Background: an optimization exercise with open tools, aiming at small area and a short achievable clock period. Do not read the settings as production practice.
Where RTL was checked, it was by simulation tests only, not by an equivalence proof against the original.
Some runs may be left out. An edit can pass the tests and still lose a function that they never use.
Only the layout flow was run in runs 2 and 6; the RTL was not checked for function there.

`design.v`:
```
module ml_demodulator(
    i_clk,
    i_reset,
    i_trig,
    i_y_hat,
    i_r,
    i_rd_rdy,
    o_rd_vld,
    o_llr,
    o_hard_bit
);
    input i_clk;
    input i_reset;
    input i_trig;
    input [159:0] i_y_hat;
    input [319:0] i_r;
    input i_rd_rdy;
    output o_rd_vld;
    output [7:0] o_llr;
    output o_hard_bit;
integer i;
parameter   INT = 4;
parameter   FRAC = 7;
parameter   INT_TRUNC = 2;
parameter   FRAC_TRUNC = 9;
parameter   LENGTH = INT + FRAC;
parameter   TRUNCATION = INT_TRUNC + FRAC_TRUNC;
parameter   LENGTH_MUL = 2*LENGTH;
parameter   IDLE    		= 4'd0;
parameter   COMPUTE_s4     	= 4'd1;
parameter   COMPUTE_s3_1st  = 4'd2;
parameter   COMPUTE_s3_2nd  = 4'd3;
parameter   COMPUTE_s2_1st  = 4'd4;
parameter   COMPUTE_s2_2nd  = 4'd5;
parameter   COMPUTE_s2_3rd  = 4'd6;
parameter   COMPUTE_s1_1st  = 4'd7;
parameter   COMPUTE_s1_2nd  = 4'd8;
parameter   COMPUTE_s1_3rd  = 4'd9;
parameter   COMPARE_4to1    = 4'd10;
parameter   LLR    		    = 4'd11;
parameter   COMPARE_4to2    = 4'd12;
parameter   COMPARE         = 4'd13;
parameter   COMPARE_3to1    = 4'd14;
reg  [3:0] state, state_nxt;
reg signed [LENGTH - 1 : 0 ] i_y_hat_im_4;
reg signed [LENGTH - 1 : 0 ] i_y_hat_re_4;
reg signed [LENGTH - 1 : 0 ] i_y_hat_im_3;
reg signed [LENGTH - 1 : 0 ] i_y_hat_re_3;
reg signed [LENGTH - 1 : 0 ] i_y_hat_im_2;
reg signed [LENGTH - 1 : 0 ] i_y_hat_re_2;
reg signed [LENGTH - 1 : 0 ] i_y_hat_im_1;
reg signed [LENGTH - 1 : 0 ] i_y_hat_re_1;
reg signed [LENGTH - 1 : 0 ] i_r_re_44;
reg signed [LENGTH - 1 : 0 ] i_r_im_34;
reg signed [LENGTH - 1 : 0 ] i_r_re_34;
reg signed [LENGTH - 1 : 0 ] i_r_im_24;
reg signed [LENGTH - 1 : 0 ] i_r_re_24;
reg signed [LENGTH - 1 : 0 ] i_r_im_14;
reg signed [LENGTH - 1 : 0 ] i_r_re_14;
reg signed [LENGTH - 1 : 0 ] i_r_re_33;
reg signed [LENGTH - 1 : 0 ] i_r_im_23;
reg signed [LENGTH - 1 : 0 ] i_r_re_23;
reg signed [LENGTH - 1 : 0 ] i_r_im_13;
reg signed [LENGTH - 1 : 0 ] i_r_re_13;
reg signed [LENGTH - 1 : 0 ] i_r_re_22;
reg signed [LENGTH - 1 : 0 ] i_r_im_12;
reg signed [LENGTH - 1 : 0 ] i_r_re_12;
reg signed [LENGTH - 1 : 0 ] i_r_re_11;
wire signed [LENGTH - 1 : 0 ] i_r_re_44_pos;
wire signed [LENGTH - 1 : 0 ] i_r_im_34_pos;
wire signed [LENGTH - 1 : 0 ] i_r_re_34_pos;
wire signed [LENGTH - 1 : 0 ] i_r_im_24_pos;
wire signed [LENGTH - 1 : 0 ] i_r_re_24_pos;
wire signed [LENGTH - 1 : 0 ] i_r_im_14_pos;
wire signed [LENGTH - 1 : 0 ] i_r_re_14_pos;
wire signed [LENGTH - 1 : 0 ] i_r_re_33_pos;
wire signed [LENGTH - 1 : 0 ] i_r_im_23_pos;
wire signed [LENGTH - 1 : 0 ] i_r_re_23_pos;
wire signed [LENGTH - 1 : 0 ] i_r_im_13_pos;
wire signed [LENGTH - 1 : 0 ] i_r_re_13_pos;
wire signed [LENGTH - 1 : 0 ] i_r_re_22_pos;
wire signed [LENGTH - 1 : 0 ] i_r_im_12_pos;
wire signed [LENGTH - 1 : 0 ] i_r_re_12_pos;
wire signed [LENGTH - 1 : 0 ] i_r_re_11_pos;
wire signed [LENGTH - 1 : 0 ] i_r_re_44_neg;
wire signed [LENGTH - 1 : 0 ] i_r_im_34_neg;
wire signed [LENGTH - 1 : 0 ] i_r_re_34_neg;
wire signed [LENGTH - 1 : 0 ] i_r_im_24_neg;
wire signed [LENGTH - 1 : 0 ] i_r_re_24_neg;
wire signed [LENGTH - 1 : 0 ] i_r_im_14_neg;
wire signed [LENGTH - 1 : 0 ] i_r_re_14_neg;
wire signed [LENGTH - 1 : 0 ] i_r_re_33_neg;
wire signed [LENGTH - 1 : 0 ] i_r_im_23_neg;
wire signed [LENGTH - 1 : 0 ] i_r_re_23_neg;
wire signed [LENGTH - 1 : 0 ] i_r_im_13_neg;
wire signed [LENGTH - 1 : 0 ] i_r_re_13_neg;
wire signed [LENGTH - 1 : 0 ] i_r_re_22_neg;
wire signed [LENGTH - 1 : 0 ] i_r_im_12_neg;
wire signed [LENGTH - 1 : 0 ] i_r_re_12_neg;
wire signed [LENGTH - 1 : 0 ] i_r_re_11_neg;
assign i_r_re_44_pos = (i_r_re_44 >>> 1) + (i_r_re_44 >>> 3) + (i_r_re_44 >>> 4);
assign i_r_im_34_pos = (i_r_im_34 >>> 1) + (i_r_im_34 >>> 3) + (i_r_im_34 >>> 4);
assign i_r_re_34_pos = (i_r_re_34 >>> 1) + (i_r_re_34 >>> 3) + (i_r_re_34 >>> 4);
assign i_r_im_24_pos = (i_r_im_24 >>> 1) + (i_r_im_24 >>> 3) + (i_r_im_24 >>> 4);
assign i_r_re_24_pos = (i_r_re_24 >>> 1) + (i_r_re_24 >>> 3) + (i_r_re_24 >>> 4);
assign i_r_im_14_pos = (i_r_im_14 >>> 1) + (i_r_im_14 >>> 3) + (i_r_im_14 >>> 4);
assign i_r_re_14_pos = (i_r_re_14 >>> 1) + (i_r_re_14 >>> 3) + (i_r_re_14 >>> 4);
assign i_r_re_33_pos = (i_r_re_33 >>> 1) + (i_r_re_33 >>> 3) + (i_r_re_33 >>> 4);
assign i_r_im_23_pos = (i_r_im_23 >>> 1) + (i_r_im_23 >>> 3) + (i_r_im_23 >>> 4);
assign i_r_re_23_pos = (i_r_re_23 >>> 1) + (i_r_re_23 >>> 3) + (i_r_re_23 >>> 4);
assign i_r_im_13_pos = (i_r_im_13 >>> 1) + (i_r_im_13 >>> 3) + (i_r_im_13 >>> 4);
assign i_r_re_13_pos = (i_r_re_13 >>> 1) + (i_r_re_13 >>> 3) + (i_r_re_13 >>> 4);
assign i_r_re_22_pos = (i_r_re_22 >>> 1) + (i_r_re_22 >>> 3) + (i_r_re_22 >>> 4);
assign i_r_im_12_pos = (i_r_im_12 >>> 1) + (i_r_im_12 >>> 3) + (i_r_im_12 >>> 4);
assign i_r_re_12_pos = (i_r_re_12 >>> 1) + (i_r_re_12 >>> 3) + (i_r_re_12 >>> 4);
assign i_r_re_11_pos = (i_r_re_11 >>> 1) + (i_r_re_11 >>> 3) + (i_r_re_11 >>> 4);
assign i_r_re_44_neg = (-i_r_re_44 >>> 1) + (-i_r_re_44 >>> 3) + (-i_r_re_44 >>> 4);
assign i_r_im_34_neg = (-i_r_im_34 >>> 1) + (-i_r_im_34 >>> 3) + (-i_r_im_34 >>> 4);
assign i_r_re_34_neg = (-i_r_re_34 >>> 1) + (-i_r_re_34 >>> 3) + (-i_r_re_34 >>> 4);
assign i_r_im_24_neg = (-i_r_im_24 >>> 1) + (-i_r_im_24 >>> 3) + (-i_r_im_24 >>> 4);
assign i_r_re_24_neg = (-i_r_re_24 >>> 1) + (-i_r_re_24 >>> 3) + (-i_r_re_24 >>> 4);
assign i_r_im_14_neg = (-i_r_im_14 >>> 1) + (-i_r_im_14 >>> 3) + (-i_r_im_14 >>> 4);
assign i_r_re_14_neg = (-i_r_re_14 >>> 1) + (-i_r_re_14 >>> 3) + (-i_r_re_14 >>> 4);
assign i_r_re_33_neg = (-i_r_re_33 >>> 1) + (-i_r_re_33 >>> 3) + (-i_r_re_33 >>> 4);
assign i_r_im_23_neg = (-i_r_im_23 >>> 1) + (-i_r_im_23 >>> 3) + (-i_r_im_23 >>> 4);
assign i_r_re_23_neg = (-i_r_re_23 >>> 1) + (-i_r_re_23 >>> 3) + (-i_r_re_23 >>> 4);
assign i_r_im_13_neg = (-i_r_im_13 >>> 1) + (-i_r_im_13 >>> 3) + (-i_r_im_13 >>> 4);
assign i_r_re_13_neg = (-i_r_re_13 >>> 1) + (-i_r_re_13 >>> 3) + (-i_r_re_13 >>> 4);
assign i_r_re_22_neg = (-i_r_re_22 >>> 1) + (-i_r_re_22 >>> 3) + (-i_r_re_22 >>> 4);
assign i_r_im_12_neg = (-i_r_im_12 >>> 1) + (-i_r_im_12 >>> 3) + (-i_r_im_12 >>> 4);
assign i_r_re_12_neg = (-i_r_re_12 >>> 1) + (-i_r_re_12 >>> 3) + (-i_r_re_12 >>> 4);
assign i_r_re_11_neg = (-i_r_re_11 >>> 1) + (-i_r_re_11 >>> 3) + (-i_r_re_11 >>> 4);
reg [1:0] s_choose;
reg [7:0] s_fianl_1st;
reg [7:0] s_fianl_2nd;
reg [7:0] s_fianl_3rd;
reg [7:0] s_final_temp;
reg [7:0] s_final_temp2;
reg [7:0] s_fianl_1st_p;
reg [7:0] s_fianl_2nd_p;
reg [7:0] s_fianl_3rd_p;
reg [7:0] s_final_temp_p;
reg [7:0] s_final_temp2_p;
reg [3:0] s_cnt_r, s_cnt_w;
reg       comp_cnt;
reg  [LENGTH_MUL - 1 - TRUNCATION : 0 ] s_temp [3:0];
reg  [LENGTH_MUL - 1 - TRUNCATION : 0 ] min_PED_1st;
reg  [LENGTH_MUL - 1 - TRUNCATION : 0 ] min_PED_2nd;
reg  [LENGTH_MUL - 1 - TRUNCATION : 0 ] min_PED_3rd;
reg  [LENGTH_MUL - 1 - TRUNCATION : 0 ] min_PED_temp;
reg  [LENGTH_MUL - 1 - TRUNCATION : 0 ] min_PED_temp2;
reg  [LENGTH_MUL - 1 - TRUNCATION : 0 ] s_temp_p [3:0];
reg  [LENGTH_MUL - 1 - TRUNCATION : 0 ] min_PED_1st_p;
reg  [LENGTH_MUL - 1 - TRUNCATION : 0 ] min_PED_2nd_p;
reg  [LENGTH_MUL - 1 - TRUNCATION : 0 ] min_PED_3rd_p;
reg  [LENGTH_MUL - 1 - TRUNCATION : 0 ] min_PED_temp_p;
reg  [LENGTH_MUL - 1 - TRUNCATION : 0 ] min_PED_temp2_p;
reg  [LENGTH_MUL - 1 - TRUNCATION : 0 ] mul_temp_01;
reg  [LENGTH_MUL - 1 - TRUNCATION : 0 ] mul_temp_02;
reg  [LENGTH_MUL - 1 - TRUNCATION : 0 ] mul_temp_03;
reg  [LENGTH_MUL - 1 - TRUNCATION : 0 ] mul_temp_04;
reg  [LENGTH_MUL - 1 - TRUNCATION : 0 ] mul_temp_05;
reg  [LENGTH_MUL - 1 - TRUNCATION : 0 ] mul_temp_06;
reg  [LENGTH_MUL - 1 - TRUNCATION : 0 ] mul_temp_07;
reg  [LENGTH_MUL - 1 - TRUNCATION : 0 ] mul_temp_08;
reg signed [LENGTH - 1 : 0 ] i_r_01;
reg signed [LENGTH - 1 : 0 ] i_r_02;
reg signed [LENGTH - 1 : 0 ] i_r_03;
reg signed [LENGTH - 1 : 0 ] i_r_04;
reg signed [LENGTH - 1 : 0 ] i_r_05;
reg signed [LENGTH - 1 : 0 ] i_r_06;
reg signed [LENGTH - 1 : 0 ] i_r_07;
reg signed [LENGTH - 1 : 0 ] i_r_08;
reg signed [LENGTH - 1 : 0 ] i_r_09;
reg signed [LENGTH - 1 : 0 ] i_r_10;
reg signed [LENGTH - 1 : 0 ] i_r_11;
reg signed [LENGTH - 1 : 0 ] i_r_12;
reg signed [LENGTH - 1 : 0 ] i_r_13;
reg signed [LENGTH - 1 : 0 ] i_r_14;
reg signed [LENGTH - 1 : 0 ] i_r_15;
reg signed [LENGTH - 1 : 0 ] i_r_16;
reg signed [LENGTH - 1 : 0 ] i_r_17;
reg signed [LENGTH - 1 : 0 ] i_r_18;
reg signed [LENGTH - 1 : 0 ] i_r_19;
reg signed [LENGTH - 1 : 0 ] i_r_20;
reg signed [LENGTH - 1 : 0 ] i_r_21;
reg signed [LENGTH - 1 : 0 ] i_r_22;
reg signed [LENGTH - 1 : 0 ] i_r_23;
reg signed [LENGTH - 1 : 0 ] i_r_24;
reg signed [LENGTH - 1 : 0 ] i_r_25;
reg signed [LENGTH - 1 : 0 ] i_r_26;
reg  [LENGTH_MUL - 1 - TRUNCATION : 0 ] s_temp_w [3:0];
reg  [LENGTH_MUL - 1 - TRUNCATION : 0 ] min_PED_1st_w;
reg  [LENGTH_MUL - 1 - TRUNCATION : 0 ] min_PED_2nd_w;
reg  [LENGTH_MUL - 1 - TRUNCATION : 0 ] s_temp_p_w [3:0];
reg  [LENGTH_MUL - 1 - TRUNCATION : 0 ] min_PED_1st_p_w;
reg  [LENGTH_MUL - 1 - TRUNCATION : 0 ] min_PED_2nd_p_w;
reg  [LENGTH_MUL - 1 - TRUNCATION : 0 ] mul_temp_01_w;
reg  [LENGTH_MUL - 1 - TRUNCATION : 0 ] mul_temp_02_w;
reg  [LENGTH_MUL - 1 - TRUNCATION : 0 ] mul_temp_03_w;
reg  [LENGTH_MUL - 1 - TRUNCATION : 0 ] mul_temp_04_w;
reg  [LENGTH_MUL - 1 - TRUNCATION : 0 ] mul_temp_05_w;
reg  [LENGTH_MUL - 1 - TRUNCATION : 0 ] mul_temp_06_w;
reg  [LENGTH_MUL - 1 - TRUNCATION : 0 ] mul_temp_07_w;
reg  [LENGTH_MUL - 1 - TRUNCATION : 0 ] mul_temp_08_w;
reg signed [LENGTH - 1 : 0 ] i_r_01_w;
reg signed [LENGTH - 1 : 0 ] i_r_02_w;
reg signed [LENGTH - 1 : 0 ] i_r_03_w;
reg signed [LENGTH - 1 : 0 ] i_r_04_w;
reg signed [LENGTH - 1 : 0 ] i_r_05_w;
reg signed [LENGTH - 1 : 0 ] i_r_06_w;
reg signed [LENGTH - 1 : 0 ] i_r_07_w;
reg signed [LENGTH - 1 : 0 ] i_r_08_w;
reg signed [LENGTH - 1 : 0 ] i_r_09_w;
reg signed [LENGTH - 1 : 0 ] i_r_10_w;
reg signed [LENGTH - 1 : 0 ] i_r_11_w;
reg signed [LENGTH - 1 : 0 ] i_r_12_w;
reg signed [LENGTH - 1 : 0 ] i_r_13_w;
reg signed [LENGTH - 1 : 0 ] i_r_14_w;
reg signed [LENGTH - 1 : 0 ] i_r_15_w;
reg signed [LENGTH - 1 : 0 ] i_r_16_w;
reg signed [LENGTH - 1 : 0 ] i_r_17_w;
reg signed [LENGTH - 1 : 0 ] i_r_18_w;
reg signed [LENGTH - 1 : 0 ] i_r_19_w;
reg signed [LENGTH - 1 : 0 ] i_r_20_w;
reg signed [LENGTH - 1 : 0 ] i_r_21_w;
reg signed [LENGTH - 1 : 0 ] i_r_22_w;
reg signed [LENGTH - 1 : 0 ] i_r_23_w;
reg signed [LENGTH - 1 : 0 ] i_r_24_w;
reg signed [LENGTH - 1 : 0 ] i_r_25_w;
reg signed [LENGTH - 1 : 0 ] i_r_26_w;
wire  [7:0] min111;
wire  [7:0] min110;
wire  [7:0] min121;
wire  [7:0] min120;
wire  [7:0] min211;
wire  [7:0] min210;
wire  [7:0] min221;
wire  [7:0] min220;
wire  [7:0] min311;
wire  [7:0] min310;
wire  [7:0] min321;
wire  [7:0] min320;
wire  [7:0] min411;
wire  [7:0] min410;
wire  [7:0] min421;
wire  [7:0] min420;
reg [ 7:0] i_cnt;
reg	[ 7:0] o_LLR [135:0];
reg [ 7:0] o_cnt;
reg [ 7:0] o_cnt_r;
reg        rd_vld;   
always @(*) begin
    state_nxt = state;
    s_cnt_w = s_cnt_r;
    case (state)
        IDLE:
        begin
            s_cnt_w = 0;
            if(i_trig)
                state_nxt = COMPUTE_s4;
        end
        COMPUTE_s4:
        begin
            if(s_choose == 2'b11)
                state_nxt = COMPUTE_s3_1st;
        end
        COMPUTE_s3_1st:
        begin
            if(s_choose == 2'b11)
            begin
                state_nxt = COMPARE_4to2;
                s_cnt_w = s_cnt_r + 1;
            end
        end
        COMPUTE_s3_2nd:
        begin
            if(s_choose == 2'b11)
            begin
                state_nxt = COMPARE_4to2;
                s_cnt_w = s_cnt_r + 1;
            end
        end
        COMPUTE_s2_1st:
        begin
            if(s_choose == 2'b11)
            begin
                state_nxt = COMPARE_4to2;
                s_cnt_w = s_cnt_r + 1;
            end
        end
        COMPUTE_s2_2nd:
        begin
            if(s_choose == 2'b11)
            begin
                state_nxt = COMPARE_4to2;
                s_cnt_w = s_cnt_r + 1;
            end
        end
        COMPUTE_s2_3rd:
        begin
            if(s_choose == 2'b11)
            begin
                state_nxt = COMPARE_4to2;
                s_cnt_w = s_cnt_r + 1;
            end
        end
        COMPUTE_s1_1st:
        begin
            if(s_choose == 2'b11)
            begin
                state_nxt = COMPARE_4to1;
                s_cnt_w = s_cnt_r + 1;
            end
        end
        COMPUTE_s1_2nd:
        begin
            if(s_choose == 2'b11)
            begin
                state_nxt = COMPARE_4to1;
                s_cnt_w = s_cnt_r + 1;
            end
        end
        COMPUTE_s1_3rd:
        begin
            if(s_choose == 2'b11)
            begin
                state_nxt = COMPARE_4to1;
                s_cnt_w = s_cnt_r + 1;
            end
        end
        COMPARE_4to1:
        begin
            case(s_cnt_r)
                4'b0110:
                    state_nxt = COMPUTE_s1_2nd;
                4'b0111:
                    state_nxt = COMPUTE_s1_3rd;
                4'b1000:
                    state_nxt = COMPARE_3to1;
                default:
                    state_nxt = state;
            endcase
        end
        COMPARE_4to2:
        begin
            case(s_cnt_r)
                4'b0001:
                    state_nxt = COMPUTE_s3_2nd;
                4'b0010:
                    state_nxt = COMPARE;
                4'b0011:
                    state_nxt = COMPUTE_s2_2nd;
                4'b0100:
                    state_nxt = COMPUTE_s2_3rd;
                4'b0101:
                    state_nxt = COMPARE;
                default:
                    state_nxt = state;
            endcase
        end
        COMPARE:
        begin
            if(comp_cnt)
                case(s_cnt_r)
                    4'b0010:
                        state_nxt = COMPUTE_s2_1st;
                    4'b0101:
                        state_nxt = COMPUTE_s1_1st;
                endcase
        end
        COMPARE_3to1:
        begin
            state_nxt = LLR;
        end
        LLR:
        begin
            state_nxt = IDLE;
        end
    endcase    
end
always @(*) begin
    o_cnt = o_cnt_r;
    if ((o_cnt_r != i_cnt) && rd_vld && i_rd_rdy)
    begin
        if (o_cnt_r == 135) o_cnt = 0;
		else        o_cnt = o_cnt_r +1;
	end
end
always @(posedge i_clk or posedge i_reset) begin
	if(i_reset) 
    begin
		i_y_hat_im_4 <= 0;
        i_y_hat_re_4 <= 0;
        i_y_hat_im_3 <= 0;
        i_y_hat_re_3 <= 0;
        i_y_hat_im_2 <= 0;
        i_y_hat_re_2 <= 0;
        i_y_hat_im_1 <= 0;
        i_y_hat_re_1 <= 0;
        i_r_re_44 <= 0;
        i_r_im_34 <= 0;
        i_r_re_34 <= 0;
        i_r_im_24 <= 0;
        i_r_re_24 <= 0;
        i_r_im_14 <= 0;
        i_r_re_14 <= 0;
        i_r_re_33 <= 0;
        i_r_im_23 <= 0;
        i_r_re_23 <= 0;
        i_r_im_13 <= 0;
        i_r_re_13 <= 0;
        i_r_re_22 <= 0;
        i_r_im_12 <= 0;
        i_r_re_12 <= 0;
        i_r_re_11 <= 0;
	end
    else if (i_trig) 
    begin
        i_y_hat_im_4 <= $signed(i_y_hat[159:160 - LENGTH]);
        i_y_hat_re_4 <= $signed(i_y_hat[139:140 - LENGTH]);
        i_y_hat_im_3 <= $signed(i_y_hat[119:120 - LENGTH]);
        i_y_hat_re_3 <= $signed(i_y_hat[ 99:100 - LENGTH]);
        i_y_hat_im_2 <= $signed(i_y_hat[ 79: 80 - LENGTH]);
        i_y_hat_re_2 <= $signed(i_y_hat[ 59: 60 - LENGTH]);
        i_y_hat_im_1 <= $signed(i_y_hat[ 39: 40 - LENGTH]);
        i_y_hat_re_1 <= $signed(i_y_hat[ 19: 20 - LENGTH]);
        i_r_re_44 <= $signed(i_r[319:320 - LENGTH]);
        i_r_im_34 <= $signed(i_r[299:300 - LENGTH]);
        i_r_re_34 <= $signed(i_r[279:280 - LENGTH]);
        i_r_im_24 <= $signed(i_r[259:260 - LENGTH]);
        i_r_re_24 <= $signed(i_r[239:240 - LENGTH]);
        i_r_im_14 <= $signed(i_r[219:220 - LENGTH]);
        i_r_re_14 <= $signed(i_r[199:200 - LENGTH]);
        i_r_re_33 <= $signed(i_r[179:180 - LENGTH]);
        i_r_im_23 <= $signed(i_r[159:160 - LENGTH]);
        i_r_re_23 <= $signed(i_r[139:140 - LENGTH]);
        i_r_im_13 <= $signed(i_r[119:120 - LENGTH]);
        i_r_re_13 <= $signed(i_r[ 99:100 - LENGTH]);
        i_r_re_22 <= $signed(i_r[ 79: 80 - LENGTH]);
        i_r_im_12 <= $signed(i_r[ 59: 60 - LENGTH]);
        i_r_re_12 <= $signed(i_r[ 39: 40 - LENGTH]);
        i_r_re_11 <= $signed(i_r[ 19: 20 - LENGTH]);
    end
end
always@ (*) begin
    s_temp_w[0] = s_temp[0];
    s_temp_w[1] = s_temp[1];
    s_temp_w[2] = s_temp[2];
    s_temp_w[3] = s_temp[3];
    min_PED_1st_w = min_PED_1st;
    min_PED_2nd_w = min_PED_2nd;
    s_temp_p_w[0] = s_temp_p[0];
    s_temp_p_w[1] = s_temp_p[1];
    s_temp_p_w[2] = s_temp_p[2];
    s_temp_p_w[3] = s_temp_p[3];
    min_PED_1st_p_w = min_PED_1st_p;
    min_PED_2nd_p_w = min_PED_2nd_p;
    mul_temp_01_w = mul_temp_01;
    mul_temp_02_w = mul_temp_02;
    mul_temp_03_w = mul_temp_03;
    mul_temp_04_w = mul_temp_04;
    mul_temp_05_w = mul_temp_05;
    mul_temp_06_w = mul_temp_06;
    mul_temp_07_w = mul_temp_07;
    mul_temp_08_w = mul_temp_08;
    i_r_01_w = i_r_01;
    i_r_02_w = i_r_02;
    i_r_03_w = i_r_03;
    i_r_04_w = i_r_04;
    i_r_05_w = i_r_05;
    i_r_06_w = i_r_06;
    i_r_07_w = i_r_07;
    i_r_08_w = i_r_08;
    i_r_09_w = i_r_09;
    i_r_10_w = i_r_10;
    i_r_11_w = i_r_11;
    i_r_12_w = i_r_12;
    i_r_13_w = i_r_13;
    i_r_14_w = i_r_14;
    i_r_15_w = i_r_15;
    i_r_16_w = i_r_16;
    i_r_17_w = i_r_17;
    i_r_18_w = i_r_18;
    i_r_19_w = i_r_19;
    i_r_20_w = i_r_20;
    i_r_21_w = i_r_21;
    i_r_22_w = i_r_22;
    i_r_23_w = i_r_23;
    i_r_24_w = i_r_24;
    i_r_25_w = i_r_25;
    i_r_26_w = i_r_26;
    case (state)
        COMPUTE_s4:
        begin
            case(s_choose)
                2'b00:
                begin
                    i_r_01_w = i_r_re_44_pos;
                    i_r_02_w = i_r_re_44_neg;
                end
                2'b01:
                begin
                    i_r_01_w = i_y_hat_re_4 - i_r_01;
                    i_r_02_w = i_y_hat_im_4 - i_r_01;
                    i_r_03_w = i_y_hat_re_4 - i_r_02;
                    i_r_04_w = i_y_hat_im_4 - i_r_02;
                end
                2'b10:
                begin
                    mul_temp_01_w = trunc(i_r_01 * i_r_01);
                    mul_temp_02_w = trunc(i_r_02 * i_r_02);
                    mul_temp_03_w = trunc(i_r_03 * i_r_03);
                    mul_temp_04_w = trunc(i_r_04 * i_r_04);
                end
                2'b11:
                begin
                    min_PED_1st_w = mul_temp_01 + mul_temp_02;
                    min_PED_2nd_w = mul_temp_01 + mul_temp_04;
                    min_PED_1st_p_w = mul_temp_03 + mul_temp_02;
                    min_PED_2nd_p_w = mul_temp_03 + mul_temp_04;
                end
            endcase
        end
        COMPUTE_s3_1st:
        begin
            case(s_choose)
                2'b00:
                begin
                    i_r_01_w = i_r_re_33_pos;
                    i_r_02_w = i_r_re_33_neg;
                    i_r_03_w = (s_fianl_1st[1])? i_r_re_34_neg : i_r_re_34_pos;
                    i_r_04_w = (s_fianl_1st[0])? i_r_re_34_neg : i_r_re_34_pos;
                    i_r_05_w = (s_fianl_1st_p[1])? i_r_re_34_neg: i_r_re_34_pos;
                    i_r_06_w = (s_fianl_1st_p[0])? i_r_re_34_neg : i_r_re_34_pos;
                    i_r_07_w = (s_fianl_1st[1])? i_r_im_34_neg : i_r_im_34_pos;
                    i_r_08_w = (s_fianl_1st[0])? i_r_im_34_neg : i_r_im_34_pos;
                    i_r_09_w = (s_fianl_1st_p[1])? i_r_im_34_neg: i_r_im_34_pos;
                    i_r_10_w = (s_fianl_1st_p[0])? i_r_im_34_neg : i_r_im_34_pos;
                end
                2'b01:
                begin
                    i_r_01_w = i_y_hat_re_3 - i_r_01 - (i_r_03 - i_r_08);
                    i_r_02_w = i_y_hat_im_3 - i_r_01 - (i_r_04 + i_r_07);
                    i_r_03_w = i_y_hat_re_3 - i_r_02 - (i_r_03 - i_r_08);
                    i_r_04_w = i_y_hat_im_3 - i_r_02 - (i_r_04 + i_r_07);
                    i_r_05_w = i_y_hat_re_3 - i_r_01 - (i_r_05 - i_r_10);
                    i_r_06_w = i_y_hat_im_3 - i_r_01 - (i_r_06 + i_r_09);
                    i_r_07_w = i_y_hat_re_3 - i_r_02 - (i_r_05 - i_r_10);
                    i_r_08_w = i_y_hat_im_3 - i_r_02 - (i_r_06 + i_r_09);
                end
                2'b10:
                begin
                    mul_temp_01_w = trunc(i_r_01 * i_r_01);
                    mul_temp_02_w = trunc(i_r_02 * i_r_02);
                    mul_temp_03_w = trunc(i_r_03 * i_r_03);
                    mul_temp_04_w = trunc(i_r_04 * i_r_04);
                    mul_temp_05_w = trunc(i_r_05 * i_r_05);
                    mul_temp_06_w = trunc(i_r_06 * i_r_06);
                    mul_temp_07_w = trunc(i_r_07 * i_r_07);
                    mul_temp_08_w = trunc(i_r_08 * i_r_08);
                end
                2'b11:
                begin
                    s_temp_w[0] = min_PED_1st + mul_temp_01 + mul_temp_02;
                    s_temp_w[1] = min_PED_1st + mul_temp_01 + mul_temp_04;
                    s_temp_w[2] = min_PED_1st + mul_temp_03 + mul_temp_02;
                    s_temp_w[3] = min_PED_1st + mul_temp_03 + mul_temp_04;
                    s_temp_p_w[0] = min_PED_1st_p + mul_temp_05 + mul_temp_06;
                    s_temp_p_w[1] = min_PED_1st_p + mul_temp_05 + mul_temp_08;
                    s_temp_p_w[2] = min_PED_1st_p + mul_temp_07 + mul_temp_06;
                    s_temp_p_w[3] = min_PED_1st_p + mul_temp_07 + mul_temp_08;
                end
            endcase
        end
        COMPUTE_s3_2nd:
        begin
            case(s_choose)
                2'b00:
                begin
                    i_r_01_w = i_r_re_33_pos;
                    i_r_02_w = i_r_re_33_neg;
                    i_r_03_w = (s_fianl_2nd[1])? i_r_re_34_neg : i_r_re_34_pos;
                    i_r_04_w = (s_fianl_2nd[0])? i_r_re_34_neg : i_r_re_34_pos;
                    i_r_05_w = (s_fianl_2nd_p[1])? i_r_re_34_neg: i_r_re_34_pos;
                    i_r_06_w = (s_fianl_2nd_p[0])? i_r_re_34_neg : i_r_re_34_pos;
                    i_r_07_w = (s_fianl_2nd[1])? i_r_im_34_neg : i_r_im_34_pos;
                    i_r_08_w = (s_fianl_2nd[0])? i_r_im_34_neg : i_r_im_34_pos;
                    i_r_09_w = (s_fianl_2nd_p[1])? i_r_im_34_neg: i_r_im_34_pos;
                    i_r_10_w = (s_fianl_2nd_p[0])? i_r_im_34_neg : i_r_im_34_pos;
                end
                2'b01:
                begin
                    i_r_01_w = i_y_hat_re_3 - i_r_01 - (i_r_03 - i_r_08);
                    i_r_02_w = i_y_hat_im_3 - i_r_01 - (i_r_04 + i_r_07);
                    i_r_03_w = i_y_hat_re_3 - i_r_02 - (i_r_03 - i_r_08);
                    i_r_04_w = i_y_hat_im_3 - i_r_02 - (i_r_04 + i_r_07);
                    i_r_05_w = i_y_hat_re_3 - i_r_01 - (i_r_05 - i_r_10);
                    i_r_06_w = i_y_hat_im_3 - i_r_01 - (i_r_06 + i_r_09);
                    i_r_07_w = i_y_hat_re_3 - i_r_02 - (i_r_05 - i_r_10);
                    i_r_08_w = i_y_hat_im_3 - i_r_02 - (i_r_06 + i_r_09);
                end
                2'b10:
                begin
                    mul_temp_01_w = trunc(i_r_01 * i_r_01);
                    mul_temp_02_w = trunc(i_r_02 * i_r_02);
                    mul_temp_03_w = trunc(i_r_03 * i_r_03);
                    mul_temp_04_w = trunc(i_r_04 * i_r_04);
                    mul_temp_05_w = trunc(i_r_05 * i_r_05);
                    mul_temp_06_w = trunc(i_r_06 * i_r_06);
                    mul_temp_07_w = trunc(i_r_07 * i_r_07);
                    mul_temp_08_w = trunc(i_r_08 * i_r_08);
                end
                2'b11:
                begin
                    s_temp_w[0] = min_PED_2nd + mul_temp_01 + mul_temp_02;
                    s_temp_w[1] = min_PED_2nd + mul_temp_01 + mul_temp_04;
                    s_temp_w[2] = min_PED_2nd + mul_temp_03 + mul_temp_02;
                    s_temp_w[3] = min_PED_2nd + mul_temp_03 + mul_temp_04;
                    s_temp_p_w[0] = min_PED_2nd_p + mul_temp_05 + mul_temp_06;
                    s_temp_p_w[1] = min_PED_2nd_p + mul_temp_05 + mul_temp_08;
                    s_temp_p_w[2] = min_PED_2nd_p + mul_temp_07 + mul_temp_06;
                    s_temp_p_w[3] = min_PED_2nd_p + mul_temp_07 + mul_temp_08;
                end
            endcase
        end
        COMPUTE_s2_1st:
        begin
            case(s_choose)
                2'b00:
                begin
                    i_r_01_w = i_r_re_22_pos;
                    i_r_02_w = i_r_re_22_neg;
                    i_r_03_w = (s_fianl_1st[1])? i_r_re_24_neg : i_r_re_24_pos;
                    i_r_04_w = (s_fianl_1st[0])? i_r_re_24_neg : i_r_re_24_pos;
                    i_r_05_w = (s_fianl_1st_p[1])? i_r_re_24_neg: i_r_re_24_pos;
                    i_r_06_w = (s_fianl_1st_p[0])? i_r_re_24_neg : i_r_re_24_pos;
                    i_r_07_w = (s_fianl_1st[1])? i_r_im_24_neg : i_r_im_24_pos;
                    i_r_08_w = (s_fianl_1st[0])? i_r_im_24_neg : i_r_im_24_pos;
                    i_r_09_w = (s_fianl_1st_p[1])? i_r_im_24_neg: i_r_im_24_pos;
                    i_r_10_w = (s_fianl_1st_p[0])? i_r_im_24_neg : i_r_im_24_pos;
                    i_r_11_w = (s_fianl_1st[3])? i_r_re_23_neg : i_r_re_23_pos;
                    i_r_12_w = (s_fianl_1st[2])? i_r_re_23_neg : i_r_re_23_pos;
                    i_r_13_w = (s_fianl_1st_p[3])? i_r_re_23_neg: i_r_re_23_pos;
                    i_r_14_w = (s_fianl_1st_p[2])? i_r_re_23_neg : i_r_re_23_pos;
                    i_r_15_w = (s_fianl_1st[3])? i_r_im_23_neg : i_r_im_23_pos;
                    i_r_16_w = (s_fianl_1st[2])? i_r_im_23_neg : i_r_im_23_pos;
                    i_r_17_w = (s_fianl_1st_p[3])? i_r_im_23_neg: i_r_im_23_pos;
                    i_r_18_w = (s_fianl_1st_p[2])? i_r_im_23_neg : i_r_im_23_pos;
                end
                2'b01:
                begin
                    i_r_01_w = i_y_hat_re_2 - i_r_01 - (i_r_03 - i_r_08) - (i_r_11 - i_r_16);
                    i_r_02_w = i_y_hat_im_2 - i_r_01 - (i_r_04 + i_r_07) - (i_r_12 + i_r_15);
                    i_r_03_w = i_y_hat_re_2 - i_r_02 - (i_r_03 - i_r_08) - (i_r_11 - i_r_16);
                    i_r_04_w = i_y_hat_im_2 - i_r_02 - (i_r_04 + i_r_07) - (i_r_12 + i_r_15);
                    i_r_05_w = i_y_hat_re_2 - i_r_01 - (i_r_05 - i_r_10) - (i_r_13 - i_r_18);
                    i_r_06_w = i_y_hat_im_2 - i_r_01 - (i_r_06 + i_r_09) - (i_r_14 + i_r_17);
                    i_r_07_w = i_y_hat_re_2 - i_r_02 - (i_r_05 - i_r_10) - (i_r_13 - i_r_18);
                    i_r_08_w = i_y_hat_im_2 - i_r_02 - (i_r_06 + i_r_09) - (i_r_14 + i_r_17);
                end
                2'b10:
                begin
                    mul_temp_01_w = trunc(i_r_01 * i_r_01);
                    mul_temp_02_w = trunc(i_r_02 * i_r_02);
                    mul_temp_03_w = trunc(i_r_03 * i_r_03);
                    mul_temp_04_w = trunc(i_r_04 * i_r_04);
                    mul_temp_05_w = trunc(i_r_05 * i_r_05);
                    mul_temp_06_w = trunc(i_r_06 * i_r_06);
                    mul_temp_07_w = trunc(i_r_07 * i_r_07);
                    mul_temp_08_w = trunc(i_r_08 * i_r_08);
                end
                2'b11:
                begin
                    s_temp_w[0] = min_PED_1st + mul_temp_01 + mul_temp_02;
                    s_temp_w[1] = min_PED_1st + mul_temp_01 + mul_temp_04;
                    s_temp_w[2] = min_PED_1st + mul_temp_03 + mul_temp_02;
                    s_temp_w[3] = min_PED_1st + mul_temp_03 + mul_temp_04;
                    s_temp_p_w[0] = min_PED_1st_p + mul_temp_05 + mul_temp_06;
                    s_temp_p_w[1] = min_PED_1st_p + mul_temp_05 + mul_temp_08;
                    s_temp_p_w[2] = min_PED_1st_p + mul_temp_07 + mul_temp_06;
                    s_temp_p_w[3] = min_PED_1st_p + mul_temp_07 + mul_temp_08;
                end
            endcase
        end
        COMPUTE_s2_2nd:
        begin
            case(s_choose)
                2'b00:
                begin
                    i_r_01_w= i_r_re_22_pos;
                    i_r_02_w= i_r_re_22_neg;
                    i_r_03_w= (s_fianl_2nd[1])? i_r_re_24_neg : i_r_re_24_pos;
                    i_r_04_w= (s_fianl_2nd[0])? i_r_re_24_neg : i_r_re_24_pos;
                    i_r_05_w= (s_fianl_2nd_p[1])? i_r_re_24_neg: i_r_re_24_pos;
                    i_r_06_w= (s_fianl_2nd_p[0])? i_r_re_24_neg : i_r_re_24_pos;
                    i_r_07_w= (s_fianl_2nd[1])? i_r_im_24_neg : i_r_im_24_pos;
                    i_r_08_w= (s_fianl_2nd[0])? i_r_im_24_neg : i_r_im_24_pos;
                    i_r_09_w= (s_fianl_2nd_p[1])? i_r_im_24_neg: i_r_im_24_pos;
                    i_r_10_w= (s_fianl_2nd_p[0])? i_r_im_24_neg : i_r_im_24_pos;
                    i_r_11_w= (s_fianl_2nd[3])? i_r_re_23_neg : i_r_re_23_pos;
                    i_r_12_w= (s_fianl_2nd[2])? i_r_re_23_neg : i_r_re_23_pos;
                    i_r_13_w= (s_fianl_2nd_p[3])? i_r_re_23_neg: i_r_re_23_pos;
                    i_r_14_w= (s_fianl_2nd_p[2])? i_r_re_23_neg : i_r_re_23_pos;
                    i_r_15_w= (s_fianl_2nd[3])? i_r_im_23_neg : i_r_im_23_pos;
                    i_r_16_w= (s_fianl_2nd[2])? i_r_im_23_neg : i_r_im_23_pos;
                    i_r_17_w= (s_fianl_2nd_p[3])? i_r_im_23_neg: i_r_im_23_pos;
                    i_r_18_w= (s_fianl_2nd_p[2])? i_r_im_23_neg : i_r_im_23_pos;
                end
                2'b01:
                begin
                    i_r_01_w = i_y_hat_re_2 - i_r_01 - (i_r_03 - i_r_08) - (i_r_11 - i_r_16);
                    i_r_02_w = i_y_hat_im_2 - i_r_01 - (i_r_04 + i_r_07) - (i_r_12 + i_r_15);
                    i_r_03_w = i_y_hat_re_2 - i_r_02 - (i_r_03 - i_r_08) - (i_r_11 - i_r_16);
                    i_r_04_w = i_y_hat_im_2 - i_r_02 - (i_r_04 + i_r_07) - (i_r_12 + i_r_15);
                    i_r_05_w = i_y_hat_re_2 - i_r_01 - (i_r_05 - i_r_10) - (i_r_13 - i_r_18);
                    i_r_06_w = i_y_hat_im_2 - i_r_01 - (i_r_06 + i_r_09) - (i_r_14 + i_r_17);
                    i_r_07_w = i_y_hat_re_2 - i_r_02 - (i_r_05 - i_r_10) - (i_r_13 - i_r_18);
                    i_r_08_w = i_y_hat_im_2 - i_r_02 - (i_r_06 + i_r_09) - (i_r_14 + i_r_17);
                end
                2'b10:
                begin
                    mul_temp_01_w = trunc(i_r_01 * i_r_01);
                    mul_temp_02_w = trunc(i_r_02 * i_r_02);
                    mul_temp_03_w = trunc(i_r_03 * i_r_03);
                    mul_temp_04_w = trunc(i_r_04 * i_r_04);
                    mul_temp_05_w = trunc(i_r_05 * i_r_05);
                    mul_temp_06_w = trunc(i_r_06 * i_r_06);
                    mul_temp_07_w = trunc(i_r_07 * i_r_07);
                    mul_temp_08_w = trunc(i_r_08 * i_r_08);
                end
                2'b11:
                begin
                    s_temp_w[0] = min_PED_2nd + mul_temp_01 + mul_temp_02;
                    s_temp_w[1] = min_PED_2nd + mul_temp_01 + mul_temp_04;
                    s_temp_w[2] = min_PED_2nd + mul_temp_03 + mul_temp_02;
                    s_temp_w[3] = min_PED_2nd + mul_temp_03 + mul_temp_04;
                    s_temp_p_w[0] = min_PED_2nd_p + mul_temp_05 + mul_temp_06;
                    s_temp_p_w[1] = min_PED_2nd_p + mul_temp_05 + mul_temp_08;
                    s_temp_p_w[2] = min_PED_2nd_p + mul_temp_07 + mul_temp_06;
                    s_temp_p_w[3] = min_PED_2nd_p + mul_temp_07 + mul_temp_08;
                end
            endcase
        end
        COMPUTE_s2_3rd:
        begin
            case(s_choose)
                2'b00:
                begin
                    i_r_01_w= i_r_re_22_pos;
                    i_r_02_w= i_r_re_22_neg;
                    i_r_03_w= (s_fianl_3rd[1])? i_r_re_24_neg : i_r_re_24_pos;
                    i_r_04_w= (s_fianl_3rd[0])? i_r_re_24_neg : i_r_re_24_pos;
                    i_r_05_w= (s_fianl_3rd_p[1])? i_r_re_24_neg: i_r_re_24_pos;
                    i_r_06_w= (s_fianl_3rd_p[0])? i_r_re_24_neg : i_r_re_24_pos;
                    i_r_07_w= (s_fianl_3rd[1])? i_r_im_24_neg : i_r_im_24_pos;
                    i_r_08_w= (s_fianl_3rd[0])? i_r_im_24_neg : i_r_im_24_pos;
                    i_r_09_w= (s_fianl_3rd_p[1])? i_r_im_24_neg: i_r_im_24_pos;
                    i_r_10_w= (s_fianl_3rd_p[0])? i_r_im_24_neg : i_r_im_24_pos;
                    i_r_11_w= (s_fianl_3rd[3])? i_r_re_23_neg : i_r_re_23_pos;
                    i_r_12_w= (s_fianl_3rd[2])? i_r_re_23_neg : i_r_re_23_pos;
                    i_r_13_w= (s_fianl_3rd_p[3])? i_r_re_23_neg: i_r_re_23_pos;
                    i_r_14_w= (s_fianl_3rd_p[2])? i_r_re_23_neg : i_r_re_23_pos;
                    i_r_15_w= (s_fianl_3rd[3])? i_r_im_23_neg : i_r_im_23_pos;
                    i_r_16_w= (s_fianl_3rd[2])? i_r_im_23_neg : i_r_im_23_pos;
                    i_r_17_w= (s_fianl_3rd_p[3])? i_r_im_23_neg: i_r_im_23_pos;
                    i_r_18_w= (s_fianl_3rd_p[2])? i_r_im_23_neg : i_r_im_23_pos;
                end
                2'b01:
                begin
                    i_r_01_w = i_y_hat_re_2 - i_r_01 - (i_r_03 - i_r_08) - (i_r_11 - i_r_16);
                    i_r_02_w = i_y_hat_im_2 - i_r_01 - (i_r_04 + i_r_07) - (i_r_12 + i_r_15);
                    i_r_03_w = i_y_hat_re_2 - i_r_02 - (i_r_03 - i_r_08) - (i_r_11 - i_r_16);
                    i_r_04_w = i_y_hat_im_2 - i_r_02 - (i_r_04 + i_r_07) - (i_r_12 + i_r_15);
                    i_r_05_w = i_y_hat_re_2 - i_r_01 - (i_r_05 - i_r_10) - (i_r_13 - i_r_18);
                    i_r_06_w = i_y_hat_im_2 - i_r_01 - (i_r_06 + i_r_09) - (i_r_14 + i_r_17);
                    i_r_07_w = i_y_hat_re_2 - i_r_02 - (i_r_05 - i_r_10) - (i_r_13 - i_r_18);
                    i_r_08_w = i_y_hat_im_2 - i_r_02 - (i_r_06 + i_r_09) - (i_r_14 + i_r_17);
                end
                2'b10:
                begin
                    mul_temp_01_w = trunc(i_r_01 * i_r_01);
                    mul_temp_02_w = trunc(i_r_02 * i_r_02);
                    mul_temp_03_w = trunc(i_r_03 * i_r_03);
                    mul_temp_04_w = trunc(i_r_04 * i_r_04);
                    mul_temp_05_w = trunc(i_r_05 * i_r_05);
                    mul_temp_06_w = trunc(i_r_06 * i_r_06);
                    mul_temp_07_w = trunc(i_r_07 * i_r_07);
                    mul_temp_08_w = trunc(i_r_08 * i_r_08);
                end
                2'b11:
                begin
                    s_temp_w[0] = min_PED_3rd + mul_temp_01 + mul_temp_02;
                    s_temp_w[1] = min_PED_3rd + mul_temp_01 + mul_temp_04;
                    s_temp_w[2] = min_PED_3rd + mul_temp_03 + mul_temp_02;
                    s_temp_w[3] = min_PED_3rd + mul_temp_03 + mul_temp_04;
                    s_temp_p_w[0] = min_PED_3rd_p + mul_temp_05 + mul_temp_06;
                    s_temp_p_w[1] = min_PED_3rd_p + mul_temp_05 + mul_temp_08;
                    s_temp_p_w[2] = min_PED_3rd_p + mul_temp_07 + mul_temp_06;
                    s_temp_p_w[3] = min_PED_3rd_p + mul_temp_07 + mul_temp_08;
                end
            endcase
        end
        COMPUTE_s1_1st:
        begin
            case(s_choose)
                2'b00:
                begin
                    i_r_01_w = i_r_re_11_pos;
                    i_r_02_w = i_r_re_11_neg;
                    i_r_03_w = (s_fianl_1st[1])? i_r_re_14_neg : i_r_re_14_pos;
                    i_r_04_w = (s_fianl_1st[0])? i_r_re_14_neg : i_r_re_14_pos;
                    i_r_05_w = (s_fianl_1st_p[1])? i_r_re_14_neg : i_r_re_14_pos;
                    i_r_06_w = (s_fianl_1st_p[0])? i_r_re_14_neg : i_r_re_14_pos;
                    i_r_07_w = (s_fianl_1st[1])? i_r_im_14_neg : i_r_im_14_pos;
                    i_r_08_w = (s_fianl_1st[0])? i_r_im_14_neg : i_r_im_14_pos;
                    i_r_09_w = (s_fianl_1st_p[1])? i_r_im_14_neg : i_r_im_14_pos;
                    i_r_10_w = (s_fianl_1st_p[0])? i_r_im_14_neg : i_r_im_14_pos;
                    i_r_11_w = (s_fianl_1st[3])? i_r_re_13_neg : i_r_re_13_pos;
                    i_r_12_w = (s_fianl_1st[2])? i_r_re_13_neg : i_r_re_13_pos;
                    i_r_13_w = (s_fianl_1st_p[3])? i_r_re_13_neg : i_r_re_13_pos;
                    i_r_14_w = (s_fianl_1st_p[2])? i_r_re_13_neg : i_r_re_13_pos;
                    i_r_15_w = (s_fianl_1st[3])? i_r_im_13_neg : i_r_im_13_pos;
                    i_r_16_w = (s_fianl_1st[2])? i_r_im_13_neg : i_r_im_13_pos;
                    i_r_17_w = (s_fianl_1st_p[3])? i_r_im_13_neg : i_r_im_13_pos;
                    i_r_18_w = (s_fianl_1st_p[2])? i_r_im_13_neg : i_r_im_13_pos;
                    i_r_19_w = (s_fianl_1st[5])? i_r_re_12_neg : i_r_re_12_pos;
                    i_r_20_w = (s_fianl_1st[4])? i_r_re_12_neg : i_r_re_12_pos;
                    i_r_21_w = (s_fianl_1st_p[5])? i_r_re_12_neg : i_r_re_12_pos;
                    i_r_22_w = (s_fianl_1st_p[4])? i_r_re_12_neg : i_r_re_12_pos;
                    i_r_23_w = (s_fianl_1st[5])? i_r_im_12_neg : i_r_im_12_pos;
                    i_r_24_w = (s_fianl_1st[4])? i_r_im_12_neg : i_r_im_12_pos;
                    i_r_25_w = (s_fianl_1st_p[5])? i_r_im_12_neg : i_r_im_12_pos;
                    i_r_26_w = (s_fianl_1st_p[4])? i_r_im_12_neg : i_r_im_12_pos;
                end
                2'b01:
                begin
                    i_r_01_w = i_y_hat_re_1 - i_r_01 - (i_r_03 - i_r_08) - (i_r_11 - i_r_16) - (i_r_19 - i_r_24);
                    i_r_02_w = i_y_hat_im_1 - i_r_01 - (i_r_04 + i_r_07) - (i_r_12 + i_r_15) - (i_r_20 + i_r_23);
                    i_r_03_w = i_y_hat_re_1 - i_r_02 - (i_r_03 - i_r_08) - (i_r_11 - i_r_16) - (i_r_19 - i_r_24);
                    i_r_04_w = i_y_hat_im_1 - i_r_02 - (i_r_04 + i_r_07) - (i_r_12 + i_r_15) - (i_r_20 + i_r_23);
                    i_r_05_w = i_y_hat_re_1 - i_r_01 - (i_r_05 - i_r_10) - (i_r_13 - i_r_18) - (i_r_21 - i_r_26);
                    i_r_06_w = i_y_hat_im_1 - i_r_01 - (i_r_06 + i_r_09) - (i_r_14 + i_r_17) - (i_r_22 + i_r_25);
                    i_r_07_w = i_y_hat_re_1 - i_r_02 - (i_r_05 - i_r_10) - (i_r_13 - i_r_18) - (i_r_21 - i_r_26);
                    i_r_08_w = i_y_hat_im_1 - i_r_02 - (i_r_06 + i_r_09) - (i_r_14 + i_r_17) - (i_r_22 + i_r_25);
                end
                2'b10:
                begin
                    mul_temp_01_w = trunc(i_r_01 * i_r_01);
                    mul_temp_02_w = trunc(i_r_02 * i_r_02);
                    mul_temp_03_w = trunc(i_r_03 * i_r_03);
                    mul_temp_04_w = trunc(i_r_04 * i_r_04);
                    mul_temp_05_w = trunc(i_r_05 * i_r_05);
                    mul_temp_06_w = trunc(i_r_06 * i_r_06);
                    mul_temp_07_w = trunc(i_r_07 * i_r_07);
                    mul_temp_08_w = trunc(i_r_08 * i_r_08);
                end
                2'b11:
                begin
                    s_temp_w[0] = min_PED_1st + mul_temp_01 + mul_temp_02;
                    s_temp_w[1] = min_PED_1st + mul_temp_01 + mul_temp_04;
                    s_temp_w[2] = min_PED_1st + mul_temp_03 + mul_temp_02;
                    s_temp_w[3] = min_PED_1st + mul_temp_03 + mul_temp_04;
                    s_temp_p_w[0] = min_PED_1st_p + mul_temp_05 + mul_temp_06;
                    s_temp_p_w[1] = min_PED_1st_p + mul_temp_05 + mul_temp_08;
                    s_temp_p_w[2] = min_PED_1st_p + mul_temp_07 + mul_temp_06;
                    s_temp_p_w[3] = min_PED_1st_p + mul_temp_07 + mul_temp_08;
                end
            endcase
        end
        COMPUTE_s1_2nd:
        begin
            case(s_choose)
                2'b00:
                begin
                    i_r_01_w = i_r_re_11_pos;
                    i_r_02_w = i_r_re_11_neg;
                    i_r_03_w = (s_fianl_2nd[1])? i_r_re_14_neg : i_r_re_14_pos;
                    i_r_04_w = (s_fianl_2nd[0])? i_r_re_14_neg : i_r_re_14_pos;
                    i_r_05_w = (s_fianl_2nd_p[1])? i_r_re_14_neg : i_r_re_14_pos;
                    i_r_06_w = (s_fianl_2nd_p[0])? i_r_re_14_neg : i_r_re_14_pos;
                    i_r_07_w = (s_fianl_2nd[1])? i_r_im_14_neg : i_r_im_14_pos;
                    i_r_08_w = (s_fianl_2nd[0])? i_r_im_14_neg : i_r_im_14_pos;
                    i_r_09_w = (s_fianl_2nd_p[1])? i_r_im_14_neg : i_r_im_14_pos;
                    i_r_10_w = (s_fianl_2nd_p[0])? i_r_im_14_neg : i_r_im_14_pos;
                    i_r_11_w = (s_fianl_2nd[3])? i_r_re_13_neg : i_r_re_13_pos;
                    i_r_12_w = (s_fianl_2nd[2])? i_r_re_13_neg : i_r_re_13_pos;
                    i_r_13_w = (s_fianl_2nd_p[3])? i_r_re_13_neg : i_r_re_13_pos;
                    i_r_14_w = (s_fianl_2nd_p[2])? i_r_re_13_neg : i_r_re_13_pos;
                    i_r_15_w = (s_fianl_2nd[3])? i_r_im_13_neg : i_r_im_13_pos;
                    i_r_16_w = (s_fianl_2nd[2])? i_r_im_13_neg : i_r_im_13_pos;
                    i_r_17_w = (s_fianl_2nd_p[3])? i_r_im_13_neg : i_r_im_13_pos;
                    i_r_18_w = (s_fianl_2nd_p[2])? i_r_im_13_neg : i_r_im_13_pos;
                    i_r_19_w = (s_fianl_2nd[5])? i_r_re_12_neg : i_r_re_12_pos;
                    i_r_20_w = (s_fianl_2nd[4])? i_r_re_12_neg : i_r_re_12_pos;
                    i_r_21_w = (s_fianl_2nd_p[5])? i_r_re_12_neg : i_r_re_12_pos;
                    i_r_22_w = (s_fianl_2nd_p[4])? i_r_re_12_neg : i_r_re_12_pos;
                    i_r_23_w = (s_fianl_2nd[5])? i_r_im_12_neg : i_r_im_12_pos;
                    i_r_24_w = (s_fianl_2nd[4])? i_r_im_12_neg : i_r_im_12_pos;
                    i_r_25_w = (s_fianl_2nd_p[5])? i_r_im_12_neg : i_r_im_12_pos;
                    i_r_26_w = (s_fianl_2nd_p[4])? i_r_im_12_neg : i_r_im_12_pos;
                end
                2'b01:
                begin
                    i_r_01_w = i_y_hat_re_1 - i_r_01 - (i_r_03 - i_r_08) - (i_r_11 - i_r_16) - (i_r_19 - i_r_24);
                    i_r_02_w = i_y_hat_im_1 - i_r_01 - (i_r_04 + i_r_07) - (i_r_12 + i_r_15) - (i_r_20 + i_r_23);
                    i_r_03_w = i_y_hat_re_1 - i_r_02 - (i_r_03 - i_r_08) - (i_r_11 - i_r_16) - (i_r_19 - i_r_24);
                    i_r_04_w = i_y_hat_im_1 - i_r_02 - (i_r_04 + i_r_07) - (i_r_12 + i_r_15) - (i_r_20 + i_r_23);
                    i_r_05_w = i_y_hat_re_1 - i_r_01 - (i_r_05 - i_r_10) - (i_r_13 - i_r_18) - (i_r_21 - i_r_26);
                    i_r_06_w = i_y_hat_im_1 - i_r_01 - (i_r_06 + i_r_09) - (i_r_14 + i_r_17) - (i_r_22 + i_r_25);
                    i_r_07_w = i_y_hat_re_1 - i_r_02 - (i_r_05 - i_r_10) - (i_r_13 - i_r_18) - (i_r_21 - i_r_26);
                    i_r_08_w = i_y_hat_im_1 - i_r_02 - (i_r_06 + i_r_09) - (i_r_14 + i_r_17) - (i_r_22 + i_r_25);
                end
                2'b10:
                begin
                    mul_temp_01_w = trunc(i_r_01 * i_r_01);
                    mul_temp_02_w = trunc(i_r_02 * i_r_02);
                    mul_temp_03_w = trunc(i_r_03 * i_r_03);
                    mul_temp_04_w = trunc(i_r_04 * i_r_04);
                    mul_temp_05_w = trunc(i_r_05 * i_r_05);
                    mul_temp_06_w = trunc(i_r_06 * i_r_06);
                    mul_temp_07_w = trunc(i_r_07 * i_r_07);
                    mul_temp_08_w = trunc(i_r_08 * i_r_08);
                end
                2'b11:
                begin
                    s_temp_w[0] = min_PED_2nd + mul_temp_01 + mul_temp_02;
                    s_temp_w[1] = min_PED_2nd + mul_temp_01 + mul_temp_04;
                    s_temp_w[2] = min_PED_2nd + mul_temp_03 + mul_temp_02;
                    s_temp_w[3] = min_PED_2nd + mul_temp_03 + mul_temp_04;
                    s_temp_p_w[0] = min_PED_2nd_p + mul_temp_05 + mul_temp_06;
                    s_temp_p_w[1] = min_PED_2nd_p + mul_temp_05 + mul_temp_08;
                    s_temp_p_w[2] = min_PED_2nd_p + mul_temp_07 + mul_temp_06;
                    s_temp_p_w[3] = min_PED_2nd_p + mul_temp_07 + mul_temp_08;
                end
            endcase
        end
        COMPUTE_s1_3rd:
        begin
            case(s_choose)
                2'b00:
                begin
                    i_r_01_w = i_r_re_11_pos;
                    i_r_02_w = i_r_re_11_neg;
                    i_r_03_w = (s_fianl_3rd[1])? i_r_re_14_neg : i_r_re_14_pos;
                    i_r_04_w = (s_fianl_3rd[0])? i_r_re_14_neg : i_r_re_14_pos;
                    i_r_05_w = (s_fianl_3rd_p[1])? i_r_re_14_neg : i_r_re_14_pos;
                    i_r_06_w = (s_fianl_3rd_p[0])? i_r_re_14_neg : i_r_re_14_pos;
                    i_r_07_w = (s_fianl_3rd[1])? i_r_im_14_neg : i_r_im_14_pos;
                    i_r_08_w = (s_fianl_3rd[0])? i_r_im_14_neg : i_r_im_14_pos;
                    i_r_09_w = (s_fianl_3rd_p[1])? i_r_im_14_neg : i_r_im_14_pos;
                    i_r_10_w = (s_fianl_3rd_p[0])? i_r_im_14_neg : i_r_im_14_pos;
                    i_r_11_w = (s_fianl_3rd[3])? i_r_re_13_neg : i_r_re_13_pos;
                    i_r_12_w = (s_fianl_3rd[2])? i_r_re_13_neg : i_r_re_13_pos;
                    i_r_13_w = (s_fianl_3rd_p[3])? i_r_re_13_neg : i_r_re_13_pos;
                    i_r_14_w = (s_fianl_3rd_p[2])? i_r_re_13_neg : i_r_re_13_pos;
                    i_r_15_w = (s_fianl_3rd[3])? i_r_im_13_neg : i_r_im_13_pos;
                    i_r_16_w = (s_fianl_3rd[2])? i_r_im_13_neg : i_r_im_13_pos;
                    i_r_17_w = (s_fianl_3rd_p[3])? i_r_im_13_neg : i_r_im_13_pos;
                    i_r_18_w = (s_fianl_3rd_p[2])? i_r_im_13_neg : i_r_im_13_pos;
                    i_r_19_w = (s_fianl_3rd[5])? i_r_re_12_neg : i_r_re_12_pos;
                    i_r_20_w = (s_fianl_3rd[4])? i_r_re_12_neg : i_r_re_12_pos;
                    i_r_21_w = (s_fianl_3rd_p[5])? i_r_re_12_neg : i_r_re_12_pos;
                    i_r_22_w = (s_fianl_3rd_p[4])? i_r_re_12_neg : i_r_re_12_pos;
                    i_r_23_w = (s_fianl_3rd[5])? i_r_im_12_neg : i_r_im_12_pos;
                    i_r_24_w = (s_fianl_3rd[4])? i_r_im_12_neg : i_r_im_12_pos;
                    i_r_25_w = (s_fianl_3rd_p[5])? i_r_im_12_neg : i_r_im_12_pos;
                    i_r_26_w = (s_fianl_3rd_p[4])? i_r_im_12_neg : i_r_im_12_pos;
                end
                2'b01:
                begin
                    i_r_01_w = i_y_hat_re_1 - i_r_01 - (i_r_03 - i_r_08) - (i_r_11 - i_r_16) - (i_r_19 - i_r_24);
                    i_r_02_w = i_y_hat_im_1 - i_r_01 - (i_r_04 + i_r_07) - (i_r_12 + i_r_15) - (i_r_20 + i_r_23);
                    i_r_03_w = i_y_hat_re_1 - i_r_02 - (i_r_03 - i_r_08) - (i_r_11 - i_r_16) - (i_r_19 - i_r_24);
                    i_r_04_w = i_y_hat_im_1 - i_r_02 - (i_r_04 + i_r_07) - (i_r_12 + i_r_15) - (i_r_20 + i_r_23);
                    i_r_05_w = i_y_hat_re_1 - i_r_01 - (i_r_05 - i_r_10) - (i_r_13 - i_r_18) - (i_r_21 - i_r_26);
                    i_r_06_w = i_y_hat_im_1 - i_r_01 - (i_r_06 + i_r_09) - (i_r_14 + i_r_17) - (i_r_22 + i_r_25);
                    i_r_07_w = i_y_hat_re_1 - i_r_02 - (i_r_05 - i_r_10) - (i_r_13 - i_r_18) - (i_r_21 - i_r_26);
                    i_r_08_w = i_y_hat_im_1 - i_r_02 - (i_r_06 + i_r_09) - (i_r_14 + i_r_17) - (i_r_22 + i_r_25);
                end
                2'b10:
                begin
                    mul_temp_01_w = trunc(i_r_01 * i_r_01);
                    mul_temp_02_w = trunc(i_r_02 * i_r_02);
                    mul_temp_03_w = trunc(i_r_03 * i_r_03);
                    mul_temp_04_w = trunc(i_r_04 * i_r_04);
                    mul_temp_05_w = trunc(i_r_05 * i_r_05);
                    mul_temp_06_w = trunc(i_r_06 * i_r_06);
                    mul_temp_07_w = trunc(i_r_07 * i_r_07);
                    mul_temp_08_w = trunc(i_r_08 * i_r_08);
                end
                2'b11:
                begin
                    s_temp_w[0] = min_PED_3rd + mul_temp_01 + mul_temp_02;
                    s_temp_w[1] = min_PED_3rd + mul_temp_01 + mul_temp_04;
                    s_temp_w[2] = min_PED_3rd + mul_temp_03 + mul_temp_02;
                    s_temp_w[3] = min_PED_3rd + mul_temp_03 + mul_temp_04;
                    s_temp_p_w[0] = min_PED_3rd_p + mul_temp_05 + mul_temp_06;
                    s_temp_p_w[1] = min_PED_3rd_p + mul_temp_05 + mul_temp_08;
                    s_temp_p_w[2] = min_PED_3rd_p + mul_temp_07 + mul_temp_06;
                    s_temp_p_w[3] = min_PED_3rd_p + mul_temp_07 + mul_temp_08;
                end
            endcase
        end  
    endcase    
end
always @(posedge i_clk or posedge i_reset) begin
	if(i_reset) 
    begin
        for(i=0;i<4;i=i+1)
        begin
            s_temp[i] <= 0;
        end
        s_choose    <= 0;
        s_fianl_1st <= 0;
        s_fianl_2nd <= 0;
        s_fianl_3rd <= 0;
        s_final_temp<= 0;
        s_final_temp2<= 0;
        min_PED_1st <= 0;
        min_PED_2nd <= 0;
        min_PED_3rd <= 0;
        min_PED_temp<= 0;
        min_PED_temp2<= 0;
        s_fianl_1st_p <= 0;
        s_fianl_2nd_p <= 0;
        s_fianl_3rd_p <= 0;
        s_final_temp_p<= 0;
        s_final_temp2_p<= 0;
        min_PED_1st_p <= 0;
        min_PED_2nd_p <= 0;
        min_PED_3rd_p <= 0;
        min_PED_temp_p<= 0;
        min_PED_temp2_p<= 0;
        comp_cnt <=0;
        s_temp[0] <= 0;
        s_temp[1] <= 0;
        s_temp[2] <= 0;
        s_temp[3] <= 0;
        min_PED_1st <= 0;
        min_PED_2nd <= 0;
        s_temp_p[0] <= 0;
        s_temp_p[1] <= 0;
        s_temp_p[2] <= 0;
        s_temp_p[3] <= 0;
        min_PED_1st_p <= 0;
        min_PED_2nd_p <= 0;
        mul_temp_01 <= 0;
        mul_temp_02 <= 0;
        mul_temp_03 <= 0;
        mul_temp_04 <= 0;
        mul_temp_05 <= 0;
        mul_temp_06 <= 0;
        mul_temp_07 <= 0;
        mul_temp_08 <= 0;
        i_r_01 <= 0;
        i_r_02 <= 0;
        i_r_03 <= 0;
        i_r_04 <= 0;
        i_r_05 <= 0;
        i_r_06 <= 0;
        i_r_07 <= 0;
        i_r_08 <= 0;
        i_r_09 <= 0;
        i_r_10 <= 0;
        i_r_11 <= 0;
        i_r_12 <= 0;
        i_r_13 <= 0;
        i_r_14 <= 0;
        i_r_15 <= 0;
        i_r_16 <= 0;
        i_r_17 <= 0;
        i_r_18 <= 0;
        i_r_19 <= 0;
        i_r_20 <= 0;
        i_r_21 <= 0;
        i_r_22 <= 0;
        i_r_23 <= 0;
        i_r_24 <= 0;
        i_r_25 <= 0;
        i_r_26 <= 0;
    end
    else if (state == IDLE)
    begin
        for(i=0;i<4;i=i+1)
        begin
            s_temp[i] <= 0;
        end
        s_choose    <= 0;
        s_fianl_1st <= 0;
        s_fianl_2nd <= 0;
        s_fianl_3rd <= 0;
        s_final_temp<= 0;
        s_final_temp2<= 0;
        min_PED_1st <= 0;
        min_PED_2nd <= 0;
        min_PED_3rd <= 0;
        min_PED_temp<= 0;
        min_PED_temp2<= 0;
        s_fianl_1st_p <= 0;
        s_fianl_2nd_p <= 0;
        s_fianl_3rd_p <= 0;
        s_final_temp_p<= 0;
        s_final_temp2_p<= 0;
        min_PED_1st_p <= 0;
        min_PED_2nd_p <= 0;
        min_PED_3rd_p <= 0;
        min_PED_temp_p<= 0;
        min_PED_temp2_p<= 0;
        comp_cnt <=0;
        s_temp[0] <= 0;
        s_temp[1] <= 0;
        s_temp[2] <= 0;
        s_temp[3] <= 0;
        min_PED_1st <= 0;
        min_PED_2nd <= 0;
        s_temp_p[0] <= 0;
        s_temp_p[1] <= 0;
        s_temp_p[2] <= 0;
        s_temp_p[3] <= 0;
        min_PED_1st_p <= 0;
        min_PED_2nd_p <= 0;
        mul_temp_01 <= 0;
        mul_temp_02 <= 0;
        mul_temp_03 <= 0;
        mul_temp_04 <= 0;
        mul_temp_05 <= 0;
        mul_temp_06 <= 0;
        mul_temp_07 <= 0;
        mul_temp_08 <= 0;
        i_r_01 <= 0;
        i_r_02 <= 0;
        i_r_03 <= 0;
        i_r_04 <= 0;
        i_r_05 <= 0;
        i_r_06 <= 0;
        i_r_07 <= 0;
        i_r_08 <= 0;
        i_r_09 <= 0;
        i_r_10 <= 0;
        i_r_11 <= 0;
        i_r_12 <= 0;
        i_r_13 <= 0;
        i_r_14 <= 0;
        i_r_15 <= 0;
        i_r_16 <= 0;
        i_r_17 <= 0;
        i_r_18 <= 0;
        i_r_19 <= 0;
        i_r_20 <= 0;
        i_r_21 <= 0;
        i_r_22 <= 0;
        i_r_23 <= 0;
        i_r_24 <= 0;
        i_r_25 <= 0;
        i_r_26 <= 0;
    end
    else if (state == COMPUTE_s4)
    begin
        case(s_choose)
            2'b00:
            begin
                i_r_01 <= i_r_01_w;
                i_r_02 <= i_r_02_w;
                s_fianl_1st <= 8'h00;
            end
            2'b01:
            begin
                i_r_01 <=i_r_01_w ;
                i_r_02 <=i_r_02_w ;
                i_r_03 <=i_r_03_w ;
                i_r_04 <=i_r_04_w ;
                s_fianl_2nd <= 8'h01;
            end
            2'b10:
            begin
                mul_temp_01 <= mul_temp_01_w;
                mul_temp_02 <= mul_temp_02_w;
                mul_temp_03 <= mul_temp_03_w;
                mul_temp_04 <= mul_temp_04_w;
                s_fianl_1st_p <= 8'h02;
            end
            2'b11:
            begin
                min_PED_1st <= min_PED_1st_w;
                min_PED_2nd <= min_PED_2nd_w;
                min_PED_1st_p <= min_PED_1st_p_w;
                min_PED_2nd_p <= min_PED_2nd_p_w;
                s_fianl_2nd_p <= 8'h03;
            end
        endcase
		s_choose <= s_choose + 1;
    end
    else if (state == COMPUTE_s3_1st)
    begin
        case(s_choose)
            2'b00:
            begin
                i_r_01 <= i_r_01_w;
                i_r_02 <= i_r_02_w;
                i_r_03 <= i_r_03_w;
                i_r_04 <= i_r_04_w;
                i_r_05 <= i_r_05_w;
                i_r_06 <= i_r_06_w;
                i_r_07 <= i_r_07_w;
                i_r_08 <= i_r_08_w;
                i_r_09 <= i_r_09_w;
                i_r_10 <= i_r_10_w;
            end
            2'b01:
            begin
                i_r_01 <= i_r_01_w;
                i_r_02 <= i_r_02_w;
                i_r_03 <= i_r_03_w;
                i_r_04 <= i_r_04_w;
                i_r_05 <= i_r_05_w;
                i_r_06 <= i_r_06_w;
                i_r_07 <= i_r_07_w;
                i_r_08 <= i_r_08_w;
            end
            2'b10:
            begin
                mul_temp_01 <= mul_temp_01_w;
                mul_temp_02 <= mul_temp_02_w;
                mul_temp_03 <= mul_temp_03_w;
                mul_temp_04 <= mul_temp_04_w;
                mul_temp_05 <= mul_temp_05_w;
                mul_temp_06 <= mul_temp_06_w;
                mul_temp_07 <= mul_temp_07_w;
                mul_temp_08 <= mul_temp_08_w;
            end
            2'b11:
            begin
                s_temp[0] <= s_temp_w[0];
                s_temp[1] <= s_temp_w[1];
                s_temp[2] <= s_temp_w[2];
                s_temp[3] <= s_temp_w[3];
                s_temp_p[0] <= s_temp_p_w[0];
                s_temp_p[1] <= s_temp_p_w[1];
                s_temp_p[2] <= s_temp_p_w[2];
                s_temp_p[3] <= s_temp_p_w[3];
            end
        endcase
        s_choose <= s_choose + 1;
    end
    else if (state == COMPUTE_s3_2nd)
    begin
	    case(s_choose)
            2'b00:
            begin
                i_r_01 <= i_r_01_w;
                i_r_02 <= i_r_02_w;
                i_r_03 <= i_r_03_w;
                i_r_04 <= i_r_04_w;
                i_r_05 <= i_r_05_w;
                i_r_06 <= i_r_06_w;
                i_r_07 <= i_r_07_w;
                i_r_08 <= i_r_08_w;
                i_r_09 <= i_r_09_w;
                i_r_10 <= i_r_10_w;
            end
            2'b01:
            begin
                i_r_01 <= i_r_01_w;
                i_r_02 <= i_r_02_w;
                i_r_03 <= i_r_03_w;
                i_r_04 <= i_r_04_w;
                i_r_05 <= i_r_05_w;
                i_r_06 <= i_r_06_w;
                i_r_07 <= i_r_07_w;
                i_r_08 <= i_r_08_w;
            end
            2'b10:
            begin
                mul_temp_01 <= mul_temp_01_w;
                mul_temp_02 <= mul_temp_02_w;
                mul_temp_03 <= mul_temp_03_w;
                mul_temp_04 <= mul_temp_04_w;
                mul_temp_05 <= mul_temp_05_w;
                mul_temp_06 <= mul_temp_06_w;
                mul_temp_07 <= mul_temp_07_w;
                mul_temp_08 <= mul_temp_08_w;
            end
            2'b11:
            begin
                s_temp[0] <= s_temp_w[0];
                s_temp[1] <= s_temp_w[1];
                s_temp[2] <= s_temp_w[2];
                s_temp[3] <= s_temp_w[3];
                s_temp_p[0] <= s_temp_p_w[0];
                s_temp_p[1] <= s_temp_p_w[1];
                s_temp_p[2] <= s_temp_p_w[2];
                s_temp_p[3] <= s_temp_p_w[3];
            end
        endcase
        s_choose <= s_choose + 1;
    end
    else if (state == COMPARE_4to1)
    begin
        case(s_cnt_r)
            4'b0110:
            begin
                if(s_temp[0]<s_temp[1] && s_temp[0]<s_temp[2] && s_temp[0]<s_temp[3])
                begin
                    min_PED_1st <= s_temp[0];
                    s_fianl_1st <= {{2'b00},s_fianl_1st[5:0]};
                end
                else if(s_temp[1]<s_temp[0] && s_temp[1]<s_temp[2] && s_temp[1]<s_temp[3])
                begin
                    min_PED_1st <= s_temp[1];
                    s_fianl_1st <= {{2'b01},s_fianl_1st[5:0]};
                end
                else if(s_temp[2]<s_temp[0] && s_temp[2]<s_temp[1] && s_temp[2]<s_temp[3])
                begin
                    min_PED_1st <= s_temp[2];
                    s_fianl_1st <= {{2'b10},s_fianl_1st[5:0]};
                end
                else
                begin
                    min_PED_1st <= s_temp[3];
                    s_fianl_1st <= {{2'b11},s_fianl_1st[5:0]};
                end
                if(s_temp_p[0]<s_temp_p[1] && s_temp_p[0]<s_temp_p[2] && s_temp_p[0]<s_temp_p[3])
                begin
                    min_PED_1st_p <= s_temp_p[0];
                    s_fianl_1st_p <= {{2'b00},s_fianl_1st_p[5:0]};
                end
                else if(s_temp_p[1]<s_temp_p[0] && s_temp_p[1]<s_temp_p[2] && s_temp_p[1]<s_temp_p[3])
                begin
                    min_PED_1st_p <= s_temp_p[1];
                    s_fianl_1st_p <= {{2'b01},s_fianl_1st_p[5:0]};
                end
                else if(s_temp_p[2]<s_temp_p[0] && s_temp_p[2]<s_temp_p[1] && s_temp_p[2]<s_temp_p[3])
                begin
                    min_PED_1st_p <= s_temp_p[2];
                    s_fianl_1st_p <= {{2'b10},s_fianl_1st_p[5:0]};
                end
                else
                begin
                    min_PED_1st_p <= s_temp_p[3];
                    s_fianl_1st_p <= {{2'b11},s_fianl_1st_p[5:0]};
                end
            end
            4'b0111:
            begin
                if(s_temp[0]<s_temp[1] && s_temp[0]<s_temp[2] && s_temp[0]<s_temp[3])
                begin
                    min_PED_2nd <= s_temp[0];
                    s_fianl_2nd <= {{2'b00},s_fianl_2nd[5:0]};
                end
                else if(s_temp[1]<s_temp[0] && s_temp[1]<s_temp[2] && s_temp[1]<s_temp[3])
                begin
                    min_PED_2nd <= s_temp[1];
                    s_fianl_2nd <= {{2'b01},s_fianl_2nd[5:0]};
                end
                else if(s_temp[2]<s_temp[0] && s_temp[2]<s_temp[1] && s_temp[2]<s_temp[3])
                begin
                    min_PED_2nd <= s_temp[2];
                    s_fianl_2nd <= {{2'b10},s_fianl_2nd[5:0]};
                end
                else
                begin
                    min_PED_2nd <= s_temp[3];
                    s_fianl_2nd <= {{2'b11},s_fianl_2nd[5:0]};
                end
                if(s_temp_p[0]<s_temp_p[1] && s_temp_p[0]<s_temp_p[2] && s_temp_p[0]<s_temp_p[3])
                begin
                    min_PED_2nd_p <= s_temp_p[0];
                    s_fianl_2nd_p <= {{2'b00},s_fianl_2nd_p[5:0]};
                end
                else if(s_temp_p[1]<s_temp_p[0] && s_temp_p[1]<s_temp_p[2] && s_temp_p[1]<s_temp_p[3])
                begin
                    min_PED_2nd_p <= s_temp_p[1];
                    s_fianl_2nd_p <= {{2'b01},s_fianl_2nd_p[5:0]};
                end
                else if(s_temp_p[2]<s_temp_p[0] && s_temp_p[2]<s_temp_p[1] && s_temp_p[2]<s_temp_p[3])
                begin
                    min_PED_2nd_p <= s_temp_p[2];
                    s_fianl_2nd_p <= {{2'b10},s_fianl_2nd_p[5:0]};
                end
                else
                begin
                    min_PED_2nd_p <= s_temp_p[3];
                    s_fianl_2nd_p <= {{2'b11},s_fianl_2nd_p[5:0]};
                end
            end
            4'b1000:
            begin
                if(s_temp[0]<s_temp[1] && s_temp[0]<s_temp[2] && s_temp[0]<s_temp[3])
                begin
                    min_PED_3rd <= s_temp[0];
                    s_fianl_3rd <= {{2'b00},s_fianl_3rd[5:0]};
                end
                else if(s_temp[1]<s_temp[0] && s_temp[1]<s_temp[2] && s_temp[1]<s_temp[3])
                begin
                    min_PED_3rd <= s_temp[1];
                    s_fianl_3rd <= {{2'b01},s_fianl_3rd[5:0]};
                end
                else if(s_temp[2]<s_temp[0] && s_temp[2]<s_temp[1] && s_temp[2]<s_temp[3])
                begin
                    min_PED_3rd <= s_temp[2];
                    s_fianl_3rd <= {{2'b10},s_fianl_3rd[5:0]};
                end
                else
                begin
                    min_PED_3rd <= s_temp[3];
                    s_fianl_3rd <= {{2'b11},s_fianl_3rd[5:0]};
                end
                if(s_temp_p[0]<s_temp_p[1] && s_temp_p[0]<s_temp_p[2] && s_temp_p[0]<s_temp_p[3])
                begin
                    min_PED_3rd_p <= s_temp_p[0];
                    s_fianl_3rd_p <= {{2'b00},s_fianl_3rd_p[5:0]};
                end
                else if(s_temp_p[1]<s_temp_p[0] && s_temp_p[1]<s_temp_p[2] && s_temp_p[1]<s_temp_p[3])
                begin
                    min_PED_3rd_p <= s_temp_p[1];
                    s_fianl_3rd_p <= {{2'b01},s_fianl_3rd_p[5:0]};
                end
                else if(s_temp_p[2]<s_temp_p[0] && s_temp_p[2]<s_temp_p[1] && s_temp_p[2]<s_temp_p[3])
                begin
                    min_PED_3rd_p <= s_temp_p[2];
                    s_fianl_3rd_p <= {{2'b10},s_fianl_3rd_p[5:0]};
                end
                else
                begin
                    min_PED_3rd_p <= s_temp_p[3];
                    s_fianl_3rd_p <= {{2'b11},s_fianl_3rd_p[5:0]};
                end
            end
        endcase
    end
    else if (state == COMPARE_4to2)
    begin
		case(s_cnt_r)
            4'b0001:
            begin
                if(s_temp[0]<s_temp[1] && s_temp[0]<s_temp[2] && s_temp[0]<s_temp[3])
                begin
                    min_PED_1st <= s_temp[0];
                    s_fianl_1st <= {s_fianl_1st[7:4],{2'b00},s_fianl_1st[1:0]};
                    if(s_temp[3]>s_temp[1] && s_temp[3]>s_temp[2])
                    begin
                        min_PED_3rd <= s_temp[1];
                        s_fianl_3rd <= {s_fianl_1st[7:4],{2'b01},s_fianl_1st[1:0]};
                        min_PED_temp <= s_temp[2];
                        s_final_temp <= {s_fianl_1st[7:4],{2'b10},s_fianl_1st[1:0]};
                    end
                    else if(s_temp[2]>s_temp[1] && s_temp[2]>s_temp[3])
                    begin
                        min_PED_3rd <= s_temp[1];
                        s_fianl_3rd <= {s_fianl_1st[7:4],{2'b01},s_fianl_1st[1:0]};
                        min_PED_temp <= s_temp[3];
                        s_final_temp <= {s_fianl_1st[7:4],{2'b11},s_fianl_1st[1:0]};
                    end
                    else
                    begin
                        min_PED_3rd <= s_temp[2];
                        s_fianl_3rd <= {s_fianl_1st[7:4],{2'b10},s_fianl_1st[1:0]};
                        min_PED_temp <= s_temp[3];
                        s_final_temp <= {s_fianl_1st[7:4],{2'b11},s_fianl_1st[1:0]};
                    end
                end
                else if(s_temp[1]<s_temp[0] && s_temp[1]<s_temp[2] && s_temp[1]<s_temp[3])
                begin
                    min_PED_1st <= s_temp[1];
                    s_fianl_1st <= {s_fianl_1st[7:4],{2'b01},s_fianl_1st[1:0]};
                    if(s_temp[3]>s_temp[0] && s_temp[3]>s_temp[2])
                    begin
                        min_PED_3rd <= s_temp[0];
                        s_fianl_3rd <= {s_fianl_1st[7:4],{2'b00},s_fianl_1st[1:0]};
                        min_PED_temp <= s_temp[2];
                        s_final_temp <= {s_fianl_1st[7:4],{2'b10},s_fianl_1st[1:0]};
                    end
                    else if(s_temp[2]>s_temp[0] && s_temp[2]>s_temp[3])
                    begin
                        min_PED_3rd <= s_temp[0];
                        s_fianl_3rd <= {s_fianl_1st[7:4],{2'b00},s_fianl_1st[1:0]};
                        min_PED_temp <= s_temp[3];
                        s_final_temp <= {s_fianl_1st[7:4],{2'b11},s_fianl_1st[1:0]};
                    end
                    else
                    begin
                        min_PED_3rd <= s_temp[2];
                        s_fianl_3rd <= {s_fianl_1st[7:4],{2'b10},s_fianl_1st[1:0]};
                        min_PED_temp <= s_temp[3];
                        s_final_temp <= {s_fianl_1st[7:4],{2'b11},s_fianl_1st[1:0]};
                    end
                end
                else if(s_temp[2]<s_temp[0] && s_temp[2]<s_temp[1] && s_temp[2]<s_temp[3])
                begin
                    min_PED_1st <= s_temp[2];
                    s_fianl_1st <= {s_fianl_1st[7:4],{2'b10},s_fianl_1st[1:0]};
                    if(s_temp[3]>s_temp[0] && s_temp[3]>s_temp[1])
                    begin
                        min_PED_3rd <= s_temp[0];
                        s_fianl_3rd <= {s_fianl_1st[7:4],{2'b00},s_fianl_1st[1:0]};
                        min_PED_temp <= s_temp[1];
                        s_final_temp <= {s_fianl_1st[7:4],{2'b01},s_fianl_1st[1:0]};
                    end
                    else if(s_temp[0]>s_temp[1] && s_temp[0]<s_temp[3])
                    begin
                        min_PED_3rd <= s_temp[1];
                        s_fianl_3rd <= {s_fianl_1st[7:4],{2'b01},s_fianl_1st[1:0]};
                        min_PED_temp <= s_temp[3];
                        s_final_temp <= {s_fianl_1st[7:4],{2'b11},s_fianl_1st[1:0]};
                    end
                    else
                    begin
                        min_PED_3rd <= s_temp[0];
                        s_fianl_3rd <= {s_fianl_1st[7:4],{2'b00},s_fianl_1st[1:0]};
                        min_PED_temp <= s_temp[3];
                        s_final_temp <= {s_fianl_1st[7:4],{2'b11},s_fianl_1st[1:0]};
                    end
                end
                else
                begin
                    min_PED_1st <= s_temp[3];
                    s_fianl_1st <= {s_fianl_1st[7:4],{2'b11},s_fianl_1st[1:0]};
                    if(s_temp[2]>s_temp[0] && s_temp[2]>s_temp[1])
                    begin
                        min_PED_3rd <= s_temp[0];
                        s_fianl_3rd <= {s_fianl_1st[7:4],{2'b00},s_fianl_1st[1:0]};
                        min_PED_temp <= s_temp[1];
                        s_final_temp <= {s_fianl_1st[7:4],{2'b01},s_fianl_1st[1:0]};
                    end
                    else if(s_temp[1]>s_temp[0] && s_temp[1]>s_temp[2])
                    begin
                        min_PED_3rd <= s_temp[0];
                        s_fianl_3rd <= {s_fianl_1st[7:4],{2'b00},s_fianl_1st[1:0]};
                        min_PED_temp <= s_temp[2];
                        s_final_temp <= {s_fianl_1st[7:4],{2'b10},s_fianl_1st[1:0]};
                    end
                    else
                    begin
                        min_PED_3rd <= s_temp[2];
                        s_fianl_3rd <= {s_fianl_1st[7:4],{2'b10},s_fianl_1st[1:0]};
                        min_PED_temp <= s_temp[1];
                        s_final_temp <= {s_fianl_1st[7:4],{2'b01},s_fianl_1st[1:0]};
                    end
                end
                if(s_temp_p[0]<s_temp_p[1] && s_temp_p[0]<s_temp_p[2] && s_temp_p[0]<s_temp_p[3])
                begin
                    min_PED_1st_p <= s_temp_p[0];
                    s_fianl_1st_p <= {s_fianl_1st_p[7:4],{2'b00},s_fianl_1st_p[1:0]};
                    if(s_temp_p[3]>s_temp_p[1] && s_temp_p[3]>s_temp_p[2])
                    begin
                        min_PED_3rd_p <= s_temp_p[1];
                        s_fianl_3rd_p <= {s_fianl_1st_p[7:4],{2'b01},s_fianl_1st_p[1:0]};
                        min_PED_temp_p <= s_temp_p[2];
                        s_final_temp_p <= {s_fianl_1st_p[7:4],{2'b10},s_fianl_1st_p[1:0]};
                    end
                    else if(s_temp_p[2]>s_temp_p[1] && s_temp_p[2]>s_temp_p[3])
                    begin
                        min_PED_3rd_p <= s_temp_p[1];
                        s_fianl_3rd_p <= {s_fianl_1st_p[7:4],{2'b01},s_fianl_1st_p[1:0]};
                        min_PED_temp_p <= s_temp_p[3];
                        s_final_temp_p <= {s_fianl_1st_p[7:4],{2'b11},s_fianl_1st_p[1:0]};
                    end
                    else
                    begin
                        min_PED_3rd_p <= s_temp_p[2];
                        s_fianl_3rd_p <= {s_fianl_1st_p[7:4],{2'b10},s_fianl_1st_p[1:0]};
                        min_PED_temp_p <= s_temp_p[3];
                        s_final_temp_p <= {s_fianl_1st_p[7:4],{2'b11},s_fianl_1st_p[1:0]};
                    end
                end
                else if(s_temp_p[1]<s_temp_p[0] && s_temp_p[1]<s_temp_p[2] && s_temp_p[1]<s_temp_p[3])
                begin
                    min_PED_1st_p <= s_temp_p[1];
                    s_fianl_1st_p <= {s_fianl_1st_p[7:4],{2'b01},s_fianl_1st_p[1:0]};
                    if(s_temp_p[3]>s_temp_p[0] && s_temp_p[3]>s_temp_p[2])
                    begin
                        min_PED_3rd_p <= s_temp_p[0];
                        s_fianl_3rd_p <= {s_fianl_1st_p[7:4],{2'b00},s_fianl_1st_p[1:0]};
                        min_PED_temp_p <= s_temp_p[2];
                        s_final_temp_p <= {s_fianl_1st_p[7:4],{2'b10},s_fianl_1st_p[1:0]};
                    end
                    else if(s_temp_p[2]>s_temp_p[0] && s_temp_p[2]>s_temp_p[3])
                    begin
                        min_PED_3rd_p <= s_temp_p[0];
                        s_fianl_3rd_p <= {s_fianl_1st_p[7:4],{2'b00},s_fianl_1st_p[1:0]};
                        min_PED_temp_p <= s_temp_p[3];
                        s_final_temp_p <= {s_fianl_1st_p[7:4],{2'b11},s_fianl_1st_p[1:0]};
                    end
                    else
                    begin
                        min_PED_3rd_p <= s_temp_p[2];
                        s_fianl_3rd_p <= {s_fianl_1st_p[7:4],{2'b10},s_fianl_1st_p[1:0]};
                        min_PED_temp_p <= s_temp_p[3];
                        s_final_temp_p <= {s_fianl_1st_p[7:4],{2'b11},s_fianl_1st_p[1:0]};
                    end
                end
                else if(s_temp_p[2]<s_temp_p[0] && s_temp_p[2]<s_temp_p[1] && s_temp_p[2]<s_temp_p[3])
                begin
                    min_PED_1st_p <= s_temp_p[2];
                    s_fianl_1st_p <= {s_fianl_1st_p[7:4],{2'b10},s_fianl_1st_p[1:0]};
                    if(s_temp_p[3]>s_temp_p[0] && s_temp_p[3]>s_temp_p[1])
                    begin
                        min_PED_3rd_p <= s_temp_p[0];
                        s_fianl_3rd_p <= {s_fianl_1st_p[7:4],{2'b00},s_fianl_1st_p[1:0]};
                        min_PED_temp_p <= s_temp_p[1];
                        s_final_temp_p <= {s_fianl_1st_p[7:4],{2'b01},s_fianl_1st_p[1:0]};
                    end
                    else if(s_temp_p[0]>s_temp_p[1] && s_temp_p[0]<s_temp_p[3])
                    begin
                        min_PED_3rd_p <= s_temp_p[1];
                        s_fianl_3rd_p <= {s_fianl_1st_p[7:4],{2'b01},s_fianl_1st_p[1:0]};
                        min_PED_temp_p <= s_temp_p[3];
                        s_final_temp_p <= {s_fianl_1st_p[7:4],{2'b11},s_fianl_1st_p[1:0]};
                    end
                    else
                    begin
                        min_PED_3rd_p <= s_temp_p[0];
                        s_fianl_3rd_p <= {s_fianl_1st_p[7:4],{2'b00},s_fianl_1st_p[1:0]};
                        min_PED_temp_p <= s_temp_p[3];
                        s_final_temp_p <= {s_fianl_1st_p[7:4],{2'b11},s_fianl_1st_p[1:0]};
                    end
                end
                else
                begin
                    min_PED_1st_p <= s_temp_p[3];
                    s_fianl_1st_p <= {s_fianl_1st_p[7:4],{2'b11},s_fianl_1st_p[1:0]};
                    if(s_temp_p[2]>s_temp_p[0] && s_temp_p[2]>s_temp_p[1])
                    begin
                        min_PED_3rd_p <= s_temp_p[0];
                        s_fianl_3rd_p <= {s_fianl_1st_p[7:4],{2'b00},s_fianl_1st_p[1:0]};
                        min_PED_temp_p <= s_temp_p[1];
                        s_final_temp_p <= {s_fianl_1st_p[7:4],{2'b01},s_fianl_1st_p[1:0]};
                    end
                    else if(s_temp_p[1]>s_temp_p[0] && s_temp_p[1]>s_temp_p[2])
                    begin
                        min_PED_3rd_p <= s_temp_p[0];
                        s_fianl_3rd_p <= {s_fianl_1st_p[7:4],{2'b00},s_fianl_1st_p[1:0]};
                        min_PED_temp_p <= s_temp_p[2];
                        s_final_temp_p <= {s_fianl_1st_p[7:4],{2'b10},s_fianl_1st_p[1:0]};
                    end
                    else
                    begin
                        min_PED_3rd_p <= s_temp_p[2];
                        s_fianl_3rd_p <= {s_fianl_1st_p[7:4],{2'b10},s_fianl_1st_p[1:0]};
                        min_PED_temp_p <= s_temp_p[1];
                        s_final_temp_p <= {s_fianl_1st_p[7:4],{2'b01},s_fianl_1st_p[1:0]};
                    end
                end
            end
            4'b0010:
            begin
                if(s_temp[0]<s_temp[1] && s_temp[0]<s_temp[2] && s_temp[0]<s_temp[3])
                begin
                    min_PED_2nd <= s_temp[0];
                    s_fianl_2nd <= {s_fianl_2nd[7:4],{2'b00},s_fianl_2nd[1:0]};
                    if(s_temp[1]<s_temp[2] && s_temp[1]<s_temp[3])
                    begin
                        min_PED_temp2 <= s_temp[1];
                        s_final_temp2 <= {s_fianl_2nd[7:4],{2'b01},s_fianl_2nd[1:0]};
                    end
                    else if(s_temp[2]<s_temp[1] && s_temp[2]<s_temp[3])
                    begin
                        min_PED_temp2 <= s_temp[2];
                        s_final_temp2 <= {s_fianl_2nd[7:4],{2'b10},s_fianl_2nd[1:0]};
                    end
                    else
                    begin
                        min_PED_temp2 <= s_temp[3];
                        s_final_temp2 <= {s_fianl_2nd[7:4],{2'b11},s_fianl_2nd[1:0]};
                    end
                end
                else if(s_temp[1]<s_temp[0] && s_temp[1]<s_temp[2] && s_temp[1]<s_temp[3])
                begin
                    min_PED_2nd <= s_temp[1];
                    s_fianl_2nd <= {s_fianl_2nd[7:4],{2'b01},s_fianl_2nd[1:0]};
                    if(s_temp[0]<s_temp[2] && s_temp[0]<s_temp[3])
                    begin
                        min_PED_temp2 <= s_temp[0];
                        s_final_temp2 <= {s_fianl_2nd[7:4],{2'b00},s_fianl_2nd[1:0]};
                    end
                    else if(s_temp[2]<s_temp[0] && s_temp[2]<s_temp[3])
                    begin
                        min_PED_temp2 <= s_temp[2];
                        s_final_temp2 <= {s_fianl_2nd[7:4],{2'b10},s_fianl_2nd[1:0]};
                    end
                    else
                    begin
                        min_PED_temp2 <= s_temp[3];
                        s_final_temp2 <= {s_fianl_2nd[7:4],{2'b11},s_fianl_2nd[1:0]};
                    end
                end
                else if(s_temp[2]<s_temp[0] && s_temp[2]<s_temp[1] && s_temp[2]<s_temp[3])
                begin
                    min_PED_2nd <= s_temp[2];
                    s_fianl_2nd <= {s_fianl_2nd[7:4],{2'b10},s_fianl_2nd[1:0]};
                    if(s_temp[0]<s_temp[1] && s_temp[0]<s_temp[3])
                    begin
                        min_PED_temp2 <= s_temp[0];
                        s_final_temp2 <= {s_fianl_2nd[7:4],{2'b00},s_fianl_2nd[1:0]};
                    end
                    else if(s_temp[1]<s_temp[0] && s_temp[1]<s_temp[3])
                    begin
                        min_PED_temp2 <= s_temp[1];
                        s_final_temp2 <= {s_fianl_2nd[7:4],{2'b01},s_fianl_2nd[1:0]};
                    end
                    else
                    begin
                        min_PED_temp2 <= s_temp[3];
                        s_final_temp2 <= {s_fianl_2nd[7:4],{2'b11},s_fianl_2nd[1:0]};
                    end
                end
                else
                begin
                    min_PED_2nd <= s_temp[3];
                    s_fianl_2nd <= {s_fianl_2nd[7:4],{2'b11},s_fianl_2nd[1:0]};
                    if(s_temp[0]<s_temp[1] && s_temp[0]<s_temp[2])
                    begin
                        min_PED_temp2 <= s_temp[0];
                        s_final_temp2 <= {s_fianl_2nd[7:4],{2'b00},s_fianl_2nd[1:0]};
                    end
                    else if(s_temp[1]<s_temp[0] && s_temp[1]<s_temp[2])
                    begin
                        min_PED_temp2 <= s_temp[1];
                        s_final_temp2 <= {s_fianl_2nd[7:4],{2'b01},s_fianl_2nd[1:0]};
                    end
                    else
                    begin
                        min_PED_temp2 <= s_temp[2];
                        s_final_temp2 <= {s_fianl_2nd[7:4],{2'b10},s_fianl_2nd[1:0]};
                    end
                end
                if(s_temp_p[0]<s_temp_p[1] && s_temp_p[0]<s_temp_p[2] && s_temp_p[0]<s_temp_p[3])
                begin
                    min_PED_2nd_p <= s_temp_p[0];
                    s_fianl_2nd_p <= {s_fianl_2nd_p[7:4],{2'b00},s_fianl_2nd_p[1:0]};
                    if(s_temp_p[1]<s_temp_p[2] && s_temp_p[1]<s_temp_p[3])
                    begin
                        min_PED_temp2_p <= s_temp_p[1];
                        s_final_temp2_p <= {s_fianl_2nd_p[7:4],{2'b01},s_fianl_2nd_p[1:0]};
                    end
                    else if(s_temp_p[2]<s_temp_p[1] && s_temp_p[2]<s_temp_p[3])
                    begin
                        min_PED_temp2_p <= s_temp_p[2];
                        s_final_temp2_p <= {s_fianl_2nd_p[7:4],{2'b10},s_fianl_2nd_p[1:0]};
                    end
                    else
                    begin
                        min_PED_temp2_p <= s_temp_p[3];
                        s_final_temp2_p <= {s_fianl_2nd_p[7:4],{2'b11},s_fianl_2nd_p[1:0]};
                    end
                end
                else if(s_temp_p[1]<s_temp_p[0] && s_temp_p[1]<s_temp_p[2] && s_temp_p[1]<s_temp_p[3])
                begin
                    min_PED_2nd_p <= s_temp_p[1];
                    s_fianl_2nd_p <= {s_fianl_2nd_p[7:4],{2'b01},s_fianl_2nd_p[1:0]};
                    if(s_temp_p[0]<s_temp_p[2] && s_temp_p[0]<s_temp_p[3])
                    begin
                        min_PED_temp2_p <= s_temp_p[0];
                        s_final_temp2_p <= {s_fianl_2nd_p[7:4],{2'b00},s_fianl_2nd_p[1:0]};
                    end
                    else if(s_temp_p[2]<s_temp_p[0] && s_temp_p[2]<s_temp_p[3])
                    begin
                        min_PED_temp2_p <= s_temp_p[2];
                        s_final_temp2_p <= {s_fianl_2nd_p[7:4],{2'b10},s_fianl_2nd_p[1:0]};
                    end
                    else
                    begin
                        min_PED_temp2_p <= s_temp_p[3];
                        s_final_temp2_p <= {s_fianl_2nd_p[7:4],{2'b11},s_fianl_2nd_p[1:0]};
                    end
                end
                else if(s_temp_p[2]<s_temp_p[0] && s_temp_p[2]<s_temp_p[1] && s_temp_p[2]<s_temp_p[3])
                begin
                    min_PED_2nd_p <= s_temp_p[2];
                    s_fianl_2nd_p <= {s_fianl_2nd_p[7:4],{2'b10},s_fianl_2nd_p[1:0]};
                    if(s_temp_p[0]<s_temp_p[1] && s_temp_p[0]<s_temp_p[3])
                    begin
                        min_PED_temp2_p <= s_temp_p[0];
                        s_final_temp2_p <= {s_fianl_2nd_p[7:4],{2'b00},s_fianl_2nd_p[1:0]};
                    end
                    else if(s_temp_p[1]<s_temp_p[0] && s_temp_p[1]<s_temp_p[3])
                    begin
                        min_PED_temp2_p <= s_temp_p[1];
                        s_final_temp2_p <= {s_fianl_2nd_p[7:4],{2'b01},s_fianl_2nd_p[1:0]};
                    end
                    else
                    begin
                        min_PED_temp2_p <= s_temp_p[3];
                        s_final_temp2_p <= {s_fianl_2nd_p[7:4],{2'b11},s_fianl_2nd_p[1:0]};
                    end
                end
                else
                begin
                    min_PED_2nd_p <= s_temp_p[3];
                    s_fianl_2nd_p <= {s_fianl_2nd_p[7:4],{2'b11},s_fianl_2nd_p[1:0]};
                    if(s_temp_p[0]<s_temp_p[1] && s_temp_p[0]<s_temp_p[2])
                    begin
                        min_PED_temp2_p <= s_temp_p[0];
                        s_final_temp2_p <= {s_fianl_2nd_p[7:4],{2'b00},s_fianl_2nd_p[1:0]};
                    end
                    else if(s_temp_p[1]<s_temp_p[0] && s_temp_p[1]<s_temp_p[2])
                    begin
                        min_PED_temp2_p <= s_temp_p[1];
                        s_final_temp2_p <= {s_fianl_2nd_p[7:4],{2'b01},s_fianl_2nd_p[1:0]};
                    end
                    else
                    begin
                        min_PED_temp2_p <= s_temp_p[2];
                        s_final_temp2_p <= {s_fianl_2nd_p[7:4],{2'b10},s_fianl_2nd_p[1:0]};
                    end
                end
            end
            4'b0011:
            begin
                if(s_temp[0]<s_temp[1] && s_temp[0]<s_temp[2] && s_temp[0]<s_temp[3])
                begin
                    min_PED_1st <= s_temp[0];
                    s_fianl_1st <= {s_fianl_1st[7:6],{2'b00},s_fianl_1st[3:0]};
                    if(s_temp[1]<s_temp[2] && s_temp[1]<s_temp[3])
                    begin
                        min_PED_temp <= s_temp[1];
                        s_final_temp <= {s_fianl_1st[7:6],{2'b01},s_fianl_1st[3:0]};
                    end
                    else if(s_temp[2]<s_temp[1] && s_temp[2]<s_temp[3])
                    begin
                        min_PED_temp <= s_temp[2];
                        s_final_temp <= {s_fianl_1st[7:6],{2'b10},s_fianl_1st[3:0]};
                    end
                    else
                    begin
                        min_PED_temp <= s_temp[3];
                        s_final_temp <= {s_fianl_1st[7:6],{2'b11},s_fianl_1st[3:0]};
                    end
                end
                else if(s_temp[1]<s_temp[0] && s_temp[1]<s_temp[2] && s_temp[1]<s_temp[3])
                begin
                    min_PED_1st <= s_temp[1];
                    s_fianl_1st <= {s_fianl_1st[7:6],{2'b01},s_fianl_1st[3:0]};
                    if(s_temp[0]<s_temp[2] && s_temp[0]<s_temp[3])
                    begin
                        min_PED_temp <= s_temp[0];
                        s_final_temp <= {s_fianl_1st[7:6],{2'b00},s_fianl_1st[3:0]};
                    end
                    else if(s_temp[2]<s_temp[0] && s_temp[2]<s_temp[3])
                    begin
                        min_PED_temp <= s_temp[2];
                        s_final_temp <= {s_fianl_1st[7:6],{2'b10},s_fianl_1st[3:0]};
                    end
                    else
                    begin
                        min_PED_temp <= s_temp[3];
                        s_final_temp <= {s_fianl_1st[7:6],{2'b11},s_fianl_1st[3:0]};
                    end
                end
                else if(s_temp[2]<s_temp[0] && s_temp[2]<s_temp[1] && s_temp[2]<s_temp[3])
                begin
                    min_PED_1st <= s_temp[2];
                    s_fianl_1st <= {s_fianl_1st[7:6],{2'b10},s_fianl_1st[3:0]};
                    if(s_temp[0]<s_temp[1] && s_temp[0]<s_temp[3])
                    begin
                        min_PED_temp <= s_temp[0];
                        s_final_temp <= {s_fianl_1st[7:6],{2'b00},s_fianl_1st[3:0]};
                    end
                    else if(s_temp[1]<s_temp[0] && s_temp[1]<s_temp[3])
                    begin
                        min_PED_temp <= s_temp[1];
                        s_final_temp <= {s_fianl_1st[7:6],{2'b01},s_fianl_1st[3:0]};
                    end
                    else
                    begin
                        min_PED_temp <= s_temp[3];
                        s_final_temp <= {s_fianl_1st[7:6],{2'b11},s_fianl_1st[3:0]};
                    end
                end
                else
                begin
                    min_PED_1st <= s_temp[3];
                    s_fianl_1st <= {s_fianl_1st[7:4],{2'b11},s_fianl_1st[3:0]};
                    if(s_temp[0]<s_temp[1] && s_temp[0]<s_temp[2])
                    begin
                        min_PED_temp <= s_temp[0];
                        s_final_temp <= {s_fianl_1st[7:6],{2'b00},s_fianl_1st[3:0]};
                    end
                    else if(s_temp[1]<s_temp[0] && s_temp[1]<s_temp[2])
                    begin
                        min_PED_temp <= s_temp[1];
                        s_final_temp <= {s_fianl_1st[7:6],{2'b01},s_fianl_1st[3:0]};
                    end
                    else
                    begin
                        min_PED_temp <= s_temp[2];
                        s_final_temp <= {s_fianl_1st[7:6],{2'b10},s_fianl_1st[3:0]};
                    end
                end
                if(s_temp_p[0]<s_temp_p[1] && s_temp_p[0]<s_temp_p[2] && s_temp_p[0]<s_temp_p[3])
                begin
                    min_PED_1st_p <= s_temp_p[0];
                    s_fianl_1st_p <= {s_fianl_1st_p[7:6],{2'b00},s_fianl_1st_p[3:0]};
                    if(s_temp_p[1]<s_temp_p[2] && s_temp_p[1]<s_temp_p[3])
                    begin
                        min_PED_temp_p <= s_temp_p[1];
                        s_final_temp_p <= {s_fianl_1st_p[7:6],{2'b01},s_fianl_1st_p[3:0]};
                    end
                    else if(s_temp_p[2]<s_temp_p[1] && s_temp_p[2]<s_temp_p[3])
                    begin
                        min_PED_temp_p <= s_temp_p[2];
                        s_final_temp_p <= {s_fianl_1st_p[7:6],{2'b10},s_fianl_1st_p[3:0]};
                    end
                    else
                    begin
                        min_PED_temp_p <= s_temp_p[3];
                        s_final_temp_p <= {s_fianl_1st_p[7:6],{2'b11},s_fianl_1st_p[3:0]};
                    end
                end
                else if(s_temp_p[1]<s_temp_p[0] && s_temp_p[1]<s_temp_p[2] && s_temp_p[1]<s_temp_p[3])
                begin
                    min_PED_1st_p <= s_temp_p[1];
                    s_fianl_1st_p <= {s_fianl_1st_p[7:6],{2'b01},s_fianl_1st_p[3:0]};
                    if(s_temp_p[0]<s_temp_p[2] && s_temp_p[0]<s_temp_p[3])
                    begin
                        min_PED_temp_p <= s_temp_p[0];
                        s_final_temp_p <= {s_fianl_1st_p[7:6],{2'b00},s_fianl_1st_p[3:0]};
                    end
                    else if(s_temp_p[2]<s_temp_p[0] && s_temp_p[2]<s_temp_p[3])
                    begin
                        min_PED_temp_p <= s_temp_p[2];
                        s_final_temp_p <= {s_fianl_1st_p[7:6],{2'b10},s_fianl_1st_p[3:0]};
                    end
                    else
                    begin
                        min_PED_temp_p <= s_temp_p[3];
                        s_final_temp_p <= {s_fianl_1st_p[7:6],{2'b11},s_fianl_1st_p[3:0]};
                    end
                end
                else if(s_temp_p[2]<s_temp_p[0] && s_temp_p[2]<s_temp_p[1] && s_temp_p[2]<s_temp_p[3])
                begin
                    min_PED_1st_p <= s_temp_p[2];
                    s_fianl_1st_p <= {s_fianl_1st_p[7:6],{2'b10},s_fianl_1st_p[3:0]};
                    if(s_temp_p[0]<s_temp_p[1] && s_temp_p[0]<s_temp_p[3])
                    begin
                        min_PED_temp_p <= s_temp_p[0];
                        s_final_temp_p <= {s_fianl_1st_p[7:6],{2'b00},s_fianl_1st_p[3:0]};
                    end
                    else if(s_temp_p[1]<s_temp_p[0] && s_temp_p[1]<s_temp_p[3])
                    begin
                        min_PED_temp_p <= s_temp_p[1];
                        s_final_temp_p <= {s_fianl_1st_p[7:6],{2'b01},s_fianl_1st_p[3:0]};
                    end
                    else
                    begin
                        min_PED_temp_p <= s_temp_p[3];
                        s_final_temp_p <= {s_fianl_1st_p[7:6],{2'b11},s_fianl_1st_p[3:0]};
                    end
                end
                else
                begin
                    min_PED_1st_p <= s_temp_p[3];
                    s_fianl_1st_p <= {s_fianl_1st_p[7:4],{2'b11},s_fianl_1st_p[3:0]};
                    if(s_temp_p[0]<s_temp_p[1] && s_temp_p[0]<s_temp_p[2])
                    begin
                        min_PED_temp_p <= s_temp_p[0];
                        s_final_temp_p <= {s_fianl_1st_p[7:6],{2'b00},s_fianl_1st_p[3:0]};
                    end
                    else if(s_temp_p[1]<s_temp_p[0] && s_temp_p[1]<s_temp_p[2])
                    begin
                        min_PED_temp_p <= s_temp_p[1];
                        s_final_temp_p <= {s_fianl_1st_p[7:6],{2'b01},s_fianl_1st_p[3:0]};
                    end
                    else
                    begin
                        min_PED_temp_p <= s_temp_p[2];
                        s_final_temp_p <= {s_fianl_1st_p[7:6],{2'b10},s_fianl_1st_p[3:0]};
                    end
                end
            end
            4'b0100:
            begin
                if(s_temp[0]<s_temp[1] && s_temp[0]<s_temp[2] && s_temp[0]<s_temp[3])
                begin
                    min_PED_2nd <= s_temp[0];
                    s_fianl_2nd <= {s_fianl_2nd[7:6],{2'b00},s_fianl_2nd[3:0]};
                    if(s_temp[1]<s_temp[2] && s_temp[1]<s_temp[3])
                    begin
                        min_PED_temp2 <= s_temp[1];
                        s_final_temp2 <= {s_fianl_2nd[7:6],{2'b01},s_fianl_2nd[3:0]};
                    end
                    else if(s_temp[2]<s_temp[1] && s_temp[2]<s_temp[3])
                    begin
                        min_PED_temp2 <= s_temp[2];
                        s_final_temp2 <= {s_fianl_2nd[7:6],{2'b10},s_fianl_2nd[3:0]};
                    end
                    else
                    begin
                        min_PED_temp2 <= s_temp[3];
                        s_final_temp2 <= {s_fianl_2nd[7:6],{2'b11},s_fianl_2nd[3:0]};
                    end
                end
                else if(s_temp[1]<s_temp[0] && s_temp[1]<s_temp[2] && s_temp[1]<s_temp[3])
                begin
                    min_PED_2nd <= s_temp[1];
                    s_fianl_2nd <= {s_fianl_2nd[7:6],{2'b01},s_fianl_2nd[3:0]};
                    if(s_temp[0]<s_temp[2] && s_temp[0]<s_temp[3])
                    begin
                        min_PED_temp2 <= s_temp[0];
                        s_final_temp2 <= {s_fianl_2nd[7:6],{2'b00},s_fianl_2nd[3:0]};
                    end
                    else if(s_temp[2]<s_temp[0] && s_temp[2]<s_temp[3])
                    begin
                        min_PED_temp2 <= s_temp[2];
                        s_final_temp2 <= {s_fianl_2nd[7:6],{2'b10},s_fianl_2nd[3:0]};
                    end
                    else
                    begin
                        min_PED_temp2 <= s_temp[3];
                        s_final_temp2 <= {s_fianl_2nd[7:6],{2'b11},s_fianl_2nd[3:0]};
                    end
                end
                else if(s_temp[2]<s_temp[0] && s_temp[2]<s_temp[1] && s_temp[2]<s_temp[3])
                begin
                    min_PED_2nd <= s_temp[2];
                    s_fianl_2nd <= {s_fianl_2nd[7:6],{2'b10},s_fianl_2nd[3:0]};
                    if(s_temp[0]<s_temp[1] && s_temp[0]<s_temp[3])
                    begin
                        min_PED_temp2 <= s_temp[0];
                        s_final_temp2 <= {s_fianl_2nd[7:6],{2'b00},s_fianl_2nd[3:0]};
                    end
                    else if(s_temp[1]<s_temp[0] && s_temp[1]<s_temp[3])
                    begin
                        min_PED_temp2 <= s_temp[1];
                        s_final_temp2 <= {s_fianl_2nd[7:6],{2'b01},s_fianl_2nd[3:0]};
                    end
                    else
                    begin
                        min_PED_temp2 <= s_temp[3];
                        s_final_temp2 <= {s_fianl_2nd[7:6],{2'b11},s_fianl_2nd[3:0]};
                    end
                end
                else
                begin
                    min_PED_2nd <= s_temp[3];
                    s_fianl_2nd <= {s_fianl_2nd[7:6],{2'b11},s_fianl_2nd[3:0]};
                    if(s_temp[0]<s_temp[1] && s_temp[0]<s_temp[2])
                    begin
                        min_PED_temp2 <= s_temp[0];
                        s_final_temp2 <= {s_fianl_2nd[7:6],{2'b00},s_fianl_2nd[3:0]};
                    end
                    else if(s_temp[1]<s_temp[0] && s_temp[1]<s_temp[2])
                    begin
                        min_PED_temp2 <= s_temp[1];
                        s_final_temp2 <= {s_fianl_2nd[7:6],{2'b01},s_fianl_2nd[3:0]};
                    end
                    else
                    begin
                        min_PED_temp2 <= s_temp[2];
                        s_final_temp2 <= {s_fianl_2nd[7:6],{2'b10},s_fianl_2nd[3:0]};
                    end
                end
                if(s_temp_p[0]<s_temp_p[1] && s_temp_p[0]<s_temp_p[2] && s_temp_p[0]<s_temp_p[3])
                begin
                    min_PED_2nd_p <= s_temp_p[0];
                    s_fianl_2nd_p <= {s_fianl_2nd_p[7:6],{2'b00},s_fianl_2nd_p[3:0]};
                    if(s_temp_p[1]<s_temp_p[2] && s_temp_p[1]<s_temp_p[3])
                    begin
                        min_PED_temp2_p <= s_temp_p[1];
                        s_final_temp2_p <= {s_fianl_2nd_p[7:6],{2'b01},s_fianl_2nd_p[3:0]};
                    end
                    else if(s_temp_p[2]<s_temp_p[1] && s_temp_p[2]<s_temp_p[3])
                    begin
                        min_PED_temp2_p <= s_temp_p[2];
                        s_final_temp2_p <= {s_fianl_2nd_p[7:6],{2'b10},s_fianl_2nd_p[3:0]};
                    end
                    else
                    begin
                        min_PED_temp2_p <= s_temp_p[3];
                        s_final_temp2_p <= {s_fianl_2nd_p[7:6],{2'b11},s_fianl_2nd_p[3:0]};
                    end
                end
                else if(s_temp_p[1]<s_temp_p[0] && s_temp_p[1]<s_temp_p[2] && s_temp_p[1]<s_temp_p[3])
                begin
                    min_PED_2nd_p <= s_temp_p[1];
                    s_fianl_2nd_p <= {s_fianl_2nd_p[7:6],{2'b01},s_fianl_2nd_p[3:0]};
                    if(s_temp_p[0]<s_temp_p[2] && s_temp_p[0]<s_temp_p[3])
                    begin
                        min_PED_temp2_p <= s_temp_p[0];
                        s_final_temp2_p <= {s_fianl_2nd_p[7:6],{2'b00},s_fianl_2nd_p[3:0]};
                    end
                    else if(s_temp_p[2]<s_temp_p[0] && s_temp_p[2]<s_temp_p[3])
                    begin
                        min_PED_temp2_p <= s_temp_p[2];
                        s_final_temp2_p <= {s_fianl_2nd_p[7:6],{2'b10},s_fianl_2nd_p[3:0]};
                    end
                    else
                    begin
                        min_PED_temp2_p <= s_temp_p[3];
                        s_final_temp2_p <= {s_fianl_2nd_p[7:6],{2'b11},s_fianl_2nd_p[3:0]};
                    end
                end
                else if(s_temp_p[2]<s_temp_p[0] && s_temp_p[2]<s_temp_p[1] && s_temp_p[2]<s_temp_p[3])
                begin
                    min_PED_2nd_p <= s_temp_p[2];
                    s_fianl_2nd_p <= {s_fianl_2nd_p[7:6],{2'b10},s_fianl_2nd_p[3:0]};
                    if(s_temp_p[0]<s_temp_p[1] && s_temp_p[0]<s_temp_p[3])
                    begin
                        min_PED_temp2_p <= s_temp_p[0];
                        s_final_temp2_p <= {s_fianl_2nd_p[7:6],{2'b00},s_fianl_2nd_p[3:0]};
                    end
                    else if(s_temp_p[1]<s_temp_p[0] && s_temp_p[1]<s_temp_p[3])
                    begin
                        min_PED_temp2_p <= s_temp_p[1];
                        s_final_temp2_p <= {s_fianl_2nd_p[7:6],{2'b01},s_fianl_2nd_p[3:0]};
                    end
                    else
                    begin
                        min_PED_temp2_p <= s_temp_p[3];
                        s_final_temp2_p <= {s_fianl_2nd_p[7:6],{2'b11},s_fianl_2nd_p[3:0]};
                    end
                end
                else
                begin
                    min_PED_2nd_p <= s_temp_p[3];
                    s_fianl_2nd_p <= {s_fianl_2nd_p[7:6],{2'b11},s_fianl_2nd_p[3:0]};
                    if(s_temp_p[0]<s_temp_p[1] && s_temp_p[0]<s_temp_p[2])
                    begin
                        min_PED_temp2_p <= s_temp_p[0];
                        s_final_temp2_p <= {s_fianl_2nd_p[7:6],{2'b00},s_fianl_2nd_p[3:0]};
                    end
                    else if(s_temp_p[1]<s_temp_p[0] && s_temp_p[1]<s_temp_p[2])
                    begin
                        min_PED_temp2_p <= s_temp_p[1];
                        s_final_temp2_p <= {s_fianl_2nd_p[7:6],{2'b01},s_fianl_2nd_p[3:0]};
                    end
                    else
                    begin
                        min_PED_temp2_p <= s_temp_p[2];
                        s_final_temp2_p <= {s_fianl_2nd_p[7:6],{2'b10},s_fianl_2nd_p[3:0]};
                    end
                end
            end
            4'b0101:
            begin
                if(s_temp[0]<s_temp[1] && s_temp[0]<s_temp[2] && s_temp[0]<s_temp[3])
                begin
                    min_PED_3rd <= s_temp[0];
                    s_fianl_3rd <= {s_fianl_3rd[7:6],{2'b00},s_fianl_3rd[3:0]};
                    if(s_temp[1]<s_temp[2] && s_temp[1]<s_temp[3])
                    begin
                        min_PED_temp2 <= s_temp[1];
                        s_final_temp2 <= {s_fianl_3rd[7:6],{2'b01},s_fianl_3rd[3:0]};
                    end
                    else if(s_temp[2]<s_temp[1] && s_temp[2]<s_temp[3])
                    begin
                        min_PED_temp2 <= s_temp[2];
                        s_final_temp2 <= {s_fianl_3rd[7:6],{2'b10},s_fianl_3rd[3:0]};
                    end
                    else
                    begin
                        min_PED_temp2 <= s_temp[3];
                        s_final_temp2 <= {s_fianl_3rd[7:6],{2'b11},s_fianl_3rd[3:0]};
                    end
                end
                else if(s_temp[1]<s_temp[0] && s_temp[1]<s_temp[2] && s_temp[1]<s_temp[3])
                begin
                    min_PED_3rd <= s_temp[1];
                    s_fianl_3rd <= {s_fianl_3rd[7:6],{2'b01},s_fianl_3rd[3:0]};
                    if(s_temp[0]<s_temp[2] && s_temp[0]<s_temp[3])
                    begin
                        min_PED_temp2 <= s_temp[0];
                        s_final_temp2 <= {s_fianl_3rd[7:6],{2'b00},s_fianl_3rd[3:0]};
                    end
                    else if(s_temp[2]<s_temp[0] && s_temp[2]<s_temp[3])
                    begin
                        min_PED_temp2 <= s_temp[2];
                        s_final_temp2 <= {s_fianl_3rd[7:6],{2'b10},s_fianl_3rd[3:0]};
                    end
                    else
                    begin
                        min_PED_temp2 <= s_temp[3];
                        s_final_temp2 <= {s_fianl_3rd[7:6],{2'b11},s_fianl_3rd[3:0]};
                    end
                end
                else if(s_temp[2]<s_temp[0] && s_temp[2]<s_temp[1] && s_temp[2]<s_temp[3])
                begin
                    min_PED_3rd <= s_temp[2];
                    s_fianl_3rd <= {s_fianl_3rd[7:6],{2'b10},s_fianl_3rd[3:0]};
                    if(s_temp[0]<s_temp[1] && s_temp[0]<s_temp[3])
                    begin
                        min_PED_temp2 <= s_temp[0];
                        s_final_temp2 <= {s_fianl_3rd[7:6],{2'b00},s_fianl_3rd[3:0]};
                    end
                    else if(s_temp[1]<s_temp[0] && s_temp[1]<s_temp[3])
                    begin
                        min_PED_temp2 <= s_temp[1];
                        s_final_temp2 <= {s_fianl_3rd[7:6],{2'b01},s_fianl_3rd[3:0]};
                    end
                    else
                    begin
                        min_PED_temp2 <= s_temp[3];
                        s_final_temp2 <= {s_fianl_3rd[7:6],{2'b11},s_fianl_3rd[3:0]};
                    end
                end
                else
                begin
                    min_PED_3rd <= s_temp[3];
                    s_fianl_3rd <= {s_fianl_3rd[7:6],{2'b11},s_fianl_3rd[3:0]};
                    if(s_temp[0]<s_temp[1] && s_temp[0]<s_temp[2])
                    begin
                        min_PED_temp2 <= s_temp[0];
                        s_final_temp2 <= {s_fianl_3rd[7:6],{2'b00},s_fianl_3rd[3:0]};
                    end
                    else if(s_temp[1]<s_temp[0] && s_temp[1]<s_temp[2])
                    begin
                        min_PED_temp2 <= s_temp[1];
                        s_final_temp2 <= {s_fianl_3rd[7:6],{2'b01},s_fianl_3rd[3:0]};
                    end
                    else
                    begin
                        min_PED_temp2 <= s_temp[2];
                        s_final_temp2 <= {s_fianl_3rd[7:6],{2'b10},s_fianl_3rd[3:0]};
                    end
                end
                if(s_temp_p[0]<s_temp_p[1] && s_temp_p[0]<s_temp_p[2] && s_temp_p[0]<s_temp_p[3])
                begin
                    min_PED_3rd_p <= s_temp_p[0];
                    s_fianl_3rd_p <= {s_fianl_3rd_p[7:6],{2'b00},s_fianl_3rd_p[3:0]};
                    if(s_temp_p[1]<s_temp_p[2] && s_temp_p[1]<s_temp_p[3])
                    begin
                        min_PED_temp2_p <= s_temp_p[1];
                        s_final_temp2_p <= {s_fianl_3rd_p[7:6],{2'b01},s_fianl_3rd_p[3:0]};
                    end
                    else if(s_temp_p[2]<s_temp_p[1] && s_temp_p[2]<s_temp_p[3])
                    begin
                        min_PED_temp2_p <= s_temp_p[2];
                        s_final_temp2_p <= {s_fianl_3rd_p[7:6],{2'b10},s_fianl_3rd_p[3:0]};
                    end
                    else
                    begin
                        min_PED_temp2_p <= s_temp_p[3];
                        s_final_temp2_p <= {s_fianl_3rd_p[7:6],{2'b11},s_fianl_3rd_p[3:0]};
                    end
                end
                else if(s_temp_p[1]<s_temp_p[0] && s_temp_p[1]<s_temp_p[2] && s_temp_p[1]<s_temp_p[3])
                begin
                    min_PED_3rd_p <= s_temp_p[1];
                    s_fianl_3rd_p <= {s_fianl_3rd_p[7:6],{2'b01},s_fianl_3rd_p[3:0]};
                    if(s_temp_p[0]<s_temp_p[2] && s_temp_p[0]<s_temp_p[3])
                    begin
                        min_PED_temp2_p <= s_temp_p[0];
                        s_final_temp2_p <= {s_fianl_3rd_p[7:6],{2'b00},s_fianl_3rd_p[3:0]};
                    end
                    else if(s_temp_p[2]<s_temp_p[0] && s_temp_p[2]<s_temp_p[3])
                    begin
                        min_PED_temp2_p <= s_temp_p[2];
                        s_final_temp2_p <= {s_fianl_3rd_p[7:6],{2'b10},s_fianl_3rd_p[3:0]};
                    end
                    else
                    begin
                        min_PED_temp2_p <= s_temp_p[3];
                        s_final_temp2_p <= {s_fianl_3rd_p[7:6],{2'b11},s_fianl_3rd_p[3:0]};
                    end
                end
                else if(s_temp_p[2]<s_temp_p[0] && s_temp_p[2]<s_temp_p[1] && s_temp_p[2]<s_temp_p[3])
                begin
                    min_PED_3rd_p <= s_temp_p[2];
                    s_fianl_3rd_p <= {s_fianl_3rd_p[7:6],{2'b10},s_fianl_3rd_p[3:0]};
                    if(s_temp_p[0]<s_temp_p[1] && s_temp_p[0]<s_temp_p[3])
                    begin
                        min_PED_temp2_p <= s_temp_p[0];
                        s_final_temp2_p <= {s_fianl_3rd_p[7:6],{2'b00},s_fianl_3rd_p[3:0]};
                    end
                    else if(s_temp_p[1]<s_temp_p[0] && s_temp_p[1]<s_temp_p[3])
                    begin
                        min_PED_temp2_p <= s_temp_p[1];
                        s_final_temp2_p <= {s_fianl_3rd_p[7:6],{2'b01},s_fianl_3rd_p[3:0]};
                    end
                    else
                    begin
                        min_PED_temp2_p <= s_temp_p[3];
                        s_final_temp2_p <= {s_fianl_3rd_p[7:6],{2'b11},s_fianl_3rd_p[3:0]};
                    end
                end
                else
                begin
                    min_PED_3rd_p <= s_temp_p[3];
                    s_fianl_3rd_p <= {s_fianl_3rd_p[7:6],{2'b11},s_fianl_3rd_p[3:0]};
                    if(s_temp_p[0]<s_temp_p[1] && s_temp_p[0]<s_temp_p[2])
                    begin
                        min_PED_temp2_p <= s_temp_p[0];
                        s_final_temp2_p <= {s_fianl_3rd_p[7:6],{2'b00},s_fianl_3rd_p[3:0]};
                    end
                    else if(s_temp_p[1]<s_temp_p[0] && s_temp_p[1]<s_temp_p[2])
                    begin
                        min_PED_temp2_p <= s_temp_p[1];
                        s_final_temp2_p <= {s_fianl_3rd_p[7:6],{2'b01},s_fianl_3rd_p[3:0]};
                    end
                    else
                    begin
                        min_PED_temp2_p <= s_temp_p[2];
                        s_final_temp2_p <= {s_fianl_3rd_p[7:6],{2'b10},s_fianl_3rd_p[3:0]};
                    end
                end
            end
        endcase
    end
    else if (state == COMPARE)
    begin
        comp_cnt <= comp_cnt+1;
        if(comp_cnt)
        begin
            if(min_PED_1st > min_PED_2nd && min_PED_1st > min_PED_3rd)
            begin
                if(min_PED_temp < min_PED_1st)
                begin
                    min_PED_1st <= min_PED_temp;
                    s_fianl_1st <= s_final_temp;
                end
            end
            else if(min_PED_2nd > min_PED_1st && min_PED_2nd > min_PED_3rd)
            begin
                if(min_PED_temp < min_PED_2nd)
                begin
                    min_PED_2nd <= min_PED_temp;
                    s_fianl_2nd <= s_final_temp;
                end
            end
            else if(min_PED_3rd > min_PED_1st && min_PED_3rd > min_PED_2nd)
            begin
                if(min_PED_temp < min_PED_3rd)
                begin
                    min_PED_3rd <= min_PED_temp;
                    s_fianl_3rd <= s_final_temp;
                end
            end
            if(min_PED_1st_p > min_PED_2nd_p && min_PED_1st_p > min_PED_3rd_p)
            begin
                if(min_PED_temp_p < min_PED_1st_p)
                begin
                    min_PED_1st_p <= min_PED_temp_p;
                    s_fianl_1st_p <= s_final_temp_p;
                end
            end
            else if(min_PED_2nd_p > min_PED_1st_p && min_PED_2nd_p > min_PED_3rd_p)
            begin
                if(min_PED_temp_p < min_PED_2nd_p)
                begin
                    min_PED_2nd_p <= min_PED_temp_p;
                    s_fianl_2nd_p <= s_final_temp_p;
                end
            end
            else if(min_PED_3rd_p > min_PED_1st_p && min_PED_3rd_p > min_PED_2nd_p)
            begin
                if(min_PED_temp_p < min_PED_3rd_p)
                begin
                    min_PED_3rd_p <= min_PED_temp_p;
                    s_fianl_3rd_p <= s_final_temp_p;
                end
            end
        end
        else
        begin
            if(min_PED_1st > min_PED_2nd && min_PED_1st > min_PED_3rd)
            begin
                if(min_PED_temp2 < min_PED_1st)
                begin
                    min_PED_1st <= min_PED_temp2;
                    s_fianl_1st <= s_final_temp2;
                end
            end
            else if(min_PED_2nd > min_PED_1st && min_PED_2nd > min_PED_3rd)
            begin
                if(min_PED_temp2 < min_PED_2nd)
                begin
                    min_PED_2nd <= min_PED_temp2;
                    s_fianl_2nd <= s_final_temp2;
                end
            end
            else if(min_PED_3rd > min_PED_1st && min_PED_3rd > min_PED_2nd)
            begin
                if(min_PED_temp2 < min_PED_3rd)
                begin
                    min_PED_3rd <= min_PED_temp2;
                    s_fianl_3rd <= s_final_temp2;
                end
            end
            if(min_PED_1st_p > min_PED_2nd_p && min_PED_1st_p > min_PED_3rd_p)
            begin
                if(min_PED_temp2_p < min_PED_1st_p)
                begin
                    min_PED_1st_p <= min_PED_temp2_p;
                    s_fianl_1st_p <= s_final_temp2_p;
                end
            end
            else if(min_PED_2nd_p > min_PED_1st_p && min_PED_2nd_p > min_PED_3rd_p)
            begin
                if(min_PED_temp2_p < min_PED_2nd_p)
                begin
                    min_PED_2nd_p <= min_PED_temp2_p;
                    s_fianl_2nd_p <= s_final_temp2_p;
                end
            end
            else if(min_PED_3rd_p > min_PED_1st_p && min_PED_3rd_p > min_PED_2nd_p)
            begin
                if(min_PED_temp2_p < min_PED_3rd_p)
                begin
                    min_PED_3rd_p <= min_PED_temp2_p;
                    s_fianl_3rd_p <= s_final_temp2_p;
                end
            end
        end
    end
    else if (state == COMPUTE_s2_1st)
    begin
        case(s_choose)
            2'b00:
            begin
                i_r_01 <= i_r_01_w;
                i_r_02 <= i_r_02_w;
                i_r_03 <= i_r_03_w;
                i_r_04 <= i_r_04_w;
                i_r_05 <= i_r_05_w;
                i_r_06 <= i_r_06_w;
                i_r_07 <= i_r_07_w;
                i_r_08 <= i_r_08_w;
                i_r_09 <= i_r_09_w;
                i_r_10 <= i_r_10_w;
                i_r_11 <= i_r_11_w;
                i_r_12 <= i_r_12_w;
                i_r_13 <= i_r_13_w;
                i_r_14 <= i_r_14_w;
                i_r_15 <= i_r_15_w;
                i_r_16 <= i_r_16_w;
                i_r_17 <= i_r_17_w;
                i_r_18 <= i_r_18_w;
            end
            2'b01:
            begin
                i_r_01 <= i_r_01_w;
                i_r_02 <= i_r_02_w;
                i_r_03 <= i_r_03_w;
                i_r_04 <= i_r_04_w;
                i_r_05 <= i_r_05_w;
                i_r_06 <= i_r_06_w;
                i_r_07 <= i_r_07_w;
                i_r_08 <= i_r_08_w;
            end
            2'b10:
            begin
                mul_temp_01 <= mul_temp_01_w;
                mul_temp_02 <= mul_temp_02_w;
                mul_temp_03 <= mul_temp_03_w;
                mul_temp_04 <= mul_temp_04_w;
                mul_temp_05 <= mul_temp_05_w;
                mul_temp_06 <= mul_temp_06_w;
                mul_temp_07 <= mul_temp_07_w;
                mul_temp_08 <= mul_temp_08_w;
            end
            2'b11:
            begin
                s_temp[0] <= s_temp_w[0];
                s_temp[1] <= s_temp_w[1];
                s_temp[2] <= s_temp_w[2];
                s_temp[3] <= s_temp_w[3];
                s_temp_p[0] <= s_temp_p_w[0];
                s_temp_p[1] <= s_temp_p_w[1];
                s_temp_p[2] <= s_temp_p_w[2];
                s_temp_p[3] <= s_temp_p_w[3];
            end
        endcase
        s_choose <= s_choose + 1;
    end
    else if (state == COMPUTE_s2_2nd)
    begin
		case(s_choose)
            2'b00:
            begin
                i_r_01 <= i_r_01_w;
                i_r_02 <= i_r_02_w;
                i_r_03 <= i_r_03_w;
                i_r_04 <= i_r_04_w;
                i_r_05 <= i_r_05_w;
                i_r_06 <= i_r_06_w;
                i_r_07 <= i_r_07_w;
                i_r_08 <= i_r_08_w;
                i_r_09 <= i_r_09_w;
                i_r_10 <= i_r_10_w;
                i_r_11 <= i_r_11_w;
                i_r_12 <= i_r_12_w;
                i_r_13 <= i_r_13_w;
                i_r_14 <= i_r_14_w;
                i_r_15 <= i_r_15_w;
                i_r_16 <= i_r_16_w;
                i_r_17 <= i_r_17_w;
                i_r_18 <= i_r_18_w;
            end
            2'b01:
            begin
                i_r_01 <= i_r_01_w;
                i_r_02 <= i_r_02_w;
                i_r_03 <= i_r_03_w;
                i_r_04 <= i_r_04_w;
                i_r_05 <= i_r_05_w;
                i_r_06 <= i_r_06_w;
                i_r_07 <= i_r_07_w;
                i_r_08 <= i_r_08_w;
            end
            2'b10:
            begin
                mul_temp_01 <= mul_temp_01_w;
                mul_temp_02 <= mul_temp_02_w;
                mul_temp_03 <= mul_temp_03_w;
                mul_temp_04 <= mul_temp_04_w;
                mul_temp_05 <= mul_temp_05_w;
                mul_temp_06 <= mul_temp_06_w;
                mul_temp_07 <= mul_temp_07_w;
                mul_temp_08 <= mul_temp_08_w;
            end
            2'b11:
            begin
                s_temp[0] <= s_temp_w[0];
                s_temp[1] <= s_temp_w[1];
                s_temp[2] <= s_temp_w[2];
                s_temp[3] <= s_temp_w[3];
                s_temp_p[0] <= s_temp_p_w[0];
                s_temp_p[1] <= s_temp_p_w[1];
                s_temp_p[2] <= s_temp_p_w[2];
                s_temp_p[3] <= s_temp_p_w[3];
            end
        endcase
        s_choose <= s_choose + 1;
    end
    else if (state == COMPUTE_s2_3rd)
    begin
		case(s_choose)
            2'b00:
            begin
                i_r_01 <= i_r_01_w;
                i_r_02 <= i_r_02_w;
                i_r_03 <= i_r_03_w;
                i_r_04 <= i_r_04_w;
                i_r_05 <= i_r_05_w;
                i_r_06 <= i_r_06_w;
                i_r_07 <= i_r_07_w;
                i_r_08 <= i_r_08_w;
                i_r_09 <= i_r_09_w;
                i_r_10 <= i_r_10_w;
                i_r_11 <= i_r_11_w;
                i_r_12 <= i_r_12_w;
                i_r_13 <= i_r_13_w;
                i_r_14 <= i_r_14_w;
                i_r_15 <= i_r_15_w;
                i_r_16 <= i_r_16_w;
                i_r_17 <= i_r_17_w;
                i_r_18 <= i_r_18_w;
            end
            2'b01:
            begin
                i_r_01 <= i_r_01_w;
                i_r_02 <= i_r_02_w;
                i_r_03 <= i_r_03_w;
                i_r_04 <= i_r_04_w;
                i_r_05 <= i_r_05_w;
                i_r_06 <= i_r_06_w;
                i_r_07 <= i_r_07_w;
                i_r_08 <= i_r_08_w;
            end
            2'b10:
            begin
                mul_temp_01 <= mul_temp_01_w;
                mul_temp_02 <= mul_temp_02_w;
                mul_temp_03 <= mul_temp_03_w;
                mul_temp_04 <= mul_temp_04_w;
                mul_temp_05 <= mul_temp_05_w;
                mul_temp_06 <= mul_temp_06_w;
                mul_temp_07 <= mul_temp_07_w;
                mul_temp_08 <= mul_temp_08_w;
            end
            2'b11:
            begin
                s_temp[0] <= s_temp_w[0];
                s_temp[1] <= s_temp_w[1];
                s_temp[2] <= s_temp_w[2];
                s_temp[3] <= s_temp_w[3];
                s_temp_p[0] <= s_temp_p_w[0];
                s_temp_p[1] <= s_temp_p_w[1];
                s_temp_p[2] <= s_temp_p_w[2];
                s_temp_p[3] <= s_temp_p_w[3];
            end
        endcase
        s_choose <= s_choose + 1;
        if(min_PED_1st > min_PED_2nd && min_PED_1st > min_PED_temp && min_PED_1st > min_PED_temp2)
        begin
            min_PED_1st <= min_PED_temp2;
            s_fianl_1st <= s_final_temp2;
        end
        else if(min_PED_2nd > min_PED_1st && min_PED_2nd > min_PED_temp && min_PED_2nd > min_PED_temp2)
        begin
            min_PED_2nd <= min_PED_temp2;
            s_fianl_2nd <= s_final_temp2;
        end
        else if(min_PED_temp > min_PED_1st && min_PED_temp > min_PED_2nd && min_PED_temp > min_PED_temp2)
        begin
            min_PED_temp <= min_PED_temp2;
            s_final_temp <= s_final_temp2;
        end
        if(min_PED_1st_p > min_PED_2nd_p && min_PED_1st_p > min_PED_temp_p && min_PED_1st_p > min_PED_temp2_p)
        begin
            min_PED_1st_p <= min_PED_temp2_p;
            s_fianl_1st_p <= s_final_temp2_p;
        end
        else if(min_PED_2nd_p > min_PED_1st_p && min_PED_2nd_p > min_PED_temp_p && min_PED_2nd_p > min_PED_temp2_p)
        begin
            min_PED_2nd_p <= min_PED_temp2_p;
            s_fianl_2nd_p <= s_final_temp2_p;
        end
        else if(min_PED_temp_p > min_PED_1st_p && min_PED_temp_p > min_PED_2nd_p && min_PED_temp_p > min_PED_temp2_p)
        begin
            min_PED_temp_p <= min_PED_temp2_p;
            s_final_temp_p <= s_final_temp2_p;
        end
    end
    else if (state == COMPUTE_s1_1st)
    begin
        case(s_choose)
            2'b00:
            begin
                i_r_01 <= i_r_01_w;
                i_r_02 <= i_r_02_w;
                i_r_03 <= i_r_03_w;
                i_r_04 <= i_r_04_w;
                i_r_05 <= i_r_05_w;
                i_r_06 <= i_r_06_w;
                i_r_07 <= i_r_07_w;
                i_r_08 <= i_r_08_w;
                i_r_09 <= i_r_09_w;
                i_r_10 <= i_r_10_w;
                i_r_11 <= i_r_11_w;
                i_r_12 <= i_r_12_w;
                i_r_13 <= i_r_13_w;
                i_r_14 <= i_r_14_w;
                i_r_15 <= i_r_15_w;
                i_r_16 <= i_r_16_w;
                i_r_17 <= i_r_17_w;
                i_r_18 <= i_r_18_w;
                i_r_19 <= i_r_19_w;
                i_r_20 <= i_r_20_w;
                i_r_21 <= i_r_21_w;
                i_r_22 <= i_r_22_w;
                i_r_23 <= i_r_23_w;
                i_r_24 <= i_r_24_w;
                i_r_25 <= i_r_25_w;
                i_r_26 <= i_r_26_w;
            end
            2'b01:
            begin
                i_r_01 <= i_r_01_w;
                i_r_02 <= i_r_02_w;
                i_r_03 <= i_r_03_w;
                i_r_04 <= i_r_04_w;
                i_r_05 <= i_r_05_w;
                i_r_06 <= i_r_06_w;
                i_r_07 <= i_r_07_w;
                i_r_08 <= i_r_08_w;
            end
            2'b10:
            begin
                mul_temp_01 <= mul_temp_01_w;
                mul_temp_02 <= mul_temp_02_w;
                mul_temp_03 <= mul_temp_03_w;
                mul_temp_04 <= mul_temp_04_w;
                mul_temp_05 <= mul_temp_05_w;
                mul_temp_06 <= mul_temp_06_w;
                mul_temp_07 <= mul_temp_07_w;
                mul_temp_08 <= mul_temp_08_w;
            end
            2'b11:
            begin
                s_temp[0] <= s_temp_w[0];
                s_temp[1] <= s_temp_w[1];
                s_temp[2] <= s_temp_w[2];
                s_temp[3] <= s_temp_w[3];
                s_temp_p[0] <= s_temp_p_w[0];
                s_temp_p[1] <= s_temp_p_w[1];
                s_temp_p[2] <= s_temp_p_w[2];
                s_temp_p[3] <= s_temp_p_w[3];
            end
        endcase
        s_choose <= s_choose + 1;
    end
    else if (state == COMPUTE_s1_2nd)
    begin
		case(s_choose)
            2'b00:
            begin
                i_r_01 <= i_r_01_w;
                i_r_02 <= i_r_02_w;
                i_r_03 <= i_r_03_w;
                i_r_04 <= i_r_04_w;
                i_r_05 <= i_r_05_w;
                i_r_06 <= i_r_06_w;
                i_r_07 <= i_r_07_w;
                i_r_08 <= i_r_08_w;
                i_r_09 <= i_r_09_w;
                i_r_10 <= i_r_10_w;
                i_r_11 <= i_r_11_w;
                i_r_12 <= i_r_12_w;
                i_r_13 <= i_r_13_w;
                i_r_14 <= i_r_14_w;
                i_r_15 <= i_r_15_w;
                i_r_16 <= i_r_16_w;
                i_r_17 <= i_r_17_w;
                i_r_18 <= i_r_18_w;
                i_r_19 <= i_r_19_w;
                i_r_20 <= i_r_20_w;
                i_r_21 <= i_r_21_w;
                i_r_22 <= i_r_22_w;
                i_r_23 <= i_r_23_w;
                i_r_24 <= i_r_24_w;
                i_r_25 <= i_r_25_w;
                i_r_26 <= i_r_26_w;
            end
            2'b01:
            begin
                i_r_01 <= i_r_01_w;
                i_r_02 <= i_r_02_w;
                i_r_03 <= i_r_03_w;
                i_r_04 <= i_r_04_w;
                i_r_05 <= i_r_05_w;
                i_r_06 <= i_r_06_w;
                i_r_07 <= i_r_07_w;
                i_r_08 <= i_r_08_w;
            end
            2'b10:
            begin
                mul_temp_01 <= mul_temp_01_w;
                mul_temp_02 <= mul_temp_02_w;
                mul_temp_03 <= mul_temp_03_w;
                mul_temp_04 <= mul_temp_04_w;
                mul_temp_05 <= mul_temp_05_w;
                mul_temp_06 <= mul_temp_06_w;
                mul_temp_07 <= mul_temp_07_w;
                mul_temp_08 <= mul_temp_08_w;
            end
            2'b11:
            begin
                s_temp[0] <= s_temp_w[0];
                s_temp[1] <= s_temp_w[1];
                s_temp[2] <= s_temp_w[2];
                s_temp[3] <= s_temp_w[3];
                s_temp_p[0] <= s_temp_p_w[0];
                s_temp_p[1] <= s_temp_p_w[1];
                s_temp_p[2] <= s_temp_p_w[2];
                s_temp_p[3] <= s_temp_p_w[3];
            end
        endcase
        s_choose <= s_choose + 1;
    end
    else if (state == COMPUTE_s1_3rd)
    begin
		case(s_choose)
            2'b00:
            begin
                i_r_01 <= i_r_01_w;
                i_r_02 <= i_r_02_w;
                i_r_03 <= i_r_03_w;
                i_r_04 <= i_r_04_w;
                i_r_05 <= i_r_05_w;
                i_r_06 <= i_r_06_w;
                i_r_07 <= i_r_07_w;
                i_r_08 <= i_r_08_w;
                i_r_09 <= i_r_09_w;
                i_r_10 <= i_r_10_w;
                i_r_11 <= i_r_11_w;
                i_r_12 <= i_r_12_w;
                i_r_13 <= i_r_13_w;
                i_r_14 <= i_r_14_w;
                i_r_15 <= i_r_15_w;
                i_r_16 <= i_r_16_w;
                i_r_17 <= i_r_17_w;
                i_r_18 <= i_r_18_w;
                i_r_19 <= i_r_19_w;
                i_r_20 <= i_r_20_w;
                i_r_21 <= i_r_21_w;
                i_r_22 <= i_r_22_w;
                i_r_23 <= i_r_23_w;
                i_r_24 <= i_r_24_w;
                i_r_25 <= i_r_25_w;
                i_r_26 <= i_r_26_w;
            end
            2'b01:
            begin
                i_r_01 <= i_r_01_w;
                i_r_02 <= i_r_02_w;
                i_r_03 <= i_r_03_w;
                i_r_04 <= i_r_04_w;
                i_r_05 <= i_r_05_w;
                i_r_06 <= i_r_06_w;
                i_r_07 <= i_r_07_w;
                i_r_08 <= i_r_08_w;
            end
            2'b10:
            begin
                mul_temp_01 <= mul_temp_01_w;
                mul_temp_02 <= mul_temp_02_w;
                mul_temp_03 <= mul_temp_03_w;
                mul_temp_04 <= mul_temp_04_w;
                mul_temp_05 <= mul_temp_05_w;
                mul_temp_06 <= mul_temp_06_w;
                mul_temp_07 <= mul_temp_07_w;
                mul_temp_08 <= mul_temp_08_w;
            end
            2'b11:
            begin
                s_temp[0] <= s_temp_w[0];
                s_temp[1] <= s_temp_w[1];
                s_temp[2] <= s_temp_w[2];
                s_temp[3] <= s_temp_w[3];
                s_temp_p[0] <= s_temp_p_w[0];
                s_temp_p[1] <= s_temp_p_w[1];
                s_temp_p[2] <= s_temp_p_w[2];
                s_temp_p[3] <= s_temp_p_w[3];
            end
        endcase
        s_choose <= s_choose + 1;
    end
    else if (state == COMPARE_3to1)
    begin
        if(min_PED_2nd < min_PED_1st && min_PED_2nd < min_PED_3rd)
        begin
            min_PED_1st <= min_PED_2nd;
            s_fianl_1st <= s_fianl_2nd;
        end
        else if(min_PED_3rd < min_PED_1st && min_PED_3rd < min_PED_2nd)
        begin
            min_PED_1st <= min_PED_3rd;
            s_fianl_1st <= s_fianl_3rd;
        end
        if(min_PED_2nd_p < min_PED_1st_p && min_PED_2nd_p < min_PED_3rd_p)
        begin
            min_PED_1st_p <= min_PED_2nd_p;
            s_fianl_1st_p <= s_fianl_2nd_p;
        end
        else if(min_PED_3rd_p < min_PED_1st_p && min_PED_3rd_p < min_PED_2nd_p)
        begin
            min_PED_1st_p <= min_PED_3rd_p;
            s_fianl_1st_p <= s_fianl_3rd_p;
        end
    end
end
always @(posedge i_clk or posedge i_reset) begin
	if(i_reset) 
    begin
		state <= IDLE;
        o_cnt_r <= 0;
        s_cnt_r <= 0;
	end 
    else 
    begin
		state <= state_nxt;
        o_cnt_r <= o_cnt;
        s_cnt_r <= s_cnt_w;
	end
end
always @(posedge i_clk or posedge i_reset) begin
	if(i_reset) 
    begin
        rd_vld <= 0;
	end 
    else if (state == LLR)
    begin
		rd_vld <= 1;
	end
    else if(i_cnt == o_cnt)
        rd_vld <= 0;
end
assign min111 = (state == LLR) ? 
                (min_PED_1st < min_PED_1st_p) ? 
                (s_fianl_1st[7])   ? min_PED_1st[LENGTH_MUL -1 -TRUNCATION - INT + INT_TRUNC : LENGTH_MUL - TRUNCATION -INT*3 + INT_TRUNC]  : 8'h7f :
                (s_fianl_1st_p[7]) ? min_PED_1st_p[LENGTH_MUL -1 -TRUNCATION - INT + INT_TRUNC : LENGTH_MUL - TRUNCATION -INT*3 + INT_TRUNC]: 8'h7f : 8'h7f;
assign min110 = (state == LLR) ? 
                (min_PED_1st < min_PED_1st_p) ? 
                (s_fianl_1st[7])   ? 8'h7f  : min_PED_1st[LENGTH_MUL -1 -TRUNCATION - INT + INT_TRUNC : LENGTH_MUL - TRUNCATION -INT*3 + INT_TRUNC] :
                (s_fianl_1st_p[7]) ? 8'h7f  : min_PED_1st_p[LENGTH_MUL -1 -TRUNCATION - INT + INT_TRUNC : LENGTH_MUL - TRUNCATION -INT*3 + INT_TRUNC] : 8'h7f;
assign min121 = (state == LLR) ? 
                (min_PED_1st < min_PED_1st_p) ? 
                (s_fianl_1st[6])   ? min_PED_1st[LENGTH_MUL -1 -TRUNCATION - INT + INT_TRUNC : LENGTH_MUL - TRUNCATION -INT*3 + INT_TRUNC]  : 8'h7f :
                (s_fianl_1st_p[6]) ? min_PED_1st_p[LENGTH_MUL -1 -TRUNCATION - INT + INT_TRUNC : LENGTH_MUL - TRUNCATION -INT*3 + INT_TRUNC]: 8'h7f : 8'h7f;
assign min120 = (state == LLR) ? 
                (min_PED_1st < min_PED_1st_p) ? 
                (s_fianl_1st[6])   ? 8'h7f  : min_PED_1st[LENGTH_MUL -1 -TRUNCATION - INT + INT_TRUNC : LENGTH_MUL - TRUNCATION -INT*3 + INT_TRUNC] :
                (s_fianl_1st_p[6]) ? 8'h7f  : min_PED_1st_p[LENGTH_MUL -1 -TRUNCATION - INT + INT_TRUNC : LENGTH_MUL - TRUNCATION -INT*3 + INT_TRUNC] : 8'h7f;
assign min211 = (state == LLR) ? 
                (min_PED_1st < min_PED_1st_p) ? 
                (s_fianl_1st[5])   ? min_PED_1st[LENGTH_MUL -1 -TRUNCATION - INT + INT_TRUNC : LENGTH_MUL - TRUNCATION -INT*3 + INT_TRUNC]  : 8'h7f :
                (s_fianl_1st_p[5]) ? min_PED_1st_p[LENGTH_MUL -1 -TRUNCATION - INT + INT_TRUNC : LENGTH_MUL - TRUNCATION -INT*3 + INT_TRUNC]: 8'h7f : 8'h7f;
assign min210 = (state == LLR) ? 
                (min_PED_1st < min_PED_1st_p) ? 
                (s_fianl_1st[5])   ? 8'h7f  : min_PED_1st[LENGTH_MUL -1 -TRUNCATION - INT + INT_TRUNC : LENGTH_MUL - TRUNCATION -INT*3 + INT_TRUNC] :
                (s_fianl_1st_p[5]) ? 8'h7f  : min_PED_1st_p[LENGTH_MUL -1 -TRUNCATION - INT + INT_TRUNC : LENGTH_MUL - TRUNCATION -INT*3 + INT_TRUNC] : 8'h7f;
assign min221 = (state == LLR) ? 
                (min_PED_1st < min_PED_1st_p) ? 
                (s_fianl_1st[4])   ? min_PED_1st[LENGTH_MUL -1 -TRUNCATION - INT + INT_TRUNC : LENGTH_MUL - TRUNCATION -INT*3 + INT_TRUNC]  : 8'h7f :
                (s_fianl_1st_p[4]) ? min_PED_1st_p[LENGTH_MUL -1 -TRUNCATION - INT + INT_TRUNC : LENGTH_MUL - TRUNCATION -INT*3 + INT_TRUNC]: 8'h7f : 8'h7f;
assign min220 = (state == LLR) ? 
                (min_PED_1st < min_PED_1st_p) ? 
                (s_fianl_1st[4])   ? 8'h7f  : min_PED_1st[LENGTH_MUL -1 -TRUNCATION - INT + INT_TRUNC : LENGTH_MUL - TRUNCATION -INT*3 + INT_TRUNC] :
                (s_fianl_1st_p[4]) ? 8'h7f  : min_PED_1st_p[LENGTH_MUL -1 -TRUNCATION - INT + INT_TRUNC : LENGTH_MUL - TRUNCATION -INT*3 + INT_TRUNC] : 8'h7f;
assign min311 = (state == LLR) ? 
                (min_PED_1st < min_PED_1st_p) ? 
                (s_fianl_1st[3])   ? min_PED_1st[LENGTH_MUL -1 -TRUNCATION - INT + INT_TRUNC : LENGTH_MUL - TRUNCATION -INT*3 + INT_TRUNC]  : 8'h7f :
                (s_fianl_1st_p[3]) ? min_PED_1st_p[LENGTH_MUL -1 -TRUNCATION - INT + INT_TRUNC : LENGTH_MUL - TRUNCATION -INT*3 + INT_TRUNC]: 8'h7f : 8'h7f;
assign min310 = (state == LLR) ? 
                (min_PED_1st < min_PED_1st_p) ? 
                (s_fianl_1st[3])   ? 8'h7f  : min_PED_1st[LENGTH_MUL -1 -TRUNCATION - INT + INT_TRUNC : LENGTH_MUL - TRUNCATION -INT*3 + INT_TRUNC] :
                (s_fianl_1st_p[3]) ? 8'h7f  : min_PED_1st_p[LENGTH_MUL -1 -TRUNCATION - INT + INT_TRUNC : LENGTH_MUL - TRUNCATION -INT*3 + INT_TRUNC] : 8'h7f;
assign min321 = (state == LLR) ? 
                (min_PED_1st < min_PED_1st_p) ? 
                (s_fianl_1st[2])   ? min_PED_1st[LENGTH_MUL -1 -TRUNCATION - INT + INT_TRUNC : LENGTH_MUL - TRUNCATION -INT*3 + INT_TRUNC]  : 8'h7f :
                (s_fianl_1st_p[2]) ? min_PED_1st_p[LENGTH_MUL -1 -TRUNCATION - INT + INT_TRUNC : LENGTH_MUL - TRUNCATION -INT*3 + INT_TRUNC]: 8'h7f : 8'h7f;
assign min320 = (state == LLR) ? 
                (min_PED_1st < min_PED_1st_p) ? 
                (s_fianl_1st[2])   ? 8'h7f  : min_PED_1st[LENGTH_MUL -1 -TRUNCATION - INT + INT_TRUNC : LENGTH_MUL - TRUNCATION -INT*3 + INT_TRUNC] :
                (s_fianl_1st_p[2]) ? 8'h7f  : min_PED_1st_p[LENGTH_MUL -1 -TRUNCATION - INT + INT_TRUNC : LENGTH_MUL - TRUNCATION -INT*3 + INT_TRUNC] : 8'h7f;
assign min411 = (state == LLR) ? 
                (min_PED_1st < min_PED_1st_p) ? 
                (s_fianl_1st[1])   ? min_PED_1st[LENGTH_MUL -1 -TRUNCATION - INT + INT_TRUNC : LENGTH_MUL - TRUNCATION -INT*3 + INT_TRUNC]  : 8'h7f :
                (s_fianl_1st_p[1]) ? min_PED_1st_p[LENGTH_MUL -1 -TRUNCATION - INT + INT_TRUNC : LENGTH_MUL - TRUNCATION -INT*3 + INT_TRUNC]: 8'h7f : 8'h7f;
assign min410 = (state == LLR) ? 
                (min_PED_1st < min_PED_1st_p) ? 
                (s_fianl_1st[1])   ? 8'h7f  : min_PED_1st[LENGTH_MUL -1 -TRUNCATION - INT + INT_TRUNC : LENGTH_MUL - TRUNCATION -INT*3 + INT_TRUNC] :
                (s_fianl_1st_p[1]) ? 8'h7f  : min_PED_1st_p[LENGTH_MUL -1 -TRUNCATION - INT + INT_TRUNC : LENGTH_MUL - TRUNCATION -INT*3 + INT_TRUNC] : 8'h7f;
assign min421 = (state == LLR) ? 
                (min_PED_1st < min_PED_1st_p) ? 
                (s_fianl_1st[0])   ? min_PED_1st[LENGTH_MUL -1 -TRUNCATION - INT + INT_TRUNC : LENGTH_MUL - TRUNCATION -INT*3 + INT_TRUNC]  : 8'h7f :
                (s_fianl_1st_p[0]) ? min_PED_1st_p[LENGTH_MUL -1 -TRUNCATION - INT + INT_TRUNC : LENGTH_MUL - TRUNCATION -INT*3 + INT_TRUNC]: 8'h7f : 8'h7f;
assign min420 = (state == LLR) ? 
                (min_PED_1st < min_PED_1st_p) ? 
                (s_fianl_1st[0])   ? 8'h7f  : min_PED_1st[LENGTH_MUL -1 -TRUNCATION - INT + INT_TRUNC : LENGTH_MUL - TRUNCATION -INT*3 + INT_TRUNC] :
                (s_fianl_1st_p[0]) ? 8'h7f  : min_PED_1st_p[LENGTH_MUL -1 -TRUNCATION - INT + INT_TRUNC : LENGTH_MUL - TRUNCATION -INT*3 + INT_TRUNC] : 8'h7f;
always @(posedge i_clk or posedge i_reset) begin
	if(i_reset) 
    begin
		for(i=0; i<136; i=i+1) 
        begin
            o_LLR[i] <= 0;
        end
        i_cnt <= 0;
	end
    else if (state == LLR)
    begin
        o_LLR[i_cnt   ] <= (min111 - min110);
        o_LLR[i_cnt +1] <= (min121 - min120);
        o_LLR[i_cnt +2] <= (min211 - min210);
        o_LLR[i_cnt +3] <= (min221 - min220);
        o_LLR[i_cnt +4] <= (min311 - min310);
        o_LLR[i_cnt +5] <= (min321 - min320);
        o_LLR[i_cnt +6] <= (min411 - min410);
        o_LLR[i_cnt +7] <= (min421 - min420);
        if(i_cnt == 128) i_cnt <=0;
        else             i_cnt <= i_cnt +8;
    end 
end
assign o_rd_vld = rd_vld;
assign o_llr = (rd_vld)? o_LLR[o_cnt_r] : 0;
assign o_hard_bit = (rd_vld)? o_LLR[o_cnt_r][7] : 0;
function     [LENGTH_MUL -1 -INT_TRUNC : FRAC_TRUNC] trunc;
input [LENGTH_MUL - 1 : 0] a;  
begin
    trunc = a[LENGTH_MUL -1 -INT_TRUNC : FRAC_TRUNC];
end
endfunction
endmodule
```
`run.sh`:
```
#!/bin/bash
# synth_recipe.tcl (not shown) runs the flow's synth.tcl, then flattens the netlist and writes it again
# the make line also repeats each setting of config.mk as NAME=value (left out here)
make -C /OpenROAD-flow-scripts/flow DESIGN_CONFIG=/design/flow/config.mk WORK_HOME=/design/flow/orfs CLKGATE_MAP_FILE= SYNTH_SCRIPT=/design/flow/synth_recipe.tcl finish
```
`constraint.sdc`:
```
create_clock -name core_clock -period 11.0 [get_ports {i_clk}]
set_input_delay 2.2000 -clock core_clock [delete_from_list [all_inputs] [get_ports {i_clk}]]
set_output_delay 2.2000 -clock core_clock [all_outputs]
set_load 0.01 [all_outputs]
```
`config.mk`:
```
export PLATFORM = sky130hd
export DESIGN_NAME = ml_demodulator
export DESIGN_NICKNAME = ml_demodulator
export VERILOG_FILES = /design/flow/design.v
export SDC_FILE = /design/flow/constraint.sdc
export NUM_CORES = 8
export LEC_CHECK = 0
export CAP_MARGIN = 20
export CORE_MARGIN = 2
export CORE_UTILIZATION = 40
export SLEW_MARGIN = 20
```
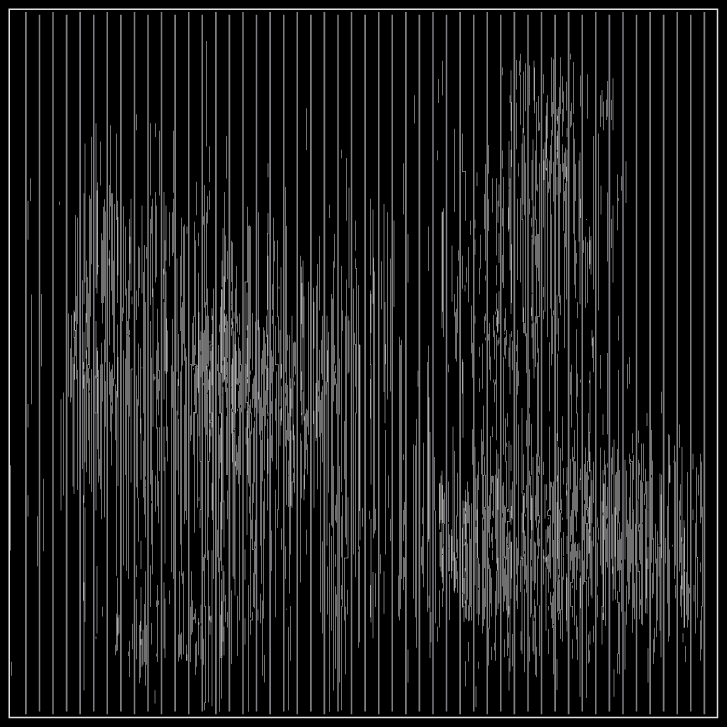
Fig. 1. Signal wires on met4 (run 1).
Scale: 1 px per um. Supply wires on this layer in grey.
wire length on this layer: 77.2 mm
share of all routed wire: 8.4%
nets with wire on the layer: 859

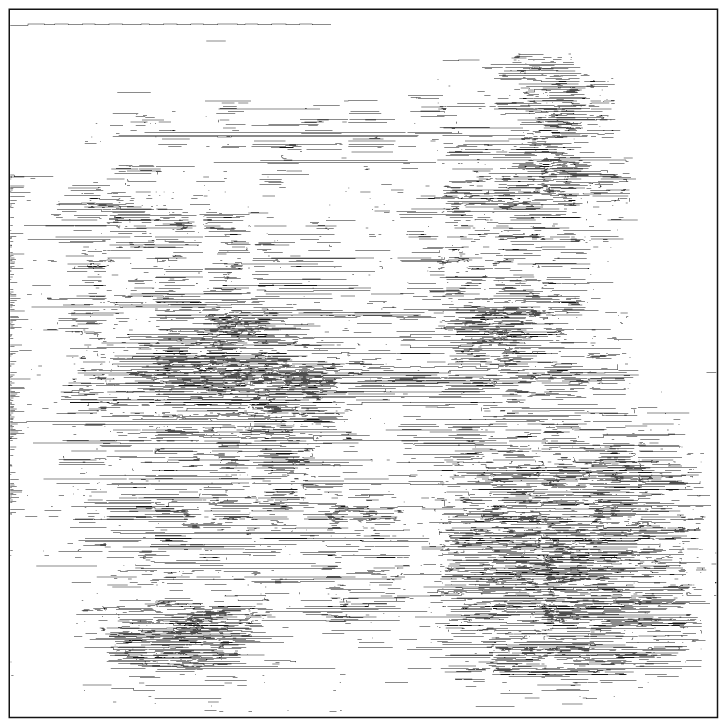
Fig. 2. The metal 3 layer (run 1).
Scale: 1 px per um.
wire length on this layer: 109 mm
share of all routed wire: 12%
final WL: 918000 um
Vias: 184000
GRT met3 Usage: 0.112

==> impl_metrics.env, run 1 <==
export IMPL_cp_required_ns=8.80
export IMPL_rr_worst_depth=18
export IMPL_synth_top_cell_area_share=0.257
export IMPL_n_clock_buffer=330
export IMPL_seq_cell_count=2029
export IMPL_synth_top_area_cell="dfrtp_1"
export IMPL_start_util=0.401
export IMPL_top_usage_layer="met2"
export IMPL_cts_hold_buffers=0
export IMPL_regArea_um2=50800
export IMPL_rows=258
export IMPL_use_met2=0.515
export IMPL_relSlewSlack=0.0852
export IMPL_insertion_delay_ns=1.10
export IMPL_synth_most_common_cell="nand2_1"
export IMPL_ys_seq_area_frac=0.257
export IMPL_cts_clk_slew_worst_paths_ns=0.07
export IMPL_ys_types=111
export IMPL_signal_buffers=888
export IMPL_ctsLongestPathBuffers=4
export IMPL_cts_sinks=2029
export IMPL_regToRegSetupSlack_ns=3.39
export IMPL_fin_crit_sh=0.824
export IMPL_syn_avg_cell_area_um2=8.63
export IMPL_gp_congestion=1.08
export IMPL_holdPathStages=2
export IMPL_layout_drive_gt1_share=0.0758
export IMPL_largest_register_ffs=1088
export IMPL_synth_compound_area_frac=0.222
export IMPL_worst_path_max_fanout=15
export IMPL_reg_top3="o_LLR: 1088 flops, s_temp: 44 flops, s_temp_p: 44 flops"
export IMPL_final_cell_mix="nand2_1, o21ai_0, inv_1"
export IMPL_startpoint="o_cnt_r[2]"
export IMPL_syn_nets=26300
export IMPL_drc=0
export IMPL_hp_class="flip-flop to flip-flop"
export IMPL_holdPathEnd="o_LLR[66][5]"
export IMPL_seq_share=0.232
export IMPL_yosysWarnings=6
export IMPL_final_common_cell="nand2_1"
export IMPL_setup_tns_final_ns=0
export IMPL_synthXorXnorAreaFrac=0.0568
export IMPL_rsz0062_at_grt="no"
export IMPL_num_nonclk_inverters=2125
export IMPL_arrival_ns=6.87
export IMPL_fill_cells=48200
export IMPL_buf_share=0.0346
export IMPL_tritoncts="built"
export IMPL_core_um2=493000
export IMPL_met1_length_um=357000
export IMPL_tightest_slew_ns=1.36
export IMPL_clock_area_frac=0.0385
export IMPL_multi_input_area_um2=135000
export IMPL_drtAntennaViolNets=0
export IMPL_multi_input_area_share=0.620
export IMPL_grt_pass1_vias=175000
export IMPL_drt_iter0_markers=24200
export IMPL_die_x_um=707
export IMPL_cp_start_kind="flip-flop"
export IMPL_dpl_cell_count=29000
export IMPL_highest_layer="met5"
export IMPL_wl_met3_um=109000
export IMPL_cts_max_level=4
export IMPL_outcome="timing/DRC/antenna clean"
export IMPL_synth_ff_type="dfrtp_1"
export IMPL_fin_crit_ns=9.07
export IMPL_hp_start="o_LLR[66][5]"
export IMPL_syn_area_um2=197000
export IMPL_crit_type="flip-flop to primary output"
export IMPL_via_per_inst=6.25
export IMPL_setup_viol=0
export IMPL_skew_ns=0.155
export IMPL_end_kind="primary output"
export IMPL_synthTopCellsByArea="dfrtp_1, fa_1, ha_1"
export IMPL_synth_edff_count=0
export IMPL_post_cts_resized=0
export IMPL_layout_cells_non_filler=29500
export IMPL_largestClassByArea="multi-input combinational cells"
export IMPL_cts_buffers=239
export IMPL_wl_per_cell_um=31.1
export IMPL_maxCapViolations=0
export IMPL_wl_met2_um=374000
export IMPL_async_flop_share=1.00
export IMPL_first_pass_iters=14
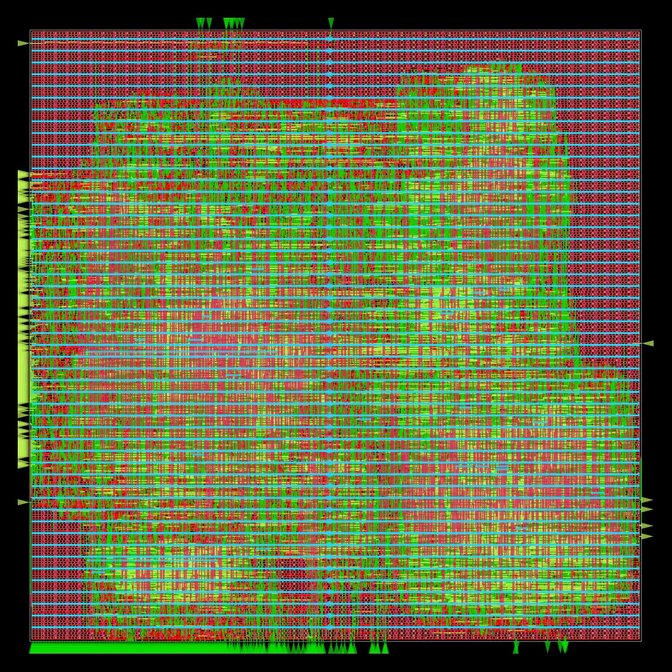
Fig. 3. Finished layout with every layer on (run 1).
final instance area: 219000 um^2
Die ar.: 499000 um^2
final core utilization: 0.444
num ports: 494
die height: 707 um

[run 1: stage by stage]
stage	area, um^2	hold slack [ns]	setup WS [ns]	util
final	219000	0.480	1.93	0.444
after global routing	218000	0.492	2.01	0.443
after global placement	210000	0.458	3.29	0.425
after detailed placement	210000	0.468	3.18	0.426
after CTS	218000	0.482	2.05	0.443
after floorplan	197000	0.443	-19.37	-
[run 1: cell families (layout without fill, tap and decap cells)]
group / Yosys count / in the layout
multiplexers: 593 / 593
AO/OA/AOI/OAI: 6855 / 6855
XOR/XNOR: 1249 / 1249
AND/OR/NAND/NOR: 5836 / 5836
flip-flops: 2029 / 2029
other: 0 / 55
buffers and inverters: 3373 / 3452
adder cells (fa/ha/maj): 2960 / 2960
[run 1: worst max-delay path: stages, from the launching register on]
cell and delay, ns:
dfrtp_1 0.69, inv_1 0.27, nor2_1 0.54, nand2_1 0.78, nor2_2 1.24, nor4_1 0.12
nand4_1 0.19, nor4_1 0.09, nand3_1 0.13, a2111oi_4 0.05, buf_4 0.27, a21oi_1 0.69
nor2_1 0.15, clkdlybuf4s50_1 0.53
Fig. 4: run 1, path with the least slack
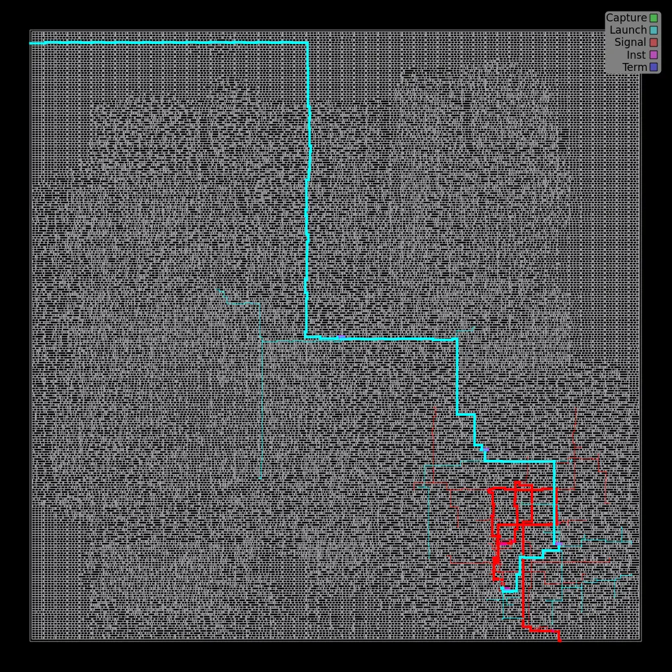

--- run 2 (changed files replaced; the others as in run 1) ---
==> design.v <==
module ml_demodulator_lane #(parameter LANE = 0) (
    input             clk,
    input             bwe,         
    input             rb,          
    input             sen,         
    input      [1:0]  sk,          
    input      [1:0]  sp,          
    input      [3:0]  ev,          
    input      [10:0] t_s, t_c,    
    input      [10:0] dpos, dneg,  
    input      [1:0]  sel_j,       
    output reg [5:0]  s_out,
    output     [10:0] p1,
    output     [7:0]  s1
);
    localparam EV_L4 = 4'd1, EV_C1 = 4'd2, EV_C2 = 4'd3, EV_CA = 4'd4, EV_CB = 4'd5,
               EV_C3 = 4'd6, EV_C4 = 4'd7, EV_IT = 4'd8, EV_C5 = 4'd9, EV_D1 = 4'd10,
               EV_D2 = 4'd11, EV_D3 = 4'd12, EV_C31 = 4'd13;
    reg  [10:0] s_temp [0:3];
    reg  [10:0] min_PED_1st, min_PED_2nd, min_PED_3rd, min_PED_temp, min_PED_temp2;
    reg  [1:0]  d1_76, d2_76, d3_76;
    reg  [3:0]  d1_h, d2_h, d3_h, dt_h, dt2_h;      
    reg         d1_0, d2_0, d3_0, dt_0, dt2_0;      
    wire [7:0]  s_fianl_1st   = {d1_76, d1_h, LANE[0], d1_0};
    wire [7:0]  s_fianl_2nd   = {d2_76, d2_h, LANE[0], d2_0};
    wire [7:0]  s_fianl_3rd   = {d3_76, d3_h, LANE[0], d3_0};
    wire [7:0]  s_final_temp  = {2'b00, dt_h, LANE[0], dt_0};
    wire [7:0]  s_final_temp2 = {2'b00, dt2_h, LANE[0], dt2_0};
    assign p1 = min_PED_1st;
    assign s1 = s_fianl_1st;
    always @(*) begin
        case (sel_j)
            2'd0: s_out = s_fianl_1st[5:0];
            2'd1: s_out = s_fianl_2nd[5:0];
            default: s_out = s_fianl_3rd[5:0];
        endcase
    end
    reg [10:0] b_s, b_c;
    always @(posedge clk) if (bwe) begin b_s <= t_s; b_c <= t_c; end
    wire [10:0] rx = rb ? dneg : dpos;
    wire [10:0] e  = b_s + b_c + ~rx + 11'd1;
    wire [9:0]  ae = e[10] ? (~e[9:0] + 10'd1) : e[9:0];    
    reg  [9:0]  u;
    always @(posedge clk) u <= ae;
    wire [19:0] sq_diag;
    genvar gi;
    generate
        for (gi = 0; gi < 10; gi = gi + 1) begin : g_diag
            assign sq_diag[2*gi] = u[gi];
            assign sq_diag[2*gi+1] = 1'b0;
        end
    endgenerate
    wire [19:0] sq_r0 = ({10'd0, u[9:1] & {9{u[0]}}} << 2);
    wire [19:0] sq_r1 = ({10'd0, u[9:2] & {8{u[1]}}} << 4);
    wire [19:0] sq_r2 = ({10'd0, u[9:3] & {7{u[2]}}} << 6);
    wire [19:0] sq_r3 = ({10'd0, u[9:4] & {6{u[3]}}} << 8);
    wire [19:0] sq_r4 = ({10'd0, u[9:5] & {5{u[4]}}} << 10);
    wire [19:0] sq_r5 = ({10'd0, u[9:6] & {4{u[5]}}} << 12);
    wire [19:0] sq_r6 = ({10'd0, u[9:7] & {3{u[6]}}} << 14);
    wire [19:0] sq_r7 = ({10'd0, u[9:8] & {2{u[7]}}} << 16);
    wire [19:0] sq_r8 = ({10'd0, u[9:9] & {1{u[8]}}} << 18);
    wire [19:0] sqt_s1 = sq_diag ^ sq_r0 ^ sq_r1;
    wire [19:0] sqt_m1 = (sq_diag & sq_r0) | (sq_diag & sq_r1) | (sq_r0 & sq_r1);
    wire [19:0] sqt_c1 = {sqt_m1[18:0], 1'b0};
    wire [19:0] sqt_s2 = sq_r2 ^ sq_r3 ^ sq_r4;
    wire [19:0] sqt_m2 = (sq_r2 & sq_r3) | (sq_r2 & sq_r4) | (sq_r3 & sq_r4);
    wire [19:0] sqt_c2 = {sqt_m2[18:0], 1'b0};
    wire [19:0] sqt_s3 = sq_r5 ^ sq_r6 ^ sq_r7;
    wire [19:0] sqt_m3 = (sq_r5 & sq_r6) | (sq_r5 & sq_r7) | (sq_r6 & sq_r7);
    wire [19:0] sqt_c3 = {sqt_m3[18:0], 1'b0};
    wire [19:0] sqt_s4 = sqt_s1 ^ sqt_c1 ^ sqt_s2;
    wire [19:0] sqt_m4 = (sqt_s1 & sqt_c1) | (sqt_s1 & sqt_s2) | (sqt_c1 & sqt_s2);
    wire [19:0] sqt_c4 = {sqt_m4[18:0], 1'b0};
    wire [19:0] sqt_s5 = sqt_c2 ^ sqt_s3 ^ sqt_c3;
    wire [19:0] sqt_m5 = (sqt_c2 & sqt_s3) | (sqt_c2 & sqt_c3) | (sqt_s3 & sqt_c3);
    wire [19:0] sqt_c5 = {sqt_m5[18:0], 1'b0};
    wire [19:0] sqt_s6 = sqt_s4 ^ sqt_c4 ^ sqt_s5;
    wire [19:0] sqt_m6 = (sqt_s4 & sqt_c4) | (sqt_s4 & sqt_s5) | (sqt_c4 & sqt_s5);
    wire [19:0] sqt_c6 = {sqt_m6[18:0], 1'b0};
    wire [19:0] sqt_s7 = sqt_s6 ^ sqt_c6 ^ sqt_c5;
    wire [19:0] sqt_m7 = (sqt_s6 & sqt_c6) | (sqt_s6 & sqt_c5) | (sqt_c6 & sqt_c5);
    wire [19:0] sqt_c7 = {sqt_m7[18:0], 1'b0};
    wire [19:0] sqt_s8 = sqt_s7 ^ sqt_c7 ^ sq_r8;
    wire [19:0] sqt_m8 = (sqt_s7 & sqt_c7) | (sqt_s7 & sq_r8) | (sqt_c7 & sq_r8);
    wire [19:0] sqt_c8 = {sqt_m8[18:0], 1'b0};
    wire [9:0] sq_lo = {1'b0, sqt_s8[8:0]} + {1'b0, sqt_c8[8:0]};
    reg  [10:0] q_s, q_c;
    reg         q_ci;
    always @(posedge clk) begin
        q_s  <= sqt_s8[19:9];
        q_c  <= sqt_c8[19:9];
        q_ci <= sq_lo[9];
    end
    reg  [10:0] pa;
    always @(*) begin
        case (sp)
            2'd0: pa = 11'd0;
            2'd1: pa = min_PED_1st;
            2'd2: pa = min_PED_2nd;
            default: pa = min_PED_3rd;
        endcase
    end
    wire [10:0] a1 = sk[1] ? (sk[0] ? s_temp[1] : s_temp[0]) : pa;
    wire [10:0] a2 = sk[0] ? s_temp[3] : s_temp[2];
    wire [10:0] x1s = a1 ^ q_s ^ q_c;
    wire [10:0] x1m = (a1 & q_s) | (a1 & q_c) | (q_s & q_c);
    wire [10:0] x2s = a2 ^ q_s ^ q_c;
    wire [10:0] x2m = (a2 & q_s) | (a2 & q_c) | (q_s & q_c);
    wire [10:0] o1 = x1s + {x1m[9:0], 1'b0} + {10'd0, q_ci};
    wire [10:0] o2 = x2s + {x2m[9:0], 1'b0} + {10'd0, q_ci};
    always @(posedge clk) if (sen) begin
        case (sk)
            2'd0: begin s_temp[0] <= o1; s_temp[1] <= o1; end
            2'd1: begin s_temp[2] <= o1; s_temp[3] <= o1; end
            2'd2: begin s_temp[0] <= o1; s_temp[2] <= o2; end
            default: begin s_temp[1] <= o1; s_temp[3] <= o2; end
        endcase
    end
    wire lt01 = s_temp[0] < s_temp[1], lt02 = s_temp[0] < s_temp[2], lt03 = s_temp[0] < s_temp[3];
    wire lt12 = s_temp[1] < s_temp[2], lt13 = s_temp[1] < s_temp[3], lt23 = s_temp[2] < s_temp[3];
    wire eq01 = s_temp[0] == s_temp[1], eq02 = s_temp[0] == s_temp[2], eq03 = s_temp[0] == s_temp[3];
    wire eq12 = s_temp[1] == s_temp[2], eq13 = s_temp[1] == s_temp[3], eq23 = s_temp[2] == s_temp[3];
    wire lt10 = ~lt01 & ~eq01, lt20 = ~lt02 & ~eq02, lt30 = ~lt03 & ~eq03;
    wire lt21 = ~lt12 & ~eq12, lt31 = ~lt13 & ~eq13, lt32 = ~lt23 & ~eq23;
    reg [1:0] C1_1st, C1_3rd, C1_temp;
    always @(*) begin
        C1_1st = 2'd0; C1_3rd = 2'd0; C1_temp = 2'd0;
        if(lt01 && lt02 && lt03)
        begin
        C1_1st = 2'd0;
        if(lt13 && lt23)
        begin
        C1_3rd = 2'd1;
        C1_temp = 2'd2;
        end
        else if(lt12 && lt32)
        begin
        C1_3rd = 2'd1;
        C1_temp = 2'd3;
        end
        else
        begin
        C1_3rd = 2'd2;
        C1_temp = 2'd3;
        end
        end
        else if(lt10 && lt12 && lt13)
        begin
        C1_1st = 2'd1;
        if(lt03 && lt23)
        begin
        C1_3rd = 2'd0;
        C1_temp = 2'd2;
        end
        else if(lt02 && lt32)
        begin
        C1_3rd = 2'd0;
        C1_temp = 2'd3;
        end
        else
        begin
        C1_3rd = 2'd2;
        C1_temp = 2'd3;
        end
        end
        else if(lt20 && lt21 && lt23)
        begin
        C1_1st = 2'd2;
        if(lt03 && lt13)
        begin
        C1_3rd = 2'd0;
        C1_temp = 2'd1;
        end
        else if(lt10 && lt03)
        begin
        C1_3rd = 2'd1;
        C1_temp = 2'd3;
        end
        else
        begin
        C1_3rd = 2'd0;
        C1_temp = 2'd3;
        end
        end
        else
        begin
        C1_1st = 2'd3;
        if(lt02 && lt12)
        begin
        C1_3rd = 2'd0;
        C1_temp = 2'd1;
        end
        else if(lt01 && lt21)
        begin
        C1_3rd = 2'd0;
        C1_temp = 2'd2;
        end
        else
        begin
        C1_3rd = 2'd2;
        C1_temp = 2'd1;
        end
        end
    end
    reg [1:0] C2_2nd, C2_temp2;
    always @(*) begin
        C2_2nd = 2'd0; C2_temp2 = 2'd0;
        if(lt01 && lt02 && lt03)
        begin
        C2_2nd = 2'd0;
        if(lt12 && lt13)
        begin
        C2_temp2 = 2'd1;
        end
        else if(lt21 && lt23)
        begin
        C2_temp2 = 2'd2;
        end
        else
        begin
        C2_temp2 = 2'd3;
        end
        end
        else if(lt10 && lt12 && lt13)
        begin
        C2_2nd = 2'd1;
        if(lt02 && lt03)
        begin
        C2_temp2 = 2'd0;
        end
        else if(lt20 && lt23)
        begin
        C2_temp2 = 2'd2;
        end
        else
        begin
        C2_temp2 = 2'd3;
        end
        end
        else if(lt20 && lt21 && lt23)
        begin
        C2_2nd = 2'd2;
        if(lt01 && lt03)
        begin
        C2_temp2 = 2'd0;
        end
        else if(lt10 && lt13)
        begin
        C2_temp2 = 2'd1;
        end
        else
        begin
        C2_temp2 = 2'd3;
        end
        end
        else
        begin
        C2_2nd = 2'd3;
        if(lt01 && lt02)
        begin
        C2_temp2 = 2'd0;
        end
        else if(lt10 && lt12)
        begin
        C2_temp2 = 2'd1;
        end
        else
        begin
        C2_temp2 = 2'd2;
        end
        end
    end
    reg [1:0] C3_1st, C3_temp;
    always @(*) begin
        C3_1st = 2'd0; C3_temp = 2'd0;
        if(lt01 && lt02 && lt03)
        begin
        C3_1st = 2'd0;
        if(lt12 && lt13)
        begin
        C3_temp = 2'd1;
        end
        else if(lt21 && lt23)
        begin
        C3_temp = 2'd2;
        end
        else
        begin
        C3_temp = 2'd3;
        end
        end
        else if(lt10 && lt12 && lt13)
        begin
        C3_1st = 2'd1;
        if(lt02 && lt03)
        begin
        C3_temp = 2'd0;
        end
        else if(lt20 && lt23)
        begin
        C3_temp = 2'd2;
        end
        else
        begin
        C3_temp = 2'd3;
        end
        end
        else if(lt20 && lt21 && lt23)
        begin
        C3_1st = 2'd2;
        if(lt01 && lt03)
        begin
        C3_temp = 2'd0;
        end
        else if(lt10 && lt13)
        begin
        C3_temp = 2'd1;
        end
        else
        begin
        C3_temp = 2'd3;
        end
        end
        else
        begin
        C3_1st = 2'd3;
        if(lt01 && lt02)
        begin
        C3_temp = 2'd0;
        end
        else if(lt10 && lt12)
        begin
        C3_temp = 2'd1;
        end
        else
        begin
        C3_temp = 2'd2;
        end
        end
    end
    reg [1:0] C4_2nd, C4_temp2;
    always @(*) begin
        C4_2nd = 2'd0; C4_temp2 = 2'd0;
        if(lt01 && lt02 && lt03)
        begin
        C4_2nd = 2'd0;
        if(lt12 && lt13)
        begin
        C4_temp2 = 2'd1;
        end
        else if(lt21 && lt23)
        begin
        C4_temp2 = 2'd2;
        end
        else
        begin
        C4_temp2 = 2'd3;
        end
        end
        else if(lt10 && lt12 && lt13)
        begin
        C4_2nd = 2'd1;
        if(lt02 && lt03)
        begin
        C4_temp2 = 2'd0;
        end
        else if(lt20 && lt23)
        begin
        C4_temp2 = 2'd2;
        end
        else
        begin
        C4_temp2 = 2'd3;
        end
        end
        else if(lt20 && lt21 && lt23)
        begin
        C4_2nd = 2'd2;
        if(lt01 && lt03)
        begin
        C4_temp2 = 2'd0;
        end
        else if(lt10 && lt13)
        begin
        C4_temp2 = 2'd1;
        end
        else
        begin
        C4_temp2 = 2'd3;
        end
        end
        else
        begin
        C4_2nd = 2'd3;
        if(lt01 && lt02)
        begin
        C4_temp2 = 2'd0;
        end
        else if(lt10 && lt12)
        begin
        C4_temp2 = 2'd1;
        end
        else
        begin
        C4_temp2 = 2'd2;
        end
        end
    end
    reg [1:0] C5_3rd, C5_temp2;
    always @(*) begin
        C5_3rd = 2'd0; C5_temp2 = 2'd0;
        if(lt01 && lt02 && lt03)
        begin
        C5_3rd = 2'd0;
        if(lt12 && lt13)
        begin
        C5_temp2 = 2'd1;
        end
        else if(lt21 && lt23)
        begin
        C5_temp2 = 2'd2;
        end
        else
        begin
        C5_temp2 = 2'd3;
        end
        end
        else if(lt10 && lt12 && lt13)
        begin
        C5_3rd = 2'd1;
        if(lt02 && lt03)
        begin
        C5_temp2 = 2'd0;
        end
        else if(lt20 && lt23)
        begin
        C5_temp2 = 2'd2;
        end
        else
        begin
        C5_temp2 = 2'd3;
        end
        end
        else if(lt20 && lt21 && lt23)
        begin
        C5_3rd = 2'd2;
        if(lt01 && lt03)
        begin
        C5_temp2 = 2'd0;
        end
        else if(lt10 && lt13)
        begin
        C5_temp2 = 2'd1;
        end
        else
        begin
        C5_temp2 = 2'd3;
        end
        end
        else
        begin
        C5_3rd = 2'd3;
        if(lt01 && lt02)
        begin
        C5_temp2 = 2'd0;
        end
        else if(lt10 && lt12)
        begin
        C5_temp2 = 2'd1;
        end
        else
        begin
        C5_temp2 = 2'd2;
        end
        end
    end
    reg [1:0] D1_1st;
    always @(*) begin
        D1_1st = 2'd0;
        if(lt01 && lt02 && lt03)
        begin
        D1_1st = 2'd0;
        end
        else if(lt10 && lt12 && lt13)
        begin
        D1_1st = 2'd1;
        end
        else if(lt20 && lt21 && lt23)
        begin
        D1_1st = 2'd2;
        end
        else
        begin
        D1_1st = 2'd3;
        end
    end
    reg [1:0] D2_2nd;
    always @(*) begin
        D2_2nd = 2'd0;
        if(lt01 && lt02 && lt03)
        begin
        D2_2nd = 2'd0;
        end
        else if(lt10 && lt12 && lt13)
        begin
        D2_2nd = 2'd1;
        end
        else if(lt20 && lt21 && lt23)
        begin
        D2_2nd = 2'd2;
        end
        else
        begin
        D2_2nd = 2'd3;
        end
    end
    reg [1:0] D3_3rd;
    always @(*) begin
        D3_3rd = 2'd0;
        if(lt01 && lt02 && lt03)
        begin
        D3_3rd = 2'd0;
        end
        else if(lt10 && lt12 && lt13)
        begin
        D3_3rd = 2'd1;
        end
        else if(lt20 && lt21 && lt23)
        begin
        D3_3rd = 2'd2;
        end
        else
        begin
        D3_3rd = 2'd3;
        end
    end
    reg  [1:0] iM, iX2, iX3;
    reg  [4:0] par;         
    reg        f32;         
    always @(*) begin
        iM = D1_1st; iX2 = C2_temp2; iX3 = C1_temp;
        par = {d1_h, d1_0}; f32 = 1'b0;
        case (ev)
            EV_L4: begin iM = LANE ? 2'd2 : 2'd0; iX2 = LANE ? 2'd3 : 2'd1; end
            EV_C1: begin iM = C1_1st; iX2 = C1_3rd; f32 = 1'b1; end
            EV_C2: begin iM = C2_2nd; iX2 = C2_temp2; par = {d2_h, d2_0}; f32 = 1'b1; end
            EV_C3: begin iM = C3_1st; iX2 = C3_temp; end
            EV_C4: begin iM = C4_2nd; iX2 = C4_temp2; par = {d2_h, d2_0}; end
            EV_C5: begin iM = C5_3rd; iX2 = C5_temp2; par = {d3_h, d3_0}; end
            EV_D2: begin iM = D2_2nd; par = {d2_h, d2_0}; end
            EV_D3: begin iM = D3_3rd; par = {d3_h, d3_0}; end
            default: ;
        endcase
    end
    wire [10:0] vM  = s_temp[iM];
    wire [10:0] vX2 = s_temp[iX2];
    wire [10:0] vX3 = s_temp[iX3];
    wire [4:0]  nM  = f32 ? {par[4:3], iM,  par[0]} : {iM,  par[2:1], par[0]};
    wire [4:0]  nX2 = f32 ? {par[4:3], iX2, par[0]} : {iX2, par[2:1], par[0]};
    wire [4:0]  nX3 = {par[4:3], iX3, par[0]};
    wire        mIT = (ev == EV_IT);
    wire        mCB = (ev == EV_CB);
    wire [10:0] mA = min_PED_1st, mB = min_PED_2nd;
    wire [10:0] mC = mIT ? min_PED_temp : min_PED_3rd;
    wire [10:0] mT = mCB ? min_PED_temp : min_PED_temp2;
    wire [4:0]  mS = mCB ? {dt_h, dt_0} : {dt2_h, dt2_0};
    wire gAB = mB < mA, gAC = mC < mA, gBA = mA < mB, gBC = mC < mB, gCA = mA < mC, gCB = mB < mC;
    wire amax = gAB & gAC, bmax = gBA & gBC, cmax = gCA & gCB;
    wire repA = amax & (mT < mA);
    wire repB = ~amax & bmax & (mT < mB);
    wire repC = ~amax & ~bmax & cmax & (mT < mC);
    wire c31a = gAB & gCB;            
    wire c31b = ~c31a & gAC & gBC;    
    always @(posedge clk) begin
        case (ev)
            EV_L4: begin
                min_PED_1st <= vM; min_PED_2nd <= vX2;
                {d1_h, d1_0} <= 5'b00000; {d2_h, d2_0} <= 5'b00001;
            end
            EV_C1: begin
                min_PED_1st <= vM;  {d1_h, d1_0} <= nM;
                min_PED_3rd <= vX2; {d3_h, d3_0} <= nX2;
                min_PED_temp <= vX3; {dt_h, dt_0} <= nX3;
            end
            EV_C2, EV_C4: begin
                min_PED_2nd <= vM;    {d2_h, d2_0} <= nM;
                min_PED_temp2 <= vX2; {dt2_h, dt2_0} <= nX2;
            end
            EV_C3: begin
                min_PED_1st <= vM;   {d1_h, d1_0} <= nM;
                min_PED_temp <= vX2; {dt_h, dt_0} <= nX2;
            end
            EV_C5: begin
                min_PED_3rd <= vM;    {d3_h, d3_0} <= nM;
                min_PED_temp2 <= vX2; {dt2_h, dt2_0} <= nX2;
            end
            EV_D1: begin min_PED_1st <= vM; d1_76 <= iM; end
            EV_D2: begin min_PED_2nd <= vM; d2_76 <= iM; end
            EV_D3: begin min_PED_3rd <= vM; d3_76 <= iM; end
            EV_CA, EV_CB, EV_IT: begin
                if (repA) begin min_PED_1st <= mT; {d1_h, d1_0} <= mS; end
                if (repB) begin min_PED_2nd <= mT; {d2_h, d2_0} <= mS; end
                if (repC & mIT) begin min_PED_temp <= mT; {dt_h, dt_0} <= mS; end
                if (repC & ~mIT) begin min_PED_3rd <= mT; {d3_h, d3_0} <= mS; end
            end
            EV_C31: begin
                if (c31a) begin min_PED_1st <= min_PED_2nd; {d1_76, d1_h, d1_0} <= {d2_76, d2_h, d2_0}; end
                if (c31b) begin min_PED_1st <= min_PED_3rd; {d1_76, d1_h, d1_0} <= {d3_76, d3_h, d3_0}; end
            end
            default: ;
        endcase
    end
endmodule
module ml_demodulator(
    i_clk,
    i_reset,
    i_trig,
    i_y_hat,
    i_r,
    i_rd_rdy,
    o_rd_vld,
    o_llr,
    o_hard_bit
);
    input i_clk;
    input i_reset;
    input i_trig;
    input [159:0] i_y_hat;
    input [319:0] i_r;
    input i_rd_rdy;
    output o_rd_vld;
    output [7:0] o_llr;
    output o_hard_bit;
    reg [10:0] y4i, y4r, y3i, y3r, y2i, y2r, y1i, y1r;
    reg [10:0] r44, im34, re34, im24, re24, im14, re14, r33, im23, re23, im13, re13, r22, im12, re12, r11;
    always @(posedge i_clk) if (i_trig) begin
        y4i <= i_y_hat[159:149]; y4r <= i_y_hat[139:129];
        y3i <= i_y_hat[119:109]; y3r <= i_y_hat[ 99: 89];
        y2i <= i_y_hat[ 79: 69]; y2r <= i_y_hat[ 59: 49];
        y1i <= i_y_hat[ 39: 29]; y1r <= i_y_hat[ 19:  9];
        r44 <= i_r[319:309];
        im34 <= i_r[299:289];
        re34 <= i_r[279:269];
        im24 <= i_r[259:249];
        re24 <= i_r[239:229];
        im14 <= i_r[219:209];
        re14 <= i_r[199:189];
        r33 <= i_r[179:169];
        im23 <= i_r[159:149];
        re23 <= i_r[139:129];
        im13 <= i_r[119:109];
        re13 <= i_r[99:89];
        r22 <= i_r[79:69];
        im12 <= i_r[59:49];
        re12 <= i_r[39:29];
        r11 <= i_r[19:9];
    end
    reg       busy;
    reg [5:0] cyc;
    always @(posedge i_clk or posedge i_reset) begin
        if (i_reset) begin
            busy <= 1'b0;
            cyc  <= 6'd0;
        end else if (i_trig) begin
            busy <= 1'b1;
            cyc  <= 6'd0;
        end else if (busy) begin
            cyc  <= cyc + 6'd1;
            if (cyc == 6'd55) busy <= 1'b0;
        end
    end
    reg [25-1:0] cw_next, cw;
    always @(*) begin
        cw_next = 25'h1800;
        if (busy) begin
            case (cyc)
            6'd0: cw_next = 25'h112000;
            6'd1: cw_next = 25'h8bc00;
            6'd2: cw_next = 25'h180200;
            6'd3: cw_next = 25'h680;
            6'd4: cw_next = 25'h839b00;
            6'd5: cw_next = 25'h900380;
            6'd6: cw_next = 25'h880c02;
            6'd7: cw_next = 25'h980220;
            6'd8: cw_next = 25'ha00ea0;
            6'd9: cw_next = 25'hb00320;
            6'd10: cw_next = 25'ha80fa0;
            6'd11: cw_next = 25'hb80244;
            6'd12: cw_next = 25'h226c0;
            6'd13: cw_next = 25'h1b340;
            6'd14: cw_next = 25'h4c3c0;
            6'd15: cw_next = 25'h45006;
            6'd16: cw_next = 25'h61008;
            6'd17: cw_next = 25'ha;
            6'd18: cw_next = 25'h1000800;
            6'd19: cw_next = 25'h1176000;
            6'd20: cw_next = 25'h10efc00;
            6'd21: cw_next = 25'h1180220;
            6'd22: cw_next = 25'h1200ea0;
            6'd23: cw_next = 25'h1300320;
            6'd24: cw_next = 25'h1280fa0;
            6'd25: cw_next = 25'h138024c;
            6'd26: cw_next = 25'h1400ec0;
            6'd27: cw_next = 25'h1500340;
            6'd28: cw_next = 25'h1480fc0;
            6'd29: cw_next = 25'h158026e;
            6'd30: cw_next = 25'h326f0;
            6'd31: cw_next = 25'h2b370;
            6'd32: cw_next = 25'h5c3f0;
            6'd33: cw_next = 25'h55012;
            6'd34: cw_next = 25'h79008;
            6'd35: cw_next = 25'ha;
            6'd36: cw_next = 25'h1800800;
            6'd37: cw_next = 25'h1900000;
            6'd38: cw_next = 25'h1880c00;
            6'd39: cw_next = 25'h1980220;
            6'd40: cw_next = 25'h1a00ea0;
            6'd41: cw_next = 25'h1b00320;
            6'd42: cw_next = 25'h1a80fa0;
            6'd43: cw_next = 25'h1b80254;
            6'd44: cw_next = 25'h1c00ec0;
            6'd45: cw_next = 25'h1d00340;
            6'd46: cw_next = 25'h1c80fc0;
            6'd47: cw_next = 25'h1d80276;
            6'd48: cw_next = 25'h6e0;
            6'd49: cw_next = 25'h360;
            6'd50: cw_next = 25'h3e0;
            6'd51: cw_next = 25'h18;
            6'd52: cw_next = 25'h1a;
            6'd53: cw_next = 25'h0;
            6'd54: cw_next = 25'h1;
            6'd55: cw_next = 25'h1800;
                default: cw_next = 25'h1800;
            endcase
        end
    end
    always @(posedge i_clk) cw <= cw_next;
    wire [1:0] k_lay = cw[24:23];
    wire [1:0] k_j = cw[22:21];
    wire [0:0] k_lane = cw[20:20];
    wire [0:0] k_part = cw[19:19];
    wire [3:0] k_fld = cw[18:15];
    wire [2:0] k_slot = cw[14:12];
    wire [0:0] k_bwe = cw[11:11];
    wire [0:0] k_rb = cw[10:10];
    wire [0:0] k_sen = cw[9:9];
    wire [1:0] k_sk = cw[8:7];
    wire [1:0] k_sp = cw[6:5];
    wire [3:0] k_ev = cw[4:1];
    wire [0:0] k_fin = cw[0:0];
    reg [10:0] cwp;     
    always @(posedge i_clk) cwp <= {k_bwe, k_rb, k_sen, k_sk, k_sp, k_ev};
    reg [10:0] cx;
    always @(*) begin
        case (k_fld)
            4'd0: cx = r44;
            4'd1: cx = im34;
            4'd2: cx = re34;
            4'd3: cx = im24;
            4'd4: cx = re24;
            4'd5: cx = im14;
            4'd6: cx = re14;
            4'd7: cx = r33;
            4'd8: cx = im23;
            4'd9: cx = re23;
            4'd10: cx = im13;
            4'd11: cx = re13;
            4'd12: cx = r22;
            4'd13: cx = im12;
            4'd14: cx = re12;
            4'd15: cx = r11;
            default: cx = 11'd0;
        endcase
    end
    wire [10:0] cx1 = {cx[10], cx[10:1]};
    wire [10:0] cx3 = {{3{cx[10]}}, cx[10:3]};
    wire [10:0] cx4 = {{4{cx[10]}}, cx[10:4]};
    wire [10:0] cpos = cx1 + cx3 + cx4;
    wire [1:0]  ccor = {1'b0, ~cx[0]} + {1'b0, ~|cx[2:0]} + {1'b0, ~|cx[3:0]};
    wire        cmin = (cx == 11'h400);
    wire [10:0] cneg = cmin ? cpos : (~cx1 + ~cx3 + ~cx4 + {9'd0, ccor});
    reg [10:0] dP, dN, f1rP, f1rN, f1iP, f1iN, f2rP, f2rN, f2iP, f2iN, f3rP, f3rN, f3iP, f3iN;
    always @(posedge i_clk) begin
        case (k_slot)
            3'd1: begin dP   <= cpos; dN   <= cneg; end
            3'd2: begin f1rP <= cpos; f1rN <= cneg; end
            3'd3: begin f1iP <= cpos; f1iN <= cneg; end
            3'd4: begin f2rP <= cpos; f2rN <= cneg; end
            3'd5: begin f2iP <= cpos; f2iN <= cneg; end
            3'd6: begin f3rP <= cpos; f3rN <= cneg; end
            3'd7: begin f3iP <= cpos; f3iN <= cneg; end
            default: ;
        endcase
    end
    wire [5:0] s_n, s_p;
    wire [5:0] ts = (k_lay == 2'd1) ? {4'd0, k_lane, k_j[0]} : (k_lane ? s_p : s_n);
    wire a1s = k_part ? ts[0] : ts[1];
    wire b1s = k_part ? ts[1] : ts[0];
    wire a2s = k_part ? ts[2] : ts[3];
    wire b2s = k_part ? ts[3] : ts[2];
    wire a3s = k_part ? ts[4] : ts[5];
    wire b3s = k_part ? ts[5] : ts[4];
    wire g1 = (k_lay != 2'd0);
    wire g2 = k_lay[1];
    wire g3 = (k_lay == 2'd3);
    wire [10:0] va1 = {11{g1}} & (a1s ? f1rN : f1rP);
    wire [10:0] vb1 = {11{g1}} & (b1s ? f1iN : f1iP);
    wire [10:0] va2 = {11{g2}} & (a2s ? f2rN : f2rP);
    wire [10:0] vb2 = {11{g2}} & (b2s ? f2iN : f2iP);
    wire [10:0] va3 = {11{g3}} & (a3s ? f3rN : f3rP);
    wire [10:0] vb3 = {11{g3}} & (b3s ? f3iN : f3iP);
    reg  [10:0] t_y;
    always @(*) begin
        case ({k_lay, k_part})
            3'b000: t_y = y4r; 3'b001: t_y = y4i;
            3'b010: t_y = y3r; 3'b011: t_y = y3i;
            3'b100: t_y = y2r; 3'b101: t_y = y2i;
            3'b110: t_y = y1r; default: t_y = y1i;
        endcase
    end
    wire [10:0] t_a1 = ~va1, t_a2 = ~va2, t_a3 = ~va3;
    wire [10:0] t_b1 = k_part ? ~vb1 : vb1;
    wire [10:0] t_b2 = k_part ? ~vb2 : vb2;
    wire [10:0] t_b3 = k_part ? ~vb3 : vb3;
    wire [10:0] t_k  = k_part ? 11'd6 : 11'd3;
    wire [10:0] trt_s9 = t_y ^ t_a1 ^ t_a2;
    wire [10:0] trt_m9 = (t_y & t_a1) | (t_y & t_a2) | (t_a1 & t_a2);
    wire [10:0] trt_c9 = {trt_m9[9:0], 1'b0};
    wire [10:0] trt_s10 = t_a3 ^ t_b1 ^ t_b2;
    wire [10:0] trt_m10 = (t_a3 & t_b1) | (t_a3 & t_b2) | (t_b1 & t_b2);
    wire [10:0] trt_c10 = {trt_m10[9:0], 1'b0};
    wire [10:0] trt_s11 = trt_s9 ^ trt_c9 ^ trt_s10;
    wire [10:0] trt_m11 = (trt_s9 & trt_c9) | (trt_s9 & trt_s10) | (trt_c9 & trt_s10);
    wire [10:0] trt_c11 = {trt_m11[9:0], 1'b0};
    wire [10:0] trt_s12 = trt_c10 ^ t_b3 ^ t_k;
    wire [10:0] trt_m12 = (trt_c10 & t_b3) | (trt_c10 & t_k) | (t_b3 & t_k);
    wire [10:0] trt_c12 = {trt_m12[9:0], 1'b0};
    wire [10:0] trt_s13 = trt_s11 ^ trt_c11 ^ trt_s12;
    wire [10:0] trt_m13 = (trt_s11 & trt_c11) | (trt_s11 & trt_s12) | (trt_c11 & trt_s12);
    wire [10:0] trt_c13 = {trt_m13[9:0], 1'b0};
    wire [10:0] trt_s14 = trt_s13 ^ trt_c13 ^ trt_c12;
    wire [10:0] trt_m14 = (trt_s13 & trt_c13) | (trt_s13 & trt_c12) | (trt_c13 & trt_c12);
    wire [10:0] trt_c14 = {trt_m14[9:0], 1'b0};
    wire [10:0] p1_n, p1_p;
    wire [7:0]  s1_n, s1_p;
    ml_demodulator_lane #(.LANE(0)) lane_n (
        .clk(i_clk), .bwe(k_bwe & ~k_lane), .rb(k_rb), .sen(k_sen), .sk(k_sk), .sp(k_sp), .ev(k_ev),
        .t_s(trt_s14), .t_c(trt_c14), .dpos(dP), .dneg(dN),
        .sel_j(k_j), .s_out(s_n), .p1(p1_n), .s1(s1_n));
    ml_demodulator_lane #(.LANE(1)) lane_p (
        .clk(i_clk), .bwe(cwp[10] & k_lane), .rb(cwp[9]), .sen(cwp[8]), .sk(cwp[7:6]), .sp(cwp[5:4]), .ev(cwp[3:0]),
        .t_s(trt_s14), .t_c(trt_c14), .dpos(dP), .dneg(dN),
        .sel_j(k_j), .s_out(s_p), .p1(p1_p), .s1(s1_p));
    wire        fin  = busy & k_fin;
    wire        win  = (p1_n < p1_p);
    wire [7:0]  w_m  = win ? p1_n[8:1] : p1_p[8:1];
    wire [7:0]  w_s  = win ? s1_n : s1_p;
    reg  [7:0]  q_m [0:15];
    reg  [7:0]  q_sb [0:15];
    reg  [3:0]  wp, rp;
    reg  [4:0]  cnt;
    reg  [2:0]  oi;
    reg         vld;
    reg  [7:0]  llr;
    always @(posedge i_clk) if (fin) begin
        q_m[wp]  <= w_m;
        q_sb[wp] <= w_s;
    end
    wire [7:0] h_m  = q_m[rp];
    wire [7:0] h_s  = q_sb[rp];
    wire       h_b  = h_s[~oi];
    wire [7:0] h_l  = h_b ? (h_m - 8'h7f) : (8'h7f - h_m);
    wire       free = ~vld | i_rd_rdy;
    wire       avail = (cnt != 5'd0);
    wire       pop  = free & avail;
    wire       done = pop & (oi == 3'd7);
    always @(posedge i_clk or posedge i_reset) begin
        if (i_reset) begin
            wp <= 4'd0; rp <= 4'd0; cnt <= 5'd0; oi <= 3'd0; vld <= 1'b0;
        end else begin
            if (fin) wp <= wp + 4'd1;
            if (done) rp <= rp + 4'd1;
            cnt <= cnt + {4'd0, fin} - {4'd0, done};
            if (pop) oi <= oi + 3'd1;
            if (free) vld <= avail;
        end
    end
    always @(posedge i_clk) if (pop) llr <= h_l;
    assign o_rd_vld   = vld;
    assign o_llr      = llr;
    assign o_hard_bit = llr[7];
endmodule
==> config.mk <==
export PLATFORM = sky130hd
export DESIGN_NAME = ml_demodulator
export DESIGN_NICKNAME = ml_demodulator
export VERILOG_FILES = /design/flow/design.v
export SDC_FILE = /design/flow/constraint.sdc
export NUM_CORES = 8
export LEC_CHECK = 0
export ABC_CLOCK_PERIOD_IN_PS = 3000
export CAP_MARGIN = 20
export CORE_MARGIN = 2
export CORE_UTILIZATION = 40
export SETUP_SLACK_MARGIN = 5
export SLEW_MARGIN = 20
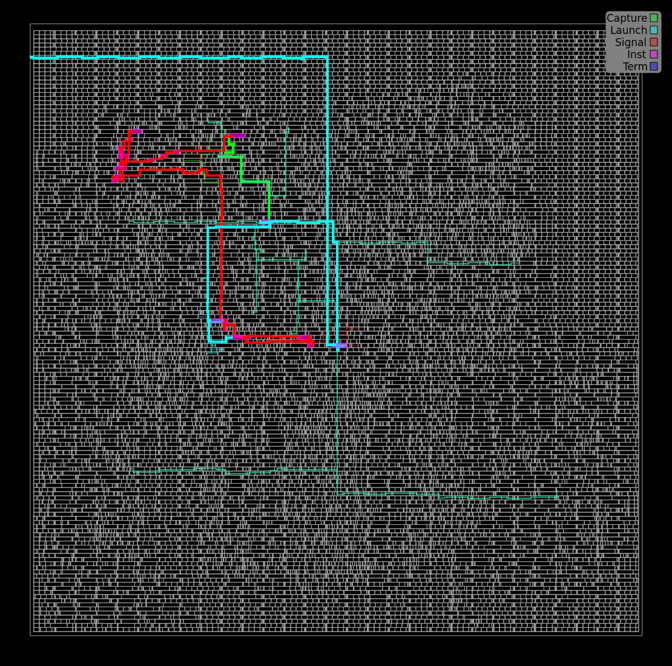
Fig. 5. Path with the least slack (run 2).
TNS Setup: 0 ns
final worst slack: 5.27 ns

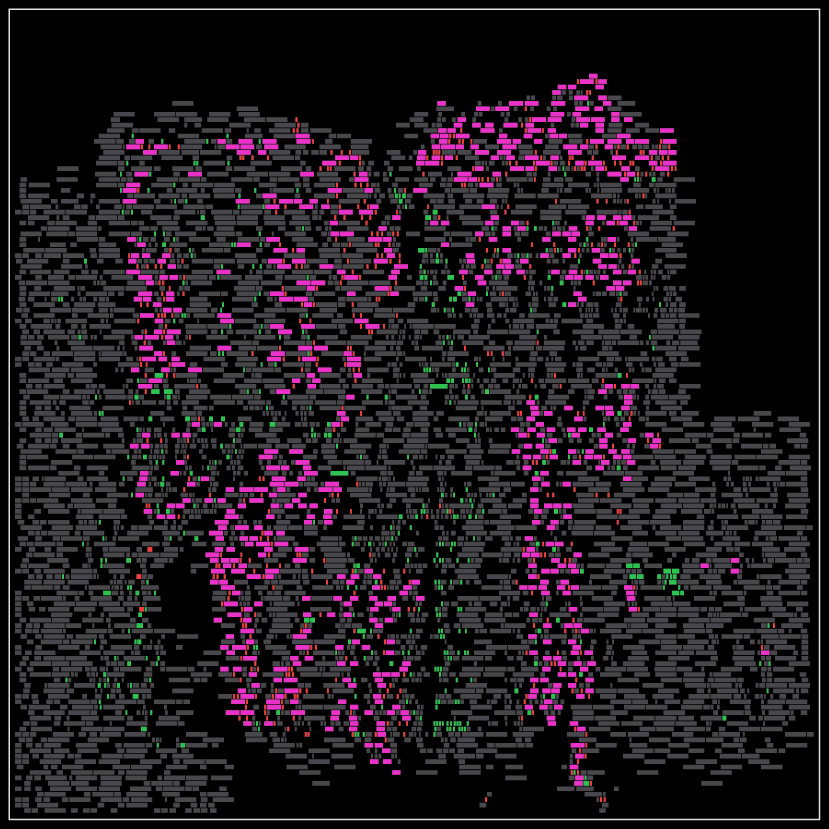
Fig. 6. Gate-type map (run 2).
Scale: 2 px per um.
[red] inv cells | cells: 494 | most used: inv_1
[magenta] fa/ha/maj cells | cells: 662 | most used: ha_1
[green] nor cells | cells: 445 | most used: nor2_1
non-filler cells, final: 7823
commonest non-fill, non-tap cell in the layout: edfxtp_1
fraction of area in multi-input gates: 0.400

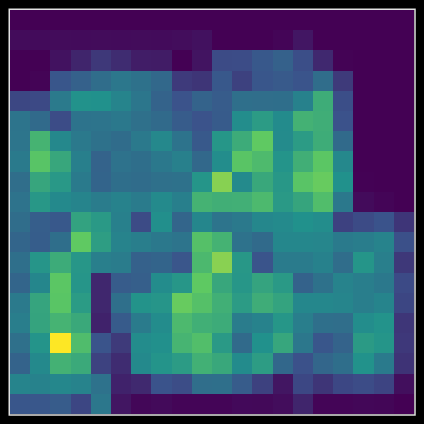
Fig. 7. Wiring heat map (run 2).
Scale: 1 px per um. The die is cut into 20 by 20 equal tiles; dark purple is low, yellow is high, scaled to the fullest tile. Values are wire area over tile area, all layers added.
fullest tile: 0.50
densest ninth of the die: centre
mean over tiles: 0.17

==> run 2 against run 1 <==
- register-to-register slack better by 1.9 ns
- die area down 67%
- via count down 76%
- largest cell class is now flip-flops and latches
- synthesized cell count down 76%
- utilization up 2.1 points
- global-route usage down 15 points
==> impl_metrics.env, run 2 <==
export IMPL_yosysWarnings=5
export IMPL_via_per_inst=5.57
export IMPL_die_area_um2=164000
export IMPL_async_flop_share=0.0217
export IMPL_n_clock_buffer=147
export IMPL_arrival_ns=6.29
export IMPL_rsz0062_at_grt="no"
export IMPL_cts_root_buffer="clkbuf_16"
export IMPL_final_cell_mix="edfxtp_1, ha_1, inv_1"
export IMPL_die_x_um=404
export IMPL_wl_met3_um=8760
export IMPL_cpMostUsedCell="xnor2_1"
export IMPL_synth_most_common_cell="edfxtp_1"
export IMPL_gp_congestion=0.915
export IMPL_overflow=0
export IMPL_layout_drive_gt1_share=0.0982
export IMPL_regArea_um2=32100
export IMPL_wl_per_cell_um=21.8
export IMPL_path_cells="mux2_2 > mux4_2 > mux2i_1 > nor2_1 > a21oi_1 > buf_4 > mux2i_1 > nor2_1 > xnor2_1 > fa_1 > inv_1 > fa_1 > fa_1 > xor2_1 > xnor2_1 > xnor2_1 > xnor2_1 > xnor2_1 > xnor2_1 > xnor2_1"
export IMPL_wl_met2_um=81600
export IMPL_synth_top_area_cell="edfxtp_1"
export IMPL_dpl_cell_count=7591
export IMPL_path_delay_family="XOR/XNOR gates"
export IMPL_grt_start_max_net_pins=129
export IMPL_finalHoldViolations=0
export IMPL_first_pass_iters=5
export IMPL_cts_clk_slew_worst_paths_ns=0.06
export IMPL_fin_util=0.465
export IMPL_seq_share=0.435
export IMPL_r2r_start="cw[21]"
export IMPL_crit_type="flip-flop to flip-flop"
export IMPL_top_usage_layer="met2"
export IMPL_ys_seq_area_frac=0.501
export IMPL_met1_length_um=75400
export IMPL_use_met2=0.345
export IMPL_syn_area_um2=64100
export IMPL_fill_cells=14200
export IMPL_io_buffer_count=277
export IMPL_hp_start="cw[11]"
export IMPL_drt_iter0_markers=3678
export IMPL_buf_share=0.0469
export IMPL_synth_seq_cells=1108
export IMPL_grt_use_total=0.207
export IMPL_use_met1=0.283
export IMPL_synth_edff_count=982
export IMPL_highest_layer="met5"
export IMPL_synth_fa_ha_area_frac=0.149
export IMPL_placed_area_um2=69300
export IMPL_syn_inst=5384
export IMPL_setup_viol=0
export IMPL_stdcell_area_um2=73800
export IMPL_drc=0
export IMPL_path_depth=20
export IMPL_reg_top3="q_m: 128 flops, q_sb: 128 flops"
export IMPL_skew_ns=0.0679
export IMPL_area_growth_pct=15.1
export IMPL_start_util=0.404
export IMPL_cp_start_kind="flip-flop"
export IMPL_taps=2072
export IMPL_seq_cell_count=1108
export IMPL_rr_worst_depth=20
export IMPL_cp_required_ns=11.55
export IMPL_cts_sinks=1108
export IMPL_signal_buffers=362
export IMPL_tritoncts="built"
export IMPL_relSlewSlack=0.262
export IMPL_ios=494
export IMPL_synth_compound_area_frac=0.119
export IMPL_end_kind="flip-flop"
export IMPL_multi_input_gates=3563
export IMPL_ys_types=89
export IMPL_tightest_slew_ns=1.11
export IMPL_nets=6794
export IMPL_insertion_delay_ns=0.77
export IMPL_num_nonclk_inverters=494
export IMPL_regToRegSetupSlack_ns=5.27
export IMPL_met3_usage=0.0273
export IMPL_ctsLongestPathBuffers=3
export IMPL_fin_hold_ws_ns=0.352
export IMPL_startpoint="cw[21]"
export IMPL_cts_hold_buffers=0
export IMPL_slew_violations=0
export IMPL_synth_top_family_by_area="adder cells"
export IMPL_synth_ff_type="edfxtp_1"
export IMPL_rows=146
export IMPL_pre_cts_ws_ns=4.13
export IMPL_drtAntennaViolNets=0
export IMPL_synthTopCellsByArea="edfxtp_1, ha_1, fa_1"
export IMPL_die_y_um=404
export IMPL_grt_pass1_vias=43200
export IMPL_synth_mux_area_frac=0.0852
export IMPL_largestClassByArea="flip-flops and latches"
export IMPL_fin_crit_sh=0.521
export IMPL_hp_class="flip-flop to flip-flop"
export IMPL_multi_input_area_um2=29500
export IMPL_antenna_found_initial=3
export IMPL_cp_num_buf_inv=2
export IMPL_fin_crit_ns=5.73
export IMPL_clock_area_frac=0.0577
export IMPL_cts_buffers=119
export IMPL_slowest_delay_ns=0.64
export IMPL_critical_path_slowest_cell="dfxtp_1"
export IMPL_r2r_end="lane_p.b_s[10]"
export IMPL_synth_top_cell_area_share=0.460
export IMPL_num_vias=43600
export IMPL_cts_max_level=3
export IMPL_core_um2=159000
export IMPL_syn_nets=6530
export IMPL_outcome="timing/DRC/antenna clean"
export IMPL_grt_pass1_wl_um=261000
export IMPL_synth_simple_area_share=0.0813
export IMPL_wl_um=170000
export IMPL_maxCapViolations=0
export IMPL_detailed_place_hpwl_um=127000
export IMPL_antennaDiodeCount=0
export IMPL_syn_avg_cell_area_um2=11.9
export IMPL_synthXorXnorAreaFrac=0.0216
export IMPL_fmax_ghz=0.174
export IMPL_endpoint="lane_p.b_s[10]"
export IMPL_worst_path_max_fanout=11
export IMPL_synth_common_cells="edfxtp_1, ha_1, inv_1"
## run 2: cell types whose count changed in the layout (fill, tap and decap cells not counted), moves of 354 or more
cell / previous run / this run
dfrtp_1: 2008 / 23
ha_1: 1702 / 495
a21oi_1: 1354 / 265
inv_1: 2102 / 488
a21o_1: 402 / 42
fa_1: 1256 / 167
buf_4: 588 / 80
nor3_1: 392 / 29
nor2_1: 1366 / 327
nand2_1: 2393 / 349
xor2_1: 400 / 46
xnor2_1: 753 / 110
edfxtp_1: 0 / 982
o21ai_0: 2267 / 292
## run 2: worst min-delay path by stage
stage / depth (start not counted) / to / slack, ns
after floorplan: 0 / cwp[10] / 0.32
after global placement: 0 / cwp[10] / 0.34
after detailed placement: 0 / cwp[10] / 0.33
after CTS: 0 / cwp[10] / 0.35
after global routing: 0 / cwp[10] / 0.36
final: 0 / cwp[10] / 0.35
## run 2: timing repair
item,CTS,global route
gates resized for setup,14,18
buffers inserted,1,6
setup endpoints to repair,84,42
pin swaps,1,0
Fig. 8: run 2, the metal 3 layer
Scale: 1 px per um.
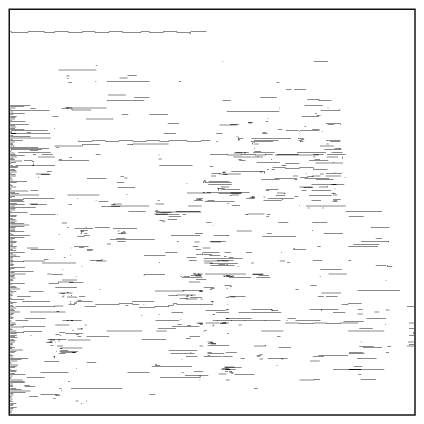

==> run 3, diff against run 2 <==
--- a/design.v
+++ b/design.v
@@ -634,3 +634,2 @@
     reg [10:0] y4i, y4r, y3i, y3r, y2i, y2r, y1i, y1r;
-    reg [10:0] r44, im34, re34, im24, re24, im14, re14, r33, im23, re23, im13, re13, r22, im12, re12, r11;
     always @(posedge i_clk) if (i_trig) begin
@@ -640,18 +639,27 @@
         y1i <= i_y_hat[ 39: 29]; y1r <= i_y_hat[ 19:  9];
-        r44 <= i_r[319:309];
-        im34 <= i_r[299:289];
-        re34 <= i_r[279:269];
-        im24 <= i_r[259:249];
-        re24 <= i_r[239:229];
-        im14 <= i_r[219:209];
-        re14 <= i_r[199:189];
-        r33 <= i_r[179:169];
-        im23 <= i_r[159:149];
-        re23 <= i_r[139:129];
-        im13 <= i_r[119:109];
-        re13 <= i_r[99:89];
-        r22 <= i_r[79:69];
-        im12 <= i_r[59:49];
-        re12 <= i_r[39:29];
-        r11 <= i_r[19:9];
+    end
+    reg [10:0] ch [0:15];
+    wire       ch_sh = (k_slot != 3'd0);
+    integer ci;
+    always @(posedge i_clk) begin
+        if (i_trig) begin
+        ch[0] <= i_r[319:309];    
+        ch[1] <= i_r[279:269];    
+        ch[2] <= i_r[299:289];    
+        ch[3] <= i_r[179:169];    
+        ch[4] <= i_r[239:229];    
+        ch[5] <= i_r[259:249];    
+        ch[6] <= i_r[139:129];    
+        ch[7] <= i_r[159:149];    
+        ch[8] <= i_r[79:69];    
+        ch[9] <= i_r[39:29];    
+        ch[10] <= i_r[59:49];    
+        ch[11] <= i_r[199:189];    
+        ch[12] <= i_r[219:209];    
+        ch[13] <= i_r[99:89];    
+        ch[14] <= i_r[119:109];    
+        ch[15] <= i_r[19:9];    
+        end else if (ch_sh) begin
+            for (ci = 0; ci < 15; ci = ci + 1) ch[ci] <= ch[ci + 1];
+        end
     end
@@ -668,67 +676,69 @@
             cyc  <= cyc + 6'd1;
-            if (cyc == 6'd55) busy <= 1'b0;
+            if (cyc == 6'd57) busy <= 1'b0;
         end
     end
-    reg [25-1:0] cw_next, cw;
+    reg [21-1:0] cw_next, cw;
     always @(*) begin
-        cw_next = 25'h1800;
+        cw_next = 21'h1800;
         if (busy) begin
             case (cyc)
-            6'd0: cw_next = 25'h112000;
-            6'd1: cw_next = 25'h8bc00;
-            6'd2: cw_next = 25'h180200;
-            6'd3: cw_next = 25'h680;
-            6'd4: cw_next = 25'h839b00;
-            6'd5: cw_next = 25'h900380;
-            6'd6: cw_next = 25'h880c02;
-            6'd7: cw_next = 25'h980220;
-            6'd8: cw_next = 25'ha00ea0;
-            6'd9: cw_next = 25'hb00320;
-            6'd10: cw_next = 25'ha80fa0;
-            6'd11: cw_next = 25'hb80244;
-            6'd12: cw_next = 25'h226c0;
-            6'd13: cw_next = 25'h1b340;
-            6'd14: cw_next = 25'h4c3c0;
-            6'd15: cw_next = 25'h45006;
-            6'd16: cw_next = 25'h61008;
-            6'd17: cw_next = 25'ha;
-            6'd18: cw_next = 25'h1000800;
-            6'd19: cw_next = 25'h1176000;
-            6'd20: cw_next = 25'h10efc00;
-            6'd21: cw_next = 25'h1180220;
-            6'd22: cw_next = 25'h1200ea0;
-            6'd23: cw_next = 25'h1300320;
-            6'd24: cw_next = 25'h1280fa0;
-            6'd25: cw_next = 25'h138024c;
-            6'd26: cw_next = 25'h1400ec0;
-            6'd27: cw_next = 25'h1500340;
-            6'd28: cw_next = 25'h1480fc0;
-            6'd29: cw_next = 25'h158026e;
-            6'd30: cw_next = 25'h326f0;
-            6'd31: cw_next = 25'h2b370;
-            6'd32: cw_next = 25'h5c3f0;
-            6'd33: cw_next = 25'h55012;
-            6'd34: cw_next = 25'h79008;
-            6'd35: cw_next = 25'ha;
-            6'd36: cw_next = 25'h1800800;
-            6'd37: cw_next = 25'h1900000;
-            6'd38: cw_next = 25'h1880c00;
-            6'd39: cw_next = 25'h1980220;
-            6'd40: cw_next = 25'h1a00ea0;
-            6'd41: cw_next = 25'h1b00320;
-            6'd42: cw_next = 25'h1a80fa0;
-            6'd43: cw_next = 25'h1b80254;
-            6'd44: cw_next = 25'h1c00ec0;
-            6'd45: cw_next = 25'h1d00340;
-            6'd46: cw_next = 25'h1c80fc0;
-            6'd47: cw_next = 25'h1d80276;
-            6'd48: cw_next = 25'h6e0;
-            6'd49: cw_next = 25'h360;
-            6'd50: cw_next = 25'h3e0;
-            6'd51: cw_next = 25'h18;
-            6'd52: cw_next = 25'h1a;
-            6'd53: cw_next = 25'h0;
-            6'd54: cw_next = 25'h1;
-            6'd55: cw_next = 25'h1800;
-                default: cw_next = 25'h1800;
+            6'd0: cw_next = 21'h12000;
+            6'd1: cw_next = 21'hbc00;
+            6'd2: cw_next = 21'h18200;
+            6'd3: cw_next = 21'h680;
+            6'd4: cw_next = 21'h81b00;
+            6'd5: cw_next = 21'h90380;
+            6'd6: cw_next = 21'h88c02;
+            6'd7: cw_next = 21'h98220;
+            6'd8: cw_next = 21'ha0ea0;
+            6'd9: cw_next = 21'hb0320;
+            6'd10: cw_next = 21'ha8fa0;
+            6'd11: cw_next = 21'hb8244;
+            6'd12: cw_next = 21'h26c0;
+            6'd13: cw_next = 21'h3340;
+            6'd14: cw_next = 21'h43c0;
+            6'd15: cw_next = 21'h5006;
+            6'd16: cw_next = 21'h1008;
+            6'd17: cw_next = 21'ha;
+            6'd18: cw_next = 21'h0;
+            6'd19: cw_next = 21'h100800;
+            6'd20: cw_next = 21'h116000;
+            6'd21: cw_next = 21'h10fc00;
+            6'd22: cw_next = 21'h118220;
+            6'd23: cw_next = 21'h120ea0;
+            6'd24: cw_next = 21'h130320;
+            6'd25: cw_next = 21'h128fa0;
+            6'd26: cw_next = 21'h13824c;
+            6'd27: cw_next = 21'h140ec0;
+            6'd28: cw_next = 21'h150340;
+            6'd29: cw_next = 21'h148fc0;
+            6'd30: cw_next = 21'h15826e;
+            6'd31: cw_next = 21'h26f0;
+            6'd32: cw_next = 21'h3370;
+            6'd33: cw_next = 21'h43f0;
+            6'd34: cw_next = 21'h5012;
+            6'd35: cw_next = 21'h1008;
+            6'd36: cw_next = 21'ha;
+            6'd37: cw_next = 21'h0;
+            6'd38: cw_next = 21'h180800;
+            6'd39: cw_next = 21'h190000;
+            6'd40: cw_next = 21'h188c00;
+            6'd41: cw_next = 21'h198220;
+            6'd42: cw_next = 21'h1a0ea0;
+            6'd43: cw_next = 21'h1b0320;
+            6'd44: cw_next = 21'h1a8fa0;
+            6'd45: cw_next = 21'h1b8254;
+            6'd46: cw_next = 21'h1c0ec0;
+            6'd47: cw_next = 21'h1d0340;
+            6'd48: cw_next = 21'h1c8fc0;
+            6'd49: cw_next = 21'h1d8276;
+            6'd50: cw_next = 21'h6e0;
+            6'd51: cw_next = 21'h360;
+            6'd52: cw_next = 21'h3e0;
+            6'd53: cw_next = 21'h18;
+            6'd54: cw_next = 21'h1a;
+            6'd55: cw_next = 21'h0;
+            6'd56: cw_next = 21'h1;
+            6'd57: cw_next = 21'h1800;
+                default: cw_next = 21'h1800;
             endcase
@@ -737,7 +747,6 @@
     always @(posedge i_clk) cw <= cw_next;
-    wire [1:0] k_lay = cw[24:23];
-    wire [1:0] k_j = cw[22:21];
-    wire [0:0] k_lane = cw[20:20];
-    wire [0:0] k_part = cw[19:19];
-    wire [3:0] k_fld = cw[18:15];
+    wire [1:0] k_lay = cw[20:19];
+    wire [1:0] k_j = cw[18:17];
+    wire [0:0] k_lane = cw[16:16];
+    wire [0:0] k_part = cw[15:15];
     wire [2:0] k_slot = cw[14:12];
@@ -752,24 +761,3 @@
     always @(posedge i_clk) cwp <= {k_bwe, k_rb, k_sen, k_sk, k_sp, k_ev};
-    reg [10:0] cx;
-    always @(*) begin
-        case (k_fld)
-            4'd0: cx = r44;
-            4'd1: cx = im34;
-            4'd2: cx = re34;
-            4'd3: cx = im24;
-            4'd4: cx = re24;
-            4'd5: cx = im14;
-            4'd6: cx = re14;
-            4'd7: cx = r33;
-            4'd8: cx = im23;
-            4'd9: cx = re23;
-            4'd10: cx = im13;
-            4'd11: cx = re13;
-            4'd12: cx = r22;
-            4'd13: cx = im12;
-            4'd14: cx = re12;
-            4'd15: cx = r11;
-            default: cx = 11'd0;
-        endcase
-    end
+    wire [10:0] cx = ch[0];
     wire [10:0] cx1 = {cx[10], cx[10:1]};
@@ -794,10 +782,17 @@
     end
+    wire [1:0] n_lay = cw_next[20:19];
+    wire [1:0] n_j = cw_next[18:17];
+    wire [0:0] n_lane = cw_next[16:16];
+    wire [0:0] n_part = cw_next[15:15];
     wire [5:0] s_n, s_p;
-    wire [5:0] ts = (k_lay == 2'd1) ? {4'd0, k_lane, k_j[0]} : (k_lane ? s_p : s_n);
-    wire a1s = k_part ? ts[0] : ts[1];
-    wire b1s = k_part ? ts[1] : ts[0];
-    wire a2s = k_part ? ts[2] : ts[3];
-    wire b2s = k_part ? ts[3] : ts[2];
-    wire a3s = k_part ? ts[4] : ts[5];
-    wire b3s = k_part ? ts[5] : ts[4];
+    wire [5:0] ns = (n_lay == 2'd1) ? {4'd0, n_lane, n_j[0]} : (n_lane ? s_p : s_n);
+    reg  a1s, b1s, a2s, b2s, a3s, b3s;
+    always @(posedge i_clk) begin
+        a1s <= n_part ? ns[0] : ns[1];
+        b1s <= n_part ? ns[1] : ns[0];
+        a2s <= n_part ? ns[2] : ns[3];
+        b2s <= n_part ? ns[3] : ns[2];
+        a3s <= n_part ? ns[4] : ns[5];
+        b3s <= n_part ? ns[5] : ns[4];
+    end
     wire g1 = (k_lay != 2'd0);
@@ -848,3 +843,3 @@
         .t_s(trt_s14), .t_c(trt_c14), .dpos(dP), .dneg(dN),
-        .sel_j(k_j), .s_out(s_n), .p1(p1_n), .s1(s1_n));
+        .sel_j(n_j), .s_out(s_n), .p1(p1_n), .s1(s1_n));
     ml_demodulator_lane #(.LANE(1)) lane_p (
@@ -852,3 +847,3 @@
         .t_s(trt_s14), .t_c(trt_c14), .dpos(dP), .dneg(dN),
-        .sel_j(k_j), .s_out(s_p), .p1(p1_p), .s1(s1_p));
+        .sel_j(n_j), .s_out(s_p), .p1(p1_p), .s1(s1_p));
     wire        fin  = busy & k_fin;
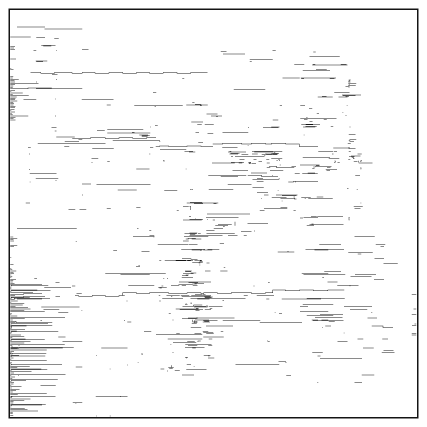
Fig. 9. The metal 3 layer (run 3).
Scale: 1 px per um.
wire length on this layer: 8310 um
share of all routed wire: 4.9%
nets with wire on the layer: 476

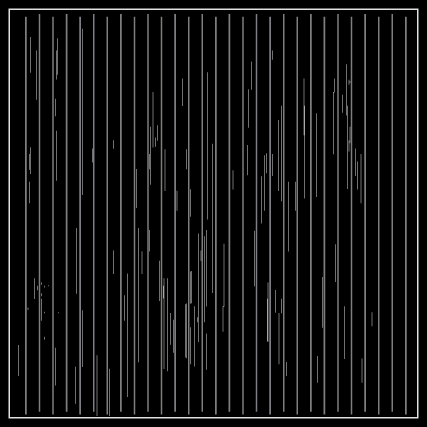
Fig. 10. Signal wires on met4 (run 3).
Scale: 1 px per um. Supply wires on this layer in grey.
wire length on this layer: 4400 um
share of all routed wire: 2.6%
nets with wire on the layer: 65
final WL: 168000 um
Vias: 43000

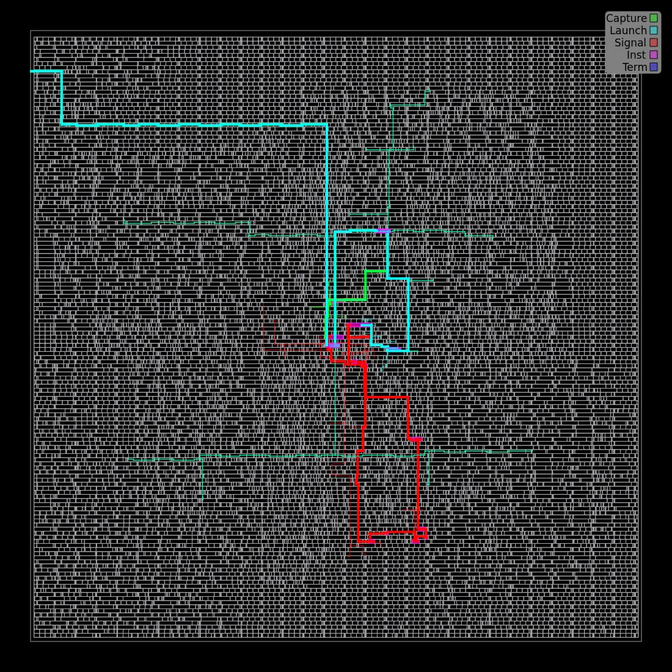
Fig. 11. Path with the least slack (run 3).
final worst slack: 5.68 ns
non-filler cells, final: 7943
shortest period the worst path allows: 5.32 ns
final core utilization: 0.462

==> run 3 against run 2 <==
- still clean
- die area grew 1.3%
- fmax is 7.7% higher
- utilization decreased by 0.29 points
- register-to-register slack improved by 0.41 ns
- first-iteration DRC count up 1.0%
- sequential share of layout area is 0.32 points lower
- flip-flop and latch count stayed put
- via count decreased by 1.3%
- critical path depth is 7 lower
- critical path type unchanged
==> impl_metrics.env, run 3 <==
export IMPL_syn_inst=5420
export IMPL_nets=6818
export IMPL_rr_worst_depth=13
export IMPL_synthTopCellsByArea="edfxtp_1, ha_1, fa_1"
export IMPL_die_x_um=407
export IMPL_area_growth_pct=14.5
export IMPL_first_pass_iters=6
export IMPL_yosysWarnings=6
export IMPL_skew_ns=0.0636
export IMPL_largest_register_ffs=176
export IMPL_dpl_cell_count=7713
export IMPL_cts_buffers=119
export IMPL_synth_top_cell_area_share=0.454
export IMPL_slowest_delay_ns=0.75
export IMPL_seq_cell_count=1108
export IMPL_num_nonclk_inverters=501
export IMPL_drc=0
export IMPL_holdPathEnd="cwp[10]"
export IMPL_via_per_inst=5.41
export IMPL_fmax_ghz=0.188
export IMPL_fin_hold_ws_ns=0.352
export IMPL_overflow=0
export IMPL_io_buffer_count=277
export IMPL_n_clock_buffer=150
export IMPL_rows=147
export IMPL_layout_drive_gt1_share=0.113
export IMPL_taps=2160
export IMPL_met1_length_um=72200
export IMPL_synth_top_area_cell="edfxtp_1"
export IMPL_wl_met3_um=8310
export IMPL_multi_input_area_share=0.405
export IMPL_cts_clk_slew_worst_paths_ns=0.06
export IMPL_path_cells="nor4bb_4 > buf_4 > mux2i_1 > inv_1 > ha_1 > a21oi_1 > nor2b_1 > o21ai_0 > o311a_1 > o21ai_0 > nor4_1 > nand2_1 > nand2_1"
export IMPL_synth_common_cells="edfxtp_1, inv_1, ha_1"
export IMPL_synth_seq_cells=1108
export IMPL_final_common_cell="edfxtp_1"
export IMPL_startpoint="cwp[2]"
export IMPL_cp_num_buf_inv=2
export IMPL_cts_root_buffer="clkbuf_16"
export IMPL_cts_max_level=3
export IMPL_reg_top3="ch: 176 flops, q_m: 128 flops, q_sb: 128 flops"
export IMPL_fill_cells=14600
export IMPL_async_flop_share=0.0217
export IMPL_start_util=0.403
export IMPL_relSlewSlack=0.214
export IMPL_multi_input_area_um2=30200
export IMPL_r2r_end="lane_p.dt_h[3]"
export IMPL_hp_class="flip-flop to flip-flop"
export IMPL_outcome="timing/DRC/antenna clean"
export IMPL_slew_violations=0
export IMPL_ys_seq_area_frac=0.495
export IMPL_multi_input_gates=3579
export IMPL_antennaDiodeCount=7
export IMPL_met3_usage=0.0333
export IMPL_r2r_start="cwp[2]"
export IMPL_grt_start_max_net_pins=81
export IMPL_finalHoldViolations=0
export IMPL_die_area_um2=166000
export IMPL_hp_start="cw[11]"
export IMPL_setup_tns_final_ns=0
export IMPL_grt_pass1_wl_um=258000
export IMPL_end_kind="flip-flop"
export IMPL_ys_types=89
export IMPL_antenna_found_initial=14
export IMPL_grt_use_total=0.202
export IMPL_cp_start_kind="flip-flop"
export IMPL_path_delay_family="simple AND/OR/NAND/NOR gates"
export IMPL_endpoint="lane_p.dt_h[3]"
export IMPL_stdcell_area_um2=74400
export IMPL_syn_avg_cell_area_um2=12.0
export IMPL_drt_iter0_markers=3716
export IMPL_pre_cts_ws_ns=5.18
export IMPL_synth_most_common_cell="edfxtp_1"
export IMPL_wl_per_cell_um=21.2
export IMPL_post_cts_resized=0
export IMPL_buf_share=0.0464
export IMPL_die_y_um=407
export IMPL_signal_buffers=367
export IMPL_crit_type="flip-flop to flip-flop"
export IMPL_final_cell_mix="edfxtp_1, inv_1, ha_1"
export IMPL_tritoncts="built"
export IMPL_synth_ff_type="edfxtp_1"
export IMPL_clock_area_frac=0.0540
export IMPL_placed_area_um2=70300
export IMPL_tightest_slew_ns=1.17
export IMPL_worst_path_max_fanout=19
export IMPL_grt_pass1_vias=43300
export IMPL_cts_hold_buffers=0
export IMPL_largestClassByArea="flip-flops and latches"
export IMPL_seq_share=0.432
export IMPL_syn_nets=6562
export IMPL_rsz0062_at_grt="no"
export IMPL_cp_required_ns=11.36
export IMPL_top_usage_layer="met2"
export IMPL_path_depth=13
export IMPL_regArea_um2=32100
export IMPL_postCtsSetupBuffers=0
==> run 3: cell families after synthesis <==
kind of cell,count (synthesis),synth area share
AOI/OAI and AO/OA,1130,0.113
xor gates and xnor gates,156,0.0210
and+or+nand+nor,1028,0.0748
DFF,1108,0.495
muxes,607,0.106
adders and majority gates,658,0.146
buffers and inverters,733,0.0436
==> run 3: worst register-to-register path, delay by kind of cell (launching register included) <==
| kind | cells | cell delay, ns |
|---|---|---|
| flip-flops | 1 | 0.75 |
| adder cells (fa/ha/maj) | 1 | 0.34 |
| buffers and inverters | 2 | 0.51 |
| AO/OA/AOI/OAI | 4 | 0.80 |
| multiplexers | 1 | 0.31 |
| AND/OR/NAND/NOR | 5 | 2.24 |
==> run 4, diff against run 3 <==
--- a/config.mk
+++ b/config.mk
@@ -7,3 +7,3 @@
 export LEC_CHECK = 0
-export ABC_CLOCK_PERIOD_IN_PS = 3000
+export ABC_CLOCK_PERIOD_IN_PS = 1500
 export CAP_MARGIN = 20
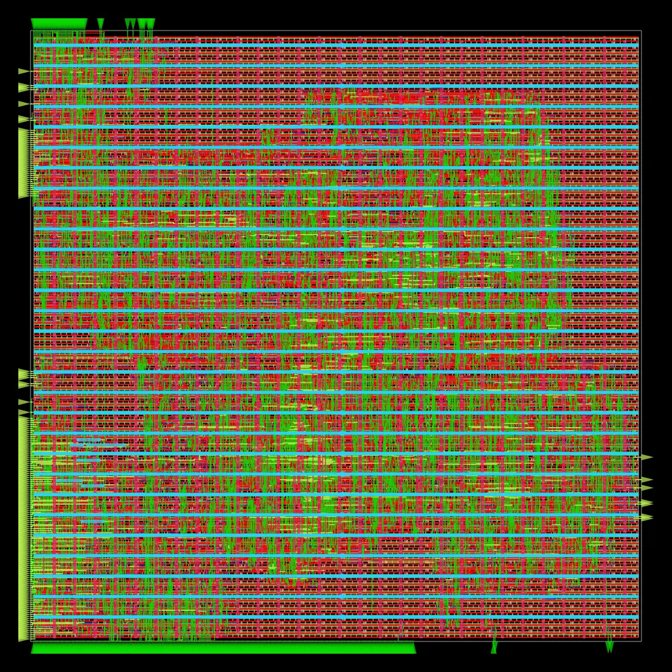
Fig. 12. Finished layout with every layer on (run 4).
die height: 407 um
Die ar.: 166000 um^2
num rows: 147
die extent in x: 407 um

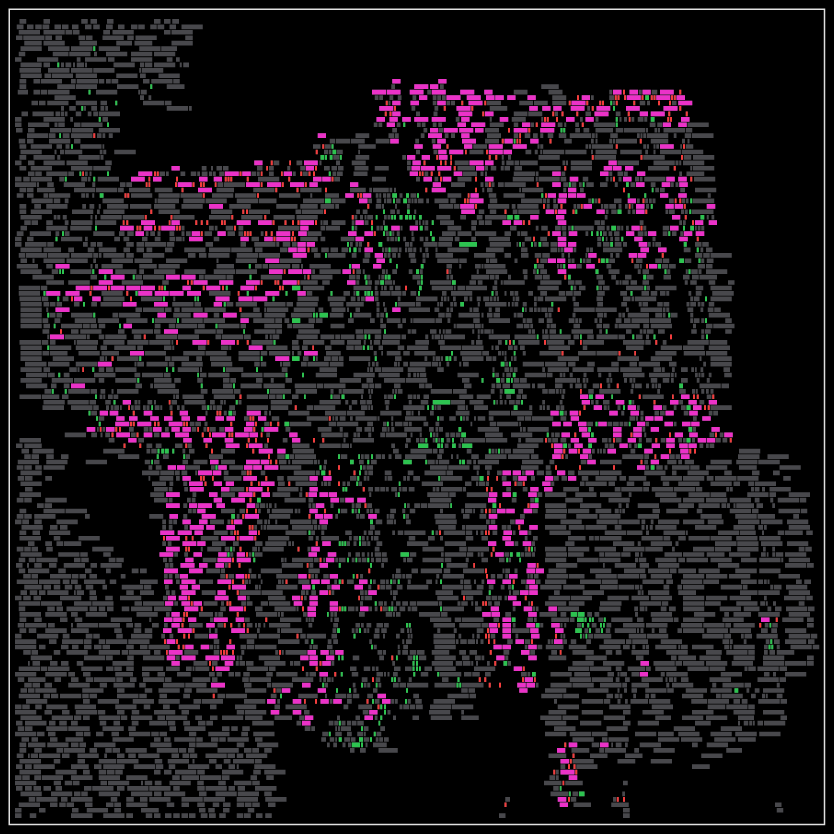
Fig. 13. Gate-type map (run 4).
Scale: 2 px per um.
[green] nor cells | cells: 444 | most used: nor2_1
[red] inv cells | cells: 501 | most used: inv_1
[magenta] fa/ha/maj cells | cells: 658 | most used: ha_1
fraction of area in multi-input gates: 0.405

==> run 4 against run 3 <==
- critical path depth unchanged
- critical endpoint unchanged
- die area unchanged
- sequential share of layout area unchanged
- utilization unchanged
- highest routed layer unchanged
==> impl_metrics.env, run 4 <==
export IMPL_antennaDiodeCount=7
export IMPL_cts_hold_buffers=0
export IMPL_use_met1=0.262
export IMPL_cp_num_buf_inv=2
export IMPL_overflow=0
export IMPL_synth_ff_type="edfxtp_1"
export IMPL_io_buffer_count=277
export IMPL_nets=6818
export IMPL_setup_tns_final_ns=0
export IMPL_synth_top_cell_area_share=0.454
export IMPL_synth_common_cells="edfxtp_1, inv_1, ha_1"
export IMPL_layout_drive_gt1_share=0.113
export IMPL_syn_nets=6562
export IMPL_fin_hold_ws_ns=0.352
export IMPL_yosysWarnings=6
export IMPL_ys_types=89
export IMPL_met3_usage=0.0333
export IMPL_wl_um=168000
export IMPL_cp_start_kind="flip-flop"
export IMPL_cts_sinks=1108
export IMPL_async_flop_share=0.0217
export IMPL_ctsLongestPathBuffers=3
export IMPL_taps=2160
export IMPL_n_clock_buffer=150
export IMPL_multi_input_area_um2=30200
export IMPL_worst_path_max_fanout=19
export IMPL_insertion_delay_ns=0.77
export IMPL_fill_cells=14600
export IMPL_fin_ws_ns=5.68
export IMPL_stdcell_area_um2=74400
export IMPL_cts_clk_slew_worst_paths_ns=0.06
export IMPL_drt_iter0_markers=3716
export IMPL_area_growth_pct=14.5
export IMPL_reg_top3="ch: 176 flops, q_m: 128 flops, q_sb: 128 flops"
export IMPL_crit_type="flip-flop to flip-flop"
export IMPL_postCtsSetupBuffers=0
export IMPL_cts_buffers=119
export IMPL_num_nonclk_inverters=501
export IMPL_drtAntennaViolNets=0
export IMPL_grt_start_max_net_pins=81
export IMPL_gp_congestion=0.914
export IMPL_setup_viol=0
export IMPL_synth_most_common_cell="edfxtp_1"
export IMPL_wl_per_cell_um=21.2
export IMPL_ys_seq_area_frac=0.495
export IMPL_fin_crit_sh=0.484
export IMPL_largest_register="ch"
export IMPL_synthTopCellsByArea="edfxtp_1, ha_1, fa_1"
export IMPL_path_cells="nor4bb_4 > buf_4 > mux2i_1 > inv_1 > ha_1 > a21oi_1 > nor2b_1 > o21ai_0 > o311a_1 > o21ai_0 > nor4_1 > nand2_1 > nand2_1"
export IMPL_regArea_um2=32100
export IMPL_tritoncts="built"
export IMPL_maxCapViolations=0
export IMPL_cp_required_ns=11.36
export IMPL_synth_seq_cells=1108
export IMPL_slew_violations=0
export IMPL_via_per_inst=5.41
export IMPL_hp_class="flip-flop to flip-flop"
export IMPL_critical_path_slowest_cell="dfxtp_1"
export IMPL_fin_util=0.462
export IMPL_synth_edff_count=982
export IMPL_cts_max_level=3
export IMPL_skew_ns=0.0636
export IMPL_dpl_cell_count=7713
export IMPL_relSlewSlack=0.214
export IMPL_use_met2=0.349
export IMPL_start_util=0.403
export IMPL_grt_use_total=0.202
export IMPL_seq_share=0.432
export IMPL_first_pass_iters=6
export IMPL_post_cts_resized=0
export IMPL_rsz0062_at_grt="no"
export IMPL_syn_area_um2=64900
export IMPL_placed_area_um2=70300
export IMPL_multi_input_gates=3579
export IMPL_core_um2=161000
export IMPL_top_usage_layer="met2"
export IMPL_met1_length_um=72200
export IMPL_tightest_slew_ns=1.17
export IMPL_clock_area_frac=0.0540
export IMPL_ios=494
export IMPL_largestClassByArea="flip-flops and latches"
export IMPL_highest_layer="met5"
export IMPL_grt_pass1_vias=43300
export IMPL_fmax_ghz=0.188
export IMPL_synth_top_area_cell="edfxtp_1"
export IMPL_wl_met3_um=8310
export IMPL_finalHoldViolations=0
export IMPL_cts_root_buffer="clkbuf_16"
export IMPL_signal_buffers=367
export IMPL_final_common_cell="edfxtp_1"
export IMPL_antenna_found_initial=14
export IMPL_end_kind="flip-flop"
export IMPL_slowest_delay_ns=0.75
export IMPL_largest_register_ffs=176
export IMPL_pre_cts_ws_ns=5.18
export IMPL_wl_met2_um=83000
export IMPL_fin_crit_ns=5.32
export IMPL_seq_cell_count=1108
export IMPL_grt_pass1_wl_um=258000
export IMPL_drc=0
export IMPL_outcome="timing/DRC/antenna clean"
export IMPL_syn_avg_cell_area_um2=12.0
export IMPL_layout_cells_non_filler=7943
export IMPL_final_cell_mix="edfxtp_1, inv_1, ha_1"
export IMPL_num_vias=43000
export IMPL_arrival_ns=5.68
export IMPL_buf_share=0.0464
export IMPL_detailed_place_hpwl_um=124000
export IMPL_syn_inst=5420
export IMPL_path_delay_family="simple AND/OR/NAND/NOR gates"
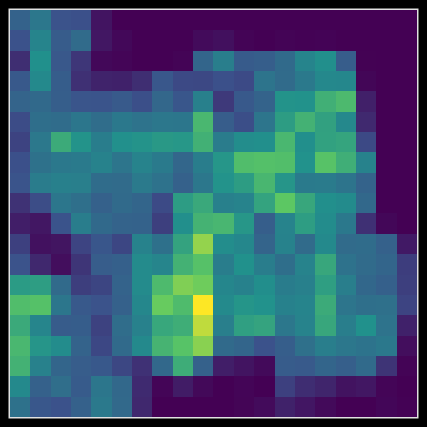
Fig. 14. Wiring heat map (run 4).
Scale: 1 px per um. The die is cut into 20 by 20 equal tiles; dark purple is low, yellow is high, scaled to the fullest tile. Values are wire area over tile area, all layers added.
densest ninth of the die: centre
emptiest ninth of the die: upper right
mean over tiles: 0.16

-- run 4: cell counts after synthesis --
No cell type changed its count.
-- run 4: cell families (layout without fill, tap and decap cells) --
| logic type | after synthesis | count (layout) | synth area share |
|---|---|---|---|
| and+or+nand+nor | 1028 | 1028 | 0.0748 |
| AOI/OAI and AO/OA | 1130 | 1130 | 0.113 |
| xor gates and xnor gates | 156 | 156 | 0.0210 |
| DFF | 1108 | 1108 | 0.495 |
| muxes | 607 | 607 | 0.106 |
| adders and majority gates | 658 | 658 | 0.146 |
| other | 0 | 7 | 0 |
| buffers and inverters | 733 | 1089 | 0.0436 |
-- run 4: path summary, 6_finish.rpt --
check,startpoint,endpoint,slack [ns],cells past startpoint
max in group asynchronous,i_reset,cyc[3],8.80,3
worst min register to register,cw[11],cwp[10],0.35,0
worst max-delay path,cwp[2],lane_p.dt_h[3],5.68,13
worst min-delay path,cw[11],cwp[10],0.35,0
min in group asynchronous,i_reset,vld,1.84,3
worst max register to register,cwp[2],lane_p.dt_h[3],5.68,13
==> run 5, diff against run 4 <==
==> flow/run.sh (new file) <==
#!/bin/bash
set -euo pipefail
cd "$(dirname "$0")/.."
bash standard.sh synth > flow_synth.log 2>&1
bash standard.sh SETUP_SLACK_MARGIN=7.5 finish > flow_layout.log 2>&1
==> standard.sh (new file) <==
#!/bin/bash
# synth_recipe.tcl (not shown) runs the flow's synth.tcl, then flattens the netlist and writes it again
# the make line also repeats each setting of config.mk as NAME=value (left out here)
make -C /OpenROAD-flow-scripts/flow DESIGN_CONFIG=/design/flow/config.mk WORK_HOME=/design/flow/orfs CLKGATE_MAP_FILE= SYNTH_SCRIPT=/design/flow/synth_recipe.tcl "${@:-finish}"
--- a/config.mk
+++ b/config.mk
@@ -7,3 +7,3 @@
 export LEC_CHECK = 0
-export ABC_CLOCK_PERIOD_IN_PS = 1500
+export ABC_CLOCK_PERIOD_IN_PS = 3000
 export CAP_MARGIN = 20
removed: run.sh
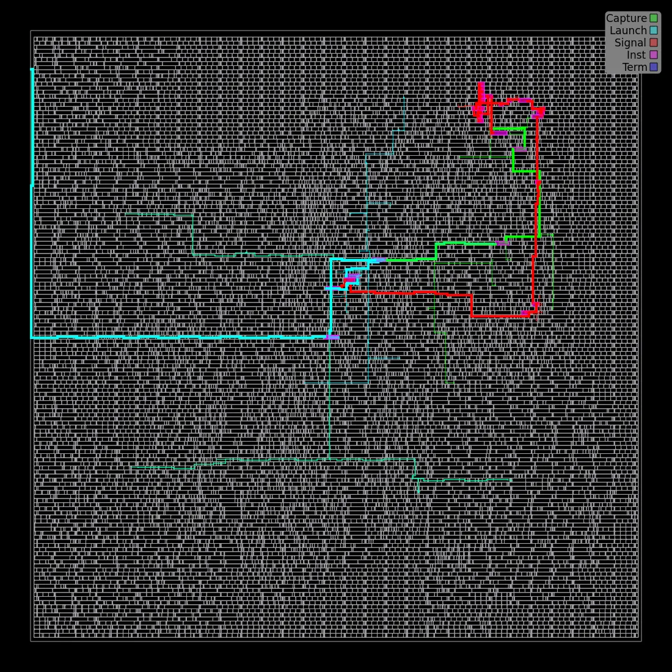
Fig. 15. Path with the least slack (run 5).
final core utilization: 0.525
non-filler cells, final: 8485
shortest period the worst path allows: 3.92 ns
final worst slack: 7.08 ns

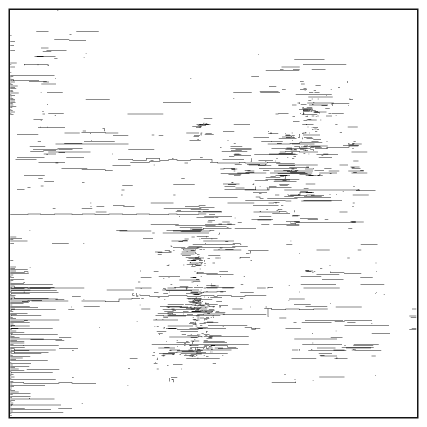
Fig. 16. The metal 3 layer (run 5).
Scale: 1 px per um.
wire length on this layer: 11900 um
main direction: horizontal
GRT met3 Usage: 0.0354
final WL: 191000 um
Vias: 47200

==> run 5 against run 4 <==
- still clean on timing, DRC and antenna
- final cell count rose by 6.8%
- critical endpoint is now lane_n.s_temp[2][4]
- clock skew increased by 0.018 ns
- design area grew 14%
- sequential share of layout area shrank 5.1 points
- wire length increased by 13%
- synthesized cell count is the same
- via count rose by 9.9%
- critical path type unchanged
- clock-buffer cell count decreased by 12
==> impl_metrics.env, run 5 <==
export IMPL_outcome="timing/DRC/antenna clean"
export IMPL_start_util=0.403
export IMPL_maxCapViolations=0
export IMPL_synth_top_area_cell="edfxtp_1"
export IMPL_detailed_place_hpwl_um=124000
export IMPL_core_um2=161000
export IMPL_syn_inst=5420
export IMPL_setup_tns_final_ns=0
export IMPL_regToRegSetupSlack_ns=7.08
export IMPL_hp_class="flip-flop to flip-flop"
export IMPL_synth_mux_area_frac=0.106
export IMPL_multi_input_area_um2=34900
export IMPL_synthTopCellsByArea="edfxtp_1, ha_1, fa_1"
export IMPL_synth_top_cell_area_share=0.454
export IMPL_async_flop_share=0.0217
export IMPL_startpoint="cw[5]"
export IMPL_end_kind="flip-flop"
export IMPL_crit_type="flip-flop to flip-flop"
export IMPL_synth_ff_type="edfxtp_1"
export IMPL_tightest_slew_ns=1.33
export IMPL_buf_share=0.105
export IMPL_die_y_um=407
export IMPL_syn_avg_cell_area_um2=12.0
export IMPL_synthXorXnorAreaFrac=0.0210
export IMPL_synth_fa_ha_area_frac=0.146
export IMPL_skew_ns=0.0815
export IMPL_cts_hold_buffers=0
export IMPL_fmax_ghz=0.255
export IMPL_seq_cell_count=1108
export IMPL_setup_viol=0
export IMPL_regArea_um2=32200
export IMPL_largestClassByArea="multi-input combinational cells"
export IMPL_clock_area_frac=0.0471
export IMPL_drc=0
export IMPL_synth_most_common_cell="edfxtp_1"
export IMPL_synth_seq_cells=1108
export IMPL_grt_pass1_vias=47100
export IMPL_syn_area_um2=64900
export IMPL_largest_register_ffs=176
export IMPL_multi_input_area_share=0.412
export IMPL_nets=7361
export IMPL_final_common_cell="edfxtp_1"
export IMPL_ys_types=89
export IMPL_area_growth_pct=30.2
export IMPL_postCtsSetupBuffers=379
export IMPL_cp_start_kind="flip-flop"
export IMPL_arrival_ns=4.39
export IMPL_hp_start="cw[11]"
export IMPL_num_nonclk_inverters=502
export IMPL_synth_common_cells="edfxtp_1, inv_1, ha_1"
export IMPL_post_cts_resized=828
export IMPL_via_per_inst=5.57
export IMPL_cts_sinks=1108
export IMPL_tritoncts="built"
export IMPL_cts_buffers=119
export IMPL_antennaDiodeCount=2
export IMPL_grt_start_max_net_pins=81
export IMPL_synth_top_family_by_area="adder cells"
export IMPL_fill_cells=13600
export IMPL_largest_register="ch"
export IMPL_stdcell_area_um2=84600
export IMPL_drt_iter0_markers=3831
export IMPL_synth_compound_area_frac=0.113
export IMPL_final_cell_mix="edfxtp_1, ha_1, buf_4"
export IMPL_r2r_start="cw[5]"
export IMPL_finalHoldViolations=0
export IMPL_dpl_cell_count=7708
export IMPL_insertion_delay_ns=0.78
export IMPL_cts_clk_slew_worst_paths_ns=0.06
export IMPL_gp_congestion=0.901
export IMPL_cts_max_level=3
export IMPL_pre_cts_ws_ns=5.40
export IMPL_die_area_um2=166000
export IMPL_synth_simple_area_share=0.0748
export IMPL_antenna_found_initial=14
export IMPL_n_clock_buffer=138
export IMPL_drtAntennaViolNets=0
export IMPL_ctsLongestPathBuffers=3
export IMPL_rsz0062_at_grt="yes"
export IMPL_fin_crit_sh=0.356
export IMPL_synth_edff_count=982
export IMPL_first_pass_iters=6
export IMPL_slew_violations=0
export IMPL_relSlewSlack=0.113
export IMPL_reg_top3="ch: 176 flops, q_m: 128 flops, q_sb: 128 flops"
export IMPL_endpoint="lane_n.s_temp[2][4]"
export IMPL_rows=147
export IMPL_ios=494
export IMPL_fin_hold_ws_ns=0.354
export IMPL_placed_area_um2=70600
export IMPL_overflow=0
export IMPL_grt_pass1_wl_um=283000
export IMPL_r2r_end="lane_n.s_temp[2][4]"
export IMPL_holdPathStages=0
export IMPL_cp_required_ns=11.47
export IMPL_worst_path_max_fanout=7
export IMPL_layout_drive_gt1_share=0.301
export IMPL_seq_share=0.381
export IMPL_taps=2160
export IMPL_die_x_um=407
export IMPL_signal_buffers=891
export IMPL_holdPathEnd="cwp[10]"
export IMPL_ys_seq_area_frac=0.495
export IMPL_io_buffer_count=277
export IMPL_yosysWarnings=6
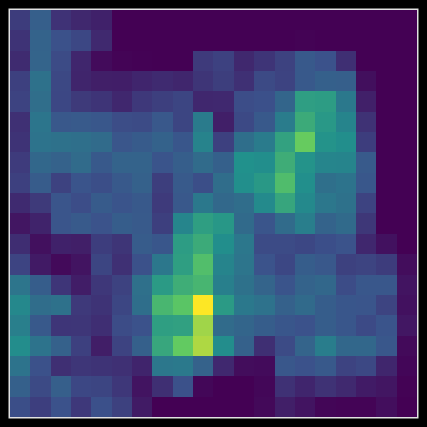
Fig. 17. Wiring heat map (run 5).
Scale: 1 px per um. The die is cut into 20 by 20 equal tiles; dark purple is low, yellow is high, scaled to the fullest tile. Values are wire area over tile area, all layers added.
emptiest ninth of the die: top centre
nearly empty tiles: 17%
fullest tile: 0.81
densest ninth of the die: centre
mean over tiles: 0.19
all-layer global routing usage: 0.223
drt wl/cell: 22.5 um

## run 5: cell counts after synthesis
Identical to the previous run, type by type.
## run 5: worst max-delay path, cell delays in order, from the launching register on
cell and delay, ns:
dfxtp_4 0.35, buf_12 0.14, nor2b_4 0.14, a221o_1 0.43
o21ai_2 0.13, fa_1 0.45, inv_1 0.07, ha_2 0.18
inv_2 0.04, fa_2 0.34, nor2b_2 0.13, o21ai_2 0.08
a21boi_2 0.19, buf_4 0.14, buf_6 0.08, buf_6 0.08
buf_6 0.08, buf_6 0.08, buf_6 0.08, buf_6 0.08
buf_6 0.08, nor2_4 0.04, mux2_4 0.27
## run 5: routing by layer
layer	track usage	vias to the layer above	routed length, um
met2	0.388	1765	94700
met5	0	-	115
li1	-	21600	-
met4	0.0719	18	7570
met3	0.0354	461	11900
met1	0.283	23400	76300
Fig. 18: run 5, finished layout with every layer on
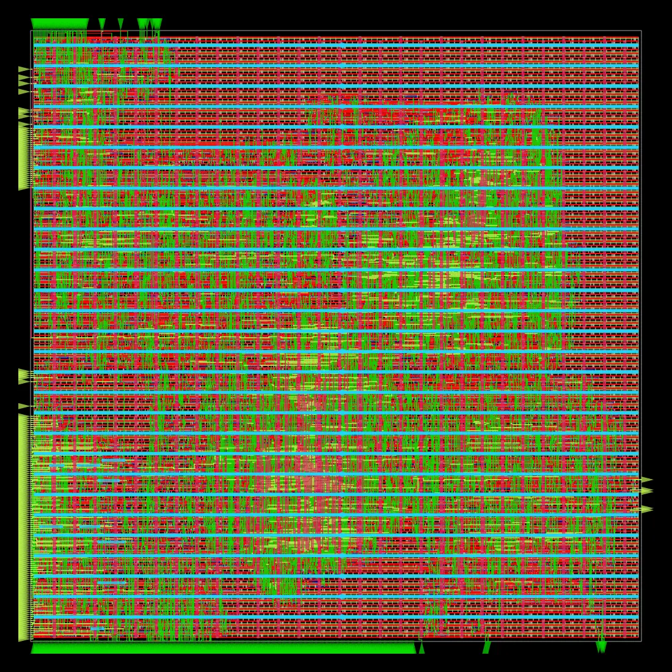

==> run 6, diff against run 5 <==
--- a/design.v
+++ b/design.v
@@ -41,5 +41,5 @@
     wire [10:0] e  = b_s + b_c + ~rx + 11'd1;
-    wire [9:0]  ae = e[10] ? (~e[9:0] + 10'd1) : e[9:0];    
-    reg  [9:0]  u;
-    always @(posedge clk) u <= ae;
+    reg  [10:0] er;
+    always @(posedge clk) er <= e;
+    wire [9:0]  u = er[9:0];
     wire [19:0] sq_diag;
@@ -49,3 +49,3 @@
             assign sq_diag[2*gi] = u[gi];
-            assign sq_diag[2*gi+1] = 1'b0;
+            assign sq_diag[2*gi+1] = (gi == 5) ? er[10] : 1'b0;    
         end
@@ -61,2 +61,3 @@
     wire [19:0] sq_r8 = ({10'd0, u[9:9] & {1{u[8]}}} << 18);
+    wire [19:0] sq_sg = er[10] ? {~u[8:0], 11'd0} : 20'd0;
     wire [19:0] sqt_s1 = sq_diag ^ sq_r0 ^ sq_r1;
@@ -79,9 +80,12 @@
     wire [19:0] sqt_c6 = {sqt_m6[18:0], 1'b0};
-    wire [19:0] sqt_s7 = sqt_s6 ^ sqt_c6 ^ sqt_c5;
-    wire [19:0] sqt_m7 = (sqt_s6 & sqt_c6) | (sqt_s6 & sqt_c5) | (sqt_c6 & sqt_c5);
+    wire [19:0] sqt_s7 = sqt_c5 ^ sq_r8 ^ sq_sg;
+    wire [19:0] sqt_m7 = (sqt_c5 & sq_r8) | (sqt_c5 & sq_sg) | (sq_r8 & sq_sg);
     wire [19:0] sqt_c7 = {sqt_m7[18:0], 1'b0};
-    wire [19:0] sqt_s8 = sqt_s7 ^ sqt_c7 ^ sq_r8;
-    wire [19:0] sqt_m8 = (sqt_s7 & sqt_c7) | (sqt_s7 & sq_r8) | (sqt_c7 & sq_r8);
+    wire [19:0] sqt_s8 = sqt_s6 ^ sqt_c6 ^ sqt_s7;
+    wire [19:0] sqt_m8 = (sqt_s6 & sqt_c6) | (sqt_s6 & sqt_s7) | (sqt_c6 & sqt_s7);
     wire [19:0] sqt_c8 = {sqt_m8[18:0], 1'b0};
-    wire [9:0] sq_lo = {1'b0, sqt_s8[8:0]} + {1'b0, sqt_c8[8:0]};
+    wire [19:0] sqt_s9 = sqt_s8 ^ sqt_c8 ^ sqt_c7;
+    wire [19:0] sqt_m9 = (sqt_s8 & sqt_c8) | (sqt_s8 & sqt_c7) | (sqt_c8 & sqt_c7);
+    wire [19:0] sqt_c9 = {sqt_m9[18:0], 1'b0};
+    wire [9:0] sq_lo = {1'b0, sqt_s9[8:0]} + {1'b0, sqt_c9[8:0]};
     reg  [10:0] q_s, q_c;
@@ -89,4 +93,4 @@
     always @(posedge clk) begin
-        q_s  <= sqt_s8[19:9];
-        q_c  <= sqt_c8[19:9];
+        q_s  <= sqt_s9[19:9];
+        q_c  <= sqt_c9[19:9];
         q_ci <= sq_lo[9];
@@ -118,6 +122,15 @@
     end
-    wire lt01 = s_temp[0] < s_temp[1], lt02 = s_temp[0] < s_temp[2], lt03 = s_temp[0] < s_temp[3];
-    wire lt12 = s_temp[1] < s_temp[2], lt13 = s_temp[1] < s_temp[3], lt23 = s_temp[2] < s_temp[3];
-    wire eq01 = s_temp[0] == s_temp[1], eq02 = s_temp[0] == s_temp[2], eq03 = s_temp[0] == s_temp[3];
-    wire eq12 = s_temp[1] == s_temp[2], eq13 = s_temp[1] == s_temp[3], eq23 = s_temp[2] == s_temp[3];
+    wire        mIT = (ev == EV_IT);
+    wire        mCB = (ev == EV_CB);
+    wire        mrg = (ev == EV_CA) | (ev == EV_CB) | (ev == EV_IT) | (ev == EV_C31);
+    wire [10:0] mC = mIT ? min_PED_temp : min_PED_3rd;
+    wire [10:0] mT = mCB ? min_PED_temp : min_PED_temp2;
+    wire [10:0] k0 = mrg ? min_PED_1st : s_temp[0];
+    wire [10:0] k1 = mrg ? min_PED_2nd : s_temp[1];
+    wire [10:0] k2 = mrg ? mC : s_temp[2];
+    wire [10:0] k3 = mrg ? mT : s_temp[3];
+    wire lt01 = k0 < k1, lt02 = k0 < k2, lt03 = k0 < k3;
+    wire lt12 = k1 < k2, lt13 = k1 < k3, lt23 = k2 < k3;
+    wire eq01 = k0 == k1, eq02 = k0 == k2, eq03 = k0 == k3;
+    wire eq12 = k1 == k2, eq13 = k1 == k3, eq23 = k2 == k3;
     wire lt10 = ~lt01 & ~eq01, lt20 = ~lt02 & ~eq02, lt30 = ~lt03 & ~eq03;
@@ -560,13 +573,8 @@
     wire [4:0]  nX3 = {par[4:3], iX3, par[0]};
-    wire        mIT = (ev == EV_IT);
-    wire        mCB = (ev == EV_CB);
-    wire [10:0] mA = min_PED_1st, mB = min_PED_2nd;
-    wire [10:0] mC = mIT ? min_PED_temp : min_PED_3rd;
-    wire [10:0] mT = mCB ? min_PED_temp : min_PED_temp2;
     wire [4:0]  mS = mCB ? {dt_h, dt_0} : {dt2_h, dt2_0};
-    wire gAB = mB < mA, gAC = mC < mA, gBA = mA < mB, gBC = mC < mB, gCA = mA < mC, gCB = mB < mC;
+    wire gAB = lt10, gAC = lt20, gBA = lt01, gBC = lt21, gCA = lt02, gCB = lt12;
     wire amax = gAB & gAC, bmax = gBA & gBC, cmax = gCA & gCB;
-    wire repA = amax & (mT < mA);
-    wire repB = ~amax & bmax & (mT < mB);
-    wire repC = ~amax & ~bmax & cmax & (mT < mC);
+    wire repA = amax & lt30;
+    wire repB = ~amax & bmax & lt31;
+    wire repC = ~amax & ~bmax & cmax & lt32;
     wire c31a = gAB & gCB;            
@@ -769,12 +777,15 @@
     wire [10:0] cneg = cmin ? cpos : (~cx1 + ~cx3 + ~cx4 + {9'd0, ccor});
-    reg [10:0] dP, dN, f1rP, f1rN, f1iP, f1iN, f2rP, f2rN, f2iP, f2iN, f3rP, f3rN, f3iP, f3iN;
+    wire [1:0]  cc = {1'b0, cx[0]} + {1'b0, |cx[2:0]} + {1'b0, |cx[3:0]};
+    reg [10:0] dP, dN, f1rP, f1iP, f2rP, f2iP, f3rP, f3iP;
+    reg [1:0]  f1rC, f1iC, f2rC, f2iC, f3rC, f3iC;
+    reg        f1rM, f1iM, f2rM, f2iM, f3rM, f3iM;
     always @(posedge i_clk) begin
         case (k_slot)
-            3'd1: begin dP   <= cpos; dN   <= cneg; end
-            3'd2: begin f1rP <= cpos; f1rN <= cneg; end
-            3'd3: begin f1iP <= cpos; f1iN <= cneg; end
-            3'd4: begin f2rP <= cpos; f2rN <= cneg; end
-            3'd5: begin f2iP <= cpos; f2iN <= cneg; end
-            3'd6: begin f3rP <= cpos; f3rN <= cneg; end
-            3'd7: begin f3iP <= cpos; f3iN <= cneg; end
+            3'd1: begin dP <= cpos; dN <= cneg; end
+            3'd2: begin f1rP <= cpos; f1rC <= cc; f1rM <= cmin; end
+            3'd3: begin f1iP <= cpos; f1iC <= cc; f1iM <= cmin; end
+            3'd4: begin f2rP <= cpos; f2rC <= cc; f2rM <= cmin; end
+            3'd5: begin f2iP <= cpos; f2iC <= cc; f2iM <= cmin; end
+            3'd6: begin f3rP <= cpos; f3rC <= cc; f3rM <= cmin; end
+            3'd7: begin f3iP <= cpos; f3iC <= cc; f3iM <= cmin; end
             default: ;
@@ -788,10 +799,27 @@
     wire [5:0] ns = (n_lay == 2'd1) ? {4'd0, n_lane, n_j[0]} : (n_lane ? s_p : s_n);
-    reg  a1s, b1s, a2s, b2s, a3s, b3s;
+    function automatic [4:0] term;    
+        input g, sub, s, m;
+        input [1:0] c;
+        reg se;
+        begin
+            se = s & ~m;
+            if (!g)       term = 5'b0_0000;
+            else if (sub) term = se ? {1'b0, 2'b00, c} : {1'b1, 4'd1};
+            else          term = se ? {1'b1, 4'd1 - {2'b00, c}} : {1'b0, 4'd0};
+        end
+    endfunction
+    wire ng1 = (n_lay != 2'd0), ng2 = n_lay[1], ng3 = (n_lay == 2'd3);
+    wire [4:0] ta1 = term(ng1, 1'b1,   n_part ? ns[0] : ns[1], f1rM, f1rC);
+    wire [4:0] tb1 = term(ng1, n_part, n_part ? ns[1] : ns[0], f1iM, f1iC);
+    wire [4:0] ta2 = term(ng2, 1'b1,   n_part ? ns[2] : ns[3], f2rM, f2rC);
+    wire [4:0] tb2 = term(ng2, n_part, n_part ? ns[3] : ns[2], f2iM, f2iC);
+    wire [4:0] ta3 = term(ng3, 1'b1,   n_part ? ns[4] : ns[5], f3rM, f3rC);
+    wire [4:0] tb3 = term(ng3, n_part, n_part ? ns[5] : ns[4], f3iM, f3iC);
+    wire [5:0] nk = {{2{ta1[3]}}, ta1[3:0]} + {{2{tb1[3]}}, tb1[3:0]} + {{2{ta2[3]}}, ta2[3:0]}
+                  + {{2{tb2[3]}}, tb2[3:0]} + {{2{ta3[3]}}, ta3[3:0]} + {{2{tb3[3]}}, tb3[3:0]};
+    reg  fa1, fb1, fa2, fb2, fa3, fb3;
+    reg  [5:0] tk;
     always @(posedge i_clk) begin
-        a1s <= n_part ? ns[0] : ns[1];
-        b1s <= n_part ? ns[1] : ns[0];
-        a2s <= n_part ? ns[2] : ns[3];
-        b2s <= n_part ? ns[3] : ns[2];
-        a3s <= n_part ? ns[4] : ns[5];
-        b3s <= n_part ? ns[5] : ns[4];
+        fa1 <= ta1[4]; fb1 <= tb1[4]; fa2 <= ta2[4]; fb2 <= tb2[4]; fa3 <= ta3[4]; fb3 <= tb3[4];
+        tk <= nk;
     end
@@ -800,8 +828,2 @@
     wire g3 = (k_lay == 2'd3);
-    wire [10:0] va1 = {11{g1}} & (a1s ? f1rN : f1rP);
-    wire [10:0] vb1 = {11{g1}} & (b1s ? f1iN : f1iP);
-    wire [10:0] va2 = {11{g2}} & (a2s ? f2rN : f2rP);
-    wire [10:0] vb2 = {11{g2}} & (b2s ? f2iN : f2iP);
-    wire [10:0] va3 = {11{g3}} & (a3s ? f3rN : f3rP);
-    wire [10:0] vb3 = {11{g3}} & (b3s ? f3iN : f3iP);
     reg  [10:0] t_y;
@@ -815,25 +837,27 @@
     end
-    wire [10:0] t_a1 = ~va1, t_a2 = ~va2, t_a3 = ~va3;
-    wire [10:0] t_b1 = k_part ? ~vb1 : vb1;
-    wire [10:0] t_b2 = k_part ? ~vb2 : vb2;
-    wire [10:0] t_b3 = k_part ? ~vb3 : vb3;
-    wire [10:0] t_k  = k_part ? 11'd6 : 11'd3;
-    wire [10:0] trt_s9 = t_y ^ t_a1 ^ t_a2;
-    wire [10:0] trt_m9 = (t_y & t_a1) | (t_y & t_a2) | (t_a1 & t_a2);
-    wire [10:0] trt_c9 = {trt_m9[9:0], 1'b0};
-    wire [10:0] trt_s10 = t_a3 ^ t_b1 ^ t_b2;
-    wire [10:0] trt_m10 = (t_a3 & t_b1) | (t_a3 & t_b2) | (t_b1 & t_b2);
+    wire [10:0] t_a1 = ({11{g1}} & f1rP) ^ {11{fa1}};
+    wire [10:0] t_b1 = ({11{g1}} & f1iP) ^ {11{fb1}};
+    wire [10:0] t_a2 = ({11{g2}} & f2rP) ^ {11{fa2}};
+    wire [10:0] t_b2 = ({11{g2}} & f2iP) ^ {11{fb2}};
+    wire [10:0] t_a3 = ({11{g3}} & f3rP) ^ {11{fa3}};
+    wire [10:0] t_b3 = ({11{g3}} & f3iP) ^ {11{fb3}};
+    wire [10:0] t_k  = {{5{tk[5]}}, tk};
+    wire [10:0] trt_s10 = t_y ^ t_a1 ^ t_a2;
+    wire [10:0] trt_m10 = (t_y & t_a1) | (t_y & t_a2) | (t_a1 & t_a2);
     wire [10:0] trt_c10 = {trt_m10[9:0], 1'b0};
-    wire [10:0] trt_s11 = trt_s9 ^ trt_c9 ^ trt_s10;
-    wire [10:0] trt_m11 = (trt_s9 & trt_c9) | (trt_s9 & trt_s10) | (trt_c9 & trt_s10);
+    wire [10:0] trt_s11 = t_a3 ^ t_b1 ^ t_b2;
+    wire [10:0] trt_m11 = (t_a3 & t_b1) | (t_a3 & t_b2) | (t_b1 & t_b2);
     wire [10:0] trt_c11 = {trt_m11[9:0], 1'b0};
-    wire [10:0] trt_s12 = trt_c10 ^ t_b3 ^ t_k;
-    wire [10:0] trt_m12 = (trt_c10 & t_b3) | (trt_c10 & t_k) | (t_b3 & t_k);
+    wire [10:0] trt_s12 = trt_s10 ^ trt_c10 ^ trt_s11;
+    wire [10:0] trt_m12 = (trt_s10 & trt_c10) | (trt_s10 & trt_s11) | (trt_c10 & trt_s11);
     wire [10:0] trt_c12 = {trt_m12[9:0], 1'b0};
-    wire [10:0] trt_s13 = trt_s11 ^ trt_c11 ^ trt_s12;
-    wire [10:0] trt_m13 = (trt_s11 & trt_c11) | (trt_s11 & trt_s12) | (trt_c11 & trt_s12);
+    wire [10:0] trt_s13 = trt_c11 ^ t_b3 ^ t_k;
+    wire [10:0] trt_m13 = (trt_c11 & t_b3) | (trt_c11 & t_k) | (t_b3 & t_k);
     wire [10:0] trt_c13 = {trt_m13[9:0], 1'b0};
-    wire [10:0] trt_s14 = trt_s13 ^ trt_c13 ^ trt_c12;
-    wire [10:0] trt_m14 = (trt_s13 & trt_c13) | (trt_s13 & trt_c12) | (trt_c13 & trt_c12);
+    wire [10:0] trt_s14 = trt_s12 ^ trt_c12 ^ trt_s13;
+    wire [10:0] trt_m14 = (trt_s12 & trt_c12) | (trt_s12 & trt_s13) | (trt_c12 & trt_s13);
     wire [10:0] trt_c14 = {trt_m14[9:0], 1'b0};
+    wire [10:0] trt_s15 = trt_s14 ^ trt_c14 ^ trt_c13;
+    wire [10:0] trt_m15 = (trt_s14 & trt_c14) | (trt_s14 & trt_c13) | (trt_c14 & trt_c13);
+    wire [10:0] trt_c15 = {trt_m15[9:0], 1'b0};
     wire [10:0] p1_n, p1_p;
@@ -842,3 +866,3 @@
         .clk(i_clk), .bwe(k_bwe & ~k_lane), .rb(k_rb), .sen(k_sen), .sk(k_sk), .sp(k_sp), .ev(k_ev),
-        .t_s(trt_s14), .t_c(trt_c14), .dpos(dP), .dneg(dN),
+        .t_s(trt_s15), .t_c(trt_c15), .dpos(dP), .dneg(dN),
         .sel_j(n_j), .s_out(s_n), .p1(p1_n), .s1(s1_n));
@@ -846,3 +870,3 @@
         .clk(i_clk), .bwe(cwp[10] & k_lane), .rb(cwp[9]), .sen(cwp[8]), .sk(cwp[7:6]), .sp(cwp[5:4]), .ev(cwp[3:0]),
-        .t_s(trt_s14), .t_c(trt_c14), .dpos(dP), .dneg(dN),
+        .t_s(trt_s15), .t_c(trt_c15), .dpos(dP), .dneg(dN),
         .sel_j(n_j), .s_out(s_p), .p1(p1_p), .s1(s1_p));
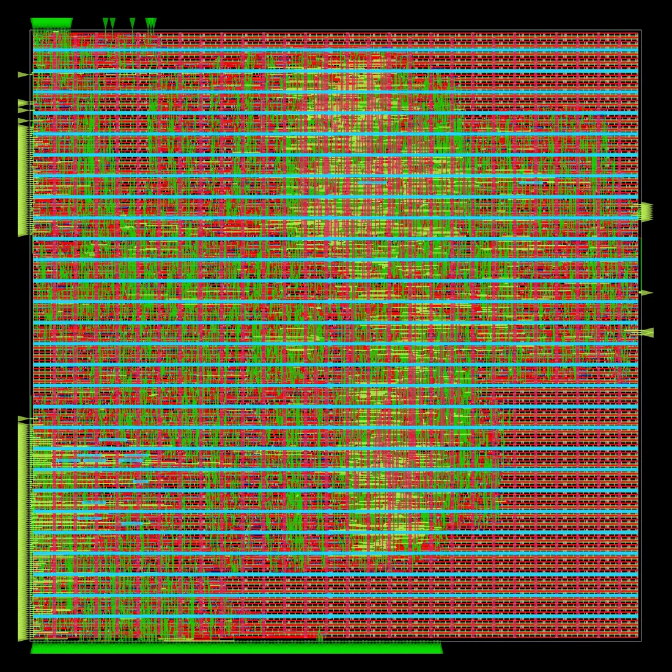
Fig. 19. Finished layout with every layer on (run 6).
num rows: 144
die extent in x: 397 um
non-filler cells, final: 7763
die height: 397 um

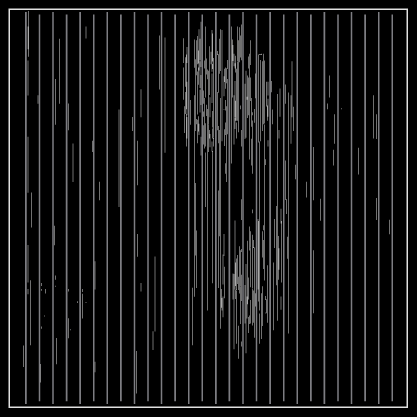
Fig. 20. Signal wires on met4 (run 6).
Scale: 1 px per um. Supply wires on this layer in grey.
wire length on this layer: 9560 um
longest straight run: 241 um
nets with wire on the layer: 159
main direction: vertical
final WL: 184000 um
Vias: 43800

==> run 6 against run 5 <==
- sequential share of layout area barely moved
- fmax fell by 30%
- global-route usage rose by 0.36 points
- via count fell by 7.3%
- clock skew fell by 0.016 ns
- still clean
- hold slack got worse by 0.0077 ns
- critical path type unchanged
- clock-buffer cell count rose by 10
- highest routed layer unchanged
==> impl_metrics.env, run 6 <==
export IMPL_synth_top_area_cell="edfxtp_1"
export IMPL_cts_max_level=3
export IMPL_synth_common_cells="edfxtp_1, inv_1, ha_1, nand2_1, mux2_2"
export IMPL_use_met1=0.290
export IMPL_gp_congestion=0.877
export IMPL_cts_hold_buffers=0
export IMPL_final_common_cell="edfxtp_1"
export IMPL_largest_register_ffs=176
export IMPL_synth_most_common_cell="edfxtp_1"
export IMPL_synth_mux_area_frac=0.124
export IMPL_synth_top_cell_area_share=0.455
export IMPL_ys_seq_area_frac=0.501
export IMPL_placed_area_um2=68400
export IMPL_ctsLongestPathBuffers=3
export IMPL_insertion_delay_ns=0.78
export IMPL_cts_buffers=117
export IMPL_path_delay_family="adder cells"
export IMPL_drtAntennaViolNets=0
export IMPL_outcome="timing/DRC/antenna clean"
export IMPL_synth_ff_type="edfxtp_1"
export IMPL_met3_usage=0.0526
export IMPL_detailed_place_hpwl_um=115000
export IMPL_synth_fa_ha_area_frac=0.140
export IMPL_tightest_slew_ns=1.13
export IMPL_ys_types=90
export IMPL_setup_tns_final_ns=0
export IMPL_final_cell_mix="edfxtp_1, inv_1, nand2_1"
export IMPL_area_growth_pct=31.7
export IMPL_nets=6666
export IMPL_grt_pass1_vias=44600
export IMPL_synthXorXnorAreaFrac=0.0249
export IMPL_synthTopCellsByArea="edfxtp_1, ha_1, fa_1"
export IMPL_synth_edff_count=934
export IMPL_synth_simple_area_share=0.0796
export IMPL_cp_num_buf_inv=4
export IMPL_drc=0
export IMPL_hp_class="flip-flop to flip-flop"
export IMPL_via_per_inst=5.64
export IMPL_fmax_ghz=0.178
export IMPL_syn_avg_cell_area_um2=12.6
export IMPL_overflow=0
export IMPL_antenna_found_initial=20
export IMPL_cts_clk_slew_worst_paths_ns=0.06
export IMPL_use_met2=0.369
export IMPL_cts_sinks=1068
export IMPL_synth_top_family_by_area="adder cells"
export IMPL_syn_inst=4894
export IMPL_ios=494
export IMPL_syn_nets=5946
export IMPL_cp_start_kind="flip-flop"
export IMPL_grt_pass1_wl_um=272000
export IMPL_fin_crit_sh=0.510
export IMPL_wl_met2_um=85600
export IMPL_end_kind="flip-flop"
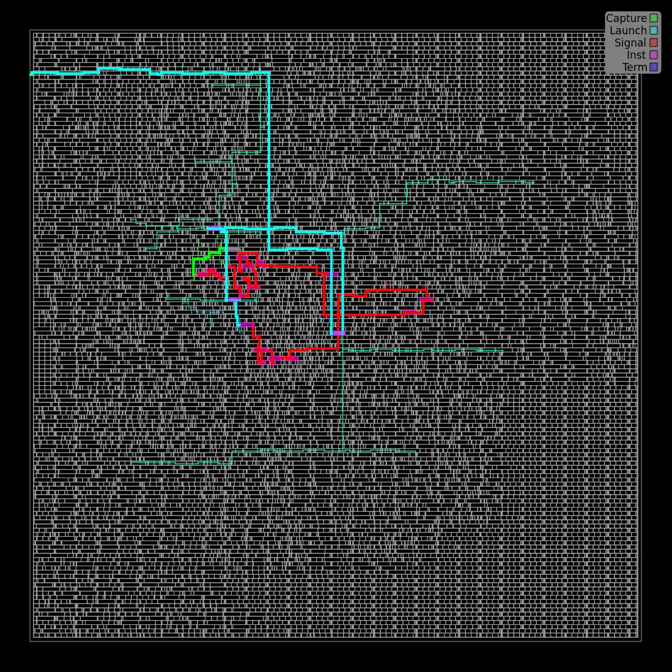
Fig. 21. Path with the least slack (run 6).
shortest period the worst path allows: 5.61 ns
final core utilization: 0.529
final worst slack: 5.39 ns

## run 6: final timing paths
path / slack, ns / end / from / depth (start not counted)
worst min register to register: 0.35 / cwp[10] / cw[11] / 0
max in group asynchronous: 8.78 / cyc[1] / i_reset / 3
worst max-delay path: 5.39 / tk[5] / cyc[1] / 25
worst min-delay path: 0.35 / cwp[10] / cw[11] / 0
worst max register to register: 5.39 / tk[5] / cyc[1] / 25
min in group asynchronous: 1.85 / oi[0] / i_reset / 3
## run 6: area by class of cell
cell class	count	area (um^2)
Multi-Input combinational cell	3215	33600
Inverter	429	1650
Fill cell	12700	72400
Sequential cell	1068	30900
Tap cell	2044	2560
Clock buffer	148	3050
Clock inverter	71	825
Antenna cell	5	12.5
Timing Repair Buffer	783	8480
## run 6: through the flow
step           worst slack [ns]   util  cells  hold WS [ns]
6_report                   5.39  0.529   7763         0.347
5_1_grt                    5.16  0.529   7758         0.354
4_1_cts                    5.45  0.514   7646         0.351
3_5_place_dp               3.70  0.445   7073         0.344
3_3_place_gp               3.76  0.445   7073         0.335
2_1_floorplan              5.67      -   4894         0.324

-- re-timing with driven ports --
The results above use ideal ports. As a check the final layouts listed here were re-extracted and re-timed, cells and wires unchanged. Step 1, drivers: a clkbuf_16 drives i_clk and a buf_2 each remaining input, both assumed. Step 2 also shifts input and output timing later by t, the mid clock arrival at the registers, as if the neighbouring blocks saw the same clock. a / b / c = ideal ports / drivers / drivers and shift; a / b = the first two.
| run | t, ns | setup slack, ns | worst slew at a driven data input, ns |
|---|---|---|---|
| run 1 | 1.125 | 1.931 / 1.822 / 2.947 | 0.09 |
| run 2 | 0.822 | 5.267 / 5.267 / 5.267 | 0.08 |
| run 3 | 0.826 | 5.675 / 5.675 / 5.675 | 0.10 |
| run 4 | 0.826 | 5.675 / 5.675 / 5.675 | 0.10 |
| run 5 | 0.812 | 7.083 / 7.083 / 6.785 | 0.10 |
| run 6 | 0.827 | 5.393 / 5.393 / 5.393 | 0.13 |
After both steps setup and hold are still met in every run listed. For run 5, which loses most, drivers alone change the setup slack by 0.000 ns; drivers and shift together by -0.298 ns.
